Source: an optimization exercise on an open RTL-to-GDS flow (aim: small area). Production flows keep margins and buffers that such runs may drop. The RTL was checked by simulation tests, not by an equivalence proof against the original design. The series may have gaps, and a smaller design here may also do less where the tests do not look. The clock cells of runs 1 to 13 come from the design's own scripts or RTL, not from TritonCTS. The clock input has no modelled driver; a real chip could not lean on it and would need a root buffer or a full tree. No activity file was given, so power comes from the tool's default toggle rates.

## flow/design.v

```verilog
module hit_table (input logic ins, input logic [2:0] row, input logic [2:0] col, output logic [3:0] code);
always_comb
    if (!ins) code = 4'b0000;
    else case ({row, col})
        6'd0: code = 4'b1100;
        6'd1: code = 4'b0101;
        6'd2: code = 4'b0101;
        6'd3: code = 4'b0101;
        6'd4: code = 4'b0101;
        6'd5: code = 4'b0101;
        6'd6: code = 4'b0101;
        6'd7: code = 4'b1110;
        6'd8: code = 4'b1000;
        6'd9: code = 4'b1100;
        6'd10: code = 4'b0101;
        6'd11: code = 4'b0101;
        6'd12: code = 4'b0101;
        6'd13: code = 4'b0101;
        6'd14: code = 4'b1110;
        6'd15: code = 4'b1010;
        6'd16: code = 4'b1000;
        6'd17: code = 4'b1000;
        6'd18: code = 4'b1100;
        6'd19: code = 4'b0101;
        6'd20: code = 4'b0101;
        6'd21: code = 4'b1110;
        6'd22: code = 4'b1010;
        6'd23: code = 4'b1010;
        6'd24: code = 4'b1000;
        6'd25: code = 4'b1000;
        6'd26: code = 4'b1000;
        6'd27: code = 4'b1100;
        6'd28: code = 4'b1110;
        6'd29: code = 4'b1010;
        6'd30: code = 4'b1010;
        6'd31: code = 4'b1010;
        6'd32: code = 4'b1101;
        6'd33: code = 4'b1101;
        6'd34: code = 4'b1101;
        6'd35: code = 4'b1101;
        6'd36: code = 4'b0001;
        6'd37: code = 4'b0001;
        6'd38: code = 4'b0001;
        6'd39: code = 4'b0001;
        6'd40: code = 4'b1101;
        6'd41: code = 4'b1101;
        6'd42: code = 4'b1101;
        6'd43: code = 4'b0110;
        6'd44: code = 4'b0110;
        6'd45: code = 4'b0001;
        6'd46: code = 4'b0001;
        6'd47: code = 4'b0001;
        6'd48: code = 4'b1101;
        6'd49: code = 4'b1101;
        6'd50: code = 4'b0110;
        6'd51: code = 4'b0110;
        6'd52: code = 4'b0110;
        6'd53: code = 4'b0110;
        6'd54: code = 4'b0001;
        6'd55: code = 4'b0001;
        6'd56: code = 4'b1101;
        6'd57: code = 4'b0110;
        6'd58: code = 4'b0110;
        6'd59: code = 4'b0110;
        6'd60: code = 4'b0110;
        6'd61: code = 4'b0110;
        6'd62: code = 4'b0110;
        6'd63: code = 4'b0001;
        default: code = 4'b0000;
    endcase
endmodule
module sprite_rom (
    input logic ins,
    input logic left,
    input logic right,
    input logic up,
    input logic [4:0] row,
    input logic [4:0] col,
    output logic [3:0] idx
);
wire new_n19, new_n20, new_n21, new_n22, new_n23, new_n24, new_n25,
    new_n26, new_n27, new_n28, new_n29, new_n30, new_n31, new_n32, new_n33,
    new_n34, new_n35, new_n36, new_n37, new_n38, new_n39, new_n40, new_n41,
    new_n42, new_n43, new_n44, new_n45, new_n46, new_n47, new_n48, new_n49,
    new_n50, new_n51, new_n52, new_n53, new_n54, new_n55, new_n56, new_n57,
    new_n58, new_n59, new_n60, new_n61, new_n62, new_n63, new_n64, new_n65,
    new_n66, new_n67, new_n68, new_n69, new_n70, new_n71, new_n72, new_n73,
    new_n74, new_n75, new_n76, new_n77, new_n78, new_n79, new_n80, new_n81,
    new_n82, new_n83, new_n84, new_n85, new_n86, new_n87, new_n88, new_n89,
    new_n90, new_n91, new_n92, new_n93, new_n94, new_n95, new_n96, new_n97,
    new_n98, new_n99, new_n100, new_n101, new_n102, new_n103, new_n104,
    new_n105, new_n106, new_n107, new_n108, new_n109, new_n110, new_n111,
    new_n112, new_n113, new_n114, new_n115, new_n116, new_n117, new_n118,
    new_n119, new_n120, new_n121, new_n122, new_n123, new_n124, new_n125,
    new_n126, new_n127, new_n128, new_n129, new_n130, new_n131, new_n132,
    new_n133, new_n134, new_n135, new_n136, new_n137, new_n138, new_n139,
    new_n140, new_n141, new_n142, new_n143, new_n144, new_n145, new_n146,
    new_n147, new_n148, new_n149, new_n150, new_n151, new_n152, new_n153,
    new_n154, new_n155, new_n156, new_n157, new_n158, new_n159, new_n160,
    new_n161, new_n162, new_n163, new_n164, new_n165, new_n166, new_n167,
    new_n168, new_n169, new_n170, new_n171, new_n172, new_n173, new_n174,
    new_n175, new_n176, new_n177, new_n178, new_n179, new_n180, new_n181,
    new_n182, new_n183, new_n184, new_n185, new_n186, new_n187, new_n188,
    new_n189, new_n190, new_n191, new_n192, new_n193, new_n194, new_n195,
    new_n196, new_n197, new_n198, new_n199, new_n200, new_n201, new_n202,
    new_n203, new_n204, new_n205, new_n206, new_n207, new_n208, new_n209,
    new_n210, new_n211, new_n212, new_n213, new_n214, new_n215, new_n216,
    new_n217, new_n218, new_n219, new_n220, new_n221, new_n222, new_n223,
    new_n224, new_n225, new_n226, new_n227, new_n228, new_n229, new_n230,
    new_n231, new_n232, new_n233, new_n235, new_n236, new_n237, new_n238,
    new_n239, new_n240, new_n241, new_n242, new_n243, new_n244, new_n245,
    new_n246, new_n247, new_n248, new_n249, new_n250, new_n251, new_n252,
    new_n253, new_n254, new_n255, new_n256, new_n257, new_n258, new_n259,
    new_n260, new_n261, new_n262, new_n263, new_n264, new_n265, new_n266,
    new_n267, new_n268, new_n270, new_n271, new_n272, new_n273, new_n274,
    new_n275, new_n276, new_n277, new_n278, new_n279, new_n280, new_n281,
    new_n282, new_n283, new_n284, new_n285, new_n286, new_n287, new_n288,
    new_n289, new_n290, new_n291, new_n292, new_n293, new_n294, new_n295,
    new_n296, new_n298, new_n299, new_n300, new_n301, new_n302, new_n303,
    new_n304, new_n305, new_n306, new_n307, new_n308, new_n309, new_n310,
    new_n311, new_n312, new_n313;
  assign new_n19 = row[1] & row[0];
  assign new_n20 = ~row[2] & ~new_n19;
  assign new_n21 = ~col[3] & ~col[2];
  assign new_n22 = col[3] & col[2];
  assign new_n23 = ~new_n21 & ~new_n22;
  assign new_n24 = ~up & ~new_n23;
  assign new_n25 = ~col[3] & ~col[1];
  assign new_n26 = col[3] & col[1];
  assign new_n27 = ~new_n25 & ~new_n26;
  assign new_n28 = new_n24 & new_n27;
  assign new_n29 = ~col[1] & ~col[0];
  assign new_n30 = col[1] & col[0];
  assign new_n31 = ~new_n29 & ~new_n30;
  assign new_n32 = col[2] & ~col[1];
  assign new_n33 = ~col[2] & col[1];
  assign new_n34 = ~new_n32 & ~new_n33;
  assign new_n35 = ~new_n31 & ~new_n34;
  assign new_n36 = up & new_n32;
  assign new_n37 = ~new_n35 & ~new_n36;
  assign new_n38 = ~new_n28 & new_n37;
  assign new_n39 = new_n23 & new_n38;
  assign new_n40 = ~new_n24 & ~new_n39;
  assign new_n41 = ~new_n20 & ~new_n40;
  assign new_n42 = row[4] & row[3];
  assign new_n43 = ~col[4] & ~col[3];
  assign new_n44 = col[4] & col[3];
  assign new_n45 = ~new_n43 & ~new_n44;
  assign new_n46 = new_n23 & new_n34;
  assign new_n47 = ~up & col[3];
  assign new_n48 = col[4] & ~new_n47;
  assign new_n49 = new_n31 & ~new_n48;
  assign new_n50 = new_n46 & ~new_n49;
  assign new_n51 = ~new_n45 & ~new_n50;
  assign new_n52 = new_n42 & ~new_n51;
  assign new_n53 = ~new_n31 & new_n46;
  assign new_n54 = new_n45 & ~new_n53;
  assign new_n55 = col[4] & col[2];
  assign new_n56 = ~col[4] & ~col[2];
  assign new_n57 = ~new_n55 & ~new_n56;
  assign new_n58 = new_n38 & ~new_n57;
  assign new_n59 = new_n45 & ~new_n58;
  assign new_n60 = ~up & new_n59;
  assign new_n61 = ~new_n31 & ~new_n55;
  assign new_n62 = up & ~new_n32;
  assign new_n63 = ~new_n57 & new_n62;
  assign new_n64 = ~new_n61 & new_n63;
  assign new_n65 = ~new_n24 & ~new_n64;
  assign new_n66 = ~new_n60 & new_n65;
  assign new_n67 = ~new_n54 & new_n66;
  assign new_n68 = new_n45 & ~new_n67;
  assign new_n69 = row[1] & ~new_n68;
  assign new_n70 = new_n52 & ~new_n69;
  assign new_n71 = row[4] & ~row[3];
  assign new_n72 = ~row[1] & ~row[0];
  assign new_n73 = new_n51 & ~new_n72;
  assign new_n74 = row[2] & new_n19;
  assign new_n75 = ~new_n20 & ~new_n74;
  assign new_n76 = up & row[2];
  assign new_n77 = row[1] & new_n76;
  assign new_n78 = new_n75 & ~new_n77;
  assign new_n79 = ~new_n73 & ~new_n78;
  assign new_n80 = ~col[0] & new_n32;
  assign new_n81 = new_n57 & ~new_n80;
  assign new_n82 = ~new_n45 & ~new_n81;
  assign new_n83 = new_n31 & ~new_n57;
  assign new_n84 = new_n30 & new_n44;
  assign new_n85 = ~new_n83 & ~new_n84;
  assign new_n86 = ~up & ~new_n85;
  assign new_n87 = ~new_n82 & ~new_n86;
  assign new_n88 = row[2] & ~new_n72;
  assign new_n89 = ~new_n41 & ~new_n88;
  assign new_n90 = new_n68 & ~new_n89;
  assign new_n91 = new_n87 & ~new_n90;
  assign new_n92 = new_n79 & ~new_n91;
  assign new_n93 = ~new_n79 & ~new_n90;
  assign new_n94 = ~new_n92 & ~new_n93;
  assign new_n95 = new_n71 & new_n94;
  assign new_n96 = ~new_n70 & ~new_n95;
  assign new_n97 = up & ~row[2];
  assign new_n98 = new_n52 & new_n97;
  assign new_n99 = ~new_n70 & ~new_n98;
  assign new_n100 = row[2] & ~row[1];
  assign new_n101 = ~new_n38 & new_n100;
  assign new_n102 = ~row[2] & row[1];
  assign new_n103 = new_n38 & new_n102;
  assign new_n104 = new_n68 & new_n103;
  assign new_n105 = ~new_n101 & ~new_n104;
  assign new_n106 = ~new_n99 & new_n105;
  assign new_n107 = new_n76 & new_n106;
  assign new_n108 = ~new_n96 & ~new_n107;
  assign new_n109 = new_n41 & new_n108;
  assign new_n110 = up & ~new_n72;
  assign new_n111 = new_n94 & new_n110;
  assign new_n112 = ~new_n28 & new_n68;
  assign new_n113 = new_n71 & new_n112;
  assign new_n114 = ~new_n111 & new_n113;
  assign new_n115 = ~new_n41 & ~new_n108;
  assign new_n116 = new_n114 & ~new_n115;
  assign new_n117 = ~new_n109 & new_n116;
  assign new_n118 = up & new_n81;
  assign new_n119 = new_n40 & ~new_n118;
  assign new_n120 = ~up & row[1];
  assign new_n121 = ~row[2] & ~new_n120;
  assign new_n122 = new_n68 & ~new_n121;
  assign new_n123 = ~row[1] & ~new_n110;
  assign new_n124 = new_n66 & ~new_n123;
  assign new_n125 = ~new_n19 & ~new_n124;
  assign new_n126 = ~new_n122 & new_n125;
  assign new_n127 = ~up & ~new_n59;
  assign new_n128 = new_n68 & ~new_n127;
  assign new_n129 = ~row[2] & ~new_n128;
  assign new_n130 = ~new_n126 & ~new_n129;
  assign new_n131 = ~row[3] & ~new_n130;
  assign new_n132 = ~new_n19 & new_n67;
  assign new_n133 = row[3] & new_n88;
  assign new_n134 = ~new_n87 & new_n133;
  assign new_n135 = ~new_n132 & new_n134;
  assign new_n136 = ~new_n23 & new_n34;
  assign new_n137 = new_n67 & new_n136;
  assign new_n138 = ~row[4] & ~new_n137;
  assign new_n139 = ~new_n135 & new_n138;
  assign new_n140 = ~new_n131 & new_n139;
  assign new_n141 = new_n19 & new_n66;
  assign new_n142 = row[2] & ~new_n19;
  assign new_n143 = new_n59 & new_n142;
  assign new_n144 = ~new_n141 & ~new_n143;
  assign new_n145 = ~row[3] & ~new_n144;
  assign new_n146 = new_n140 & new_n145;
  assign new_n147 = new_n119 & new_n146;
  assign new_n148 = ~left & ~right;
  assign new_n149 = new_n59 & new_n71;
  assign new_n150 = new_n41 & new_n149;
  assign new_n151 = new_n148 & ~new_n150;
  assign new_n152 = ~new_n147 & new_n151;
  assign new_n153 = new_n24 & new_n126;
  assign new_n154 = new_n106 & ~new_n153;
  assign new_n155 = ~row[2] & new_n72;
  assign new_n156 = ~new_n88 & ~new_n155;
  assign new_n157 = new_n59 & ~new_n72;
  assign new_n158 = ~up & ~new_n157;
  assign new_n159 = new_n112 & new_n158;
  assign new_n160 = ~new_n156 & ~new_n159;
  assign new_n161 = new_n51 & ~new_n160;
  assign new_n162 = new_n20 & ~new_n119;
  assign new_n163 = ~new_n161 & new_n162;
  assign new_n164 = ~row[4] & row[3];
  assign new_n165 = new_n67 & ~new_n136;
  assign new_n166 = ~new_n19 & ~new_n72;
  assign new_n167 = ~up & ~new_n88;
  assign new_n168 = ~new_n166 & new_n167;
  assign new_n169 = ~new_n51 & ~new_n168;
  assign new_n170 = ~new_n165 & ~new_n169;
  assign new_n171 = new_n164 & ~new_n170;
  assign new_n172 = ~new_n149 & ~new_n171;
  assign new_n173 = ~up & ~new_n31;
  assign new_n174 = new_n34 & new_n173;
  assign new_n175 = ~new_n19 & ~new_n174;
  assign new_n176 = new_n87 & new_n175;
  assign new_n177 = new_n88 & ~new_n176;
  assign new_n178 = ~new_n112 & new_n177;
  assign new_n179 = ~new_n172 & ~new_n178;
  assign new_n180 = ~new_n160 & ~new_n165;
  assign new_n181 = new_n179 & ~new_n180;
  assign new_n182 = ~new_n163 & new_n181;
  assign new_n183 = ~new_n154 & ~new_n182;
  assign new_n184 = new_n152 & new_n183;
  assign new_n185 = ~new_n117 & new_n184;
  assign new_n186 = new_n23 & new_n100;
  assign new_n187 = ~new_n46 & ~new_n100;
  assign new_n188 = ~new_n186 & ~new_n187;
  assign new_n189 = new_n23 & new_n102;
  assign new_n190 = new_n42 & ~new_n189;
  assign new_n191 = new_n54 & new_n190;
  assign new_n192 = ~new_n188 & new_n191;
  assign new_n193 = ~new_n148 & ~new_n192;
  assign new_n194 = ~row[3] & ~new_n88;
  assign new_n195 = ~row[4] & ~new_n133;
  assign new_n196 = ~new_n194 & new_n195;
  assign new_n197 = ~new_n75 & new_n196;
  assign new_n198 = new_n35 & new_n197;
  assign new_n199 = ~row[1] & new_n34;
  assign new_n200 = left & ~col[3];
  assign new_n201 = ~left & col[3];
  assign new_n202 = ~new_n200 & ~new_n201;
  assign new_n203 = ~row[1] & new_n27;
  assign new_n204 = new_n202 & ~new_n203;
  assign new_n205 = ~new_n199 & ~new_n204;
  assign new_n206 = ~row[2] & new_n205;
  assign new_n207 = new_n71 & ~new_n186;
  assign new_n208 = ~new_n206 & new_n207;
  assign new_n209 = new_n27 & new_n202;
  assign new_n210 = new_n88 & ~new_n209;
  assign new_n211 = ~new_n166 & ~new_n210;
  assign new_n212 = new_n164 & ~new_n211;
  assign new_n213 = ~new_n208 & ~new_n212;
  assign new_n214 = ~new_n198 & new_n213;
  assign new_n215 = ~new_n35 & new_n82;
  assign new_n216 = new_n45 & ~new_n46;
  assign new_n217 = ~new_n197 & ~new_n216;
  assign new_n218 = ~new_n215 & ~new_n217;
  assign new_n219 = ~new_n34 & ~new_n202;
  assign new_n220 = ~new_n211 & ~new_n219;
  assign new_n221 = new_n88 & ~new_n220;
  assign new_n222 = row[3] & ~new_n20;
  assign new_n223 = ~new_n221 & new_n222;
  assign new_n224 = new_n46 & ~new_n166;
  assign new_n225 = ~row[3] & new_n20;
  assign new_n226 = ~row[4] & ~new_n225;
  assign new_n227 = ~new_n224 & new_n226;
  assign new_n228 = new_n54 & new_n227;
  assign new_n229 = ~new_n223 & new_n228;
  assign new_n230 = new_n218 & ~new_n229;
  assign new_n231 = ~new_n214 & new_n230;
  assign new_n232 = new_n193 & ~new_n231;
  assign new_n233 = ins & ~new_n232;
  assign idx[3] = ~new_n185 & new_n233;
  assign new_n235 = ~new_n146 & new_n148;
  assign new_n236 = ~new_n66 & new_n155;
  assign new_n237 = new_n66 & new_n164;
  assign new_n238 = ~new_n71 & ~new_n237;
  assign new_n239 = new_n20 & ~new_n238;
  assign new_n240 = new_n112 & new_n239;
  assign new_n241 = ~new_n236 & ~new_n240;
  assign new_n242 = new_n179 & new_n241;
  assign new_n243 = ~up & row[2];
  assign new_n244 = ~new_n110 & new_n240;
  assign new_n245 = ~new_n106 & ~new_n244;
  assign new_n246 = ~new_n243 & ~new_n245;
  assign new_n247 = ~new_n242 & ~new_n246;
  assign new_n248 = new_n235 & new_n247;
  assign new_n249 = ~new_n190 & ~new_n208;
  assign new_n250 = ~new_n187 & new_n207;
  assign new_n251 = row[2] & ~new_n250;
  assign new_n252 = ~new_n249 & ~new_n251;
  assign new_n253 = ~row[4] & ~row[3];
  assign new_n254 = new_n75 & new_n253;
  assign new_n255 = ~new_n252 & ~new_n254;
  assign new_n256 = ~new_n189 & new_n207;
  assign new_n257 = ~row[1] & new_n202;
  assign new_n258 = new_n256 & ~new_n257;
  assign new_n259 = ~new_n46 & ~new_n258;
  assign new_n260 = ~new_n164 & ~new_n259;
  assign new_n261 = row[2] & new_n27;
  assign new_n262 = new_n260 & ~new_n261;
  assign new_n263 = ~new_n212 & new_n216;
  assign new_n264 = ~new_n262 & new_n263;
  assign new_n265 = new_n255 & new_n264;
  assign new_n266 = new_n218 & ~new_n265;
  assign new_n267 = ~new_n148 & ~new_n266;
  assign new_n268 = ins & ~new_n267;
  assign idx[2] = ~new_n248 & new_n268;
  assign new_n270 = ~new_n87 & new_n197;
  assign new_n271 = new_n152 & new_n270;
  assign new_n272 = ~row[2] & new_n165;
  assign new_n273 = ~new_n76 & ~new_n272;
  assign new_n274 = new_n106 & new_n273;
  assign new_n275 = ~new_n197 & ~new_n274;
  assign new_n276 = new_n235 & new_n275;
  assign new_n277 = ~new_n271 & ~new_n276;
  assign new_n278 = ~new_n114 & ~new_n149;
  assign new_n279 = new_n94 & ~new_n160;
  assign new_n280 = ~new_n278 & ~new_n279;
  assign new_n281 = ~new_n60 & new_n178;
  assign new_n282 = new_n60 & ~new_n178;
  assign new_n283 = new_n171 & ~new_n282;
  assign new_n284 = ~new_n281 & new_n283;
  assign new_n285 = ~new_n280 & ~new_n284;
  assign new_n286 = ~new_n277 & new_n285;
  assign new_n287 = ~new_n148 & new_n199;
  assign new_n288 = new_n204 & new_n287;
  assign new_n289 = ~new_n193 & ~new_n288;
  assign new_n290 = ~row[2] & ~new_n205;
  assign new_n291 = new_n256 & ~new_n290;
  assign new_n292 = ~new_n197 & ~new_n291;
  assign new_n293 = new_n218 & ~new_n292;
  assign new_n294 = ~new_n229 & ~new_n293;
  assign new_n295 = ~new_n289 & new_n294;
  assign new_n296 = ins & ~new_n295;
  assign idx[1] = ~new_n286 & new_n296;
  assign new_n298 = new_n127 & new_n136;
  assign new_n299 = new_n140 & ~new_n298;
  assign new_n300 = new_n148 & ~new_n299;
  assign new_n301 = ~new_n108 & new_n300;
  assign new_n302 = row[2] & new_n219;
  assign new_n303 = ~new_n72 & ~new_n302;
  assign new_n304 = ~row[4] & ~new_n303;
  assign new_n305 = ~new_n260 & ~new_n304;
  assign new_n306 = new_n255 & ~new_n305;
  assign new_n307 = new_n54 & ~new_n306;
  assign new_n308 = new_n31 & ~new_n75;
  assign new_n309 = new_n215 & ~new_n308;
  assign new_n310 = new_n196 & ~new_n309;
  assign new_n311 = new_n193 & ~new_n310;
  assign new_n312 = ~new_n307 & new_n311;
  assign new_n313 = ins & ~new_n312;
  assign idx[0] = ~new_n301 & new_n313;
endmodule
module palette (
    input logic [3:0] idx,
    input logic mode_sel,
    input logic invert,
    output logic [7:0] rgb,
    output logic dr
);
wire new_n16, new_n17, new_n18, new_n19, new_n20, new_n21, new_n22,
    new_n23, new_n24, new_n25, new_n26, new_n27, new_n28, new_n29, new_n32,
    new_n33, new_n34, new_n35, new_n36, new_n37, new_n38, new_n40, new_n41,
    new_n42, new_n43, new_n44, new_n46, new_n47, new_n48, new_n49, new_n51,
    new_n52, new_n53, new_n54, new_n56, new_n57, new_n58, new_n60, new_n61,
    new_n63, new_n64, new_n65;
  assign new_n16 = idx[3] & ~idx[1];
  assign new_n17 = idx[2] & new_n16;
  assign new_n18 = ~idx[3] & ~idx[0];
  assign new_n19 = invert & ~new_n16;
  assign new_n20 = ~new_n18 & new_n19;
  assign new_n21 = ~new_n17 & ~new_n20;
  assign new_n22 = ~idx[2] & ~idx[1];
  assign new_n23 = idx[2] & idx[1];
  assign new_n24 = ~idx[3] & ~new_n23;
  assign new_n25 = ~new_n22 & ~new_n24;
  assign new_n26 = ~idx[3] & idx[0];
  assign new_n27 = mode_sel & new_n22;
  assign new_n28 = new_n26 & new_n27;
  assign new_n29 = ~new_n25 & ~new_n28;
  assign rgb[7] = ~new_n21 | ~new_n29;
  assign dr = new_n25 | new_n26;
  assign new_n32 = idx[0] & mode_sel;
  assign new_n33 = new_n23 & ~new_n32;
  assign new_n34 = idx[2] & ~new_n33;
  assign new_n35 = ~new_n18 & ~new_n34;
  assign new_n36 = idx[3] & idx[0];
  assign new_n37 = ~invert & new_n36;
  assign new_n38 = new_n35 & new_n37;
  assign rgb[6] = dr & ~new_n38;
  assign new_n40 = ~idx[0] & ~new_n23;
  assign new_n41 = ~idx[3] & idx[2];
  assign new_n42 = ~new_n27 & ~new_n41;
  assign new_n43 = ~new_n40 & new_n42;
  assign new_n44 = ~invert & ~new_n43;
  assign rgb[5] = dr & ~new_n44;
  assign new_n46 = ~idx[2] & new_n36;
  assign new_n47 = idx[1] & new_n46;
  assign new_n48 = new_n21 & ~new_n47;
  assign new_n49 = ~idx[3] & new_n33;
  assign rgb[4] = ~new_n48 | new_n49;
  assign new_n51 = new_n33 & ~new_n44;
  assign new_n52 = idx[1] & new_n26;
  assign new_n53 = ~new_n33 & new_n52;
  assign new_n54 = new_n21 & ~new_n53;
  assign rgb[3] = new_n51 | ~new_n54;
  assign new_n56 = idx[1] & ~new_n26;
  assign new_n57 = ~invert & ~new_n56;
  assign new_n58 = new_n25 & new_n57;
  assign rgb[2] = dr & ~new_n58;
  assign new_n60 = ~idx[3] & ~new_n40;
  assign new_n61 = ~new_n35 & new_n60;
  assign rgb[1] = ~new_n48 | new_n61;
  assign new_n63 = ~new_n27 & ~new_n46;
  assign new_n64 = new_n35 & new_n63;
  assign new_n65 = ~invert & ~new_n64;
  assign rgb[0] = dr & ~new_n65;
endmodule
module Player_Block_T (
    input  logic        clk,
    input  logic        resetN,
    input  logic [10:0] pixelX,
    input  logic [10:0] pixelY,
    input  logic        startOfFrame,
    input  logic        up_key,
    input  logic        down_key,
    input  logic        left_key,
    input  logic        right_key,
    input  logic        column_collision,
    input  logic [1:0]  speed_level,
    input  logic        mode_sel,
    input  logic        game_on,
    input  logic        player_hit,
    input  logic        turbo_pulse,
    output logic [10:0] player_topLeftX,
    output logic [10:0] player_topLeftY,
    output logic        playerDR,
    output logic [7:0]  playerRGB,
    output logic        player_invulnerable
);
localparam logic [3:0] HIT_EMPTY = 4'b0010;
logic [2:0]  st;
logic [10:0] x;
logic [9:0]  y;
logic [10:1] x_hi;                      
logic [9:1]  y_hi;
logic        x_lo, y_lo;                
assign x = {x_hi, x_lo};
assign y = {y_hi, y_lo};
logic [1:0]  spd;                       
logic        f_up, f_dn, f_lf, f_rt;    
logic        ydir, xdir;                
logic [3:0]  hit;
logic [3:0]  hit_code;                  
logic [2:0] amt;                        
assign amt = (spd == 2'd1) ? 3'd3 : (spd == 2'd2) ? 3'd4 : 3'd2;
logic [10:0] dxm;
logic [9:0]  dym;
assign dxm = (f_lf | f_rt) ? (xdir ? {8'd0, amt} : -{8'd0, amt}) : 11'd0;
assign dym = (f_up | f_dn) ? (ydir ? {7'd0, amt} : -{7'd0, amt}) : 10'd0;
wire in_move = ~st[1] & st[0];                  
wire hit_open = (hit[1:0] != 2'b11) && (hit != HIT_EMPTY);
wire x_below = (x[10:5] == 6'd0) & ~(x[2] & x[1]);                  
wire x_above = x[10] & x[7] & (x[5] | (x[4:0] == 5'b11111));        
wire y_below = (y[9:5] == 5'b00010);                                 
wire y_above = y[9] & y[8] & y[6] & y[5] & (y[2:0] != 3'd0);        
wire is_idle = ~(st[2] | st[1] | st[0]);        
wire is_sof  = st[1] & st[0];                    
wire is_chg  = st[1] & ~st[0];                   
wire is_lim  = st[2];                            
wire [10:0] xs = x + (is_chg ? dxm : 11'd0);
wire [9:0]  ys = y + (is_chg ? dym : 10'd0);
wire x_clamp = is_lim & (x_below | x_above);
wire y_clamp = is_lim & (y_below | y_above);
wire x_ld_lo = is_idle | (is_sof & hit[3]) | x_clamp;
wire y_ld_lo = is_idle | (is_sof & hit[2]) | y_clamp;
wire x_ld_hi = is_idle | x_clamp;
wire y_ld_hi = is_idle | y_clamp;
logic [10:0] x_n;
logic [9:0]  y_n;
assign x_n[5:0]  = x_ld_lo ? 6'b011110 : xs[5:0];
assign x_n[10:6] = x_ld_hi ? ((is_lim & x_above) ? 5'b10010 : 5'b00000) : xs[10:6];
assign y_n[5:0]  = y_ld_lo ? 6'b100000 : ys[5:0];
assign y_n[9:6]  = y_ld_hi ? ((is_lim & y_above) ? 4'b1101 : 4'b0001) : ys[9:6];
always_ff @(posedge clk or negedge resetN)
    if (!resetN) begin
        st  <= 3'b000;
        spd <= 2'd0;
        x_hi <= 10'd0;
        y_hi <= 9'd0;
    end else begin
        x_hi <= x_n[10:1];
        y_hi <= y_n[9:1];
        st  <= {is_chg, st[0] & (st[1] | startOfFrame), ~st[1] & (st[0] | game_on)};
        if (is_chg) spd <= speed_level;
    end
always_ff @(posedge clk) begin
    x_lo <= x_n[0];
    y_lo <= y_n[0];
end
always_ff @(posedge clk) begin
    ydir <= (in_move & down_key & ~f_dn) | (ydir & ~(in_move & up_key & ~f_up));
    xdir <= (in_move & right_key & ~f_rt) | (xdir & ~(in_move & left_key & ~f_lf));
end
always_ff @(posedge clk) begin
    if (is_idle || is_chg) begin
        f_up <= 1'b0; f_dn <= 1'b0; f_lf <= 1'b0; f_rt <= 1'b0;
    end else if (in_move) begin
        if (up_key)    f_up <= 1'b1;
        if (down_key)  f_dn <= 1'b1;
        if (left_key)  f_lf <= 1'b1;
        if (right_key) f_rt <= 1'b1;
    end
    if (is_idle || is_sof)
        hit <= HIT_EMPTY;
    else if (in_move && column_collision) begin
        if (hit == HIT_EMPTY)
            hit <= hit_code;
        else if (hit_open && hit_code != hit && hit_code != 4'b0000)
            hit <= {hit[3] | hit_code[3], hit[2] | hit_code[2], 2'b11};
    end
end
assign player_topLeftX = {1'b0, x[10:1]};
assign player_topLeftY = {2'b0, y[9:1]};
logic [10:0] dx;
logic [9:0]  dy;
assign dx = {1'b0, pixelX[9:0]} - {1'b0, x[10:1]};
assign dy = {1'b0, pixelY[8:0]} - {1'b0, y[9:1]};
logic       ins;
logic [4:0] ox, oy;
always_ff @(posedge clk or negedge resetN)
    if (!resetN) ins <= 1'b0;
    else         ins <= (dx[10:5] == 6'd0) && (dy[9:5] == 5'd0);
always_ff @(posedge clk) begin
    ox <= dx[4:0];
    oy <= dy[4:0];
end
logic [3:0] idx_n, hc_n, col_idx;
sprite_rom rom (.ins(ins), .left(left_key), .right(right_key), .up(up_key),
                .row(oy), .col(ox), .idx(idx_n));
hit_table ht (.ins(ins), .row(oy[4:2]), .col(ox[4:2]), .code(hc_n));
always_ff @(posedge clk) begin
    col_idx  <= idx_n;
    hit_code <= hc_n;
end
logic [4:0] s;
always_ff @(posedge clk or negedge resetN)
    if (!resetN)          s <= 5'd0;
    else if (s == 5'd0)   begin if (player_hit) s <= 5'd1; end
    else if (s == 5'd22)  s <= 5'd0;
    else if (turbo_pulse) s <= s + 5'd1;
assign player_invulnerable = (s != 5'd0);
palette pal (.idx(col_idx), .mode_sel(mode_sel), .invert(s[0]),
             .dr(playerDR), .rgb(playerRGB));
endmodule
```

## flow/flow/cts_hook.tcl

```tcl
rename clock_tree_synthesis __orfs_clock_tree_synthesis
proc clock_tree_synthesis { args } {
  set block [ord::get_db_block]
  set port_net [[$block findBTerm clk] getNet]
  set master [[ord::get_db] findMaster sky130_fd_sc_hd__clkbuf_4]
  set k $::env(FLOW_CLK_K)
  set pins {}
  foreach it [$port_net getITerms] {
    set loc [[$it getInst] getLocation]
    lappend pins [list $it [lindex $loc 0] [lindex $loc 1]]
  }
  set n [llength $pins]
  if {[info exists ::env(FLOW_CLK_MODE)] && $::env(FLOW_CLK_MODE) eq "bisect"} {
    # balanced: split by x into halves, then each half by y (k = 4)
    set k 4
    set byx [lsort -integer -index 1 $pins]
    set h [expr {$n / 2}]
    set groups [list [lrange $byx 0 [expr {$h - 1}]] [lrange $byx $h end]]
    set pins {}; set assign {}
    set c 0
    foreach g $groups {
      set byy [lsort -integer -index 2 $g]
      set m [expr {[llength $byy] / 2}]
      foreach p [lrange $byy 0 [expr {$m - 1}]] { lappend pins $p; lappend assign $c }
      incr c
      foreach p [lrange $byy $m end] { lappend pins $p; lappend assign $c }
      incr c
    }
  } else {
  # k-means, seeded with pins spread along x+y order
  set sorted [lsort -integer -index 1 $pins]
  set cx {}; set cy {}
  for {set c 0} {$c < $k} {incr c} {
    set p [lindex $sorted [expr {int(($c + 0.5) * $n / $k)}]]
    lappend cx [lindex $p 1]; lappend cy [lindex $p 2]
  }
  for {set iter 0} {$iter < 50} {incr iter} {
    set assign {}
    foreach p $pins {
      set best 0; set bd 1e30
      for {set c 0} {$c < $k} {incr c} {
        set dx [expr {[lindex $p 1] - [lindex $cx $c]}]; set dy [expr {[lindex $p 2] - [lindex $cy $c]}]
        set d [expr {abs($dx) + abs($dy)}]
        if {$d < $bd} { set bd $d; set best $c }
      }
      lappend assign $best
    }
    for {set c 0} {$c < $k} {incr c} { set sx($c) 0; set sy($c) 0; set sn($c) 0 }
    foreach p $pins a $assign {
      set sx($a) [expr {$sx($a) + [lindex $p 1]}]; set sy($a) [expr {$sy($a) + [lindex $p 2]}]; incr sn($a)
    }
    set ncx {}; set ncy {}
    for {set c 0} {$c < $k} {incr c} {
      if {$sn($c) > 0} { lappend ncx [expr {$sx($c) / $sn($c)}]; lappend ncy [expr {$sy($c) / $sn($c)}] } else { lappend ncx [lindex $cx $c]; lappend ncy [lindex $cy $c] }
    }
    set cx $ncx; set cy $ncy
  }
  }
  for {set c 0} {$c < $k} {incr c} { set sx($c) 0; set sy($c) 0; set sn($c) 0 }
  foreach p $pins a $assign {
    set sx($a) [expr {$sx($a) + [lindex $p 1]}]; set sy($a) [expr {$sy($a) + [lindex $p 2]}]; incr sn($a)
  }
  set cx {}; set cy {}
  for {set c 0} {$c < $k} {incr c} {
    if {$sn($c) > 0} { lappend cx [expr {$sx($c) / $sn($c)}]; lappend cy [expr {$sy($c) / $sn($c)}] } else { lappend cx 0; lappend cy 0 }
  }
  for {set c 0} {$c < $k} {incr c} {
    if {$sn($c) == 0} continue
    set buf [odb::dbInst_create $block $master clkbuf_leaf_$c]
    set net [odb::dbNet_create $block clknet_leaf_$c]
    $net setSigType CLOCK
    [$buf findITerm A] connect $port_net
    [$buf findITerm X] connect $net
    $buf setLocation [lindex $cx $c] [lindex $cy $c]
    $buf setPlacementStatus PLACED
    set nets($c) $net
  }
  foreach p $pins a $assign {
    set it [lindex $p 0]
    $it disconnect
    $it connect $nets($a)
  }
  set_propagated_clock [all_clocks]
  foreach size {8 16 none} {
    estimate_parasitics -placement
    set upsized 0
    for {set c 0} {$c < $k} {incr c} {
      if {$sn($c) == 0} continue
      set worst 0
      foreach it [$nets($c) getITerms] {
        if {[$it isOutputSignal]} continue
        set pin [get_pins [[$it getInst] getName]/[[$it getMTerm] getName]]
        set sl [expr {[get_property $pin slew_max] * 1000.0}]
        if {$sl > $worst} { set worst $sl }
      }
      set bufinst [$block findInst clkbuf_leaf_$c]
      puts "clock buffer $c ([[$bufinst getMaster] getName]) drives $sn($c) clock pins, worst slew [format %.1f $worst] ps"
      if {$worst > $::env(FLOW_CLK_SLEW_PS) && $size ne "none"} {
        $bufinst swapMaster [[ord::get_db] findMaster sky130_fd_sc_hd__clkbuf_$size]
        set upsized 1
      }
    }
    if {!$upsized} break
  }
  unset_propagated_clock [all_clocks]
}
```

## flow/flow/remap.abc

```
strash
@PRE@
&get -n
&deepsyn @T@ -S @SEED@
&put
dch -f
amap
topo
dnsize
```

## flow/config.mk

```make
export PLATFORM = sky130hd
export DESIGN_NAME = Player_Block_T
export DESIGN_NICKNAME = Player_Block_T
export VERILOG_FILES = /design/flow/design.v
export SDC_FILE = /design/flow/constraint.sdc
export NUM_CORES = 8
export LEC_CHECK = 0
export ABC_AREA = 1
export CAP_MARGIN = 20
export CORE_MARGIN = 2
export CORE_UTILIZATION = 65
export PLACE_DENSITY = 0.75
export SLEW_MARGIN = 20
```

## flow/constraint.sdc

```tcl
create_clock -name core_clock -period 10.0 [get_ports {clk}]
set_input_delay 2.0000 -clock core_clock [delete_from_list [all_inputs] [get_ports {clk}]]
set_output_delay 2.0000 -clock core_clock [all_outputs]
set_load 0.01 [all_outputs]
```

## flow/flow/run.sh

```bash
#!/bin/bash
# Layout flow: the standard synthesis; then an area-oriented re-mapping of the
# combinational logic only (every register instance is kept as synthesis made it);
# then the standard layout steps, with single-strength port buffers and a
# lighter clock tree (flow/cts_hook.tcl). Each tool's output goes to a log_*.log file here.
set -euo pipefail
HERE=$(pwd)
R=$HERE/orfs/results/sky130hd/Player_Block_T/base

# 1. standard synthesis, unchanged
bash standard.sh synth > log_1_standard_synth.log 2>&1
cp "$R/1_2_yosys.v" "$HERE/standard_1_2_yosys.v"

# 2. re-map the combinational logic for area (registers are black boxes here);
#    16 runs with different optimisation seeds from the netlist as it is, and 16 from
#    it after one ABC dc2 pass; the smallest netlist is kept
bash flow/remap.sh "$HERE/standard_1_2_yosys.v" "$HERE/remapped_a.v" "$HERE/remap_a" 16 "-J 1000" \
    > log_2_remap_a.log 2>&1
bash flow/remap.sh "$HERE/standard_1_2_yosys.v" "$HERE/remapped_b.v" "$HERE/remap_b" 16 "-J 1000" "dc2" \
    > log_2_remap_b.log 2>&1
area_a=$(sed -n 's/^keeping seed .* (area \(.*\))$/\1/p' log_2_remap_a.log)
area_b=$(sed -n 's/^keeping seed .* (area \(.*\))$/\1/p' log_2_remap_b.log)
if (( $(echo "$area_b < $area_a" | bc -l) )); then best=b; else best=a; fi
echo "a: $area_a b: $area_b, keeping $best" > log_2_remap.log
cp "$HERE/remapped_$best.v" "$HERE/remapped_1_2_yosys.v"
cp "$HERE/remapped_1_2_yosys.v" "$R/1_2_yosys.v"
touch "$R/1_2_yosys.v"

# 3. the rest of the standard layout
export BUFFER_PORTS_ARGS="-buffer_cell sky130_fd_sc_hd__buf_1"
export SKIP_REPAIR_TIE_FANOUT=1
export PRE_CTS_TCL="$HERE/flow/cts_hook.tcl"
export FLOW_CLK_K=4
export FLOW_CLK_MODE=bisect
export FLOW_CLK_SLEW_PS=105
bash standard.sh > log_3_standard_layout.log 2>&1
```

## flow/flow/remap.sh

```bash
#!/bin/bash
# remap.sh IN.v OUT.v WORKDIR NSEEDS "DEEPSYN-LIMIT-OPTIONS" ["ABC-PRE-COMMANDS"]
# Re-maps the combinational logic of IN.v for area NSEEDS times in parallel, each
# with its own seed for ABC's &deepsyn, and keeps the smallest result as OUT.v.
set -euo pipefail
IN=$1; OUT=$2; W=$3; NS=$4; T=$5; PRE=${6:-strash}
HERE=$(cd "$(dirname "$0")" && pwd)
LIB=$FLOW_HOME/platforms/sky130hd/lib/sky130_fd_sc_hd__tt_025C_1v80.lib
DU=$(grep -o 'cell *( *"\{0,1\}sky130_fd_sc_hd__\(lpflow\|probe\|fill\)[a-z0-9_]*' "$LIB" \
     | sed 's/.*sky130/sky130/' | sort -u | sed 's/^/-dont_use /' | tr '\n' ' ')
mkdir -p "$W"
for ((s = 0; s < NS; s++)); do
  sed -e "s|@SEED@|$s|g" -e "s|@T@|$T|g" -e "s|@PRE@|$PRE|" "$HERE/remap.abc" > "$W/remap_$s.abc"
  sed -e "s|@LIB@|$LIB|g" -e "s|@DU@|$DU|" -e "s|@IN@|$IN|" \
      -e "s|@OUT@|$W/remapped_$s.v|" -e "s|@ABC@|$W/remap_$s.abc|" \
      "$HERE/remap.ys" > "$W/remap_$s.ys"
  (yosys -s "$W/remap_$s.ys" > "$W/log_remap_yosys_$s.log" 2>&1 || true) &
done
wait
best=""; best_area=""
for ((s = 0; s < NS; s++)); do
  a=$(grep 'Chip area' "$W/log_remap_yosys_$s.log" | tail -1 | grep -o '[0-9.]*$' || true)
  if [[ -n "$a" ]] && grep -q "Found and reported 0 problems" "$W/log_remap_yosys_$s.log"; then
    echo "seed $s: area $a"
    if [[ -z "$best" ]] || (( $(echo "$a < $best_area" | bc -l) )); then best=$s; best_area=$a; fi
  else
    echo "seed $s: failed"
  fi
done
[[ -n "$best" ]] || { echo "no re-mapping succeeded"; exit 1; }
echo "keeping seed $best (area $best_area)"
cp "$W/remapped_$best.v" "$OUT"
```

## flow/standard.sh

```bash
#!/bin/bash
# synth_recipe.tcl (not shown) runs the flow's synth.tcl, then flattens the netlist and writes it again
# the make line also repeats each setting of config.mk as NAME=value (left out here)
make -C /OpenROAD-flow-scripts/flow DESIGN_CONFIG=/design/flow/config.mk WORK_HOME=/design/flow/orfs CLKGATE_MAP_FILE= SYNTH_SCRIPT=/design/flow/synth_recipe.tcl "${@:-finish}"
```

## flow/flow/remap.ys

```
# Re-map the combinational cells of the standard synthesis netlist for area.
# Register cells (and tie cells) stay black boxes, so they keep names and types.
read_liberty -ignore_miss_func @LIB@
blackbox sky130_fd_sc_hd__df* sky130_fd_sc_hd__edf* sky130_fd_sc_hd__sdf* sky130_fd_sc_hd__dl* sky130_fd_sc_hd__conb_1
read_verilog @IN@
hierarchy -top Player_Block_T
flatten
opt_clean
stat
abc -liberty @LIB@ @DU@ -script @ABC@
opt_clean -purge
hilomap -singleton -hicell sky130_fd_sc_hd__conb_1 HI -locell sky130_fd_sc_hd__conb_1 LO
splitnets
opt_clean -purge
stat -liberty @LIB@

write_verilog -noattr -noexpr -nohex -nodec @OUT@
# sanity check of the written netlist with the cells as black boxes
design -reset
read_liberty -lib @LIB@
read_verilog @OUT@
hierarchy -top Player_Block_T
check -assert
```

==> impl_metrics.ini, run 1 <==
[yosys]
syn-mean-instance-area_um2 = 6.73
yosysWarnings = 2
synth_area_um2 = 4040
syn_inst = 601

[cells_and_area]
seq_share = 0.305
largest-register = x_hi
dominant_cells = multi-input gates
diodes = 0
fin_area_um2 = 4430
inverters = 93
largest_reg_flops = 10
synthToLayoutAreaGrowth_pct = 9.56
n_fill_cell = 453
multi_input_area_share = 0.529
fin_cells = 742
final_nets = 705
reg_top3 = x_hi: 10 flops, y_hi: 9 flops
layout_common_cells = 124 x nor2_1, 93 x clkinv_1, 60 x buf_1
final-seq-area_um2 = 1350
drive_above_1_share = 0.00900
nMultiInputCombCells = 448
seq_cell_count = 60

[critical_path]
r2r_slack_ps = 4520
cpMostUsedCell = nor2_1
cp-endpoint = col_idx[3]
cp.required_ps = 10090
crit_path_max_incr_delay_ps = 520
critPathArrivalTime_ps = 6390
r2r-start = ox[3]
cp.buffers_inverters = 4
crit_type = primary input to register
crit_fanout = 8
cp-start-kind = primary input
cp.depth = 21
slowest_stage = a221oi_1
regToRegEndpoint = col_idx[3]
cp-end-kind = register

[global_routing]
grt-ovfl-total = 0
busiest_layer = met2
grt_max_degree = 31
antenna_found_initial = 0
grt.met3_usage = 0.0348
grt_pass1_vias = 4540
grt_pass1_wl_um = 20000
use_met1 = 0.410

[pwr]
p_comb_mw = 0.832
clock_power_share = 0.076
powerDensity_nw_per_um2 = 307
swShare = 0.547
power_mw = 1.36
p_seq_frac = 0.313
p_clk_mw = 0.103
power_leader = combinational logic
power.leakage_nw = 1.58
p_seq_mw = 0.425

[timing]
setup_ws_ps = 3700
worst_pin_slew_ps = 840
setup_violations = 0
hold_viol_final = 0
skew_ps = 9.49
fmax_mhz = 159
hold-worst-slack_ps = 482
period_share = 0.630
relSlewSlack = 0.440
maxSlewViolCount = 0
rsz0062_at_grt = false
setup_tns_ps = 0
fin_crit_ps = 6300

[run_status]
status = finished clean

[hold_path]
min-delay-start = f_lf
hold_end = f_lf
min_delay_path_depth = 2

[floorplan]
top_level_ports = 68
coreArea_um2 = 5960
rows = 28
die_area_um2 = 6870
start_util = 0.679

[route]
routed.top_layer = met4
met1_length_um = 4620
wire_per_inst_um = 15.9

[run]
max_cap_violations = 0

[cts]
path_clk_slew_ps = 100
cts_resized = 0
post-cts-setup-buffers = 0
clock_latency_ps = 160

[place]
port_buffers = 61
gp_congestion = 1.05
dp_slack_ps = 3820
dp_cells = 738
hpwl_um = 8910
place_area_um2 = 4370
Fig. 1: run 1, power grid
(6 px per um) Pins as bars on the die edge. Tap cells in gray.
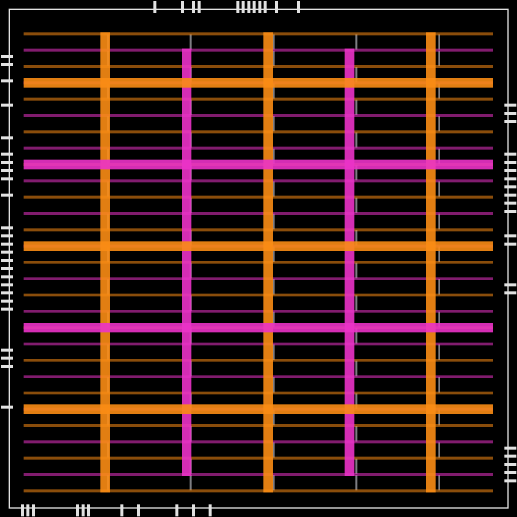
Magenta is VDD. Orange is VSS.
5 straps on met4. 29 met1 rails follow the rows. The core has 28 rows. 5 straps on met5.
chip width: 82.9 um
Worst VDD drop: 0.209 mV
Die Y: 82.9 um

Fig. 2: run 1, selected gate families
(4 px per um)
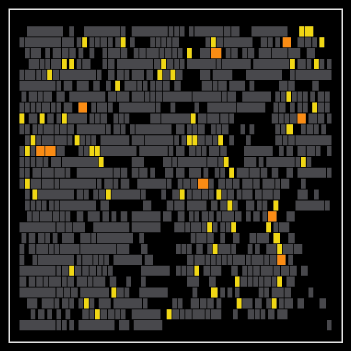
Yellow is NAND gates, cells 59, most used nand2_1, where all over the die. Orange is AND and OR gates, cells 9.

Fig. 3: run 1, wires after detailed routing
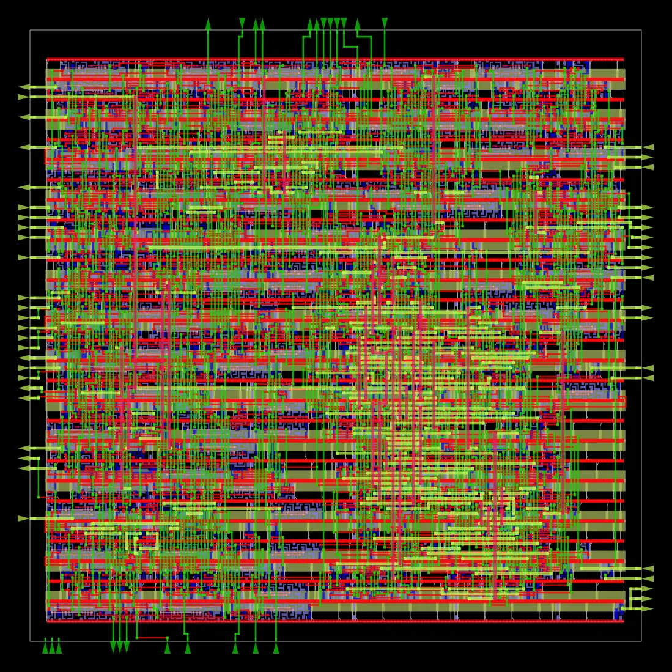
final wirelength: 11800 um
met2 wire length: 5560 um
gr usage total: 0.332
via count: 4851
DR WL met3: 1210 um

Fig. 4: run 1, nets reached from selected ports
(6 px per um)
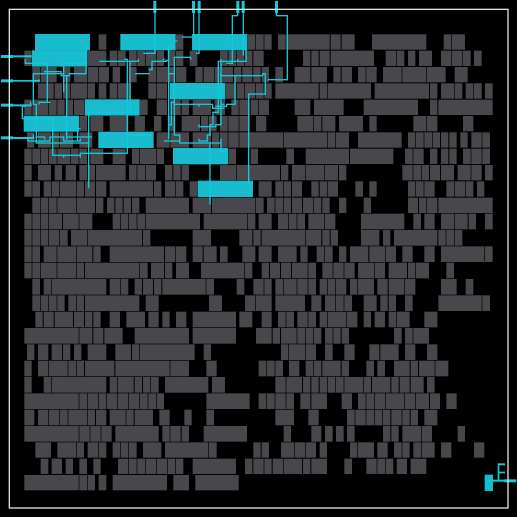

==> run 2: a larger rewrite; changed files in full <==
==> flow/design.v <==
module hit_table (input logic ins, input logic [2:0] row, input logic [2:0] col, output logic [3:0] code);
always_comb
    if (!ins) code = 4'b0000;
    else case ({row, col})
        6'd0: code = 4'b1100;
        6'd1: code = 4'b0101;
        6'd2: code = 4'b0101;
        6'd3: code = 4'b0101;
        6'd4: code = 4'b0101;
        6'd5: code = 4'b0101;
        6'd6: code = 4'b0101;
        6'd7: code = 4'b1110;
        6'd8: code = 4'b1000;
        6'd9: code = 4'b1100;
        6'd10: code = 4'b0101;
        6'd11: code = 4'b0101;
        6'd12: code = 4'b0101;
        6'd13: code = 4'b0101;
        6'd14: code = 4'b1110;
        6'd15: code = 4'b1010;
        6'd16: code = 4'b1000;
        6'd17: code = 4'b1000;
        6'd18: code = 4'b1100;
        6'd19: code = 4'b0101;
        6'd20: code = 4'b0101;
        6'd21: code = 4'b1110;
        6'd22: code = 4'b1010;
        6'd23: code = 4'b1010;
        6'd24: code = 4'b1000;
        6'd25: code = 4'b1000;
        6'd26: code = 4'b1000;
        6'd27: code = 4'b1100;
        6'd28: code = 4'b1110;
        6'd29: code = 4'b1010;
        6'd30: code = 4'b1010;
        6'd31: code = 4'b1010;
        6'd32: code = 4'b1101;
        6'd33: code = 4'b1101;
        6'd34: code = 4'b1101;
        6'd35: code = 4'b1101;
        6'd36: code = 4'b0001;
        6'd37: code = 4'b0001;
        6'd38: code = 4'b0001;
        6'd39: code = 4'b0001;
        6'd40: code = 4'b1101;
        6'd41: code = 4'b1101;
        6'd42: code = 4'b1101;
        6'd43: code = 4'b0110;
        6'd44: code = 4'b0110;
        6'd45: code = 4'b0001;
        6'd46: code = 4'b0001;
        6'd47: code = 4'b0001;
        6'd48: code = 4'b1101;
        6'd49: code = 4'b1101;
        6'd50: code = 4'b0110;
        6'd51: code = 4'b0110;
        6'd52: code = 4'b0110;
        6'd53: code = 4'b0110;
        6'd54: code = 4'b0001;
        6'd55: code = 4'b0001;
        6'd56: code = 4'b1101;
        6'd57: code = 4'b0110;
        6'd58: code = 4'b0110;
        6'd59: code = 4'b0110;
        6'd60: code = 4'b0110;
        6'd61: code = 4'b0110;
        6'd62: code = 4'b0110;
        6'd63: code = 4'b0001;
        default: code = 4'b0000;
    endcase
endmodule
module sprite_rom (
    input logic ins,
    input logic left,
    input logic right,
    input logic up,
    input logic [4:0] row,
    input logic [4:0] col,
    output logic [3:0] idx
);
wire new_n19, new_n20, new_n21, new_n22, new_n23, new_n24, new_n25,
    new_n26, new_n27, new_n28, new_n29, new_n30, new_n31, new_n32, new_n33,
    new_n34, new_n35, new_n36, new_n37, new_n38, new_n39, new_n40, new_n41,
    new_n42, new_n43, new_n44, new_n45, new_n46, new_n47, new_n48, new_n49,
    new_n50, new_n51, new_n52, new_n53, new_n54, new_n55, new_n56, new_n57,
    new_n58, new_n59, new_n60, new_n61, new_n62, new_n63, new_n64, new_n65,
    new_n66, new_n67, new_n68, new_n69, new_n70, new_n71, new_n72, new_n73,
    new_n74, new_n75, new_n76, new_n77, new_n78, new_n79, new_n80, new_n81,
    new_n82, new_n83, new_n84, new_n85, new_n86, new_n87, new_n88, new_n89,
    new_n90, new_n91, new_n92, new_n93, new_n94, new_n95, new_n96, new_n97,
    new_n98, new_n99, new_n100, new_n101, new_n102, new_n103, new_n104,
    new_n105, new_n106, new_n107, new_n108, new_n109, new_n110, new_n111,
    new_n112, new_n113, new_n114, new_n115, new_n116, new_n117, new_n118,
    new_n119, new_n120, new_n121, new_n122, new_n123, new_n124, new_n125,
    new_n126, new_n127, new_n128, new_n129, new_n130, new_n131, new_n132,
    new_n133, new_n134, new_n135, new_n136, new_n137, new_n138, new_n139,
    new_n140, new_n141, new_n142, new_n143, new_n144, new_n145, new_n146,
    new_n147, new_n148, new_n149, new_n150, new_n151, new_n152, new_n153,
    new_n154, new_n155, new_n156, new_n157, new_n158, new_n159, new_n160,
    new_n161, new_n162, new_n163, new_n164, new_n165, new_n166, new_n167,
    new_n168, new_n169, new_n170, new_n171, new_n172, new_n173, new_n174,
    new_n175, new_n176, new_n177, new_n178, new_n179, new_n180, new_n181,
    new_n182, new_n183, new_n184, new_n185, new_n186, new_n187, new_n188,
    new_n189, new_n190, new_n191, new_n192, new_n194, new_n195, new_n196,
    new_n197, new_n198, new_n199, new_n200, new_n201, new_n202, new_n203,
    new_n204, new_n205, new_n206, new_n207, new_n208, new_n209, new_n210,
    new_n211, new_n212, new_n213, new_n214, new_n215, new_n216, new_n217,
    new_n218, new_n219, new_n220, new_n221, new_n222, new_n223, new_n224,
    new_n225, new_n226, new_n227, new_n228, new_n229, new_n231, new_n232,
    new_n233, new_n234, new_n235, new_n236, new_n237, new_n238, new_n239,
    new_n240, new_n241, new_n242, new_n243, new_n244, new_n245, new_n246,
    new_n247, new_n248, new_n249, new_n250, new_n251, new_n252, new_n253,
    new_n254, new_n255, new_n256, new_n257, new_n258, new_n259, new_n260,
    new_n261, new_n263, new_n264, new_n265, new_n266, new_n267, new_n268,
    new_n269, new_n270, new_n271, new_n272, new_n273, new_n274, new_n275,
    new_n276, new_n277, new_n278, new_n279, new_n280, new_n281, new_n282,
    new_n283, new_n284, new_n285, new_n286, new_n287, new_n288, new_n289,
    new_n290, new_n291, new_n292, new_n293, new_n294, new_n295, new_n296,
    new_n297, new_n298, new_n299, new_n300, new_n301, new_n302, new_n303;
  assign new_n19 = row[1] & row[0];
  assign new_n20 = ~row[1] & ~row[0];
  assign new_n21 = ~new_n19 & ~new_n20;
  assign new_n22 = ~row[4] & row[3];
  assign new_n23 = new_n21 & new_n22;
  assign new_n24 = col[3] & ~col[1];
  assign new_n25 = ~col[3] & col[1];
  assign new_n26 = ~new_n24 & ~new_n25;
  assign new_n27 = ~up & ~new_n26;
  assign new_n28 = row[2] & ~new_n20;
  assign new_n29 = ~row[2] & ~new_n19;
  assign new_n30 = ~new_n28 & ~new_n29;
  assign new_n31 = ~row[3] & ~new_n19;
  assign new_n32 = ~new_n30 & ~new_n31;
  assign new_n33 = row[3] & new_n28;
  assign new_n34 = ~row[3] & new_n20;
  assign new_n35 = ~row[4] & ~new_n34;
  assign new_n36 = ~new_n33 & new_n35;
  assign new_n37 = new_n32 & new_n36;
  assign new_n38 = row[3] & ~new_n37;
  assign new_n39 = row[4] & ~row[3];
  assign new_n40 = ~new_n23 & ~new_n39;
  assign new_n41 = ~new_n38 & new_n40;
  assign new_n42 = ~col[4] & ~col[3];
  assign new_n43 = col[4] & col[3];
  assign new_n44 = ~new_n42 & ~new_n43;
  assign new_n45 = col[3] & col[2];
  assign new_n46 = ~col[3] & ~col[2];
  assign new_n47 = ~new_n45 & ~new_n46;
  assign new_n48 = ~col[1] & ~col[0];
  assign new_n49 = col[2] & new_n48;
  assign new_n50 = new_n47 & ~new_n49;
  assign new_n51 = up & ~new_n48;
  assign new_n52 = col[1] & col[0];
  assign new_n53 = ~col[4] & new_n52;
  assign new_n54 = ~new_n51 & ~new_n53;
  assign new_n55 = new_n44 & ~new_n54;
  assign new_n56 = new_n50 & ~new_n55;
  assign new_n57 = ~new_n48 & ~new_n52;
  assign new_n58 = up & ~col[1];
  assign new_n59 = new_n57 & ~new_n58;
  assign new_n60 = ~new_n26 & ~new_n59;
  assign new_n61 = new_n56 & new_n60;
  assign new_n62 = new_n44 & ~new_n61;
  assign new_n63 = ~up & ~row[0];
  assign new_n64 = row[1] & ~new_n63;
  assign new_n65 = ~row[3] & ~row[2];
  assign new_n66 = up & row[0];
  assign new_n67 = new_n65 & ~new_n66;
  assign new_n68 = ~new_n64 & new_n67;
  assign new_n69 = row[4] & ~new_n68;
  assign new_n70 = new_n62 & ~new_n69;
  assign new_n71 = ~new_n41 & new_n70;
  assign new_n72 = ~new_n27 & new_n71;
  assign new_n73 = ~new_n23 & ~new_n72;
  assign new_n74 = ~new_n44 & ~new_n60;
  assign new_n75 = row[3] & ~new_n28;
  assign new_n76 = ~new_n74 & new_n75;
  assign new_n77 = new_n47 & new_n57;
  assign new_n78 = ~new_n62 & new_n77;
  assign new_n79 = ~col[2] & ~col[1];
  assign new_n80 = col[2] & col[1];
  assign new_n81 = ~new_n79 & ~new_n80;
  assign new_n82 = ~new_n27 & new_n59;
  assign new_n83 = new_n81 & ~new_n82;
  assign new_n84 = new_n47 & ~new_n83;
  assign new_n85 = new_n44 & ~new_n84;
  assign new_n86 = up & new_n50;
  assign new_n87 = ~new_n85 & ~new_n86;
  assign new_n88 = ~new_n78 & new_n87;
  assign new_n89 = ~new_n76 & ~new_n88;
  assign new_n90 = ~new_n73 & new_n89;
  assign new_n91 = ~up & ~new_n47;
  assign new_n92 = new_n83 & ~new_n91;
  assign new_n93 = new_n37 & new_n92;
  assign new_n94 = new_n88 & new_n93;
  assign new_n95 = ~new_n90 & ~new_n94;
  assign new_n96 = ~row[2] & ~row[1];
  assign new_n97 = new_n91 & new_n96;
  assign new_n98 = row[4] & row[3];
  assign new_n99 = ~row[1] & new_n61;
  assign new_n100 = ~new_n62 & ~new_n99;
  assign new_n101 = new_n98 & ~new_n100;
  assign new_n102 = ~row[2] & row[1];
  assign new_n103 = ~new_n83 & new_n102;
  assign new_n104 = row[2] & ~row[1];
  assign new_n105 = new_n83 & new_n104;
  assign new_n106 = ~new_n103 & ~new_n105;
  assign new_n107 = new_n101 & new_n106;
  assign new_n108 = ~row[2] & new_n61;
  assign new_n109 = up & new_n98;
  assign new_n110 = new_n108 & new_n109;
  assign new_n111 = ~new_n107 & ~new_n110;
  assign new_n112 = row[2] & row[1];
  assign new_n113 = row[4] & ~new_n112;
  assign new_n114 = ~up & ~new_n113;
  assign new_n115 = ~new_n29 & ~new_n98;
  assign new_n116 = ~new_n114 & new_n115;
  assign new_n117 = new_n85 & new_n116;
  assign new_n118 = new_n91 & new_n117;
  assign new_n119 = ~new_n64 & new_n84;
  assign new_n120 = new_n28 & new_n39;
  assign new_n121 = new_n62 & new_n120;
  assign new_n122 = ~new_n119 & new_n121;
  assign new_n123 = ~new_n118 & ~new_n122;
  assign new_n124 = new_n111 & new_n123;
  assign new_n125 = ~new_n97 & ~new_n124;
  assign new_n126 = ~row[2] & new_n31;
  assign new_n127 = new_n41 & ~new_n126;
  assign new_n128 = ~up & ~new_n31;
  assign new_n129 = new_n85 & ~new_n128;
  assign new_n130 = new_n127 & new_n129;
  assign new_n131 = ~new_n47 & ~new_n92;
  assign new_n132 = col[0] & ~new_n47;
  assign new_n133 = ~new_n131 & ~new_n132;
  assign new_n134 = new_n130 & new_n133;
  assign new_n135 = ~left & ~right;
  assign new_n136 = new_n22 & new_n30;
  assign new_n137 = ~new_n62 & new_n136;
  assign new_n138 = ~new_n131 & new_n137;
  assign new_n139 = new_n135 & ~new_n138;
  assign new_n140 = ~new_n134 & new_n139;
  assign new_n141 = ~new_n125 & new_n140;
  assign new_n142 = new_n95 & new_n141;
  assign new_n143 = ~row[3] & ~new_n32;
  assign new_n144 = ~new_n21 & ~new_n143;
  assign new_n145 = ~new_n126 & ~new_n144;
  assign new_n146 = ~new_n26 & new_n47;
  assign new_n147 = new_n44 & ~new_n146;
  assign new_n148 = ~row[4] & new_n147;
  assign new_n149 = ~new_n145 & new_n148;
  assign new_n150 = row[1] & new_n47;
  assign new_n151 = ~row[2] & ~new_n150;
  assign new_n152 = new_n98 & ~new_n151;
  assign new_n153 = new_n147 & ~new_n152;
  assign new_n154 = ~new_n57 & new_n81;
  assign new_n155 = ~new_n47 & ~new_n154;
  assign new_n156 = ~new_n65 & ~new_n155;
  assign new_n157 = ~new_n147 & ~new_n156;
  assign new_n158 = new_n37 & ~new_n157;
  assign new_n159 = ~new_n153 & ~new_n158;
  assign new_n160 = ~new_n149 & ~new_n159;
  assign new_n161 = ~new_n26 & new_n96;
  assign new_n162 = ~row[1] & ~new_n81;
  assign new_n163 = ~left & ~col[3];
  assign new_n164 = left & col[3];
  assign new_n165 = ~new_n163 & ~new_n164;
  assign new_n166 = ~row[2] & new_n165;
  assign new_n167 = ~new_n162 & new_n166;
  assign new_n168 = new_n47 & new_n104;
  assign new_n169 = new_n39 & ~new_n168;
  assign new_n170 = ~new_n167 & new_n169;
  assign new_n171 = ~new_n161 & new_n170;
  assign new_n172 = ~new_n57 & new_n146;
  assign new_n173 = new_n44 & ~new_n172;
  assign new_n174 = ~new_n21 & ~new_n154;
  assign new_n175 = ~new_n173 & ~new_n174;
  assign new_n176 = ~new_n171 & ~new_n175;
  assign new_n177 = new_n160 & ~new_n176;
  assign new_n178 = ~new_n104 & ~new_n146;
  assign new_n179 = ~new_n168 & ~new_n178;
  assign new_n180 = ~row[2] & new_n150;
  assign new_n181 = new_n98 & ~new_n180;
  assign new_n182 = new_n173 & new_n181;
  assign new_n183 = ~new_n179 & new_n182;
  assign new_n184 = ~new_n135 & ~new_n183;
  assign new_n185 = new_n33 & new_n148;
  assign new_n186 = ~new_n21 & ~new_n26;
  assign new_n187 = new_n81 & new_n165;
  assign new_n188 = ~new_n186 & ~new_n187;
  assign new_n189 = new_n185 & new_n188;
  assign new_n190 = new_n184 & ~new_n189;
  assign new_n191 = ~new_n177 & new_n190;
  assign new_n192 = ins & ~new_n191;
  assign idx[3] = ~new_n142 & new_n192;
  assign new_n194 = ~new_n160 & ~new_n185;
  assign new_n195 = ~new_n26 & new_n112;
  assign new_n196 = ~row[3] & ~new_n171;
  assign new_n197 = ~new_n195 & ~new_n196;
  assign new_n198 = row[4] & row[1];
  assign new_n199 = row[3] & ~new_n198;
  assign new_n200 = ~new_n127 & ~new_n199;
  assign new_n201 = new_n187 & new_n199;
  assign new_n202 = ~new_n200 & ~new_n201;
  assign new_n203 = ~new_n160 & new_n202;
  assign new_n204 = new_n65 & ~new_n150;
  assign new_n205 = row[4] & ~new_n146;
  assign new_n206 = ~new_n204 & new_n205;
  assign new_n207 = ~new_n170 & ~new_n206;
  assign new_n208 = ~new_n203 & new_n207;
  assign new_n209 = ~new_n197 & ~new_n208;
  assign new_n210 = ~new_n194 & ~new_n209;
  assign new_n211 = ~new_n135 & ~new_n210;
  assign new_n212 = ~up & ~new_n186;
  assign new_n213 = new_n85 & new_n212;
  assign new_n214 = ~new_n40 & new_n213;
  assign new_n215 = new_n37 & new_n56;
  assign new_n216 = ~new_n117 & ~new_n215;
  assign new_n217 = ~new_n214 & new_n216;
  assign new_n218 = new_n95 & new_n217;
  assign new_n219 = ~up & row[2];
  assign new_n220 = ~new_n111 & ~new_n219;
  assign new_n221 = ~up & new_n30;
  assign new_n222 = new_n71 & ~new_n221;
  assign new_n223 = ~new_n138 & ~new_n222;
  assign new_n224 = ~new_n85 & ~new_n223;
  assign new_n225 = ~new_n130 & new_n135;
  assign new_n226 = ~new_n224 & new_n225;
  assign new_n227 = ~new_n220 & new_n226;
  assign new_n228 = new_n218 & new_n227;
  assign new_n229 = ins & ~new_n228;
  assign idx[2] = ~new_n211 & new_n229;
  assign new_n231 = ~new_n213 & ~new_n223;
  assign new_n232 = new_n37 & ~new_n88;
  assign new_n233 = ~new_n122 & new_n225;
  assign new_n234 = ~new_n232 & new_n233;
  assign new_n235 = ~new_n231 & new_n234;
  assign new_n236 = up & row[2];
  assign new_n237 = new_n101 & ~new_n236;
  assign new_n238 = ~new_n108 & new_n237;
  assign new_n239 = new_n235 & ~new_n238;
  assign new_n240 = new_n218 & new_n239;
  assign new_n241 = ~new_n91 & new_n117;
  assign new_n242 = new_n62 & ~new_n241;
  assign new_n243 = new_n235 & new_n242;
  assign new_n244 = ~new_n107 & new_n243;
  assign new_n245 = ~row[2] & ~new_n161;
  assign new_n246 = ~new_n168 & ~new_n245;
  assign new_n247 = ~new_n207 & ~new_n246;
  assign new_n248 = ~new_n189 & ~new_n247;
  assign new_n249 = ~new_n194 & new_n248;
  assign new_n250 = left & new_n45;
  assign new_n251 = right & ~col[2];
  assign new_n252 = new_n163 & new_n251;
  assign new_n253 = ~new_n250 & ~new_n252;
  assign new_n254 = ~row[1] & ~new_n253;
  assign new_n255 = ~new_n184 & ~new_n254;
  assign new_n256 = ~new_n30 & new_n173;
  assign new_n257 = new_n127 & new_n256;
  assign new_n258 = ~new_n255 & ~new_n257;
  assign new_n259 = ~new_n249 & new_n258;
  assign new_n260 = ins & ~new_n259;
  assign new_n261 = ~new_n244 & new_n260;
  assign idx[1] = ~new_n240 & new_n261;
  assign new_n263 = ~new_n61 & new_n88;
  assign new_n264 = ~new_n30 & ~new_n263;
  assign new_n265 = new_n244 & ~new_n264;
  assign new_n266 = ~row[1] & ~new_n66;
  assign new_n267 = row[2] & ~new_n131;
  assign new_n268 = ~new_n85 & ~new_n267;
  assign new_n269 = ~new_n266 & ~new_n268;
  assign new_n270 = new_n143 & ~new_n269;
  assign new_n271 = ~new_n265 & new_n270;
  assign new_n272 = row[4] & ~new_n244;
  assign new_n273 = ~new_n48 & ~new_n91;
  assign new_n274 = ~new_n81 & ~new_n273;
  assign new_n275 = ~new_n33 & ~new_n65;
  assign new_n276 = ~new_n274 & new_n275;
  assign new_n277 = ~new_n19 & new_n92;
  assign new_n278 = ~new_n276 & ~new_n277;
  assign new_n279 = new_n263 & new_n278;
  assign new_n280 = ~new_n272 & ~new_n279;
  assign new_n281 = ~new_n271 & new_n280;
  assign new_n282 = ~new_n243 & ~new_n264;
  assign new_n283 = new_n61 & new_n64;
  assign new_n284 = ~new_n61 & ~new_n64;
  assign new_n285 = row[2] & ~new_n284;
  assign new_n286 = ~new_n283 & new_n285;
  assign new_n287 = ~new_n20 & new_n74;
  assign new_n288 = new_n39 & ~new_n287;
  assign new_n289 = ~new_n286 & new_n288;
  assign new_n290 = ~new_n282 & new_n289;
  assign new_n291 = new_n225 & ~new_n237;
  assign new_n292 = ~new_n290 & new_n291;
  assign new_n293 = ~new_n281 & new_n292;
  assign new_n294 = row[1] & new_n249;
  assign new_n295 = ~new_n207 & ~new_n294;
  assign new_n296 = ~new_n202 & ~new_n295;
  assign new_n297 = new_n173 & ~new_n296;
  assign new_n298 = new_n32 & new_n57;
  assign new_n299 = new_n157 & ~new_n298;
  assign new_n300 = new_n36 & ~new_n299;
  assign new_n301 = ~new_n225 & ~new_n300;
  assign new_n302 = ~new_n297 & new_n301;
  assign new_n303 = ins & ~new_n302;
  assign idx[0] = ~new_n293 & new_n303;
endmodule
module palette (
    input logic [3:0] idx,
    input logic mode_sel,
    input logic invert,
    output logic [7:0] rgb,
    output logic dr
);
wire new_n16, new_n17, new_n18, new_n19, new_n20, new_n22, new_n23,
    new_n24, new_n25, new_n27, new_n28, new_n29, new_n30, new_n31, new_n32,
    new_n34, new_n35, new_n36, new_n37, new_n38, new_n40, new_n41, new_n42,
    new_n43, new_n44, new_n45, new_n46, new_n47, new_n49, new_n50, new_n51,
    new_n52, new_n54, new_n55, new_n56, new_n58, new_n59, new_n60, new_n62;
  assign new_n16 = idx[2] & idx[1];
  assign new_n17 = ~idx[2] & ~idx[1];
  assign new_n18 = idx[3] & ~new_n17;
  assign new_n19 = ~idx[3] & idx[0];
  assign new_n20 = ~new_n18 & ~new_n19;
  assign dr = new_n16 | ~new_n20;
  assign new_n22 = mode_sel & new_n17;
  assign new_n23 = ~invert & ~new_n16;
  assign new_n24 = ~new_n18 & new_n23;
  assign new_n25 = ~new_n22 & new_n24;
  assign rgb[7] = dr & ~new_n25;
  assign new_n27 = idx[3] & idx[0];
  assign new_n28 = ~invert & new_n27;
  assign new_n29 = dr & ~new_n28;
  assign new_n30 = idx[1] & ~mode_sel;
  assign new_n31 = idx[2] & idx[0];
  assign new_n32 = ~new_n30 & new_n31;
  assign rgb[6] = new_n29 | new_n32;
  assign new_n34 = ~idx[2] & ~new_n22;
  assign new_n35 = ~invert & ~new_n34;
  assign new_n36 = new_n29 & ~new_n35;
  assign new_n37 = ~new_n18 & ~new_n36;
  assign new_n38 = ~idx[0] & new_n23;
  assign rgb[5] = ~new_n37 & ~new_n38;
  assign new_n40 = idx[3] & ~idx[1];
  assign new_n41 = ~invert & ~new_n40;
  assign new_n42 = ~new_n20 & ~new_n41;
  assign new_n43 = ~idx[2] & idx[1];
  assign new_n44 = new_n27 & new_n43;
  assign new_n45 = ~new_n42 & ~new_n44;
  assign new_n46 = new_n16 & ~new_n32;
  assign new_n47 = ~idx[3] & new_n46;
  assign rgb[4] = ~new_n45 | new_n47;
  assign new_n49 = ~new_n37 & new_n46;
  assign new_n50 = idx[1] & new_n19;
  assign new_n51 = ~new_n46 & new_n50;
  assign new_n52 = ~new_n42 & ~new_n51;
  assign rgb[3] = new_n49 | ~new_n52;
  assign new_n54 = new_n16 & new_n19;
  assign new_n55 = ~new_n40 & ~new_n54;
  assign new_n56 = ~invert & ~new_n55;
  assign rgb[2] = dr & ~new_n56;
  assign new_n58 = ~idx[0] & new_n16;
  assign new_n59 = ~new_n32 & ~new_n58;
  assign new_n60 = ~idx[3] & ~new_n59;
  assign rgb[1] = ~new_n45 | new_n60;
  assign new_n62 = new_n46 & ~new_n60;
  assign rgb[0] = new_n36 | new_n62;
endmodule
module Player_Block_T (
    input  logic        clk,
    input  logic        resetN,
    input  logic [10:0] pixelX,
    input  logic [10:0] pixelY,
    input  logic        startOfFrame,
    input  logic        up_key,
    input  logic        down_key,
    input  logic        left_key,
    input  logic        right_key,
    input  logic        column_collision,
    input  logic [1:0]  speed_level,
    input  logic        mode_sel,
    input  logic        game_on,
    input  logic        player_hit,
    input  logic        turbo_pulse,
    output logic [10:0] player_topLeftX,
    output logic [10:0] player_topLeftY,
    output logic        playerDR,
    output logic [7:0]  playerRGB,
    output logic        player_invulnerable
);
localparam logic [3:0] HIT_EMPTY = 4'b0010;
logic [2:0]  st;
logic [10:0] x;
logic [9:0]  y;
logic [10:1] x_hi;                      
logic [9:1]  y_hi;
logic        x_lo, y_lo;                
assign x = {x_hi, x_lo};
assign y = {y_hi, y_lo};
logic [1:0]  spd;                       
logic        f_up, f_dn, f_lf, f_rt;    
logic        ydir, xdir;                
logic [3:0]  hit;
logic [3:0]  hit_code;                  
logic [2:0] amt;                        
assign amt = (spd == 2'd1) ? 3'd3 : (spd == 2'd2) ? 3'd4 : 3'd2;
logic [10:0] dxm;
logic [9:0]  dym;
assign dxm = (f_lf | f_rt) ? (xdir ? {8'd0, amt} : -{8'd0, amt}) : 11'd0;
assign dym = (f_up | f_dn) ? (ydir ? {7'd0, amt} : -{7'd0, amt}) : 10'd0;
wire in_move = ~st[1] & st[0];                  
wire hit_open = (hit[1:0] != 2'b11) && (hit != HIT_EMPTY);
wire x_below = (x[10:5] == 6'd0) & ~(x[2] & x[1]);                  
wire x_above = x[10] & x[7] & (x[5] | (x[4:0] == 5'b11111));        
wire y_below = (y[9:5] == 5'b00010);                                 
wire y_above = y[9] & y[8] & y[6] & y[5] & (y[2:0] != 3'd0);        
wire is_idle = ~(st[2] | st[1] | st[0]);        
wire is_sof  = st[1] & st[0];                    
wire is_chg  = st[1] & ~st[0];                   
wire is_lim  = st[2];                            
wire [10:0] xs = x + (is_chg ? dxm : 11'd0);
wire [9:0]  ys = y + (is_chg ? dym : 10'd0);
wire x_clamp = is_lim & (x_below | x_above);
wire y_clamp = is_lim & (y_below | y_above);
wire x_ld_lo = is_idle | (is_sof & hit[3]) | x_clamp;
wire y_ld_lo = is_idle | (is_sof & hit[2]) | y_clamp;
wire x_ld_hi = is_idle | x_clamp;
wire y_ld_hi = is_idle | y_clamp;
logic [10:0] x_n;
logic [9:0]  y_n;
assign x_n[5:0]  = x_ld_lo ? 6'b011110 : xs[5:0];
assign x_n[10:6] = x_ld_hi ? ((is_lim & x_above) ? 5'b10010 : 5'b00000) : xs[10:6];
assign y_n[5:0]  = y_ld_lo ? 6'b100000 : ys[5:0];
assign y_n[9:6]  = y_ld_hi ? ((is_lim & y_above) ? 4'b1101 : 4'b0001) : ys[9:6];
always_ff @(posedge clk or negedge resetN)
    if (!resetN) begin
        st  <= 3'b000;
        spd <= 2'd0;
        x_hi <= 10'd0;
        y_hi <= 9'd0;
    end else begin
        x_hi <= x_n[10:1];
        y_hi <= y_n[9:1];
        st  <= {is_chg, st[0] & (st[1] | startOfFrame), ~st[1] & (st[0] | game_on)};
        if (is_chg) spd <= speed_level;
    end
always_ff @(posedge clk) begin
    x_lo <= x_n[0];
    y_lo <= y_n[0];
end
always_ff @(posedge clk) begin
    ydir <= (in_move & down_key & ~f_dn) | (ydir & ~(in_move & up_key & ~f_up));
    xdir <= (in_move & right_key & ~f_rt) | (xdir & ~(in_move & left_key & ~f_lf));
end
always_ff @(posedge clk) begin
    if (is_idle || is_chg) begin
        f_up <= 1'b0; f_dn <= 1'b0; f_lf <= 1'b0; f_rt <= 1'b0;
    end else if (in_move) begin
        if (up_key)    f_up <= 1'b1;
        if (down_key)  f_dn <= 1'b1;
        if (left_key)  f_lf <= 1'b1;
        if (right_key) f_rt <= 1'b1;
    end
    if (is_idle || is_sof)
        hit <= HIT_EMPTY;
    else if (in_move && column_collision) begin
        if (hit == HIT_EMPTY)
            hit <= hit_code;
        else if (hit_open && hit_code != hit && hit_code != 4'b0000)
            hit <= {hit[3] | hit_code[3], hit[2] | hit_code[2], 2'b11};
    end
end
assign player_topLeftX = {1'b0, x[10:1]};
assign player_topLeftY = {2'b0, y[9:1]};
logic [10:0] dx;
logic [9:0]  dy;
assign dx = {1'b0, pixelX[9:0]} - {1'b0, x[10:1]};
assign dy = {1'b0, pixelY[8:0]} - {1'b0, y[9:1]};
logic       ins;
logic [4:0] ox, oy;
always_ff @(posedge clk or negedge resetN)
    if (!resetN) ins <= 1'b0;
    else         ins <= (dx[10:5] == 6'd0) && (dy[9:5] == 5'd0);
always_ff @(posedge clk) begin
    ox <= dx[4:0];
    oy <= dy[4:0];
end
logic [3:0] idx_n, hc_n, col_idx;
sprite_rom rom (.ins(ins), .left(left_key), .right(right_key), .up(up_key),
                .row(oy), .col(ox), .idx(idx_n));
hit_table ht (.ins(ins), .row(oy[4:2]), .col(ox[4:2]), .code(hc_n));
always_ff @(posedge clk) begin
    col_idx  <= idx_n;
    hit_code <= hc_n;
end
logic [4:0] s;
always_ff @(posedge clk or negedge resetN)
    if (!resetN)          s <= 5'd0;
    else if (s == 5'd0)   begin if (player_hit) s <= 5'd1; end
    else if (s == 5'd22)  s <= 5'd0;
    else if (turbo_pulse) s <= s + 5'd1;
assign player_invulnerable = (s != 5'd0);
palette pal (.idx(col_idx), .mode_sel(mode_sel), .invert(s[0]),
             .dr(playerDR), .rgb(playerRGB));
endmodule
Fig. 5: run 2, nets reached from selected ports
(6 px per um)
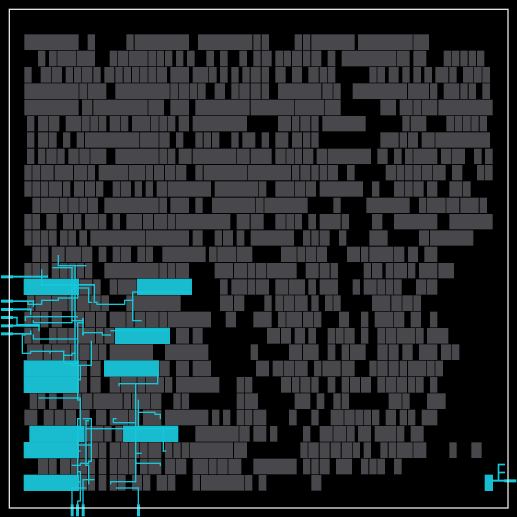
Cyan is `player_topLeftX`, bits 11, direction output, end cells 11, buffers 10, wire 354 um.

Fig. 6: run 2, wires after detailed routing
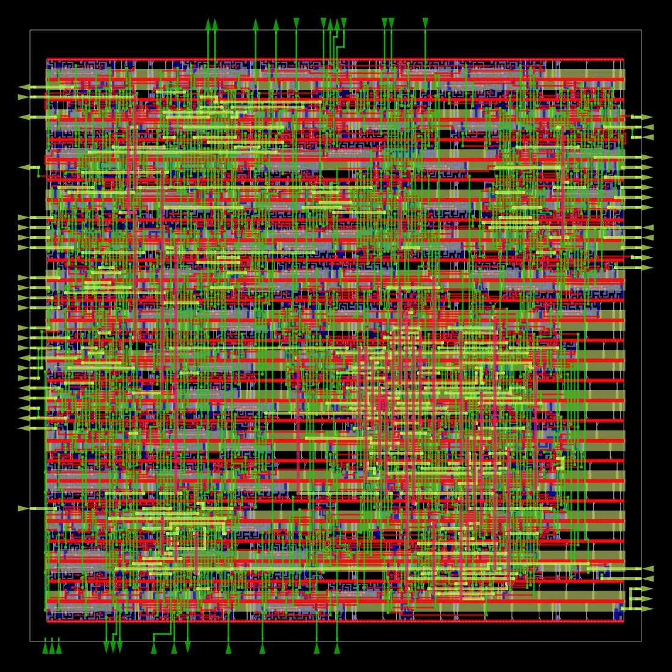
WL/cell: 16.1 um
met2 wire length: 5560 um
max layer used: met4
final wirelength: 11800 um

==> run 2 against run 1 <==
Against the previous run: critical path depth down 2; synthesized cell count down 0.83%; global-route usage down 0.29 points; combinational power down 11%; setup slack better by 400 ps; largest cell class unchanged.
==> impl_metrics.ini, run 2 <==
[floorplan]
start_util = 0.679
top_level_ports = 68
die_area_um2 = 6870
rows = 28

[yosys]
yosysWarnings = 2
syn_inst = 596
synth_area_um2 = 4040

[timing]
setup_ws_ps = 4100
fin_crit_ps = 5900
setup_violations = 0
maxSlewViolCount = 0
period_share = 0.590
setup_tns_ps = 0
skew_ps = 5.83
worst_pin_slew_ps = 849

[cts]
path_clk_slew_ps = 100
clock_latency_ps = 160
post-cts-setup-buffers = 0

[pwr]
power_leader = combinational logic
p_clk_mw = 0.100
power_mw = 1.24
power.leakage_nw = 1.58
powerDensity_nw_per_um2 = 281
clock_power_share = 0.081
p_seq_mw = 0.407

[critical_path]
cp-end-kind = register
regToRegEndpoint = col_idx[1]
crit_type = primary input to register
slowest_stage = or4b_1
cp-start-kind = primary input
cp.required_ps = 10050
crit_path_max_incr_delay_ps = 520
r2r-start = ox[1]
cp.depth = 19
crit_fanout = 12
cp-endpoint = col_idx[1]
cpMostUsedCell = nor2_1
cp.buffers_inverters = 4

[global_routing]
grt.met3_usage = 0.0328
grt_pass1_vias = 4340
grt_pass1_wl_um = 19400
grt_max_degree = 31

[route]
met3WireLength_um = 1140
vias = 4841
met1_length_um = 4620

[cells_and_area]
nMultiInputCombCells = 439
largest-register = x_hi
reg_top3 = x_hi: 10 flops, y_hi: 9 flops
largest_reg_flops = 10
multi_input_area_share = 0.526
fin_cells = 736
inverters = 97
synthToLayoutAreaGrowth_pct = 9.37
final-seq-area_um2 = 1350
drive_above_1_share = 0.00756
final_nets = 699
n_fill_cell = 459

[place]
hpwl_um = 8970
gp_congestion = 1.11
dp_cells = 732
port_buffers = 61
place_area_um2 = 4370

[run]
max_cap_violations = 0

[hold_path]
min-delay-start = f_dn

[run_status]
status = finished clean
Fig. 7: run 2, selected gate families
(4 px per um)
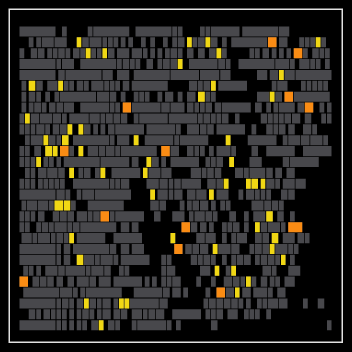
Yellow is NAND gates, cells 55, most used nand2_1, where all over the die. Orange is AND and OR gates, cells 13, most used or2_0, where all over the die.

Fig. 8: run 2, power grid
(6 px per um) Pins as bars on the die edge. Tap cells in gray.
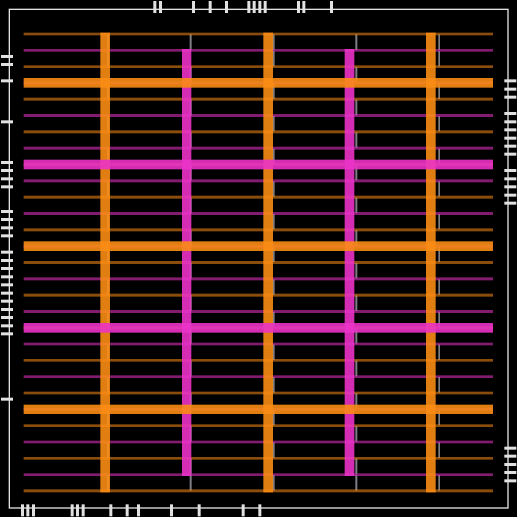
Magenta is VDD. Orange is VSS.
5 straps on met5. 68 signal pins sit on the boundary. The core has 28 rows. 75 tap cells.
Core Area: 5960 um^2
Die Y: 82.9 um
chip width: 82.9 um

Fig. 9: run 2, the metal 1 layer
(6 px per um) Supply wires on this layer in gray.
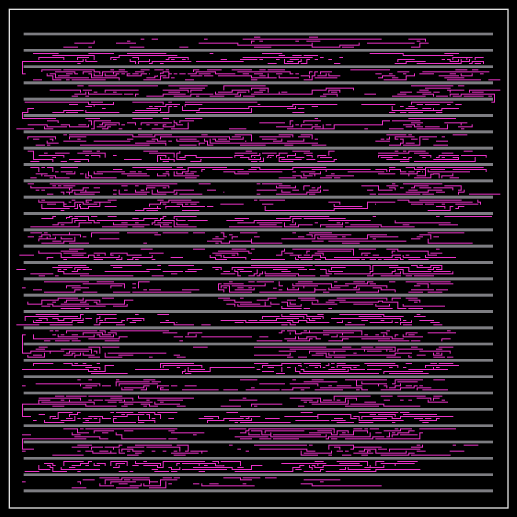

--- run 3 (diff from run 2) ---
--- a/flow/design.v
+++ b/flow/design.v
@@ -571,18 +571,21 @@
 end
 assign player_topLeftX = {1'b0, x[10:1]};
 assign player_topLeftY = {2'b0, y[9:1]};
-logic [10:0] dx;
-logic [9:0]  dy;
-assign dx = {1'b0, pixelX[9:0]} - {1'b0, x[10:1]};
-assign dy = {1'b0, pixelY[8:0]} - {1'b0, y[9:1]};
+logic [5:0] dxl, dyl;                   
+logic [4:0] dxh;
+logic [3:0] dyh;
+assign dxl = {1'b0, pixelX[4:0]} - {1'b0, x[5:1]};
+assign dyl = {1'b0, pixelY[4:0]} - {1'b0, y[5:1]};
+assign dxh = pixelX[9:5] - x[10:6] - {4'd0, dxl[5]};
+assign dyh = pixelY[8:5] - y[9:6] - {3'd0, dyl[5]};
 logic       ins;
 logic [4:0] ox, oy;
 always_ff @(posedge clk or negedge resetN)
     if (!resetN) ins <= 1'b0;
-    else         ins <= (dx[10:5] == 6'd0) && (dy[9:5] == 5'd0);
+    else         ins <= (dxh == 5'd0) && (dyh == 4'd0);
 always_ff @(posedge clk) begin
-    ox <= dx[4:0];
-    oy <= dy[4:0];
+    ox <= dxl[4:0];
+    oy <= dyl[4:0];
 end
 logic [3:0] idx_n, hc_n, col_idx;
 sprite_rom rom (.ins(ins), .left(left_key), .right(right_key), .up(up_key),
Fig. 10: run 3, the metal 1 layer
(6 px per um) Supply wires on this layer in gray.
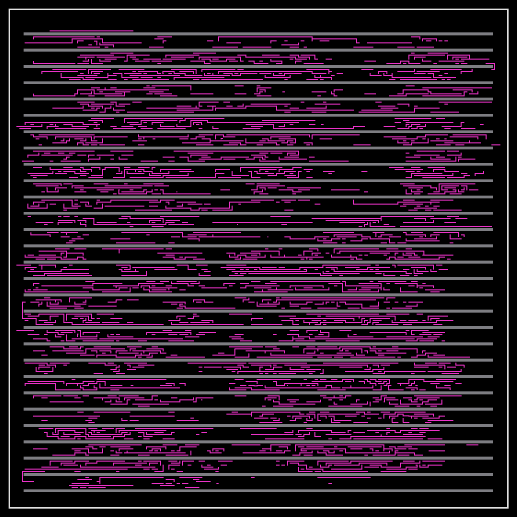
The layer carries 4630 um of wire. The longest straight run is 20.7 um. 645 nets have wire on it. The layer holds 41% of the routed length.

Fig. 11: run 3, nets reached from selected ports
(6 px per um)
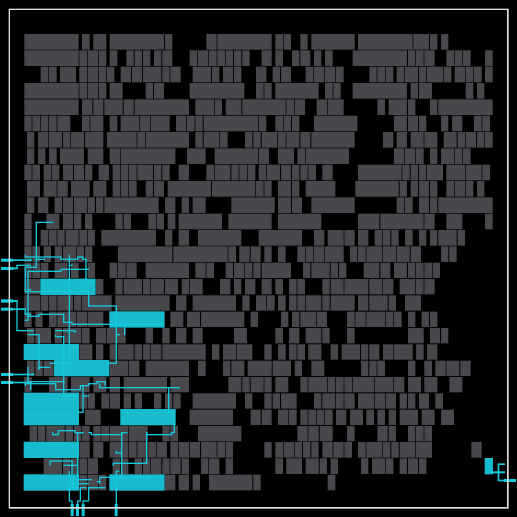
IO buf count: 61
Ports: 68

==> run 3 against run 2 <==
Against the previous run: still clean on timing, DRC and antenna; sequential power is essentially flat; first-iteration DRC count grew 1.4%; die area is essentially flat; combinational power shrank 0.8%; maximum frequency shrank 8.9%.
==> impl_metrics.ini, run 3 <==
[run_status]
status = finished clean

[route]
wire_per_inst_um = 15.3
met1_length_um = 4630
routed.top_layer = met4

[cts]
clock_latency_ps = 150
cts_resized = 0
path_clk_slew_ps = 90

[pwr]
clock_power_share = 0.079
power_mw = 1.23
p_clk_mw = 0.0972
p_seq_mw = 0.404
power.leakage_nw = 1.58
p_seq_frac = 0.328
swShare = 0.531
p_comb_mw = 0.731
powerDensity_nw_per_um2 = 279

[yosys]
syn-mean-instance-area_um2 = 6.71
synth_area_um2 = 4040
syn_inst = 602
yosysWarnings = 2

[run]
max_cap_violations = 0

[timing]
hold-worst-slack_ps = 488
setup_ws_ps = 3520
rsz0062_at_grt = false
maxSlewViolCount = 0
fin_crit_ps = 6480
hold_viol_final = 0
fmax_mhz = 154
skew_ps = 3.75
relSlewSlack = 0.448
setup_tns_ps = 0

[place]
place_area_um2 = 4360
hpwl_um = 8780
gp_congestion = 1.17
dp_cells = 738

[global_routing]
grt_pass1_vias = 4442
grt_pass1_wl_um = 18800
busiest_layer = met2
use_met1 = 0.397

[cells_and_area]
n_fill_cell = 469
largest_reg_flops = 10
final-seq-area_um2 = 1350
diodes = 0
inverters = 93
reg_top3 = x_hi: 10 flops, y_hi: 9 flops
dominant_cells = multi-input gates
nMultiInputCombCells = 449
seq_cell_count = 60
final_nets = 705

[critical_path]
cp.required_ps = 10050
critPathArrivalTime_ps = 6530
cp-end-kind = register
slowest_stage = clkinv_1
r2r_slack_ps = 4980
cpMostUsedCell = nor2_1
cp-start-kind = primary input
crit_type = primary input to register

[hold_path]
hold_end = f_lf
min-delay-start = f_lf
min_delay_path_depth = 2

[floorplan]
die_area_um2 = 6860
coreArea_um2 = 5960
start_util = 0.678
Fig. 12: run 3, wires after detailed routing
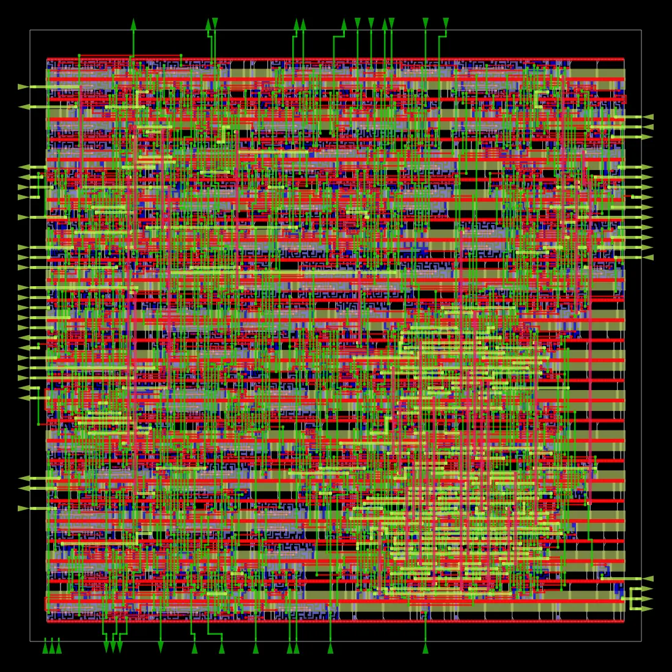
gr usage total: 0.316
final wirelength: 11300 um
DR WL met3: 1010 um
met2 wire length: 5150 um
via count: 4761

Fig. 13: run 3, power grid
(6 px per um) Pins as bars on the die edge. Tap cells in gray.
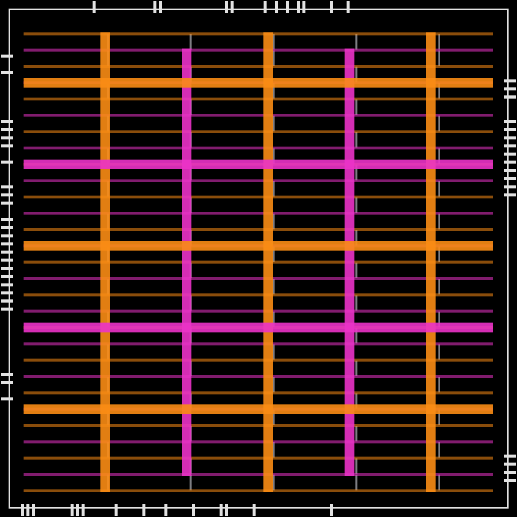
Orange is VSS. Magenta is VDD.
5 straps on met5. 75 tap cells.
Die Y: 82.8 um
chip width: 82.8 um
Worst VDD drop: 0.174 mV

Fig. 14: run 3, selected gate families
(4 px per um)
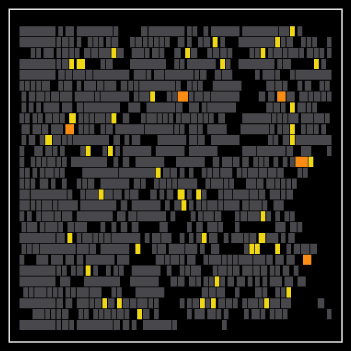

--- run 4 (diff from run 3) ---
--- a/flow/flow/run.sh
+++ b/flow/flow/run.sh
@@ -13,13 +13,14 @@
 
 # 2. re-map the combinational logic for area (registers are black boxes here);
 #    16 runs with different optimisation seeds from the netlist as it is, and 16 from
-#    it after one ABC dc2 pass; the smallest netlist is kept
+#    it after one ABC dc2 pass, each also mapped with other amap settings; the
+#    smallest netlist is kept
 bash flow/remap.sh "$HERE/standard_1_2_yosys.v" "$HERE/remapped_a.v" "$HERE/remap_a" 16 "-J 1000" \
     > log_2_remap_a.log 2>&1
 bash flow/remap.sh "$HERE/standard_1_2_yosys.v" "$HERE/remapped_b.v" "$HERE/remap_b" 16 "-J 1000" "dc2" \
     > log_2_remap_b.log 2>&1
-area_a=$(sed -n 's/^keeping seed .* (area \(.*\))$/\1/p' log_2_remap_a.log)
-area_b=$(sed -n 's/^keeping seed .* (area \(.*\))$/\1/p' log_2_remap_b.log)
+area_a=$(sed -n 's/^keeping run .* (area \(.*\))$/\1/p' log_2_remap_a.log)
+area_b=$(sed -n 's/^keeping run .* (area \(.*\))$/\1/p' log_2_remap_b.log)
 if (( $(echo "$area_b < $area_a" | bc -l) )); then best=b; else best=a; fi
 echo "a: $area_a b: $area_b, keeping $best" > log_2_remap.log
 cp "$HERE/remapped_$best.v" "$HERE/remapped_1_2_yosys.v"
==> flow/flow/remap.abc (replaced) <==
strash
@PRE@
&get -n
&deepsyn @T@ -S @SEED@
&put
write_blif @DEEP@
dch -f
amap
topo
dnsize
==> flow/flow/remap.sh (replaced) <==
#!/bin/bash
# remap.sh IN.v OUT.v WORKDIR NSEEDS "DEEPSYN-LIMIT-OPTIONS" ["ABC-PRE-COMMANDS"]
# Re-maps the combinational logic of IN.v for area NSEEDS times in parallel, each
# with its own seed for ABC's &deepsyn (then mapped with amap). Each optimised logic
# network is then also mapped with a few other amap settings (after ABC's cec proves
# it equal to IN.v's logic), and the smallest netlist of all is kept as OUT.v.
set -euo pipefail
IN=$1; OUT=$2; W=$3; NS=$4; T=$5; PRE=${6:-strash}
HERE=$(cd "$(dirname "$0")" && pwd)
LIB=$FLOW_HOME/platforms/sky130hd/lib/sky130_fd_sc_hd__tt_025C_1v80.lib
DU=$(grep -o 'cell *( *"\{0,1\}sky130_fd_sc_hd__\(lpflow\|probe\|fill\)[a-z0-9_]*' "$LIB" \
     | sed 's/.*sky130/sky130/' | sort -u | sed 's/^/-dont_use /' | tr '\n' ' ')
MAPS=("amap -F 2" "amap -F 3" "amap -A 8 -F 2" "amap -m")
mkdir -p "$W"
ys() {  # ys NAME ABCSCRIPT : one yosys re-mapping run
  sed -e "s|@LIB@|$LIB|g" -e "s|@DU@|$DU|" -e "s|@IN@|$IN|" \
      -e "s|@OUT@|$W/remapped_$1.v|" -e "s|@ABC@|$2|" "$HERE/remap.ys" > "$W/remap_$1.ys"
  yosys -s "$W/remap_$1.ys" > "$W/log_remap_yosys_$1.log" 2>&1 || true
}
for ((s = 0; s < NS; s++)); do
  sed -e "s|@SEED@|$s|g" -e "s|@T@|$T|g" -e "s|@PRE@|$PRE|" -e "s|@DEEP@|$W/deep_$s.blif|" \
      "$HERE/remap.abc" > "$W/remap_$s.abc"
  ys "$s" "$W/remap_$s.abc" &
done
wait
names=()
for ((s = 0; s < NS; s++)); do
  names+=("$s")
  [[ -f "$W/deep_$s.blif" ]] || continue
  for ((m = 0; m < ${#MAPS[@]}; m++)); do
    sed -e "s|@DEEP@|$W/deep_$s.blif|g" -e "s|@MAP@|${MAPS[$m]}|" "$HERE/remap_map.abc" > "$W/remap_${s}m$m.abc"
    ys "${s}m$m" "$W/remap_${s}m$m.abc" &
    names+=("${s}m$m")
  done
  while (( $(jobs -r | wc -l) >= 16 )); do sleep 1; done
done
wait
best=""; best_area=""
for n in "${names[@]}"; do
  L="$W/log_remap_yosys_$n.log"
  a=$(grep 'Chip area' "$L" 2>/dev/null | tail -1 | grep -o '[0-9.]*$' || true)
  ok=1
  grep -q "Found and reported 0 problems" "$L" 2>/dev/null || ok=0
  if [[ "$n" == *m* ]] && ! grep -q "Networks are equivalent" "$L"; then ok=0; fi
  if [[ -n "$a" && $ok == 1 ]]; then
    echo "run $n: area $a"
    if [[ -z "$best" ]] || (( $(echo "$a < $best_area" | bc -l) )); then best=$n; best_area=$a; fi
  else
    echo "run $n: failed"
  fi
done
[[ -n "$best" ]] || { echo "no re-mapping succeeded"; exit 1; }
echo "keeping run $best (area $best_area)"
cp "$W/remapped_$best.v" "$OUT"
==> flow/flow/remap_map.abc (new file) <==
strash
cec @DEEP@
read_blif @DEEP@
strash
dch -f
@MAP@
topo
dnsize
Fig. 15: run 4, selected gate families
(4 px per um)
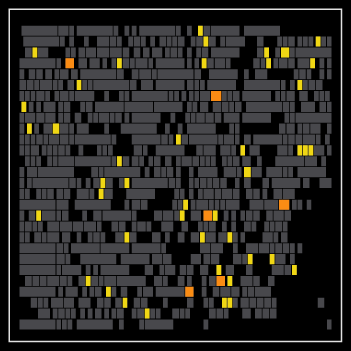
Yellow is NAND gates, cells 43, most used nand2_1, where all over the die. Orange is AND and OR gates, cells 6.

Fig. 16: run 4, wires after detailed routing
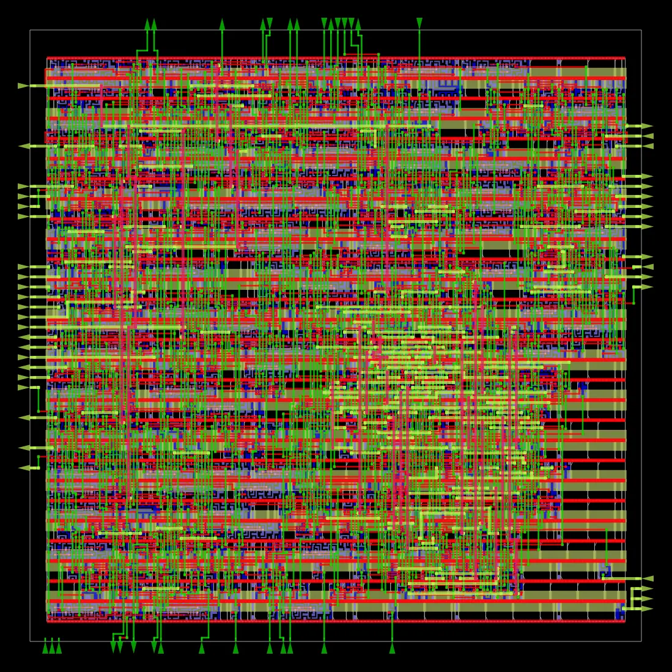
gr usage total: 0.346
final wirelength: 11500 um
met2 wire length: 5540 um
DR WL met3: 911 um
WL/cell: 15.7 um

Fig. 17: run 4, power grid
(6 px per um) Pins as bars on the die edge. Tap cells in gray.
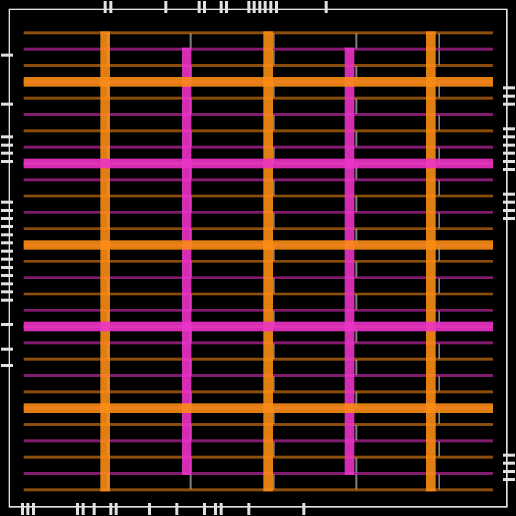
Magenta is VDD. Orange is VSS.
The core has 28 rows. 5 straps on met4.

Fig. 18: run 4, nets reached from selected ports
(6 px per um)
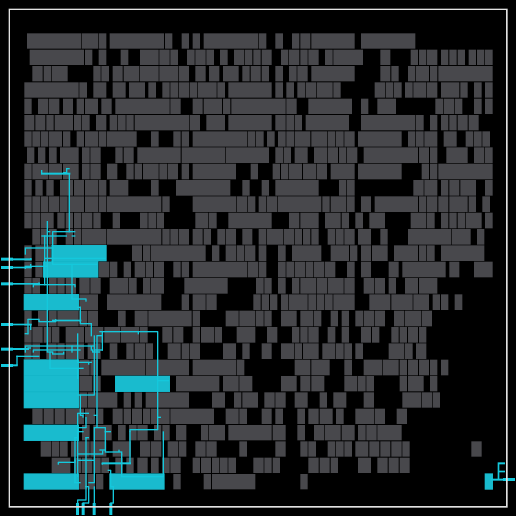
Cyan is `player_topLeftX`, bits 11, direction output, end cells 11, buffers 10, wire 384 um.

==> run 4 against run 3 <==
Against the previous run: design area down 0.17%; clock skew increased by 4.4 ps; routed wire length rose by 1.8%; global-route usage grew 3.0 points; first-iteration DRC count grew 9.4%; largest power group unchanged; highest routed layer unchanged.
==> impl_metrics.ini, run 4 <==
[place]
gp_congestion = 1.04
dp_slack_ps = 3530
hpwl_um = 8810
dp_cells = 729
port_buffers = 61
place_area_um2 = 4360

[pwr]
swShare = 0.534
p_comb_mw = 0.768
power_leader = combinational logic
peakVddDrop_mv = 0.205
p_clk_mw = 0.101
p_seq_mw = 0.425
power_mw = 1.29
p_seq_frac = 0.328
powerDensity_nw_per_um2 = 293
power.leakage_nw = 1.60

[hold_path]
hold_end = f_lf
min_delay_path_depth = 2
min-delay-start = f_lf

[global_routing]
grt.met3_usage = 0.0522
busiest_layer = met2
grt_max_degree = 31
grt_pass1_wl_um = 19000
grt-ovfl-total = 0
grt_pass1_vias = 4335
use_met1 = 0.418
antenna_found_initial = 0

[route]
routed.top_layer = met4
met1_length_um = 4600
vias = 4740
drt_iter0_markers = 537

[cells_and_area]
largest_reg_flops = 10
synthToLayoutAreaGrowth_pct = 9.61
n_fill_cell = 463
largest-register = x_hi
dominant_cells = multi-input gates
seq_cell_count = 60
reg_top3 = x_hi: 10 flops, y_hi: 9 flops
final_nets = 696
layout_common_cells = 120 x nor2_1, 97 x clkinv_1, 70 x o21ai_0
final-seq-area_um2 = 1350
nMultiInputCombCells = 435
fin_area_um2 = 4410
seq_share = 0.306
diodes = 0
inverters = 97
multi_input_area_share = 0.524
fin_cells = 733
drive_above_1_share = 0.00912
utilization = 0.741

[critical_path]
cp.required_ps = 10110
cp-start-kind = primary input
cp.buffers_inverters = 4
regToRegEndpoint = col_idx[1]
r2r-start = ox[3]
critPathArrivalTime_ps = 6670
cp.depth = 20
r2r_slack_ps = 5030
crit_path_max_incr_delay_ps = 460
cp-endpoint = col_idx[1]
crit_fanout = 9
cpMostUsedCell = o21ai_0
cp-end-kind = register
crit_type = primary input to register
slowest_stage = or3_1

[floorplan]
fp.dieH_um = 82.7
die_area_um2 = 6840
die_w_um = 82.7
top_level_ports = 68
rows = 28
coreArea_um2 = 5960
start_util = 0.676

[run_status]
status = finished clean

[cts]
cts_resized = 0
path_clk_slew_ps = 100
clock_latency_ps = 160
post-cts-setup-buffers = 0

[timing]
hold_viol_final = 0
skew_ps = 8.13
setup_tns_ps = 0
hold-worst-slack_ps = 482
worst_pin_slew_ps = 886
rsz0062_at_grt = false
setup_violations = 0
maxSlewViolCount = 0
fmax_mhz = 152
fin_crit_ps = 6560
period_share = 0.656
setup_ws_ps = 3440
relSlewSlack = 0.409

[yosys]
yosysWarnings = 2
syn_inst = 592
synth_area_um2 = 4030
syn-mean-instance-area_um2 = 6.80

[run]
max_cap_violations = 0
Fig. 19: run 4, the metal 1 layer
(6 px per um) Supply wires on this layer in gray.
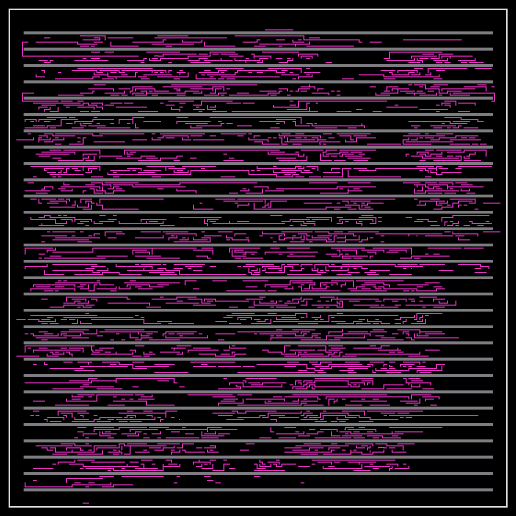

--- run 5 (diff from run 4) ---
--- a/flow/design.v
+++ b/flow/design.v
@@ -552,7 +552,7 @@
     xdir <= (in_move & right_key & ~f_rt) | (xdir & ~(in_move & left_key & ~f_lf));
 end
 always_ff @(posedge clk) begin
-    if (is_idle || is_chg) begin
+    if (~st[2] & ~st[0]) begin                   
         f_up <= 1'b0; f_dn <= 1'b0; f_lf <= 1'b0; f_rt <= 1'b0;
     end else if (in_move) begin
         if (up_key)    f_up <= 1'b1;
@@ -599,7 +599,7 @@
 always_ff @(posedge clk or negedge resetN)
     if (!resetN)          s <= 5'd0;
     else if (s == 5'd0)   begin if (player_hit) s <= 5'd1; end
-    else if (s == 5'd22)  s <= 5'd0;
+    else if (s[4] & s[2] & s[1]) s <= 5'd0;       
     else if (turbo_pulse) s <= s + 5'd1;
 assign player_invulnerable = (s != 5'd0);
 palette pal (.idx(col_idx), .mode_sel(mode_sel), .invert(s[0]),
Fig. 20: run 5, the metal 1 layer
(6 px per um) Supply wires on this layer in gray.
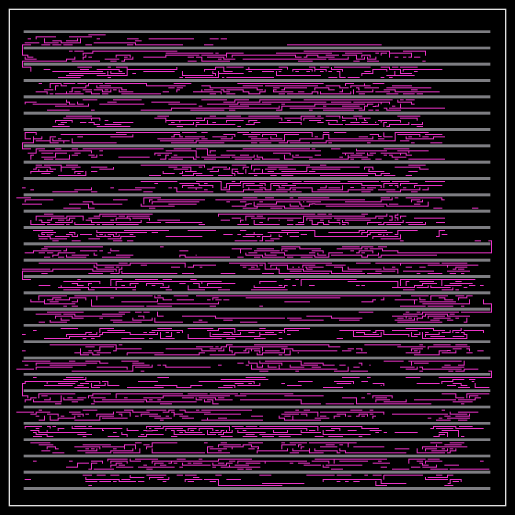
The layer holds 42% of the routed length. 635 nets have wire on it. The longest straight run is 34.0 um. The wires run mostly horizontal.
final wirelength: 11600 um
met1 Track Usage GR: 0.465
via count: 4731

Fig. 21: run 5, nets reached from selected ports
(6 px per um)
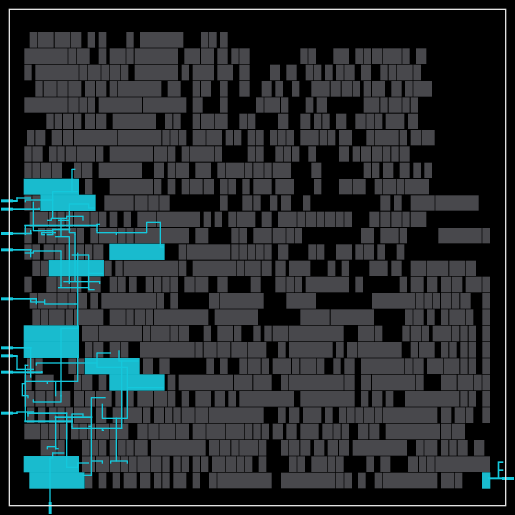
Cyan is `player_topLeftX`, bits 11, direction output, end cells 11, buffers 10, wire 416 um.

==> run 5 against run 4 <==
Against the previous run: critical path type is now primary input to output port; register-to-register slack gained 880 ps; largest cell class unchanged; design area shrank 0.65%; die area shrank 0.50%; setup slack gained 810 ps; area after synthesis shrank 0.53%; clock power shrank 4%.
==> impl_metrics.ini, run 5 <==
[route]
dr.pass1.iters = 6
drt_iter0_markers = 507
drtAntennaViolNets = 0
met3WireLength_um = 1070
routed.top_layer = met4
route.detailed.drc = 0
vias_per_cell = 6.47
met2_length_um = 5310

[global_routing]
grt_max_degree = 31
grt-ovfl-total = 0
grt_pass1_vias = 4082
grt.met3_usage = 0.0424
use_met2 = 0.579
antenna_found_initial = 0
grt_pass1_wl_um = 18800
busiest_layer = met2
grtUsageTotal = 0.344

[critical_path]
regToRegEndpoint = col_idx[0]
cp.required_ps = 8000
crit_fanout = 2
rr_worst_depth = 20
slowest_stage = nor4_1
cp_top_family = compound AO/OA/AOI/OAI gates
r2r-start = ox[3]
critPathLaunch = mode_sel
cp-end-kind = output port
critPathArrivalTime_ps = 3750
cp-start-kind = primary input
r2r_slack_ps = 5910
crit_type = primary input to output port
cp.buffers_inverters = 3
cp-endpoint = playerRGB[3]
path_cells = buf_1 -> o21a_1 -> a211oi_1 -> nor2_1 -> o21ai_0 -> o211ai_1 -> clkinv_1 -> nor4_1 -> nor2_1 -> o31ai_1 -> buf_1
cp.depth = 11
crit_path_max_incr_delay_ps = 360

[hold_path]
min_delay_path_depth = 1
min-delay-start = f_rt
hold_end = xdir

[cells_and_area]
layout_common_cells = 128 x nor2_1, 85 x clkinv_1, 60 x buf_1
nMultiInputCombCells = 446
n_fill_cell = 459
final-seq-area_um2 = 1350
reg_top3 = x_hi: 10 flops, y_hi: 9 flops
synthToLayoutAreaGrowth_pct = 9.47
drive_above_1_share = 0.00762
fin_area_um2 = 4380
inverters = 85
seq_cell_count = 60
dominant_cells = multi-input gates
largest_reg_flops = 10
largest-register = x_hi
seq_share = 0.308
multi_input_area_share = 0.532
diodes = 0
utilization = 0.740
fin_cells = 731
mostFrequentLayoutCell = nor2_1
final_nets = 694

[timing]
fmax_mhz = 174
worst_pin_slew_ps = 790
relSlewSlack = 0.459
hold_viol_final = 0
fin_crit_ps = 5750
hold-worst-slack_ps = 487
rsz0062_at_grt = false
skew_ps = 13.1
period_share = 0.575
setup_tns_ps = 0
setup_violations = 0
maxSlewViolCount = 0
setup_ws_ps = 4250

[floorplan]
coreArea_um2 = 5920
die_w_um = 82.5
top_level_ports = 68
rows = 28
fp.dieH_um = 82.5
die_area_um2 = 6800
start_util = 0.676

[cts]
cts.hold.buffers_added = 0
post-cts-setup-buffers = 0
clock_latency_ps = 160
cts_resized = 0
path_clk_slew_ps = 80

[place]
hpwl_um = 8930
gp_congestion = 1.04
place_area_um2 = 4330
port_buffers = 61
dp_cells = 727
dp_slack_ps = 4370

[yosys]
yosysWarnings = 2
syn-mean-instance-area_um2 = 6.77
synth_area_um2 = 4000
syn_inst = 591

[pwr]
p_seq_frac = 0.327
p_seq_mw = 0.414
peakVddDrop_mv = 0.228
p_comb_mw = 0.756
power.leakage_nw = 1.57
power_leader = combinational logic
p_comb_frac = 0.597
clock_power_share = 0.077
power.switching_mw = 0.680
swShare = 0.537
power_mw = 1.27
powerDensity_nw_per_um2 = 289
p_clk_mw = 0.0971
intPower_mw = 0.587

[run]
max_cap_violations = 0

[run_status]
status = finished clean
Fig. 22: run 5, wires after detailed routing
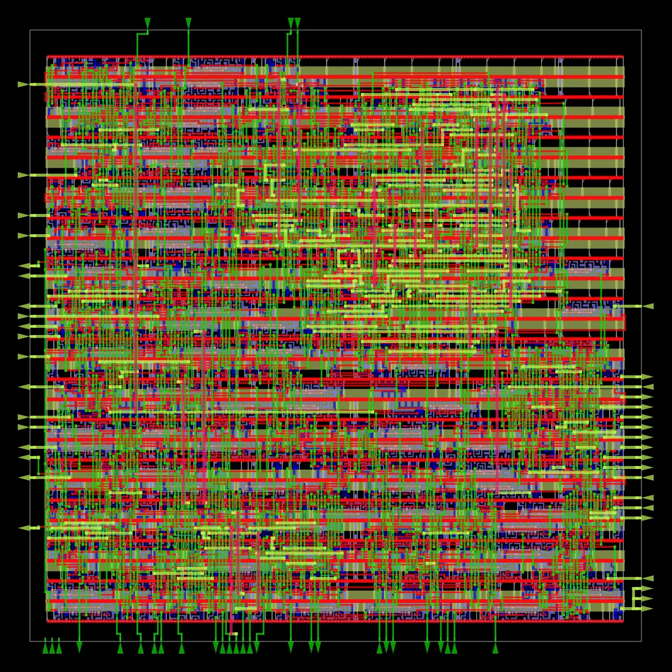
wl on met1: 4850 um
WL/cell: 15.8 um

Fig. 23: run 5, power grid
(6 px per um) Pins as bars on the die edge. Tap cells in gray.
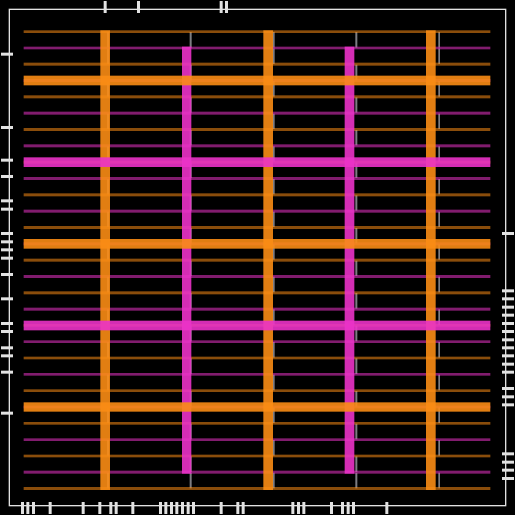
Magenta is VDD. Orange is VSS.
29 met1 rails follow the rows. 75 tap cells. 68 signal pins sit on the boundary. 5 straps on met4.

Fig. 24: run 5, selected gate families
(4 px per um)
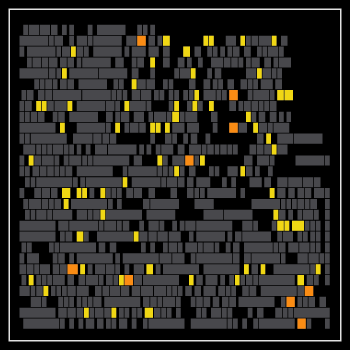

--- run 6 (diff from run 5) ---
--- a/flow/design.v
+++ b/flow/design.v
@@ -516,11 +516,10 @@
 wire is_idle = ~(st[2] | st[1] | st[0]);        
 wire is_sof  = st[1] & st[0];                    
 wire is_chg  = st[1] & ~st[0];                   
-wire is_lim  = st[2];                            
-wire [10:0] xs = x + (is_chg ? dxm : 11'd0);
-wire [9:0]  ys = y + (is_chg ? dym : 10'd0);
-wire x_clamp = is_lim & (x_below | x_above);
-wire y_clamp = is_lim & (y_below | y_above);
+wire [10:0] xs = x + (st[0] ? 11'd0 : dxm);
+wire [9:0]  ys = y + (st[0] ? 10'd0 : dym);
+wire x_clamp = x_below | x_above;
+wire y_clamp = y_below | y_above;
 wire x_ld_lo = is_idle | (is_sof & hit[3]) | x_clamp;
 wire y_ld_lo = is_idle | (is_sof & hit[2]) | y_clamp;
 wire x_ld_hi = is_idle | x_clamp;
@@ -528,9 +527,9 @@
 logic [10:0] x_n;
 logic [9:0]  y_n;
 assign x_n[5:0]  = x_ld_lo ? 6'b011110 : xs[5:0];
-assign x_n[10:6] = x_ld_hi ? ((is_lim & x_above) ? 5'b10010 : 5'b00000) : xs[10:6];
+assign x_n[10:6] = x_ld_hi ? (x_above ? 5'b10010 : 5'b00000) : xs[10:6];
 assign y_n[5:0]  = y_ld_lo ? 6'b100000 : ys[5:0];
-assign y_n[9:6]  = y_ld_hi ? ((is_lim & y_above) ? 4'b1101 : 4'b0001) : ys[9:6];
+assign y_n[9:6]  = y_ld_hi ? (y_above ? 4'b1101 : 4'b0001) : ys[9:6];
 always_ff @(posedge clk or negedge resetN)
     if (!resetN) begin
         st  <= 3'b000;
@@ -565,7 +564,7 @@
     else if (in_move && column_collision) begin
         if (hit == HIT_EMPTY)
             hit <= hit_code;
-        else if (hit_open && hit_code != hit && hit_code != 4'b0000)
+        else if (hit_open && hit_code != hit && (hit_code[3] | hit_code[2] | hit_code[0]))   
             hit <= {hit[3] | hit_code[3], hit[2] | hit_code[2], 2'b11};
     end
 end
Fig. 25: run 6, selected gate families
(4 px per um)
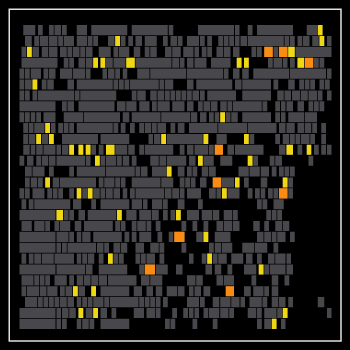
Yellow is NAND gates, cells 48, most used nand2_1, where all over the die. Orange is AND and OR gates, cells 9, most used or3_1.

Fig. 26: run 6, power grid
(6 px per um) Pins as bars on the die edge. Tap cells in gray.
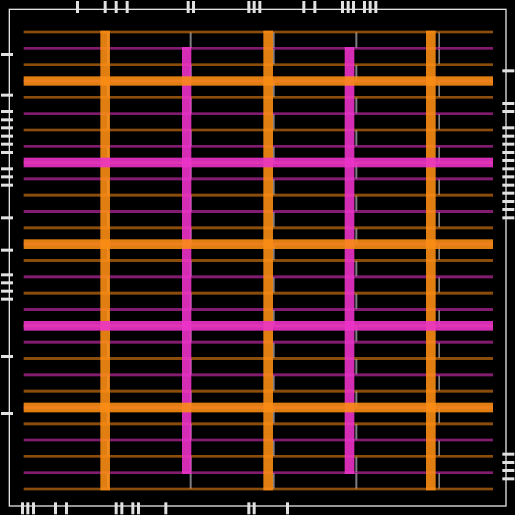
Orange is VSS. Magenta is VDD.
68 signal pins sit on the boundary. 5 straps on met4.

==> run 6 against run 5 <==
Against the previous run: largest cell class unchanged; routed wire length increased by 3.6%; first-iteration DRC count is 7.1% higher; sequential cell count stayed put; core utilization decreased by 0.18 points; setup slack better by 46 ps; maximum frequency increased by 0.80%; area after synthesis rose by 0.19%; still clean on timing, DRC and antenna; combinational power up 2.8%; sequential share of layout area down 0.11 points; largest power group unchanged; critical endpoint is now col_idx[0].
==> impl_metrics.ini, run 6 <==
[critical_path]
critPathArrivalTime_ps = 5760
slowest_stage = clkinv_1
cp-endpoint = col_idx[0]
cp-end-kind = register
path_cells = buf_1 -> clkinv_1 -> nor2_1 -> nor3_1 -> a21oi_1 -> nor2_1 -> nor2_1 -> clkinv_1 -> nor3_1 -> o21ai_0 -> o21ai_0 -> o21ai_0 -> o21ai_0 -> clkinv_1 -> o221ai_1 -> a211oi_1 -> nor2b_1 -> o21a_1 -> nor3_1 -> nor3_1
critPathLaunch = up_key
cp.buffers_inverters = 4
cp.required_ps = 10050
rr_worst_depth = 19
crit_path_max_incr_delay_ps = 390
crit_fanout = 9
crit_type = primary input to register
regToRegEndpoint = col_idx[0]
r2r-start = oy[2]
cp-start-kind = primary input
cp.depth = 20
r2r_slack_ps = 5810

[timing]
maxSlewViolCount = 0
relSlewSlack = 0.383
hold_viol_final = 0
fin_crit_ps = 5710
setup_tns_ps = 0
setup_ws_ps = 4290
period_share = 0.571
worst_pin_slew_ps = 902
skew_ps = 6.55
hold-worst-slack_ps = 475
rsz0062_at_grt = false
setup_violations = 0

[yosys]
syn_inst = 594
yosysWarnings = 2
synth_area_um2 = 4010

[cells_and_area]
largest-register = x_hi
fin_cells = 735
dominant_cells = multi-input gates
layout_common_cells = 130 x nor2_1, 93 x clkinv_1, 65 x o21ai_0
nMultiInputCombCells = 441
mostFrequentLayoutCell = nor2_1
synthToLayoutAreaGrowth_pct = 9.64
seq_share = 0.307
n_fill_cell = 480
seq_cell_count = 60
inverters = 93
drive_above_1_share = 0.00909
utilization = 0.738
multi_input_area_share = 0.525
final_nets = 698
reg_top3 = x_hi: 10 flops, y_hi: 9 flops
largest_reg_flops = 10
final-seq-area_um2 = 1350

[place]
hpwl_um = 9300
port_buffers = 61
dp_slack_ps = 4370
place_area_um2 = 4340
dp_cells = 731
gp_congestion = 0.974

[route]
drtAntennaViolNets = 0
vias = 4813
met3WireLength_um = 937
drt_iter0_markers = 543
met1_length_um = 4700
dr.pass1.iters = 6
routed.top_layer = met4
route.detailed.drc = 0
vias_per_cell = 6.55

[global_routing]
grt_pass1_vias = 4293
grt_max_degree = 31
grt_pass1_wl_um = 19100
grt.met3_usage = 0.0467
busiest_layer = met2
grt-ovfl-total = 0
use_met2 = 0.610
use_met1 = 0.425
antenna_found_initial = 0

[pwr]
intPower_mw = 0.601
swShare = 0.529
p_clk_mw = 0.0972
power_leader = combinational logic
p_seq_mw = 0.402
power_mw = 1.28
powerDensity_nw_per_um2 = 290
p_comb_frac = 0.609
power.switching_mw = 0.675
p_seq_frac = 0.315
clock_power_share = 0.076
p_comb_mw = 0.777

[hold_path]
min_delay_path_depth = 1
min-delay-start = f_dn

[cts]
path_clk_slew_ps = 100
cts_resized = 0
post-cts-setup-buffers = 0
clock_latency_ps = 160
cts.hold.buffers_added = 0

[floorplan]
rows = 28
start_util = 0.674
top_level_ports = 68

[run]
max_cap_violations = 0

[run_status]
status = finished clean
Fig. 27: run 6, the metal 1 layer
(6 px per um) Supply wires on this layer in gray.
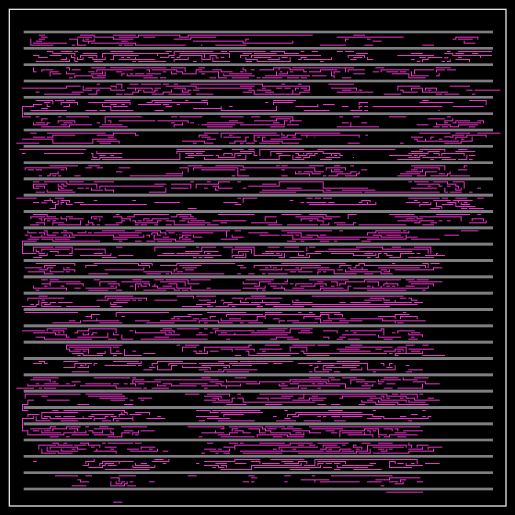
650 nets have wire on it. The wires run mostly horizontal. The longest straight run is 21.2 um. The layer carries 4700 um of wire. The layer holds 39% of the routed length.

Fig. 28: run 6, wires after detailed routing
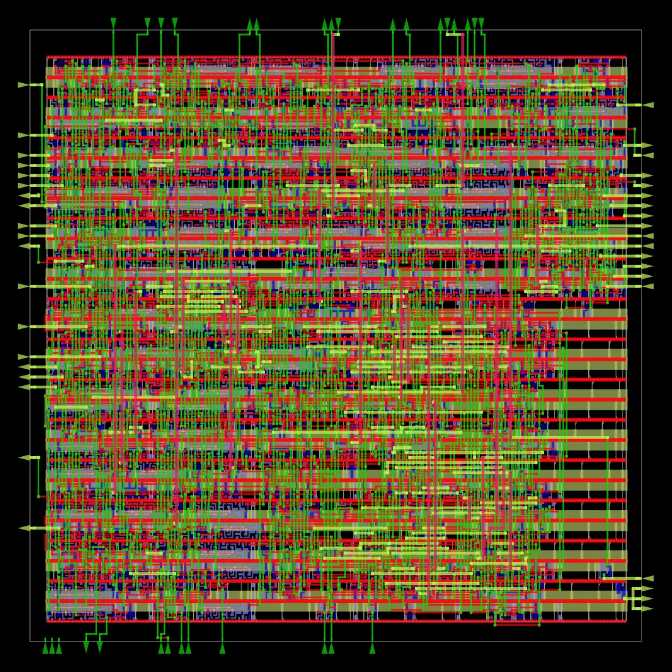
met2 wire length: 5820 um
gr usage total: 0.348
WL/cell: 16.3 um
final wirelength: 12000 um

Fig. 29: run 6, nets reached from selected ports
(6 px per um)
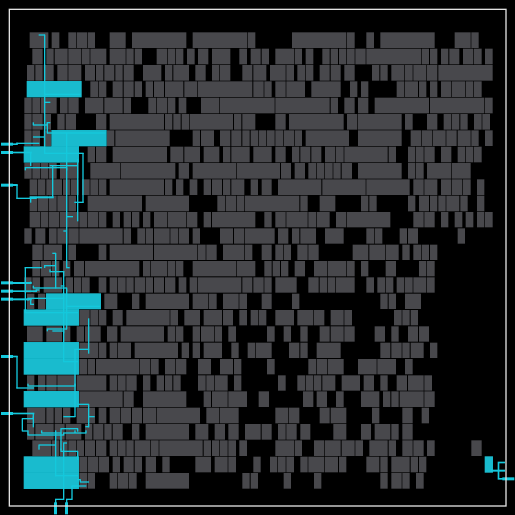

--- run 7 (diff from run 6) ---
--- a/flow/flow/run.sh
+++ b/flow/flow/run.sh
@@ -12,17 +12,23 @@
 cp "$R/1_2_yosys.v" "$HERE/standard_1_2_yosys.v"
 
 # 2. re-map the combinational logic for area (registers are black boxes here);
-#    16 runs with different optimisation seeds from the netlist as it is, and 16 from
-#    it after one ABC dc2 pass, each also mapped with other amap settings; the
-#    smallest netlist is kept
+#    16 runs with different optimisation seeds from the netlist as it is, 16 from it
+#    after one ABC dc2 pass and 16 after an ABC resyn2-style pass, each also mapped
+#    with other amap settings; the smallest netlist is kept
 bash flow/remap.sh "$HERE/standard_1_2_yosys.v" "$HERE/remapped_a.v" "$HERE/remap_a" 16 "-J 1000" \
     > log_2_remap_a.log 2>&1
 bash flow/remap.sh "$HERE/standard_1_2_yosys.v" "$HERE/remapped_b.v" "$HERE/remap_b" 16 "-J 1000" "dc2" \
     > log_2_remap_b.log 2>&1
-area_a=$(sed -n 's/^keeping run .* (area \(.*\))$/\1/p' log_2_remap_a.log)
-area_b=$(sed -n 's/^keeping run .* (area \(.*\))$/\1/p' log_2_remap_b.log)
-if (( $(echo "$area_b < $area_a" | bc -l) )); then best=b; else best=a; fi
-echo "a: $area_a b: $area_b, keeping $best" > log_2_remap.log
+bash flow/remap.sh "$HERE/standard_1_2_yosys.v" "$HERE/remapped_c.v" "$HERE/remap_c" 16 "-J 1000" \
+    "balance; rewrite; refactor; balance; rewrite; rewrite -z; balance; refactor -z; rewrite -z; balance" \
+    > log_2_remap_c.log 2>&1
+best=""; best_area=""
+for v in a b c; do
+  a=$(sed -n 's/^keeping run .* (area \(.*\))$/\1/p' log_2_remap_$v.log)
+  echo "$v: $a" >> log_2_remap.log
+  if [[ -z "$best" ]] || (( $(echo "$a < $best_area" | bc -l) )); then best=$v; best_area=$a; fi
+done
+echo "keeping $best" >> log_2_remap.log
 cp "$HERE/remapped_$best.v" "$HERE/remapped_1_2_yosys.v"
 cp "$HERE/remapped_1_2_yosys.v" "$R/1_2_yosys.v"
 touch "$R/1_2_yosys.v"
Fig. 30: run 7, nets reached from selected ports
(6 px per um)
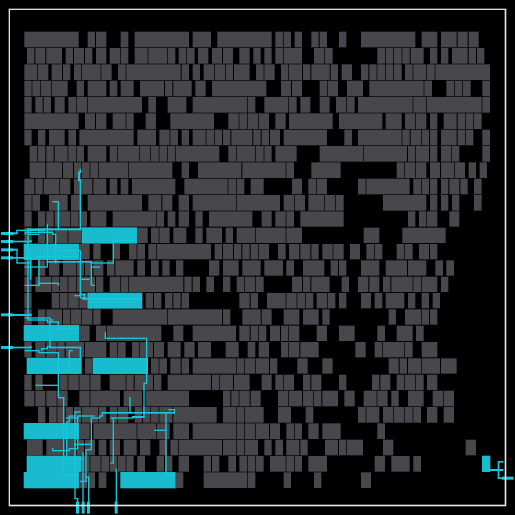
Cyan is `player_topLeftX`, bits 11, direction output, end cells 11, buffers 10, wire 377 um.

Fig. 31: run 7, power grid
(6 px per um) Pins as bars on the die edge. Tap cells in gray.
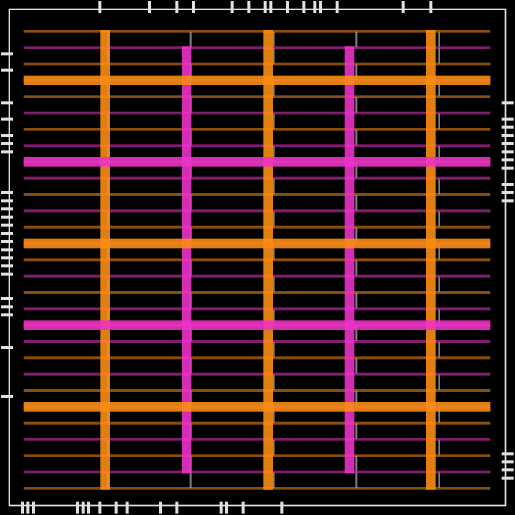
chip width: 82.4 um
Die Y: 82.4 um
Worst VDD drop: 0.240 mV
Core Area: 5920 um^2

==> run 7 against run 6 <==
Against the previous run: still clean on timing, DRC and antenna; sequential power rose by 4%; core utilization rose by 0.12 points; global-route usage rose by 0.71 points; combinational power fell by 0.9%; synthesized cell count fell by 1.3%; maximum frequency fell by 5.6%; cell count fell by 1.2%; first-iteration DRC count fell by 12%; critical path depth fell by 3; sequential cell count did not move; critical path type unchanged.
==> impl_metrics.ini, run 7 <==
[hold_path]
min_delay_path_depth = 1
min-delay-start = f_dn
hold_end = ydir

[timing]
setup_ws_ps = 3950
fin_crit_ps = 6050
relSlewSlack = 0.353
maxSlewViolCount = 0
hold-worst-slack_ps = 481
skew_ps = 6.82
hold_viol_final = 0
fmax_mhz = 165

[global_routing]
grt-ovfl-total = 0
grt_pass1_vias = 4373
grt.met3_usage = 0.0337
grt_pass1_wl_um = 19200
grt_max_degree = 31
busiest_layer = met2

[pwr]
power.leakage_nw = 1.60
p_comb_frac = 0.599
powerDensity_nw_per_um2 = 294
p_clk_mw = 0.0996
clock_power_share = 0.077
p_seq_frac = 0.324

[place]
hpwl_um = 9180
dp_slack_ps = 4030
dp_cells = 722
place_area_um2 = 4320

[yosys]
syn-mean-instance-area_um2 = 6.83
synth_area_um2 = 4000

[route]
met1_length_um = 4720
routed.top_layer = met4
dr.pass1.iters = 6
drtAntennaViolNets = 0
vias_per_cell = 6.58

[floorplan]
die_area_um2 = 6800
rows = 28
start_util = 0.676
top_level_ports = 68

[cells_and_area]
layout_common_cells = 119 x nor2_1, 93 x clkinv_1, 73 x o21ai_0
reg_top3 = x_hi: 10 flops, y_hi: 9 flops
drive_above_1_share = 0.00768
utilization = 0.740
largest_reg_flops = 10
seq_cell_count = 60
dominant_cells = multi-input gates
seq_share = 0.309
diodes = 0
final_nets = 689
final-seq-area_um2 = 1350
largest-register = x_hi
nMultiInputCombCells = 433

[critical_path]
cp.required_ps = 10050
crit_type = primary input to register
crit_path_max_incr_delay_ps = 530
regToRegEndpoint = col_idx[0]
r2r_slack_ps = 5250
cp-endpoint = col_idx[0]
critPathLaunch = up_key

[run_status]
status = finished clean

[cts]
path_clk_slew_ps = 100
cts.hold.buffers_added = 0
cts_resized = 0
Fig. 32: run 7, selected gate families
(4 px per um)
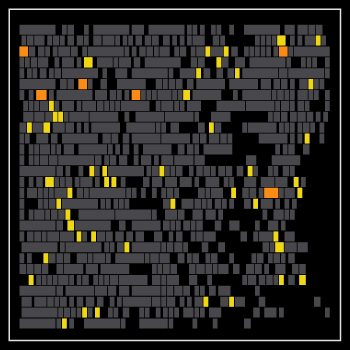
Final Instance Count excl. Fillers: 726
commonest non-fill, non-tap cell in the layout: nor2_1

Fig. 33: run 7, the metal 1 layer
(6 px per um) Supply wires on this layer in gray.
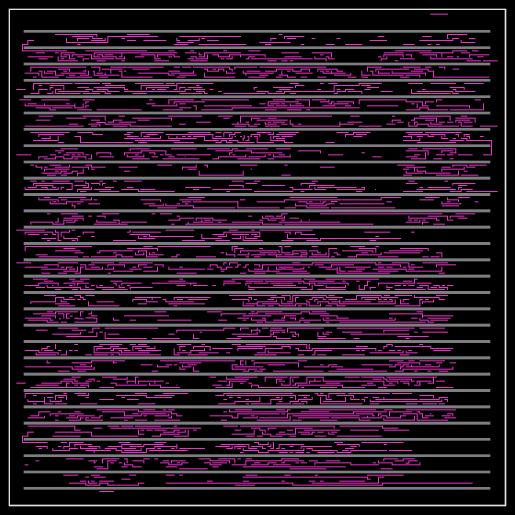
The longest straight run is 21.2 um. 644 nets have wire on it. The wires run mostly horizontal.
met1 Track Usage GR: 0.429
final wirelength: 12000 um
via count: 4774

Fig. 34: run 7, wires after detailed routing
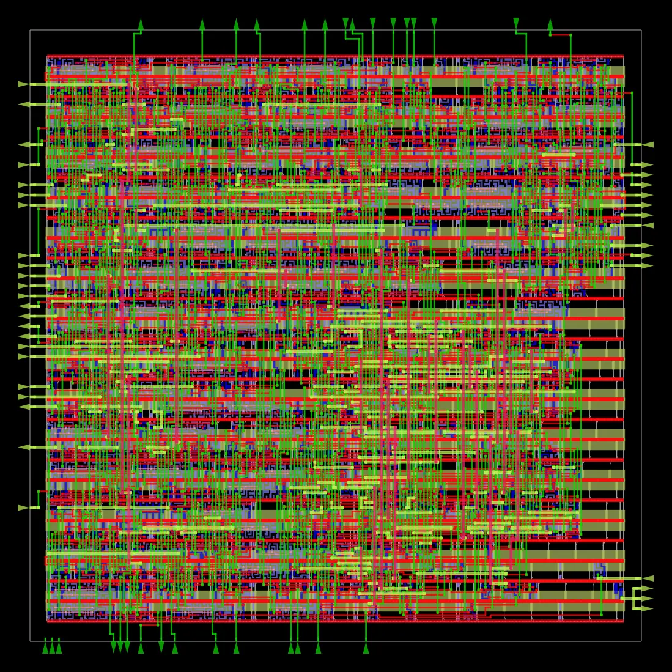

--- run 8 (diff from run 7) ---
--- a/flow/flow/run.sh
+++ b/flow/flow/run.sh
@@ -13,8 +13,9 @@
 
 # 2. re-map the combinational logic for area (registers are black boxes here);
 #    16 runs with different optimisation seeds from the netlist as it is, 16 from it
-#    after one ABC dc2 pass and 16 after an ABC resyn2-style pass, each also mapped
-#    with other amap settings; the smallest netlist is kept
+#    after one ABC dc2 pass, 16 after an ABC resyn2-style pass and 16 with &deepsyn's
+#    two-input-LUT option, each also mapped with other amap settings; the smallest
+#    netlist is kept
 bash flow/remap.sh "$HERE/standard_1_2_yosys.v" "$HERE/remapped_a.v" "$HERE/remap_a" 16 "-J 1000" \
     > log_2_remap_a.log 2>&1
 bash flow/remap.sh "$HERE/standard_1_2_yosys.v" "$HERE/remapped_b.v" "$HERE/remap_b" 16 "-J 1000" "dc2" \
@@ -22,8 +23,10 @@
 bash flow/remap.sh "$HERE/standard_1_2_yosys.v" "$HERE/remapped_c.v" "$HERE/remap_c" 16 "-J 1000" \
     "balance; rewrite; refactor; balance; rewrite; rewrite -z; balance; refactor -z; rewrite -z; balance" \
     > log_2_remap_c.log 2>&1
+bash flow/remap.sh "$HERE/standard_1_2_yosys.v" "$HERE/remapped_d.v" "$HERE/remap_d" 16 "-J 1000 -t" \
+    > log_2_remap_d.log 2>&1
 best=""; best_area=""
-for v in a b c; do
+for v in a b c d; do
   a=$(sed -n 's/^keeping run .* (area \(.*\))$/\1/p' log_2_remap_$v.log)
   echo "$v: $a" >> log_2_remap.log
   if [[ -z "$best" ]] || (( $(echo "$a < $best_area" | bc -l) )); then best=$v; best_area=$a; fi
Fig. 35: run 8, wires after detailed routing
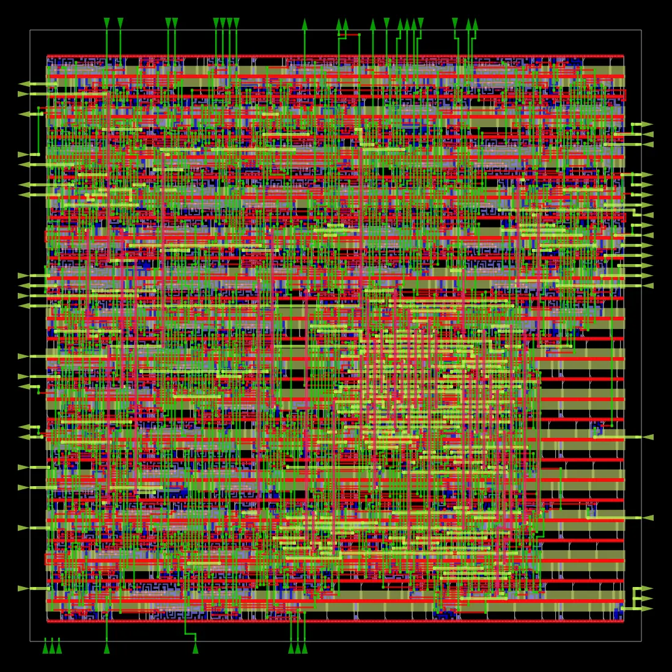
gr usage total: 0.351
WL/cell: 16.4 um
met2 wire length: 5620 um

Fig. 36: run 8, nets reached from selected ports
(6 px per um)
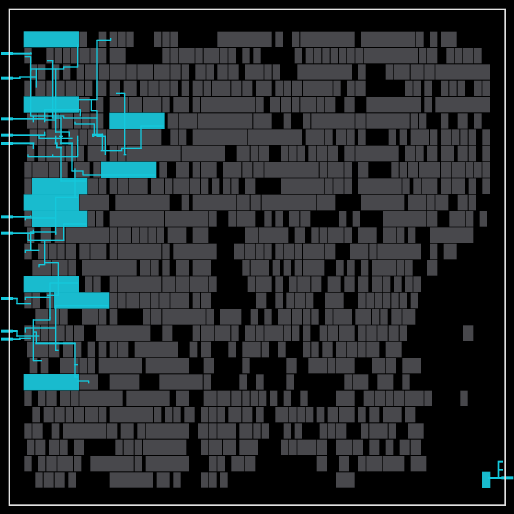
Cyan is `player_topLeftX`, bits 11, direction output, end cells 11, buffers 10, wire 369 um.

==> run 8 against run 7 <==
Against the previous run: still clean; critical endpoint unchanged; synthesized cell count did not move; design area barely moved; first-iteration DRC count rose by 5.0%; sequential cell count did not move; maximum frequency rose by 18%; core utilization fell by 0.063 points; setup slack improved by 940 ps.
==> impl_metrics.ini, run 8 <==
[floorplan]
die_area_um2 = 6790
nWellTaps = 75
die_w_um = 82.4
rows = 28
top_level_ports = 68
start_util = 0.675
coreArea_um2 = 5920
fp.dieH_um = 82.4

[critical_path]
crit_type = primary input to register
path_cells = buf_1 -> clkinv_1 -> o21ai_0 -> o21ai_0 -> clkinv_1 -> nor2_1 -> nor2_1 -> clkinv_1 -> nor4_1 -> a211o_1 -> nor3_1 -> o32ai_1 -> o311a_1 -> nor3_1
rr_worst_depth = 15
cp.depth = 14
crit_path_max_incr_delay_ps = 400
slowest_stage = clkinv_1
critPathArrivalTime_ps = 5140
critPathLaunch = up_key
crit_fanout = 11
cp-start-kind = primary input
cp.buffers_inverters = 4
r2r_slack_ps = 5160
regToRegEndpoint = col_idx[0]
cp-endpoint = col_idx[0]
cp-end-kind = register
cp.required_ps = 10030
cpMostUsedCell = clkinv_1
r2r-start = ox[3]
cp_top_family = compound AO/OA/AOI/OAI gates

[timing]
hold_viol_final = 0
setup_tns_ps = 0
setup_ws_ps = 4890
hold-worst-slack_ps = 486
fmax_mhz = 196
rsz0062_at_grt = false
maxSlewViolCount = 0
fin_crit_ps = 5110
skew_ps = 8.15
relSlewSlack = 0.428
period_share = 0.511
setup_violations = 0
worst_pin_slew_ps = 836

[cells_and_area]
fin_cells = 726
fin_area_um2 = 4380
drive_above_1_share = 0.00768
n_fill_cell = 444
nMultiInputCombCells = 427
seq_share = 0.309
layout_common_cells = 121 x nor2_1, 99 x clkinv_1, 60 x o21ai_0, 60 x buf_1
multi_input_area_um2 = 2270
mostFrequentLayoutCell = nor2_1
final_nets = 689
inverters = 99
largest-register = x_hi
synthToLayoutAreaGrowth_pct = 9.49
diodes = 0
reg_top3 = x_hi: 10 flops, y_hi: 9 flops
final-seq-area_um2 = 1350
utilization = 0.739
dominant_cells = multi-input gates
largest_reg_flops = 10
seq_cell_count = 60

[global_routing]
grt-ovfl-total = 0
grt_max_degree = 31
use_met1 = 0.426
grt.met3_usage = 0.0543
grt_pass1_wl_um = 19000
antenna_found_initial = 0
grt_pass1_vias = 4296
use_met2 = 0.603
busiest_layer = met2

[pwr]
clock_power_share = 0.073
intPower_mw = 0.607
p_comb_mw = 0.838
peakVddDrop_mv = 0.211
swShare = 0.549
power.leakage_nw = 1.57
p_comb_frac = 0.623
power_mw = 1.35
powerDensity_nw_per_um2 = 308
power_leader = combinational logic
p_clk_mw = 0.0989
p_seq_frac = 0.304
p_seq_mw = 0.409
power.switching_mw = 0.739

[place]
gp_congestion = 0.988
dp_slack_ps = 4850
hpwl_um = 9190
port_buffers = 61
dp_cells = 722
place_area_um2 = 4320

[run_status]
status = finished clean

[run]
max_cap_violations = 0

[yosys]
syn-mean-instance-area_um2 = 6.82
syn_inst = 586
synth_area_um2 = 4000
yosysWarnings = 2

[route]
vias_per_cell = 6.61
routed.top_layer = met4
vias = 4797
drt_iter0_markers = 504
route.detailed.drc = 0
dr.pass1.iters = 7
met3WireLength_um = 1040
met1_length_um = 4600
postRouteWirelength_um = 11900
drtAntennaViolNets = 0

[cts]
post-cts-setup-buffers = 0
path_clk_slew_ps = 100
cts.hold.buffers_added = 0
cts_resized = 0
clock_latency_ps = 160

[hold_path]
hold_end = f_up
min-delay-start = f_up
hp-class = register to register
min_delay_path_depth = 2
Fig. 37: run 8, the metal 1 layer
(6 px per um) Supply wires on this layer in gray.
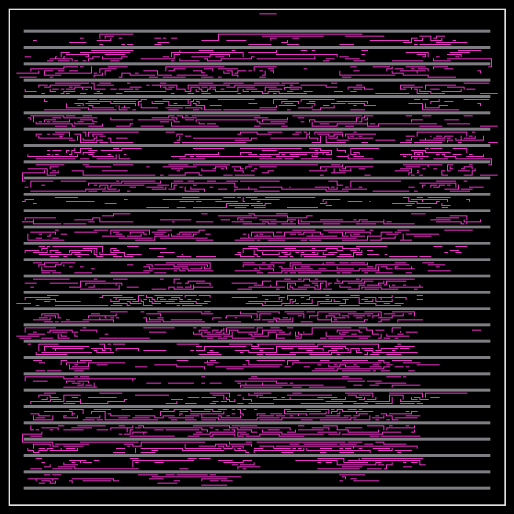
The longest straight run is 23.9 um. The wires run mostly horizontal. The layer holds 39% of the routed length.

Fig. 38: run 8, selected gate families
(4 px per um)
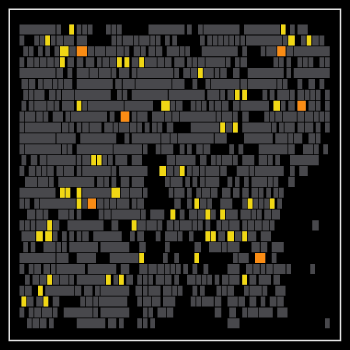
fraction of area in multi-input gates: 0.520

--- run 9 (diff from run 8) ---
--- a/flow/design.v
+++ b/flow/design.v
@@ -516,10 +516,11 @@
 wire is_idle = ~(st[2] | st[1] | st[0]);        
 wire is_sof  = st[1] & st[0];                    
 wire is_chg  = st[1] & ~st[0];                   
-wire [10:0] xs = x + (st[0] ? 11'd0 : dxm);
-wire [9:0]  ys = y + (st[0] ? 10'd0 : dym);
-wire x_clamp = x_below | x_above;
-wire y_clamp = y_below | y_above;
+wire is_lim  = st[2];                            
+wire [10:0] xs = x + (is_chg ? dxm : 11'd0);
+wire [9:0]  ys = y + (is_chg ? dym : 10'd0);
+wire x_clamp = is_lim & (x_below | x_above);
+wire y_clamp = is_lim & (y_below | y_above);
 wire x_ld_lo = is_idle | (is_sof & hit[3]) | x_clamp;
 wire y_ld_lo = is_idle | (is_sof & hit[2]) | y_clamp;
 wire x_ld_hi = is_idle | x_clamp;
@@ -527,9 +528,9 @@
 logic [10:0] x_n;
 logic [9:0]  y_n;
 assign x_n[5:0]  = x_ld_lo ? 6'b011110 : xs[5:0];
-assign x_n[10:6] = x_ld_hi ? (x_above ? 5'b10010 : 5'b00000) : xs[10:6];
+assign x_n[10:6] = x_ld_hi ? ((is_lim & x_above) ? 5'b10010 : 5'b00000) : xs[10:6];
 assign y_n[5:0]  = y_ld_lo ? 6'b100000 : ys[5:0];
-assign y_n[9:6]  = y_ld_hi ? (y_above ? 4'b1101 : 4'b0001) : ys[9:6];
+assign y_n[9:6]  = y_ld_hi ? ((is_lim & y_above) ? 4'b1101 : 4'b0001) : ys[9:6];
 always_ff @(posedge clk or negedge resetN)
     if (!resetN) begin
         st  <= 3'b000;
@@ -564,7 +565,7 @@
     else if (in_move && column_collision) begin
         if (hit == HIT_EMPTY)
             hit <= hit_code;
-        else if (hit_open && hit_code != hit && (hit_code[3] | hit_code[2] | hit_code[0]))   
+        else if (hit_open && hit_code != hit && hit_code != 4'b0000)
             hit <= {hit[3] | hit_code[3], hit[2] | hit_code[2], 2'b11};
     end
 end
==> run 9 against run 8 <==
Against the previous run: clock skew is 4.9 ps higher; critical path depth is 3 lower; clock power is 2% lower; via count is 1.4% lower; core utilization is 0.13 points higher; largest cell class unchanged; highest routed layer unchanged.
==> impl_metrics.ini, run 9 <==
[route]
met2_length_um = 5310
met1_length_um = 4850
routed.top_layer = met4
vias_per_cell = 6.47
drt_iter0_markers = 507
route.detailed.drc = 0
drtAntennaViolNets = 0

[pwr]
powerDensity_nw_per_um2 = 289
power.switching_mw = 0.680
clock_power_share = 0.077
peakVddDrop_mv = 0.228
intPower_mw = 0.587
p_comb_frac = 0.597
p_comb_mw = 0.756
p_clk_mw = 0.0971
swShare = 0.537
power_leader = combinational logic

[cells_and_area]
mostFrequentLayoutCell = nor2_1
fin_cells = 731
reg_top3 = x_hi: 10 flops, y_hi: 9 flops
multi_input_area_um2 = 2330
seq_cell_count = 60
fin_area_um2 = 4380
final_nets = 694
nMultiInputCombCells = 446
drive_above_1_share = 0.00762
largest_reg_flops = 10
largest-register = x_hi
utilization = 0.740
diodes = 0
synthToLayoutAreaGrowth_pct = 9.47
seq_share = 0.308

[floorplan]
fp.dieH_um = 82.5
top_level_ports = 68
nWellTaps = 75
start_util = 0.676

[timing]
rsz0062_at_grt = false
hold_viol_final = 0
maxSlewViolCount = 0
skew_ps = 13.1
fin_crit_ps = 5750
hold-worst-slack_ps = 487
setup_violations = 0
fmax_mhz = 174
worst_pin_slew_ps = 790
relSlewSlack = 0.459
period_share = 0.575
setup_ws_ps = 4250

[critical_path]
cp_top_family = compound AO/OA/AOI/OAI gates
cp-end-kind = output port
r2r_slack_ps = 5910
crit_type = primary input to output port
path_cells = buf_1 -> o21a_1 -> a211oi_1 -> nor2_1 -> o21ai_0 -> o211ai_1 -> clkinv_1 -> nor4_1 -> nor2_1 -> o31ai_1 -> buf_1
critPathLaunch = mode_sel
rr_worst_depth = 20
cp.buffers_inverters = 3
r2r-start = ox[3]
cp.required_ps = 8000
slowest_stage = nor4_1
crit_fanout = 2
cp-start-kind = primary input
cp.depth = 11

[global_routing]
antenna_found_initial = 0
grt_max_degree = 31
grt-ovfl-total = 0
use_met2 = 0.579
use_met1 = 0.465
grt.met3_usage = 0.0424

[place]
hpwl_um = 8930
dp_cells = 727
dp_slack_ps = 4370
gp_congestion = 1.04
place_area_um2 = 4330
port_buffers = 61

[run_status]
status = finished clean

[cts]
cts.hold.buffers_added = 0
cts_resized = 0
post-cts-setup-buffers = 0
path_clk_slew_ps = 80

[hold_path]
min-delay-start = f_rt
hold_end = xdir
hp-class = register to register

[yosys]
synth_area_um2 = 4000
yosysWarnings = 2
--- run 10 (diff from run 9) ---
--- a/flow/flow/run.sh
+++ b/flow/flow/run.sh
@@ -13,9 +13,8 @@
 
 # 2. re-map the combinational logic for area (registers are black boxes here);
 #    16 runs with different optimisation seeds from the netlist as it is, 16 from it
-#    after one ABC dc2 pass, 16 after an ABC resyn2-style pass and 16 with &deepsyn's
-#    two-input-LUT option, each also mapped with other amap settings; the smallest
-#    netlist is kept
+#    after one ABC dc2 pass and 16 after an ABC resyn2-style pass, each also mapped
+#    with other amap settings; the smallest netlist is kept
 bash flow/remap.sh "$HERE/standard_1_2_yosys.v" "$HERE/remapped_a.v" "$HERE/remap_a" 16 "-J 1000" \
     > log_2_remap_a.log 2>&1
 bash flow/remap.sh "$HERE/standard_1_2_yosys.v" "$HERE/remapped_b.v" "$HERE/remap_b" 16 "-J 1000" "dc2" \
@@ -23,10 +22,8 @@
 bash flow/remap.sh "$HERE/standard_1_2_yosys.v" "$HERE/remapped_c.v" "$HERE/remap_c" 16 "-J 1000" \
     "balance; rewrite; refactor; balance; rewrite; rewrite -z; balance; refactor -z; rewrite -z; balance" \
     > log_2_remap_c.log 2>&1
-bash flow/remap.sh "$HERE/standard_1_2_yosys.v" "$HERE/remapped_d.v" "$HERE/remap_d" 16 "-J 1000 -t" \
-    > log_2_remap_d.log 2>&1
 best=""; best_area=""
-for v in a b c d; do
+for v in a b c; do
   a=$(sed -n 's/^keeping run .* (area \(.*\))$/\1/p' log_2_remap_$v.log)
   echo "$v: $a" >> log_2_remap.log
   if [[ -z "$best" ]] || (( $(echo "$a < $best_area" | bc -l) )); then best=$v; best_area=$a; fi
==> run 10 against run 9 <==
Against the previous run: largest cell class unchanged; global-route usage stayed put; largest power group unchanged; clock power hardly changed; core utilization stayed put; critical path depth stayed put; maximum frequency stayed put; routed wire length stayed put; area after synthesis stayed put; combinational power hardly changed; power stayed put; via count stayed put; sequential share of layout area stayed put; first-iteration DRC count stayed put.
==> impl_metrics.ini, run 10 <==
[run_status]
status = finished clean

[cells_and_area]
final-seq-area_um2 = 1350
diodes = 0
n_fill_cell = 459
largest-register = x_hi
largest_reg_flops = 10
dominant_cells = multi-input gates
drive_above_1_share = 0.00762
multi_input_area_um2 = 2330
seq_share = 0.308
layout_common_cells = 128 x nor2_1, 85 x clkinv_1, 60 x buf_1
inverters = 85
multi_input_area_share = 0.532
synthToLayoutAreaGrowth_pct = 9.47
reg_top3 = x_hi: 10 flops, y_hi: 9 flops

[route]
met3WireLength_um = 1070
drt_iter0_markers = 507
met1_length_um = 4850
routed.top_layer = met4
vias = 4731
met2_length_um = 5310
drtAntennaViolNets = 0
route.detailed.drc = 0

[timing]
maxSlewViolCount = 0
relSlewSlack = 0.459
rsz0062_at_grt = false
setup_violations = 0
skew_ps = 13.1
hold_viol_final = 0
period_share = 0.575
fmax_mhz = 174
worst_pin_slew_ps = 790

[cts]
path_clk_slew_ps = 80
cts.hold.buffers_added = 0
cts_resized = 0

[global_routing]
grt_pass1_vias = 4082
busiest_layer = met2
use_met1 = 0.465
antenna_found_initial = 0
grt_max_degree = 31
grt_pass1_wl_um = 18800
grt.met3_usage = 0.0424
grt-ovfl-total = 0

[pwr]
clock_power_share = 0.077
p_comb_mw = 0.756
peakVddDrop_mv = 0.228
power_leader = combinational logic
p_seq_mw = 0.414
p_clk_mw = 0.0971

[place]
dp_slack_ps = 4370
port_buffers = 61
place_area_um2 = 4330
dp_cells = 727
hpwl_um = 8930

[hold_path]
min-delay-start = f_rt
hp-class = register to register
hold_end = xdir
min_delay_path_depth = 1

[critical_path]
cp-end-kind = output port
cp-endpoint = playerRGB[3]
critPathArrivalTime_ps = 3750
crit_path_max_incr_delay_ps = 360
rr_worst_depth = 20
r2r_slack_ps = 5910
cp_top_family = compound AO/OA/AOI/OAI gates
r2r-start = ox[3]
slowest_stage = nor4_1
critPathLaunch = mode_sel
crit_fanout = 2

[run]
max_cap_violations = 0

[yosys]
yosysWarnings = 2
synth_area_um2 = 4000
syn_inst = 591

[floorplan]
top_level_ports = 68
die_w_um = 82.5
fp.dieH_um = 82.5
nWellTaps = 75
--- run 11 (diff from run 10) ---
--- a/flow/design.v
+++ b/flow/design.v
@@ -516,11 +516,10 @@
 wire is_idle = ~(st[2] | st[1] | st[0]);        
 wire is_sof  = st[1] & st[0];                    
 wire is_chg  = st[1] & ~st[0];                   
-wire is_lim  = st[2];                            
-wire [10:0] xs = x + (is_chg ? dxm : 11'd0);
-wire [9:0]  ys = y + (is_chg ? dym : 10'd0);
-wire x_clamp = is_lim & (x_below | x_above);
-wire y_clamp = is_lim & (y_below | y_above);
+wire [10:0] xs = x + (st[0] ? 11'd0 : dxm);
+wire [9:0]  ys = y + (st[0] ? 10'd0 : dym);
+wire x_clamp = x_below | x_above;
+wire y_clamp = y_below | y_above;
 wire x_ld_lo = is_idle | (is_sof & hit[3]) | x_clamp;
 wire y_ld_lo = is_idle | (is_sof & hit[2]) | y_clamp;
 wire x_ld_hi = is_idle | x_clamp;
@@ -528,9 +527,9 @@
 logic [10:0] x_n;
 logic [9:0]  y_n;
 assign x_n[5:0]  = x_ld_lo ? 6'b011110 : xs[5:0];
-assign x_n[10:6] = x_ld_hi ? ((is_lim & x_above) ? 5'b10010 : 5'b00000) : xs[10:6];
+assign x_n[10:6] = x_ld_hi ? (x_above ? 5'b10010 : 5'b00000) : xs[10:6];
 assign y_n[5:0]  = y_ld_lo ? 6'b100000 : ys[5:0];
-assign y_n[9:6]  = y_ld_hi ? ((is_lim & y_above) ? 4'b1101 : 4'b0001) : ys[9:6];
+assign y_n[9:6]  = y_ld_hi ? (y_above ? 4'b1101 : 4'b0001) : ys[9:6];
 always_ff @(posedge clk or negedge resetN)
     if (!resetN) begin
         st  <= 3'b000;
@@ -565,7 +564,7 @@
     else if (in_move && column_collision) begin
         if (hit == HIT_EMPTY)
             hit <= hit_code;
-        else if (hit_open && hit_code != hit && hit_code != 4'b0000)
+        else if (hit_open && hit_code != hit && (hit_code[3] | hit_code[2] | hit_code[0]))   
             hit <= {hit[3] | hit_code[3], hit[2] | hit_code[2], 2'b11};
     end
 end
--- a/flow/flow/run.sh
+++ b/flow/flow/run.sh
@@ -12,14 +12,14 @@
 cp "$R/1_2_yosys.v" "$HERE/standard_1_2_yosys.v"
 
 # 2. re-map the combinational logic for area (registers are black boxes here);
-#    16 runs with different optimisation seeds from the netlist as it is, 16 from it
-#    after one ABC dc2 pass and 16 after an ABC resyn2-style pass, each also mapped
+#    24 runs with different optimisation seeds from the netlist as it is, 24 from it
+#    after one ABC dc2 pass and 24 after an ABC resyn2-style pass, each also mapped
 #    with other amap settings; the smallest netlist is kept
-bash flow/remap.sh "$HERE/standard_1_2_yosys.v" "$HERE/remapped_a.v" "$HERE/remap_a" 16 "-J 1000" \
+bash flow/remap.sh "$HERE/standard_1_2_yosys.v" "$HERE/remapped_a.v" "$HERE/remap_a" 24 "-J 1000" \
     > log_2_remap_a.log 2>&1
-bash flow/remap.sh "$HERE/standard_1_2_yosys.v" "$HERE/remapped_b.v" "$HERE/remap_b" 16 "-J 1000" "dc2" \
+bash flow/remap.sh "$HERE/standard_1_2_yosys.v" "$HERE/remapped_b.v" "$HERE/remap_b" 24 "-J 1000" "dc2" \
     > log_2_remap_b.log 2>&1
-bash flow/remap.sh "$HERE/standard_1_2_yosys.v" "$HERE/remapped_c.v" "$HERE/remap_c" 16 "-J 1000" \
+bash flow/remap.sh "$HERE/standard_1_2_yosys.v" "$HERE/remapped_c.v" "$HERE/remap_c" 24 "-J 1000" \
     "balance; rewrite; refactor; balance; rewrite; rewrite -z; balance; refactor -z; rewrite -z; balance" \
     > log_2_remap_c.log 2>&1
 best=""; best_area=""
==> run 11 against run 10 <==
Against the previous run: via count grew 0.91%; area after synthesis is essentially flat; clock power grew 2.6%; largest power group unchanged; design area is essentially flat; sequential share of layout area is essentially flat; combinational power grew 2%; routed wire length grew 3.9%; first-iteration DRC count shrank 5.3%; sequential cell count is the same; die area is essentially flat; power grew 1.5%.
==> impl_metrics.ini, run 11 <==
[cells_and_area]
multi_input_area_share = 0.525
reg_top3 = x_hi: 10 flops, y_hi: 9 flops
mostFrequentLayoutCell = nor2_1
fin_cells = 726
final-seq-area_um2 = 1350
synthToLayoutAreaGrowth_pct = 9.48
fin_area_um2 = 4380
largest_reg_flops = 10
largest-register = x_hi
utilization = 0.740
layout_common_cells = 119 x nor2_1, 93 x clkinv_1, 73 x o21ai_0
final_nets = 689
drive_above_1_share = 0.00768
seq_share = 0.309
nMultiInputCombCells = 433
n_fill_cell = 479
dominant_cells = multi-input gates
seq_cell_count = 60
diodes = 0
inverters = 93

[pwr]
power.switching_mw = 0.693
p_seq_mw = 0.417
p_comb_mw = 0.770
power_mw = 1.29
peakVddDrop_mv = 0.240
intPower_mw = 0.593
clock_power_share = 0.077
power_leader = combinational logic
swShare = 0.539
p_comb_frac = 0.599
power.leakage_nw = 1.60
p_clk_mw = 0.0996
p_seq_frac = 0.324
powerDensity_nw_per_um2 = 294

[route]
met2_length_um = 5800
routed.top_layer = met4
vias = 4774
dr.pass1.iters = 6
vias_per_cell = 6.58
drt_iter0_markers = 480
met1_length_um = 4720
postRouteWirelength_um = 12000
met3WireLength_um = 980
route.detailed.drc = 0
drtAntennaViolNets = 0
wire_per_inst_um = 16.5

[cts]
post-cts-setup-buffers = 0
path_clk_slew_ps = 100
cts_resized = 0
clock_latency_ps = 160
cts.hold.buffers_added = 0

[critical_path]
critPathArrivalTime_ps = 6100
cpMostUsedCell = clkinv_1
cp.buffers_inverters = 5
crit_type = primary input to register
cp_top_family = compound AO/OA/AOI/OAI gates
regToRegEndpoint = col_idx[0]
cp-start-kind = primary input
crit_fanout = 9
crit_path_max_incr_delay_ps = 530
cp.depth = 17
rr_worst_depth = 16
cp-end-kind = register
cp-endpoint = col_idx[0]
cp.required_ps = 10050
r2r-start = ox[3]
r2r_slack_ps = 5250
slowest_stage = o311ai_0
path_cells = buf_1 -> clkinv_1 -> o21ai_0 -> o21ai_0 -> a21oi_1 -> clkinv_1 -> nor2_1 -> a21oi_1 -> a21oi_1 -> nor2_1 -> clkinv_1 -> o21ai_0 -> o311ai_0 -> clkinv_1 -> o21a_1 -> or4b_1 -> o311a_1
critPathLaunch = up_key

[timing]
relSlewSlack = 0.353
rsz0062_at_grt = false
fmax_mhz = 165
setup_ws_ps = 3950
fin_crit_ps = 6050
hold-worst-slack_ps = 481
worst_pin_slew_ps = 946
setup_violations = 0
skew_ps = 6.82
period_share = 0.605
hold_viol_final = 0
setup_tns_ps = 0
maxSlewViolCount = 0

[hold_path]
hold_end = ydir
hp-class = register to register
min-delay-start = f_dn
min_delay_path_depth = 1

[global_routing]
use_met1 = 0.429
grt.met3_usage = 0.0337
antenna_found_initial = 0
grt-ovfl-total = 0
busiest_layer = met2
grtUsageTotal = 0.355
grt_pass1_wl_um = 19200
use_met2 = 0.647
grt_pass1_vias = 4373

[floorplan]
die_w_um = 82.4
die_area_um2 = 6800
rows = 28
start_util = 0.676
coreArea_um2 = 5920
top_level_ports = 68
nWellTaps = 75
fp.dieH_um = 82.4

[place]
port_buffers = 61
dp_slack_ps = 4030
gp_congestion = 1.02
hpwl_um = 9180
dp_cells = 722
place_area_um2 = 4320

[run]
max_cap_violations = 0

[yosys]
synth_area_um2 = 4000
syn-mean-instance-area_um2 = 6.83
yosysWarnings = 2
syn_inst = 586

[run_status]
status = finished clean
--- run 12 (diff from run 11) ---
--- a/flow/design.v
+++ b/flow/design.v
@@ -497,16 +497,16 @@
 assign x = {x_hi, x_lo};
 assign y = {y_hi, y_lo};
 logic [1:0]  spd;                       
-logic        f_up, f_dn, f_lf, f_rt;    
-logic        ydir, xdir;                
+logic        m_y, b_y, ydir;
+logic        m_x, b_x, xdir;
 logic [3:0]  hit;
 logic [3:0]  hit_code;                  
 logic [2:0] amt;                        
 assign amt = (spd == 2'd1) ? 3'd3 : (spd == 2'd2) ? 3'd4 : 3'd2;
 logic [10:0] dxm;
 logic [9:0]  dym;
-assign dxm = (f_lf | f_rt) ? (xdir ? {8'd0, amt} : -{8'd0, amt}) : 11'd0;
-assign dym = (f_up | f_dn) ? (ydir ? {7'd0, amt} : -{7'd0, amt}) : 10'd0;
+assign dxm = m_x ? (xdir ? {8'd0, amt} : -{8'd0, amt}) : 11'd0;
+assign dym = m_y ? (ydir ? {7'd0, amt} : -{7'd0, amt}) : 10'd0;
 wire in_move = ~st[1] & st[0];                  
 wire hit_open = (hit[1:0] != 2'b11) && (hit != HIT_EMPTY);
 wire x_below = (x[10:5] == 6'd0) & ~(x[2] & x[1]);                  
@@ -546,19 +546,20 @@
     x_lo <= x_n[0];
     y_lo <= y_n[0];
 end
+wire clr_keys = ~st[2] & ~st[0];                
+wire e_y = in_move & ~b_y;
+wire e_x = in_move & ~b_x;
 always_ff @(posedge clk) begin
-    ydir <= (in_move & down_key & ~f_dn) | (ydir & ~(in_move & up_key & ~f_up));
-    xdir <= (in_move & right_key & ~f_rt) | (xdir & ~(in_move & left_key & ~f_lf));
+    ydir <= ydir ? ~(e_y & ((m_y & up_key) | (~m_y & ~down_key))) : (e_y & down_key);
+    xdir <= xdir ? ~(e_x & ((m_x & left_key) | (~m_x & ~right_key))) : (e_x & right_key);
+end
+always_ff @(posedge clk) begin
+    m_y <= ~clr_keys & (m_y | (in_move & (up_key | down_key)));
+    m_x <= ~clr_keys & (m_x | (in_move & (left_key | right_key)));
+    b_y <= ~clr_keys & (b_y | (in_move & (m_y ? (ydir ? up_key : down_key) : (up_key & down_key))));
+    b_x <= ~clr_keys & (b_x | (in_move & (m_x ? (xdir ? left_key : right_key) : (left_key & right_key))));
 end
 always_ff @(posedge clk) begin
-    if (~st[2] & ~st[0]) begin                   
-        f_up <= 1'b0; f_dn <= 1'b0; f_lf <= 1'b0; f_rt <= 1'b0;
-    end else if (in_move) begin
-        if (up_key)    f_up <= 1'b1;
-        if (down_key)  f_dn <= 1'b1;
-        if (left_key)  f_lf <= 1'b1;
-        if (right_key) f_rt <= 1'b1;
-    end
     if (is_idle || is_sof)
         hit <= HIT_EMPTY;
     else if (in_move && column_collision) begin
--- a/flow/flow/run.sh
+++ b/flow/flow/run.sh
@@ -12,14 +12,14 @@
 cp "$R/1_2_yosys.v" "$HERE/standard_1_2_yosys.v"
 
 # 2. re-map the combinational logic for area (registers are black boxes here);
-#    24 runs with different optimisation seeds from the netlist as it is, 24 from it
-#    after one ABC dc2 pass and 24 after an ABC resyn2-style pass, each also mapped
+#    16 runs with different optimisation seeds from the netlist as it is, 16 from it
+#    after one ABC dc2 pass and 16 after an ABC resyn2-style pass, each also mapped
 #    with other amap settings; the smallest netlist is kept
-bash flow/remap.sh "$HERE/standard_1_2_yosys.v" "$HERE/remapped_a.v" "$HERE/remap_a" 24 "-J 1000" \
+bash flow/remap.sh "$HERE/standard_1_2_yosys.v" "$HERE/remapped_a.v" "$HERE/remap_a" 16 "-J 1000" \
     > log_2_remap_a.log 2>&1
-bash flow/remap.sh "$HERE/standard_1_2_yosys.v" "$HERE/remapped_b.v" "$HERE/remap_b" 24 "-J 1000" "dc2" \
+bash flow/remap.sh "$HERE/standard_1_2_yosys.v" "$HERE/remapped_b.v" "$HERE/remap_b" 16 "-J 1000" "dc2" \
     > log_2_remap_b.log 2>&1
-bash flow/remap.sh "$HERE/standard_1_2_yosys.v" "$HERE/remapped_c.v" "$HERE/remap_c" 24 "-J 1000" \
+bash flow/remap.sh "$HERE/standard_1_2_yosys.v" "$HERE/remapped_c.v" "$HERE/remap_c" 16 "-J 1000" \
     "balance; rewrite; refactor; balance; rewrite; rewrite -z; balance; refactor -z; rewrite -z; balance" \
     > log_2_remap_c.log 2>&1
 best=""; best_area=""
Fig. 39: run 12, nets reached from selected ports
(6 px per um)
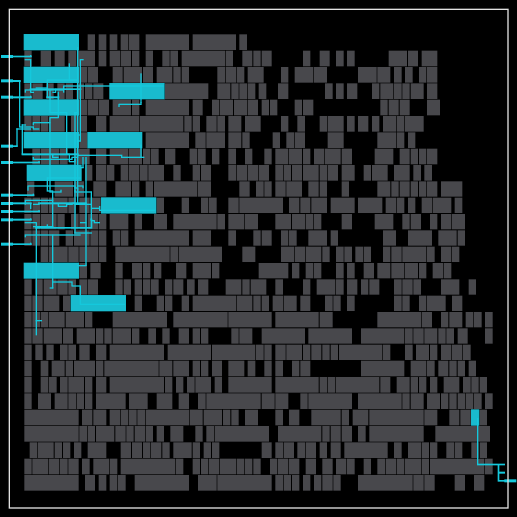

Fig. 40: run 12, the metal 1 layer
(6 px per um) Supply wires on this layer in gray.
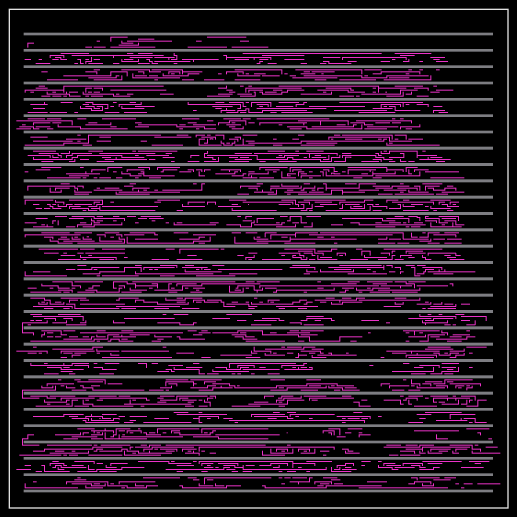
The layer holds 41% of the routed length. The longest straight run is 23.0 um.

==> run 12 against run 11 <==
Against the previous run: sequential cell count unchanged; via count down 1.9%; synthesized cell count increased by 2.7%; core utilization increased by 0.45 points; first-iteration DRC count shrank 21%; power is 3.4% higher; design area up 1.2%.
==> impl_metrics.ini, run 12 <==
[run_status]
status = finished clean

[pwr]
p_seq_frac = 0.301
powerDensity_nw_per_um2 = 300
clock_power_share = 0.074
power.switching_mw = 0.718
power.leakage_nw = 1.62
peakVddDrop_mv = 0.242
p_comb_frac = 0.625
power_mw = 1.33
power_leader = combinational logic
p_comb_mw = 0.831
p_seq_mw = 0.400

[hold_path]
hp-class = register to register
hold_end = b_y
min-delay-start = b_y
min_delay_path_depth = 2

[floorplan]
coreArea_um2 = 5960
fp.dieH_um = 82.9
rows = 28
start_util = 0.679
top_level_ports = 68
nWellTaps = 75

[critical_path]
cp-start-kind = primary input
r2r_slack_ps = 5840
cp-endpoint = playerRGB[3]
cp.buffers_inverters = 3
regToRegEndpoint = col_idx[1]
path_cells = buf_1 -> or2_0 -> o21ai_0 -> o21ai_0 -> clkinv_1 -> a21oi_1 -> nor2_1 -> nor4_1 -> o21ai_0 -> o21ai_0 -> a21boi_0 -> buf_1
cp_top_family = compound AO/OA/AOI/OAI gates
cp.depth = 12
slowest_stage = a21oi_1
rr_worst_depth = 12
crit_fanout = 4
crit_type = primary input to output port
crit_path_max_incr_delay_ps = 290
cpMostUsedCell = o21ai_0
r2r-start = ox[2]
critPathArrivalTime_ps = 4120
cp-end-kind = output port

[global_routing]
grt_pass1_wl_um = 19300
busiest_layer = met2
grt-ovfl-total = 0
use_met2 = 0.577
use_met1 = 0.412
antenna_found_initial = 0

[cells_and_area]
final_nets = 706
fin_area_um2 = 4430
multi_input_area_um2 = 2330
largest-register = x_hi
dominant_cells = multi-input gates
synthToLayoutAreaGrowth_pct = 9.56
diodes = 0
n_fill_cell = 481
seq_cell_count = 60
largest_reg_flops = 10
nMultiInputCombCells = 445
mostFrequentLayoutCell = nor2_1
seq_share = 0.305
reg_top3 = x_hi: 10 flops, y_hi: 9 flops
final-seq-area_um2 = 1350

[timing]
skew_ps = 6.00
relSlewSlack = 0.395
hold_viol_final = 0
rsz0062_at_grt = false
fmax_mhz = 163
hold-worst-slack_ps = 474
maxSlewViolCount = 0

[place]
gp_congestion = 1.02
place_area_um2 = 4380
port_buffers = 61
dp_slack_ps = 3980
dp_cells = 739

[route]
dr.pass1.iters = 9
drtAntennaViolNets = 0
drt_iter0_markers = 378
vias_per_cell = 6.30
vias = 4681
route.detailed.drc = 0
postRouteWirelength_um = 11600

[yosys]
yosysWarnings = 2
synth_area_um2 = 4050

[cts]
clock_latency_ps = 150
path_clk_slew_ps = 100
cts.hold.buffers_added = 0
cts_resized = 0

[run]
max_cap_violations = 0
Fig. 41: run 12, selected gate families
(4 px per um)
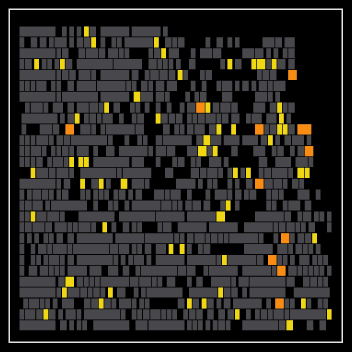
Final Instance Count excl. Fillers: 743
fraction of area in multi-input gates: 0.526

Fig. 42: run 12, wires after detailed routing
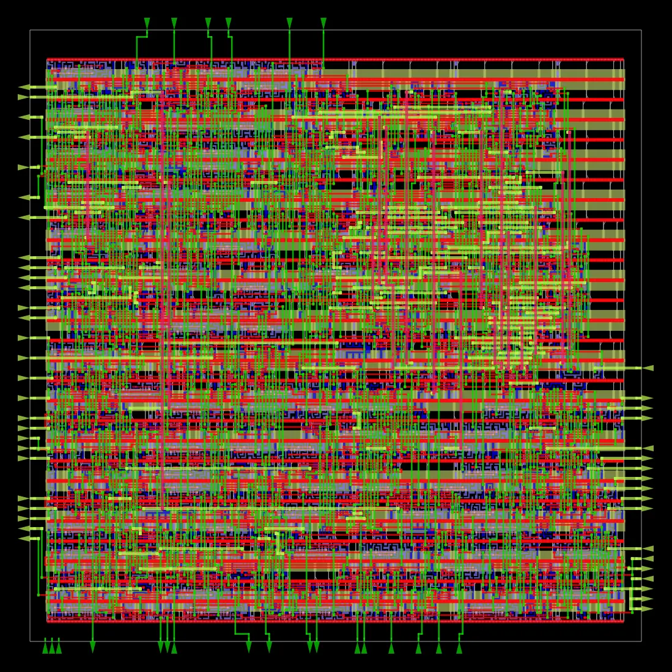
DR WL met3: 859 um
gr usage total: 0.324
wl on met1: 4760 um
met2 wire length: 5560 um

Fig. 43: run 12, power grid
(6 px per um) Pins as bars on the die edge. Tap cells in gray.
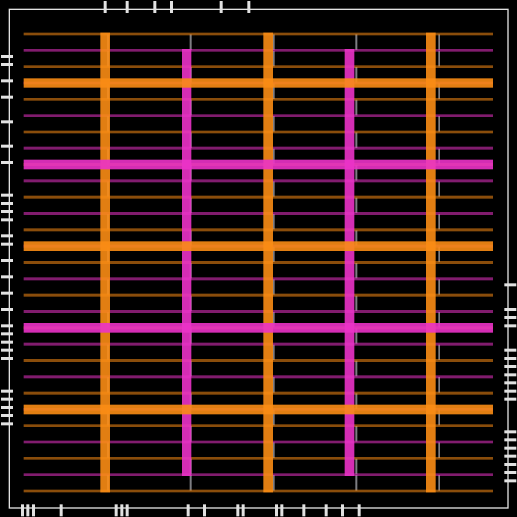

--- run 13 (diff from run 12) ---
--- a/flow/design.v
+++ b/flow/design.v
@@ -2,69 +2,69 @@
 always_comb
     if (!ins) code = 4'b0000;
     else case ({row, col})
-        6'd0: code = 4'b1100;
-        6'd1: code = 4'b0101;
-        6'd2: code = 4'b0101;
-        6'd3: code = 4'b0101;
-        6'd4: code = 4'b0101;
-        6'd5: code = 4'b0101;
-        6'd6: code = 4'b0101;
+        6'd0: code = 4'b1101;
+        6'd1: code = 4'b0110;
+        6'd2: code = 4'b0110;
+        6'd3: code = 4'b0110;
+        6'd4: code = 4'b0110;
+        6'd5: code = 4'b0110;
+        6'd6: code = 4'b0110;
         6'd7: code = 4'b1110;
         6'd8: code = 4'b1000;
-        6'd9: code = 4'b1100;
-        6'd10: code = 4'b0101;
-        6'd11: code = 4'b0101;
-        6'd12: code = 4'b0101;
-        6'd13: code = 4'b0101;
+        6'd9: code = 4'b1101;
+        6'd10: code = 4'b0110;
+        6'd11: code = 4'b0110;
+        6'd12: code = 4'b0110;
+        6'd13: code = 4'b0110;
         6'd14: code = 4'b1110;
-        6'd15: code = 4'b1010;
+        6'd15: code = 4'b1001;
         6'd16: code = 4'b1000;
         6'd17: code = 4'b1000;
-        6'd18: code = 4'b1100;
-        6'd19: code = 4'b0101;
-        6'd20: code = 4'b0101;
+        6'd18: code = 4'b1101;
+        6'd19: code = 4'b0110;
+        6'd20: code = 4'b0110;
         6'd21: code = 4'b1110;
-        6'd22: code = 4'b1010;
-        6'd23: code = 4'b1010;
+        6'd22: code = 4'b1001;
+        6'd23: code = 4'b1001;
         6'd24: code = 4'b1000;
         6'd25: code = 4'b1000;
         6'd26: code = 4'b1000;
-        6'd27: code = 4'b1100;
+        6'd27: code = 4'b1101;
         6'd28: code = 4'b1110;
-        6'd29: code = 4'b1010;
-        6'd30: code = 4'b1010;
-        6'd31: code = 4'b1010;
-        6'd32: code = 4'b1101;
-        6'd33: code = 4'b1101;
-        6'd34: code = 4'b1101;
-        6'd35: code = 4'b1101;
+        6'd29: code = 4'b1001;
+        6'd30: code = 4'b1001;
+        6'd31: code = 4'b1001;
+        6'd32: code = 4'b1100;
+        6'd33: code = 4'b1100;
+        6'd34: code = 4'b1100;
+        6'd35: code = 4'b1100;
         6'd36: code = 4'b0001;
         6'd37: code = 4'b0001;
         6'd38: code = 4'b0001;
         6'd39: code = 4'b0001;
-        6'd40: code = 4'b1101;
-        6'd41: code = 4'b1101;
-        6'd42: code = 4'b1101;
-        6'd43: code = 4'b0110;
-        6'd44: code = 4'b0110;
+        6'd40: code = 4'b1100;
+        6'd41: code = 4'b1100;
+        6'd42: code = 4'b1100;
+        6'd43: code = 4'b0100;
+        6'd44: code = 4'b0100;
         6'd45: code = 4'b0001;
         6'd46: code = 4'b0001;
         6'd47: code = 4'b0001;
-        6'd48: code = 4'b1101;
-        6'd49: code = 4'b1101;
-        6'd50: code = 4'b0110;
-        6'd51: code = 4'b0110;
-        6'd52: code = 4'b0110;
-        6'd53: code = 4'b0110;
+        6'd48: code = 4'b1100;
+        6'd49: code = 4'b1100;
+        6'd50: code = 4'b0100;
+        6'd51: code = 4'b0100;
+        6'd52: code = 4'b0100;
+        6'd53: code = 4'b0100;
         6'd54: code = 4'b0001;
         6'd55: code = 4'b0001;
-        6'd56: code = 4'b1101;
-        6'd57: code = 4'b0110;
-        6'd58: code = 4'b0110;
-        6'd59: code = 4'b0110;
-        6'd60: code = 4'b0110;
-        6'd61: code = 4'b0110;
-        6'd62: code = 4'b0110;
+        6'd56: code = 4'b1100;
+        6'd57: code = 4'b0100;
+        6'd58: code = 4'b0100;
+        6'd59: code = 4'b0100;
+        6'd60: code = 4'b0100;
+        6'd61: code = 4'b0100;
+        6'd62: code = 4'b0100;
         6'd63: code = 4'b0001;
         default: code = 4'b0000;
     endcase
@@ -497,16 +497,16 @@
 assign x = {x_hi, x_lo};
 assign y = {y_hi, y_lo};
 logic [1:0]  spd;                       
-logic        m_y, b_y, ydir;
-logic        m_x, b_x, xdir;
+logic        f_up, f_dn, f_lf, f_rt;    
+logic        ydir, xdir;                
 logic [3:0]  hit;
 logic [3:0]  hit_code;                  
 logic [2:0] amt;                        
 assign amt = (spd == 2'd1) ? 3'd3 : (spd == 2'd2) ? 3'd4 : 3'd2;
 logic [10:0] dxm;
 logic [9:0]  dym;
-assign dxm = m_x ? (xdir ? {8'd0, amt} : -{8'd0, amt}) : 11'd0;
-assign dym = m_y ? (ydir ? {7'd0, amt} : -{7'd0, amt}) : 10'd0;
+assign dxm = (f_lf | f_rt) ? (xdir ? {8'd0, amt} : -{8'd0, amt}) : 11'd0;
+assign dym = (f_up | f_dn) ? (ydir ? {7'd0, amt} : -{7'd0, amt}) : 10'd0;
 wire in_move = ~st[1] & st[0];                  
 wire hit_open = (hit[1:0] != 2'b11) && (hit != HIT_EMPTY);
 wire x_below = (x[10:5] == 6'd0) & ~(x[2] & x[1]);                  
@@ -546,20 +546,19 @@
     x_lo <= x_n[0];
     y_lo <= y_n[0];
 end
-wire clr_keys = ~st[2] & ~st[0];                
-wire e_y = in_move & ~b_y;
-wire e_x = in_move & ~b_x;
 always_ff @(posedge clk) begin
-    ydir <= ydir ? ~(e_y & ((m_y & up_key) | (~m_y & ~down_key))) : (e_y & down_key);
-    xdir <= xdir ? ~(e_x & ((m_x & left_key) | (~m_x & ~right_key))) : (e_x & right_key);
-end
-always_ff @(posedge clk) begin
-    m_y <= ~clr_keys & (m_y | (in_move & (up_key | down_key)));
-    m_x <= ~clr_keys & (m_x | (in_move & (left_key | right_key)));
-    b_y <= ~clr_keys & (b_y | (in_move & (m_y ? (ydir ? up_key : down_key) : (up_key & down_key))));
-    b_x <= ~clr_keys & (b_x | (in_move & (m_x ? (xdir ? left_key : right_key) : (left_key & right_key))));
+    ydir <= (in_move & down_key & ~f_dn) | (ydir & ~(in_move & up_key & ~f_up));
+    xdir <= (in_move & right_key & ~f_rt) | (xdir & ~(in_move & left_key & ~f_lf));
 end
 always_ff @(posedge clk) begin
+    if (~st[2] & ~st[0]) begin                   
+        f_up <= 1'b0; f_dn <= 1'b0; f_lf <= 1'b0; f_rt <= 1'b0;
+    end else if (in_move) begin
+        if (up_key)    f_up <= 1'b1;
+        if (down_key)  f_dn <= 1'b1;
+        if (left_key)  f_lf <= 1'b1;
+        if (right_key) f_rt <= 1'b1;
+    end
     if (is_idle || is_sof)
         hit <= HIT_EMPTY;
     else if (in_move && column_collision) begin
Fig. 44: run 13, power grid
(6 px per um) Pins as bars on the die edge. Tap cells in gray.
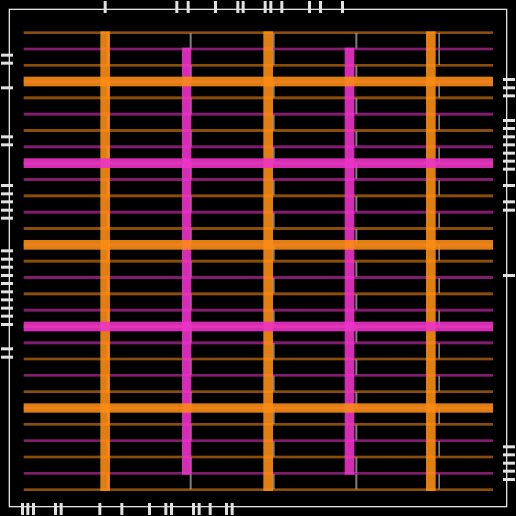
Magenta is VDD. Orange is VSS.
5 straps on met4. 75 tap cells. The core has 28 rows. 29 met1 rails follow the rows. 68 signal pins sit on the boundary.

Fig. 45: run 13, the metal 1 layer
(6 px per um) Supply wires on this layer in gray.
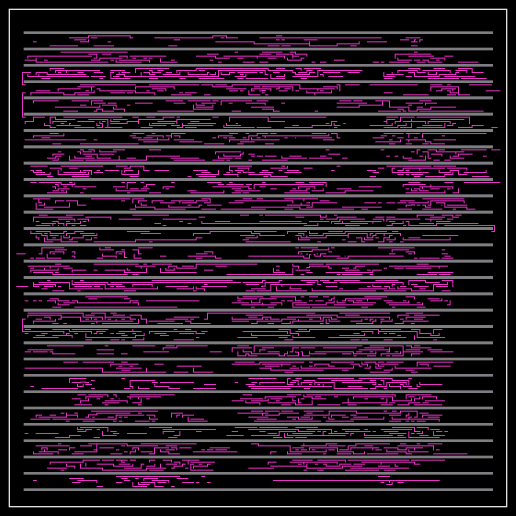
642 nets have wire on it. The layer holds 39% of the routed length. The longest straight run is 27.6 um. The layer carries 4590 um of wire.
met1 Track Usage GR: 0.430
via count: 4717

Fig. 46: run 13, selected gate families
(4 px per um)
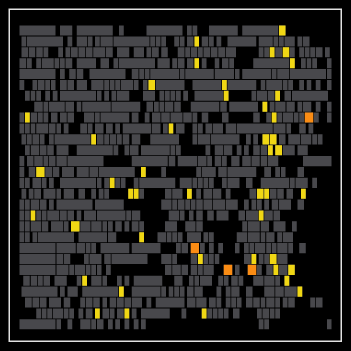
Final Instance Count excl. Fillers: 730
fraction of area in multi-input gates: 0.521

Fig. 47: run 13, nets reached from selected ports
(6 px per um)
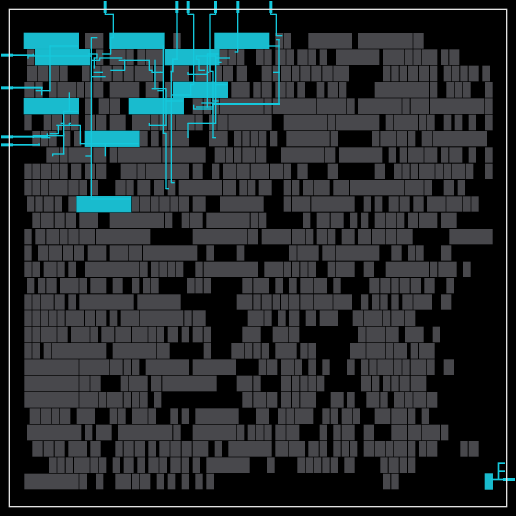
Cyan is `player_topLeftX`, bits 11, direction output, end cells 11, buffers 10, wire 377 um.

==> run 13 against run 12 <==
Against the previous run: synthesized cell count fell by 2.2%; register-to-register slack improved by 310 ps; die area fell by 0.55%; power fell by 0.59%; sequential power rose by 4%; highest routed layer unchanged; sequential cell count did not move; setup slack improved by 850 ps; clock skew rose by 2.4 ps.
==> impl_metrics.ini, run 13 <==
[cells_and_area]
synthToLayoutAreaGrowth_pct = 9.61
largest_reg_flops = 10
seq_cell_count = 60
n_fill_cell = 460
final_nets = 693
diodes = 0
fin_area_um2 = 4410
reg_top3 = x_hi: 10 flops, y_hi: 9 flops
final-seq-area_um2 = 1350
largest-register = x_hi
inverters = 99
seq_share = 0.307
drive_above_1_share = 0.00916
utilization = 0.740
mostFrequentLayoutCell = nor2_1
multi_input_area_um2 = 2300
layout_common_cells = 125 x nor2_1, 99 x clkinv_1, 60 x buf_1
dominant_cells = multi-input gates
nMultiInputCombCells = 430

[hold_path]
hp-class = register to register
min_delay_path_depth = 2
hold_end = f_lf

[yosys]
synth_area_um2 = 4020
syn-mean-instance-area_um2 = 6.83
syn_inst = 589
yosysWarnings = 2

[route]
postRouteWirelength_um = 11700
vias_per_cell = 6.46
met3WireLength_um = 1040
met2_length_um = 5650
drtAntennaViolNets = 0
met1_length_um = 4590
routed.top_layer = met4
drt_iter0_markers = 586
wire_per_inst_um = 16.0
route.detailed.drc = 0

[pwr]
swShare = 0.532
peakVddDrop_mv = 0.234
p_comb_mw = 0.807
intPower_mw = 0.619
power.switching_mw = 0.703
p_seq_mw = 0.416
power_mw = 1.32
clock_power_share = 0.075
p_clk_mw = 0.0991
powerDensity_nw_per_um2 = 300
power_leader = combinational logic
p_comb_frac = 0.610
power.leakage_nw = 1.57
p_seq_frac = 0.315

[cts]
cts.hold.buffers_added = 0
cts_resized = 0
path_clk_slew_ps = 100
post-cts-setup-buffers = 0
clock_latency_ps = 160

[critical_path]
cp-endpoint = col_idx[0]
regToRegEndpoint = col_idx[0]
cpMostUsedCell = nor2_1
r2r-start = oy[2]
r2r_slack_ps = 6150
cp.buffers_inverters = 2
rr_worst_depth = 13
path_cells = buf_1 -> clkinv_1 -> o21ai_0 -> o21ai_0 -> nor2_1 -> nor2_1 -> nor4_1 -> nor2_1 -> nor2_1 -> o21a_1 -> nor3b_1 -> o2111ai_1 -> a21oi_1 -> a2111oi_0 -> a311oi_1
cp-start-kind = primary input
cp.depth = 15
crit_type = primary input to register
crit_fanout = 11
crit_path_max_incr_delay_ps = 410
critPathLaunch = up_key
cp.required_ps = 10070
critPathArrivalTime_ps = 5340
slowest_stage = buf_1
cp_top_family = compound AO/OA/AOI/OAI gates
cp-end-kind = register

[floorplan]
die_w_um = 82.7
coreArea_um2 = 5960
rows = 28
top_level_ports = 68
die_area_um2 = 6830
fp.dieH_um = 82.7
start_util = 0.675

[global_routing]
grt.met3_usage = 0.0402
grtUsageTotal = 0.342
busiest_layer = met2
grt_pass1_wl_um = 18600
grt_max_degree = 31
use_met2 = 0.605
grt-ovfl-total = 0
antenna_found_initial = 0
grt_pass1_vias = 4207

[place]
gp_congestion = 1.01
dp_cells = 726
port_buffers = 61
place_area_um2 = 4350
hpwl_um = 8930

[timing]
period_share = 0.527
setup_tns_ps = 0
rsz0062_at_grt = false
fmax_mhz = 190
relSlewSlack = 0.433
fin_crit_ps = 5270
skew_ps = 8.38
setup_ws_ps = 4730
maxSlewViolCount = 0
setup_violations = 0
worst_pin_slew_ps = 850
hold-worst-slack_ps = 487
hold_viol_final = 0

[run]
max_cap_violations = 0

[run_status]
status = finished clean
Fig. 48: run 13, wires after detailed routing
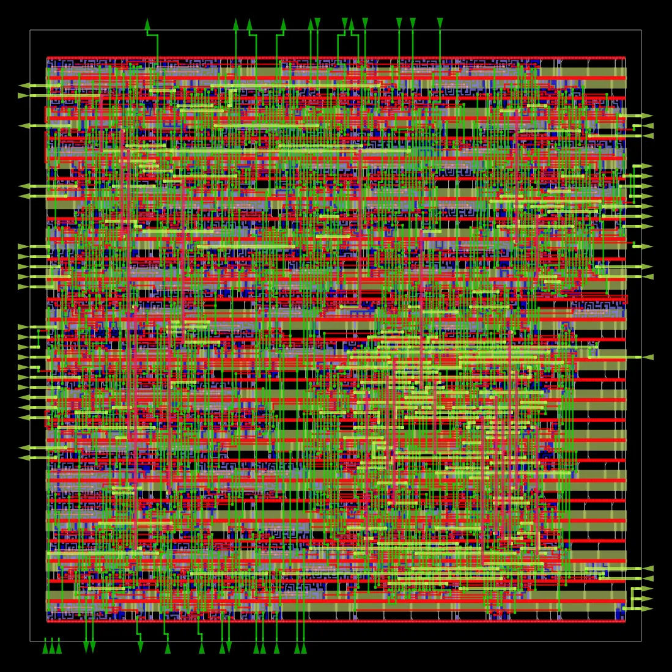

--- run 14: outline of the changes from run 13 ---
flow/design.v: 606 -> 2060 lines; modules unchanged: 0
  square_object: new, 39 lines
  hit_table: edited, 71 -> 74 lines
  player_move: new, 91 lines
  player_hit_SM: new, 17 lines
  playerBitMap: new, 1766 lines
  color_changer: new, 26 lines
  Player_Block_T: edited, 139 -> 47 lines
  removed: sprite_rom, palette
==> module hit_table as of run 14 <==
module hit_table (
    input  logic [2:0] row,
    input  logic [2:0] col,
    output logic [3:0] code
);
always_comb
    case ({row, col})
        6'd0: code = 4'b1100;
        6'd1: code = 4'b0100;
        6'd2: code = 4'b0100;
        6'd3: code = 4'b0100;
        6'd4: code = 4'b0100;
        6'd5: code = 4'b0100;
        6'd6: code = 4'b0100;
        6'd7: code = 4'b1101;
        6'd8: code = 4'b1001;
        6'd9: code = 4'b1100;
        6'd10: code = 4'b0100;
        6'd11: code = 4'b0100;
        6'd12: code = 4'b0100;
        6'd13: code = 4'b0100;
        6'd14: code = 4'b1101;
        6'd15: code = 4'b1000;
        6'd16: code = 4'b1001;
        6'd17: code = 4'b1001;
        6'd18: code = 4'b1100;
        6'd19: code = 4'b0100;
        6'd20: code = 4'b0100;
        6'd21: code = 4'b1101;
        6'd22: code = 4'b1000;
        6'd23: code = 4'b1000;
        6'd24: code = 4'b1001;
        6'd25: code = 4'b1001;
        6'd26: code = 4'b1001;
        6'd27: code = 4'b1100;
        6'd28: code = 4'b1101;
        6'd29: code = 4'b1000;
        6'd30: code = 4'b1000;
        6'd31: code = 4'b1000;
        6'd32: code = 4'b1110;
        6'd33: code = 4'b1110;
        6'd34: code = 4'b1110;
        6'd35: code = 4'b1110;
        6'd36: code = 4'b0001;
        6'd37: code = 4'b0001;
        6'd38: code = 4'b0001;
        6'd39: code = 4'b0001;
        6'd40: code = 4'b1110;
        6'd41: code = 4'b1110;
        6'd42: code = 4'b1110;
        6'd43: code = 4'b0101;
        6'd44: code = 4'b0101;
        6'd45: code = 4'b0001;
        6'd46: code = 4'b0001;
        6'd47: code = 4'b0001;
        6'd48: code = 4'b1110;
        6'd49: code = 4'b1110;
        6'd50: code = 4'b0101;
        6'd51: code = 4'b0101;
        6'd52: code = 4'b0101;
        6'd53: code = 4'b0101;
        6'd54: code = 4'b0001;
        6'd55: code = 4'b0001;
        6'd56: code = 4'b1110;
        6'd57: code = 4'b0101;
        6'd58: code = 4'b0101;
        6'd59: code = 4'b0101;
        6'd60: code = 4'b0101;
        6'd61: code = 4'b0101;
        6'd62: code = 4'b0101;
        6'd63: code = 4'b0001;
        default: code = 4'b0000;
    endcase
endmodule
==> module color_changer as of run 14 <==
module color_changer (
    input  logic [3:0] idx,
    input  logic       mode_sel,
    input  logic       invert,
    output logic       drawingRequest,
    output logic [7:0] RGBout
);
logic [7:0] c;
always_comb
    case (idx)
        4'd1:  c = 8'h46;
        4'd2:  c = mode_sel ? 8'hc4 : 8'h65;
        4'd3:  c = 8'h6d;
        4'd4:  c = mode_sel ? 8'he4 : 8'had;
        4'd5:  c = 8'hb6;
        4'd6:  c = 8'hc5;
        4'd7:  c = mode_sel ? 8'hca : 8'hd1;
        4'd8:  c = 8'hd6;
        4'd9:  c = 8'hda;
        4'd10: c = 8'hed;
        4'd11: c = 8'hfa;
        default: c = 8'h00;
    endcase
assign drawingRequest = (idx != 4'd0);
assign RGBout = (invert && drawingRequest) ? 8'hff : c;
endmodule
==> module player_move as of run 14 <==
module player_move (
    input  logic        clk,
    input  logic        resetN,
    input  logic        startOfFrame,
    input  logic        up_key,
    input  logic        down_key,
    input  logic        left_key,
    input  logic        right_key,
    input  logic        column_collision,
    input  logic [1:0]  speed_level,
    input  logic [3:0]  hit_code,
    input  logic        game_on,
    output logic [10:0] topLeftX,
    output logic [10:0] topLeftY
);
localparam logic [2:0] IDLE_ST = 3'd0, MOVE_ST = 3'd1, SOF_ST = 3'd2, CHG_ST = 3'd3, LIM_ST = 3'd4;
localparam logic [3:0] HIT_EMPTY = 4'b0010;
logic [2:0]  st;
logic [10:0] x;        
logic [9:0]  y;        
logic [1:0]  spd;      
logic        f_up, f_dn, f_lf, f_rt;    
logic        ydir, xdir;                
logic [3:0]  hit;      
logic [2:0] amt;
assign amt = (spd == 2'd1) ? 3'd3 : (spd == 2'd2) ? 3'd4 : 3'd2;
logic [10:0] dxm;
logic [9:0]  dym;
assign dxm = (f_lf | f_rt) ? (xdir ? {8'd0, amt} : -{8'd0, amt}) : 11'd0;
assign dym = (f_up | f_dn) ? (ydir ? {7'd0, amt} : -{7'd0, amt}) : 10'd0;
wire in_move  = (st == MOVE_ST);
wire clr_keys = (st == IDLE_ST) || (st == CHG_ST);
wire hit_open = (hit[1:0] != 2'b11) && (hit != HIT_EMPTY);
always_ff @(posedge clk or negedge resetN)
    if (!resetN) begin
        st  <= IDLE_ST;
        spd <= 2'd0;
    end else begin
        case (st)
            IDLE_ST: if (game_on) st <= MOVE_ST;
            MOVE_ST: if (startOfFrame) st <= SOF_ST;
            SOF_ST:  st <= CHG_ST;
            CHG_ST:  begin st <= LIM_ST; spd <= speed_level; end
            default: st <= game_on ? MOVE_ST : IDLE_ST;
        endcase
    end
always_ff @(posedge clk or negedge resetN)
    if (!resetN) begin
        x <= 11'd0;
        y <= 10'd0;
    end else
    case (st)
        IDLE_ST: begin x <= 11'd30; y <= 10'd96; end
        SOF_ST: begin
            if (hit[3]) x[5:0] <= 6'd30;
            if (hit[2]) y[5:0] <= 6'd32;
        end
        CHG_ST: begin x <= x + dxm; y <= y + dym; end
        LIM_ST: begin
            if (x < 11'd30)   x <= 11'd30;
            if (x > 11'd1182) x <= 11'd1182;
            if (y < 10'd96)   y <= 10'd96;
            if (y > 10'd864)  y <= 10'd864;
        end
        default: ;
    endcase
always_ff @(posedge clk) begin
    if (clr_keys) begin
        f_up <= 1'b0; f_dn <= 1'b0; f_lf <= 1'b0; f_rt <= 1'b0;
    end else if (in_move) begin
        if (up_key)    f_up <= 1'b1;
        if (down_key)  f_dn <= 1'b1;
        if (left_key)  f_lf <= 1'b1;
        if (right_key) f_rt <= 1'b1;
        if (down_key && !f_dn)       ydir <= 1'b1;
        else if (up_key && !f_up)    ydir <= 1'b0;
        if (right_key && !f_rt)      xdir <= 1'b1;
        else if (left_key && !f_lf)  xdir <= 1'b0;
    end
    if (st == IDLE_ST || st == SOF_ST)
        hit <= HIT_EMPTY;
    else if (in_move && column_collision) begin
        if (hit == HIT_EMPTY)
            hit <= hit_code;
        else if (hit_open && hit_code != hit && hit_code != 4'b0000)
            hit <= {hit[3] | hit_code[3], hit[2] | hit_code[2], 2'b11};
    end
end
assign topLeftX = {1'b0, x[10:1]};
assign topLeftY = {2'b0, y[9:1]};
endmodule
==> module square_object as of run 14 <==
module square_object (
    input  logic        clk,
    input  logic        resetN,
    input  logic [10:0] pixelX,      
    input  logic [10:0] pixelY,      
    input  logic [10:0] topLeftX,    
    input  logic [10:0] topLeftY,    
    input  logic        left_key,
    input  logic        right_key,
    input  logic        up_key,
    output logic [3:0]  col_idx,
    output logic [3:0]  hit_code
);
logic [10:0] dx;
logic [9:0]  dy;
assign dx = {1'b0, pixelX[9:0]} - {1'b0, topLeftX[9:0]};
assign dy = {1'b0, pixelY[8:0]} - {1'b0, topLeftY[8:0]};
logic       ins;
logic [4:0] ox, oy;
always_ff @(posedge clk or negedge resetN)
    if (!resetN) ins <= 1'b0;
    else         ins <= (dx[10:5] == 6'd0) && (dy[9:5] == 5'd0);
always_ff @(posedge clk) begin
    ox <= dx[4:0];
    oy <= dy[4:0];
end
logic [1:0] sel;
logic [4:0] col;
assign sel = (left_key | right_key) ? 2'd1 : up_key ? 2'd2 : 2'd0;
assign col = (right_key & ~left_key) ? ~ox : ox;
logic [3:0] idx;
playerBitMap rom (.sel(sel), .row(oy), .col(col), .idx(idx));
logic [3:0] hc;
hit_table ht (.row(oy[4:2]), .col(ox[4:2]), .code(hc));
always_ff @(posedge clk) begin
    col_idx  <= ins ? idx : 4'd0;
    hit_code <= ins ? hc  : 4'd0;
end
endmodule
==> module player_hit_SM as of run 14 <==
module player_hit_SM (
    input  logic clk,
    input  logic resetN,
    input  logic player_hit,
    input  logic turbo_pulse,
    output logic player_invert,
    output logic player_invulnerable
);
logic [4:0] s;
always_ff @(posedge clk or negedge resetN)
    if (!resetN)                s <= 5'd0;
    else if (s == 5'd0)         begin if (player_hit) s <= 5'd1; end
    else if (s == 5'd22)        s <= 5'd0;
    else if (turbo_pulse)       s <= s + 5'd1;
assign player_invert       = s[0];
assign player_invulnerable = (s != 5'd0);
endmodule
==> module Player_Block_T as of run 14 <==
module Player_Block_T (
    input  logic        clk,
    input  logic        resetN,
    input  logic [10:0] pixelX,
    input  logic [10:0] pixelY,
    input  logic        startOfFrame,
    input  logic        up_key,
    input  logic        down_key,
    input  logic        left_key,
    input  logic        right_key,
    input  logic        column_collision,
    input  logic [1:0]  speed_level,
    input  logic        mode_sel,
    input  logic        game_on,
    input  logic        player_hit,
    input  logic        turbo_pulse,
    output logic [10:0] player_topLeftX,
    output logic [10:0] player_topLeftY,
    output logic        playerDR,
    output logic [7:0]  playerRGB,
    output logic        player_invulnerable
);
logic [3:0] hit_code;      
logic [3:0] col_idx;       
logic       invert;
player_move mv (
    .clk(clk), .resetN(resetN), .startOfFrame(startOfFrame),
    .up_key(up_key), .down_key(down_key), .left_key(left_key), .right_key(right_key),
    .column_collision(column_collision), .speed_level(speed_level),
    .hit_code(hit_code), .game_on(game_on),
    .topLeftX(player_topLeftX), .topLeftY(player_topLeftY)
);
square_object sq (
    .clk(clk), .resetN(resetN), .pixelX(pixelX), .pixelY(pixelY),
    .topLeftX(player_topLeftX), .topLeftY(player_topLeftY),
    .left_key(left_key), .right_key(right_key), .up_key(up_key),
    .col_idx(col_idx), .hit_code(hit_code)
);
player_hit_SM hs (
    .clk(clk), .resetN(resetN), .player_hit(player_hit), .turbo_pulse(turbo_pulse),
    .player_invert(invert), .player_invulnerable(player_invulnerable)
);
color_changer cc (
    .idx(col_idx), .mode_sel(mode_sel), .invert(invert),
    .drawingRequest(playerDR), .RGBout(playerRGB)
);
endmodule
==> flow/run.sh (new file) <==
#!/bin/bash
# synth_recipe.tcl (not shown) runs the flow's synth.tcl, then flattens the netlist and writes it again
# the make line also repeats each setting of config.mk as NAME=value (left out here)
make -C /OpenROAD-flow-scripts/flow DESIGN_CONFIG=/design/flow/config.mk WORK_HOME=/design/flow/orfs CLKGATE_MAP_FILE= SYNTH_SCRIPT=/design/flow/synth_recipe.tcl finish
--- a/flow/config.mk
+++ b/flow/config.mk
@@ -9,5 +9,5 @@
 export CAP_MARGIN = 20
 export CORE_MARGIN = 2
-export CORE_UTILIZATION = 65
-export PLACE_DENSITY = 0.75
+export CORE_UTILIZATION = 40
 export SLEW_MARGIN = 20
+export SYNTH_MEMORY_MAX_BITS = 65536
removed: flow/flow/run.sh
removed: flow/flow/cts_hook.tcl
removed: flow/flow/remap.abc
removed: flow/flow/remap.sh
removed: flow/flow/remap.ys
removed: flow/flow/remap_map.abc
removed: flow/standard.sh
Fig. 49: run 14, wires after detailed routing
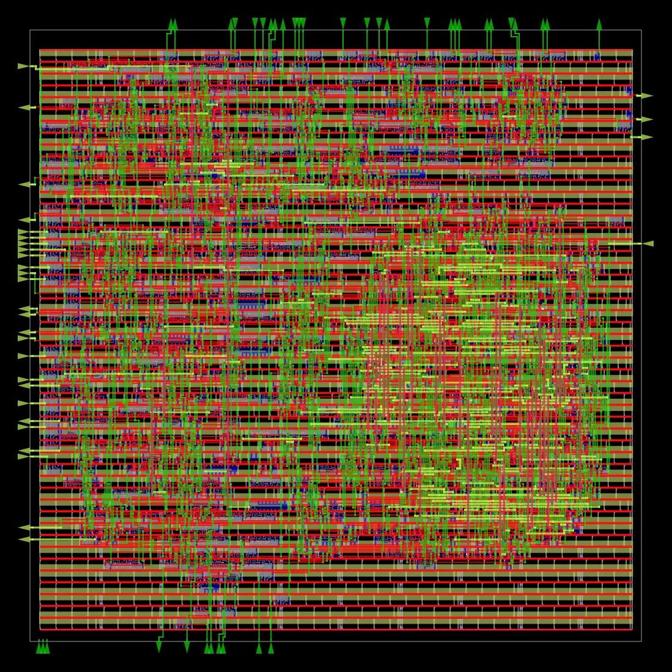
met2 wire length: 10700 um
WL/cell: 16.0 um
DR WL met3: 1810 um
via count: 8390
final wirelength: 24000 um

Fig. 50: run 14, the clock tree on the layout
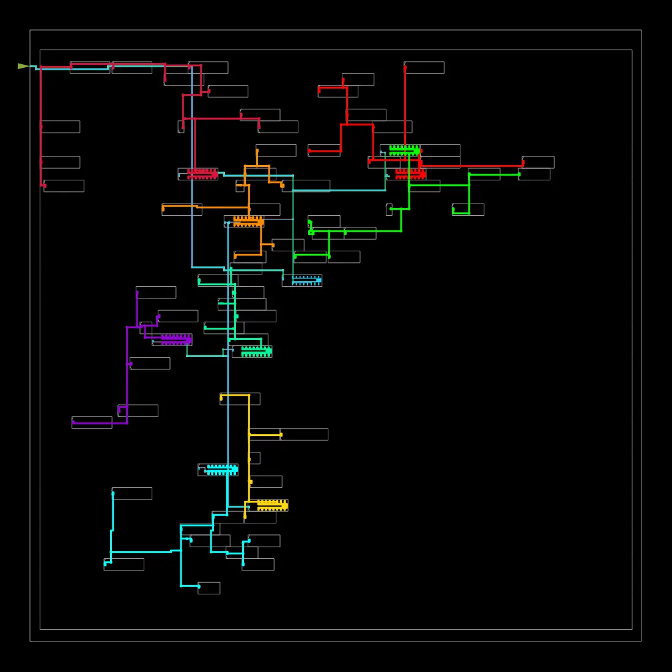
Clock Sinks: 60
clk root buf: clkbuf_16
total CTS buffers: 9
sequential cell count: 60

Fig. 51: run 14, the metal 1 layer
(4 px per um) Supply wires on this layer in gray.
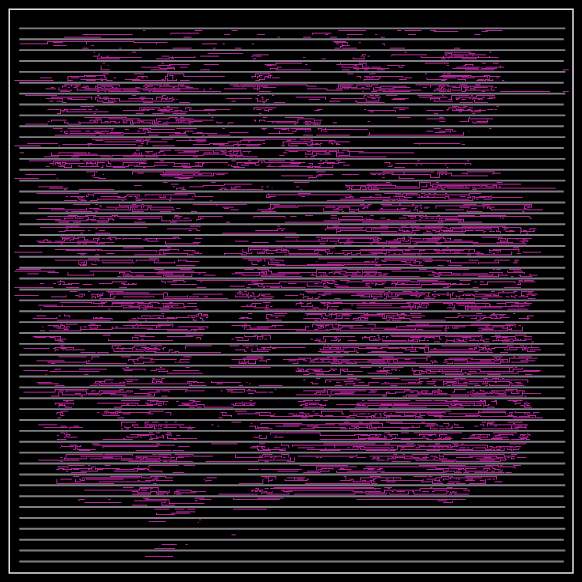
The layer carries 10400 um of wire. 1258 nets have wire on it. The layer holds 43% of the routed length. The wires run mostly horizontal. The longest straight run is 34.5 um.

Fig. 52: run 14, hierarchy map of the flops
(3 px per um)
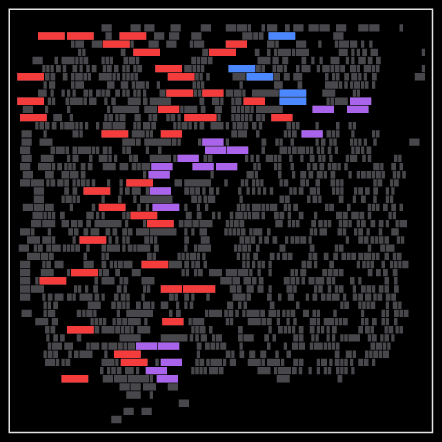
Red is `mv`, sequential cells 36. Purple is `sq`, sequential cells 19. Blue is `hs`, sequential cells 5.
DIE AREA: 19800 um^2
Final Instance Count excl. Fillers: 1497

==> run 14 against run 13 <==
Against the previous run: still clean on timing, DRC and antenna; maximum frequency down 5.4%; via count up 78%; routed wire length up 110%; area after synthesis up 86%; first-iteration DRC count up 26%; clock skew up 3.4 ps; critical path depth down 11; design area up 89%; global-route usage down 9.6 points; setup slack worse by 300 ps; sequential power up 11%; critical path type is now primary input to output port; critical endpoint is now playerRGB[7]; highest routed layer unchanged.
==> impl_metrics.ini, run 14 <==
[pwr]
p_seq_frac = 0.159
p_comb_mw = 2.13
peakVddDrop_mv = 0.137
power_leader = combinational logic
power_mw = 2.90
clock_power_share = 0.107
p_clk_mw = 0.311
p_comb_frac = 0.734
p_seq_mw = 0.462
powerDensity_nw_per_um2 = 349
intPower_mw = 1.21
swShare = 0.582
power.switching_mw = 1.69
power.leakage_nw = 4.14

[critical_path]
cp-start-kind = primary input
cp-end-kind = output port
cp_top_family = buffers and inverters
cp.depth = 4
crit_fanout = 4
slowest_stage = clkdlybuf4s50_1
regToRegEndpoint = sq.col_idx[1]
cpMostUsedCell = clkdlybuf4s50_1
cp-endpoint = playerRGB[7]
critPathLaunch = mode_sel
rr_worst_depth = 12
crit_type = primary input to output port
cp.buffers_inverters = 3
cp.required_ps = 8000
critPathArrivalTime_ps = 3570
crit_path_max_incr_delay_ps = 610
path_cells = clkdlybuf4s50_1 -> inv_1 -> o311ai_0 -> clkdlybuf4s50_1
r2r-start = sq.oy[1]
r2r_slack_ps = 6190

[cells_and_area]
diodes = 0
clkbuf_count = 12
fin_area_um2 = 8330
multi_input_area_um2 = 5080
n_fill_cell = 1933
inverters = 174
dominant_cells = multi-input gates
drive_above_1_share = 0.0426
clockNetworkAreaShare = 0.0356
nNonClkBuffers = 64
seq_share = 0.166
nMultiInputCombCells = 954
utilization = 0.459
reg_top3 = mv.x: 11 flops, mv.y: 10 flops
largest_reg_flops = 11
layout_common_cells = 335 x nand2_1, 167 x inv_1, 132 x nand3_1
final_nets = 1359
multi_input_area_share = 0.610
mostFrequentLayoutCell = nand2_1
largest-register = mv.x
buf_share = 0.0754
synthToLayoutAreaGrowth_pct = 11.6
final-seq-area_um2 = 1380

[global_routing]
use_met2 = 0.401
grt_pass1_wl_um = 39300
grt_max_degree = 33
grt.met3_usage = 0.0391
grt-ovfl-total = 0
antenna_found_initial = 0
busiest_layer = met2
grtUsageTotal = 0.246
use_met1 = 0.319
grt_pass1_vias = 7872

[timing]
setup_violations = 0
worst_pin_slew_ps = 849
setup_ws_ps = 4430
fin_crit_ps = 5570
skew_ps = 11.8
maxSlewViolCount = 0
rsz0062_at_grt = false
setup_tns_ps = 0
hold-worst-slack_ps = 465
hold_viol_final = 0
fmax_mhz = 180
relSlewSlack = 0.433
period_share = 0.557

[yosys]
synth.top_cell.area_share = 0.169
synth_edf_count = 2
ys_ff_latch = 60
synthSimpleGateAreaFrac = 0.365
synth_cell_type_count = 54
synthAdderAreaFrac = 0.105
synth_top_flop_cell = dfrtp_1
synth_compound_area_frac = 0.185
synth_commonest_cells = 335 x nand2_1, 167 x inv_1, 132 x nand3_1, 108 x nor2_1, 84 x a21oi_1
yosysMostFrequentCell = nand2_1
syn-mean-instance-area_um2 = 6.02
ys_async_sr_fraction = 0.533
synth_area_leaders = nand2_1 17%, dfrtp_1 11%, ha_1 9.4%, nand3_1 8.9%, inv_1 8.4%
synth_top_cell_by_area = nand2_1
synthMuxAreaShare = 0
synth_area_um2 = 7460
syn_inst = 1239
synth-xor-area-share = 0.0246
yosysWarnings = 6
synth_top_family_by_area = simple AND/OR/NAND/NOR gates
ys_seq_area_frac = 0.185

[floorplan]
die_w_um = 141
top_level_ports = 68
rows = 49
start_util = 0.411
fp.dieH_um = 141
nWellTaps = 229
coreArea_um2 = 18100

[place]
hpwl_um = 18600
port_buffers = 61
gp_congestion = 0.993
place_area_um2 = 8030
dp_slack_ps = 4390
dp_cells = 1481

[hold_path]
hold_end = mv.f_lf
min-delay-start = mv.f_lf
min_delay_path_depth = 2
hp-class = register to register

[cts]
clock_path_buffers = 2
path_clk_slew_ps = 50
post-cts-setup-buffers = 0
cts_resized = 0
cts.hold.buffers_added = 0
clock_latency_ps = 340
cts_tree = built
htreeDepth = 3

[route]
met1_length_um = 10400
drt_iter0_markers = 737
routed.top_layer = met4
vias_per_cell = 5.60
route.detailed.drc = 0
dr.pass1.iters = 9
drtAntennaViolNets = 0

[run_status]
status = finished clean

[run]
max_cap_violations = 0

separate check: timing with driven ports:
Ports are ideal in the flow. The routed layouts listed here were re-timed in OpenROAD.
Step 1: set_driving_cell puts a clkbuf_16 on clk and a buf_2 on each other input, an assumption about the parent block.
Step 2 adds t to the input delays and takes it off the output delays; t is the mean of the earliest and latest rising clock arrival at the registers after step 1. Input paths then give back, and output paths get back, about the clock's delay inside the block.
Three values: ideal, step 1, step 2; two values: the first two.
run	t, ns	setup WS [ns]	worst setup path after step 2	pins driven straight from the clock port
run 1	0.215	3.699 / 3.734 / 3.519	input to register	4
run 2	0.214	4.098 / 4.131 / 3.917	input to register	4
run 3	0.206	3.524 / 3.558 / 3.352	input to register	4
run 4	0.215	3.436 / 3.477 / 3.262	input to register	4
run 5	0.202	4.246 / 4.224 / 4.224	input to output	4
run 6	0.210	4.292 / 4.328 / 4.117	input to register	4
run 7	0.210	3.950 / 3.986 / 3.776	input to register	4
run 8	0.212	4.892 / 4.927 / 4.714	input to register	4
run 9	0.202	4.246 / 4.224 / 4.224	input to output	4
run 10	0.202	4.246 / 4.224 / 4.224	input to output	4
run 11	0.210	3.950 / 3.986 / 3.776	input to register	4
run 12	0.212	3.880 / 3.849 / 3.849	input to output	4
run 13	0.212	4.731 / 4.765 / 4.552	input to register	4
run 14	0.373	4.432 / 4.400 / 4.400	input to output	1
After both steps every run listed still meets setup and hold. The setup slack of run 2, which loses most, moves by +0.033 ns with the drivers and by -0.181 ns with both steps.
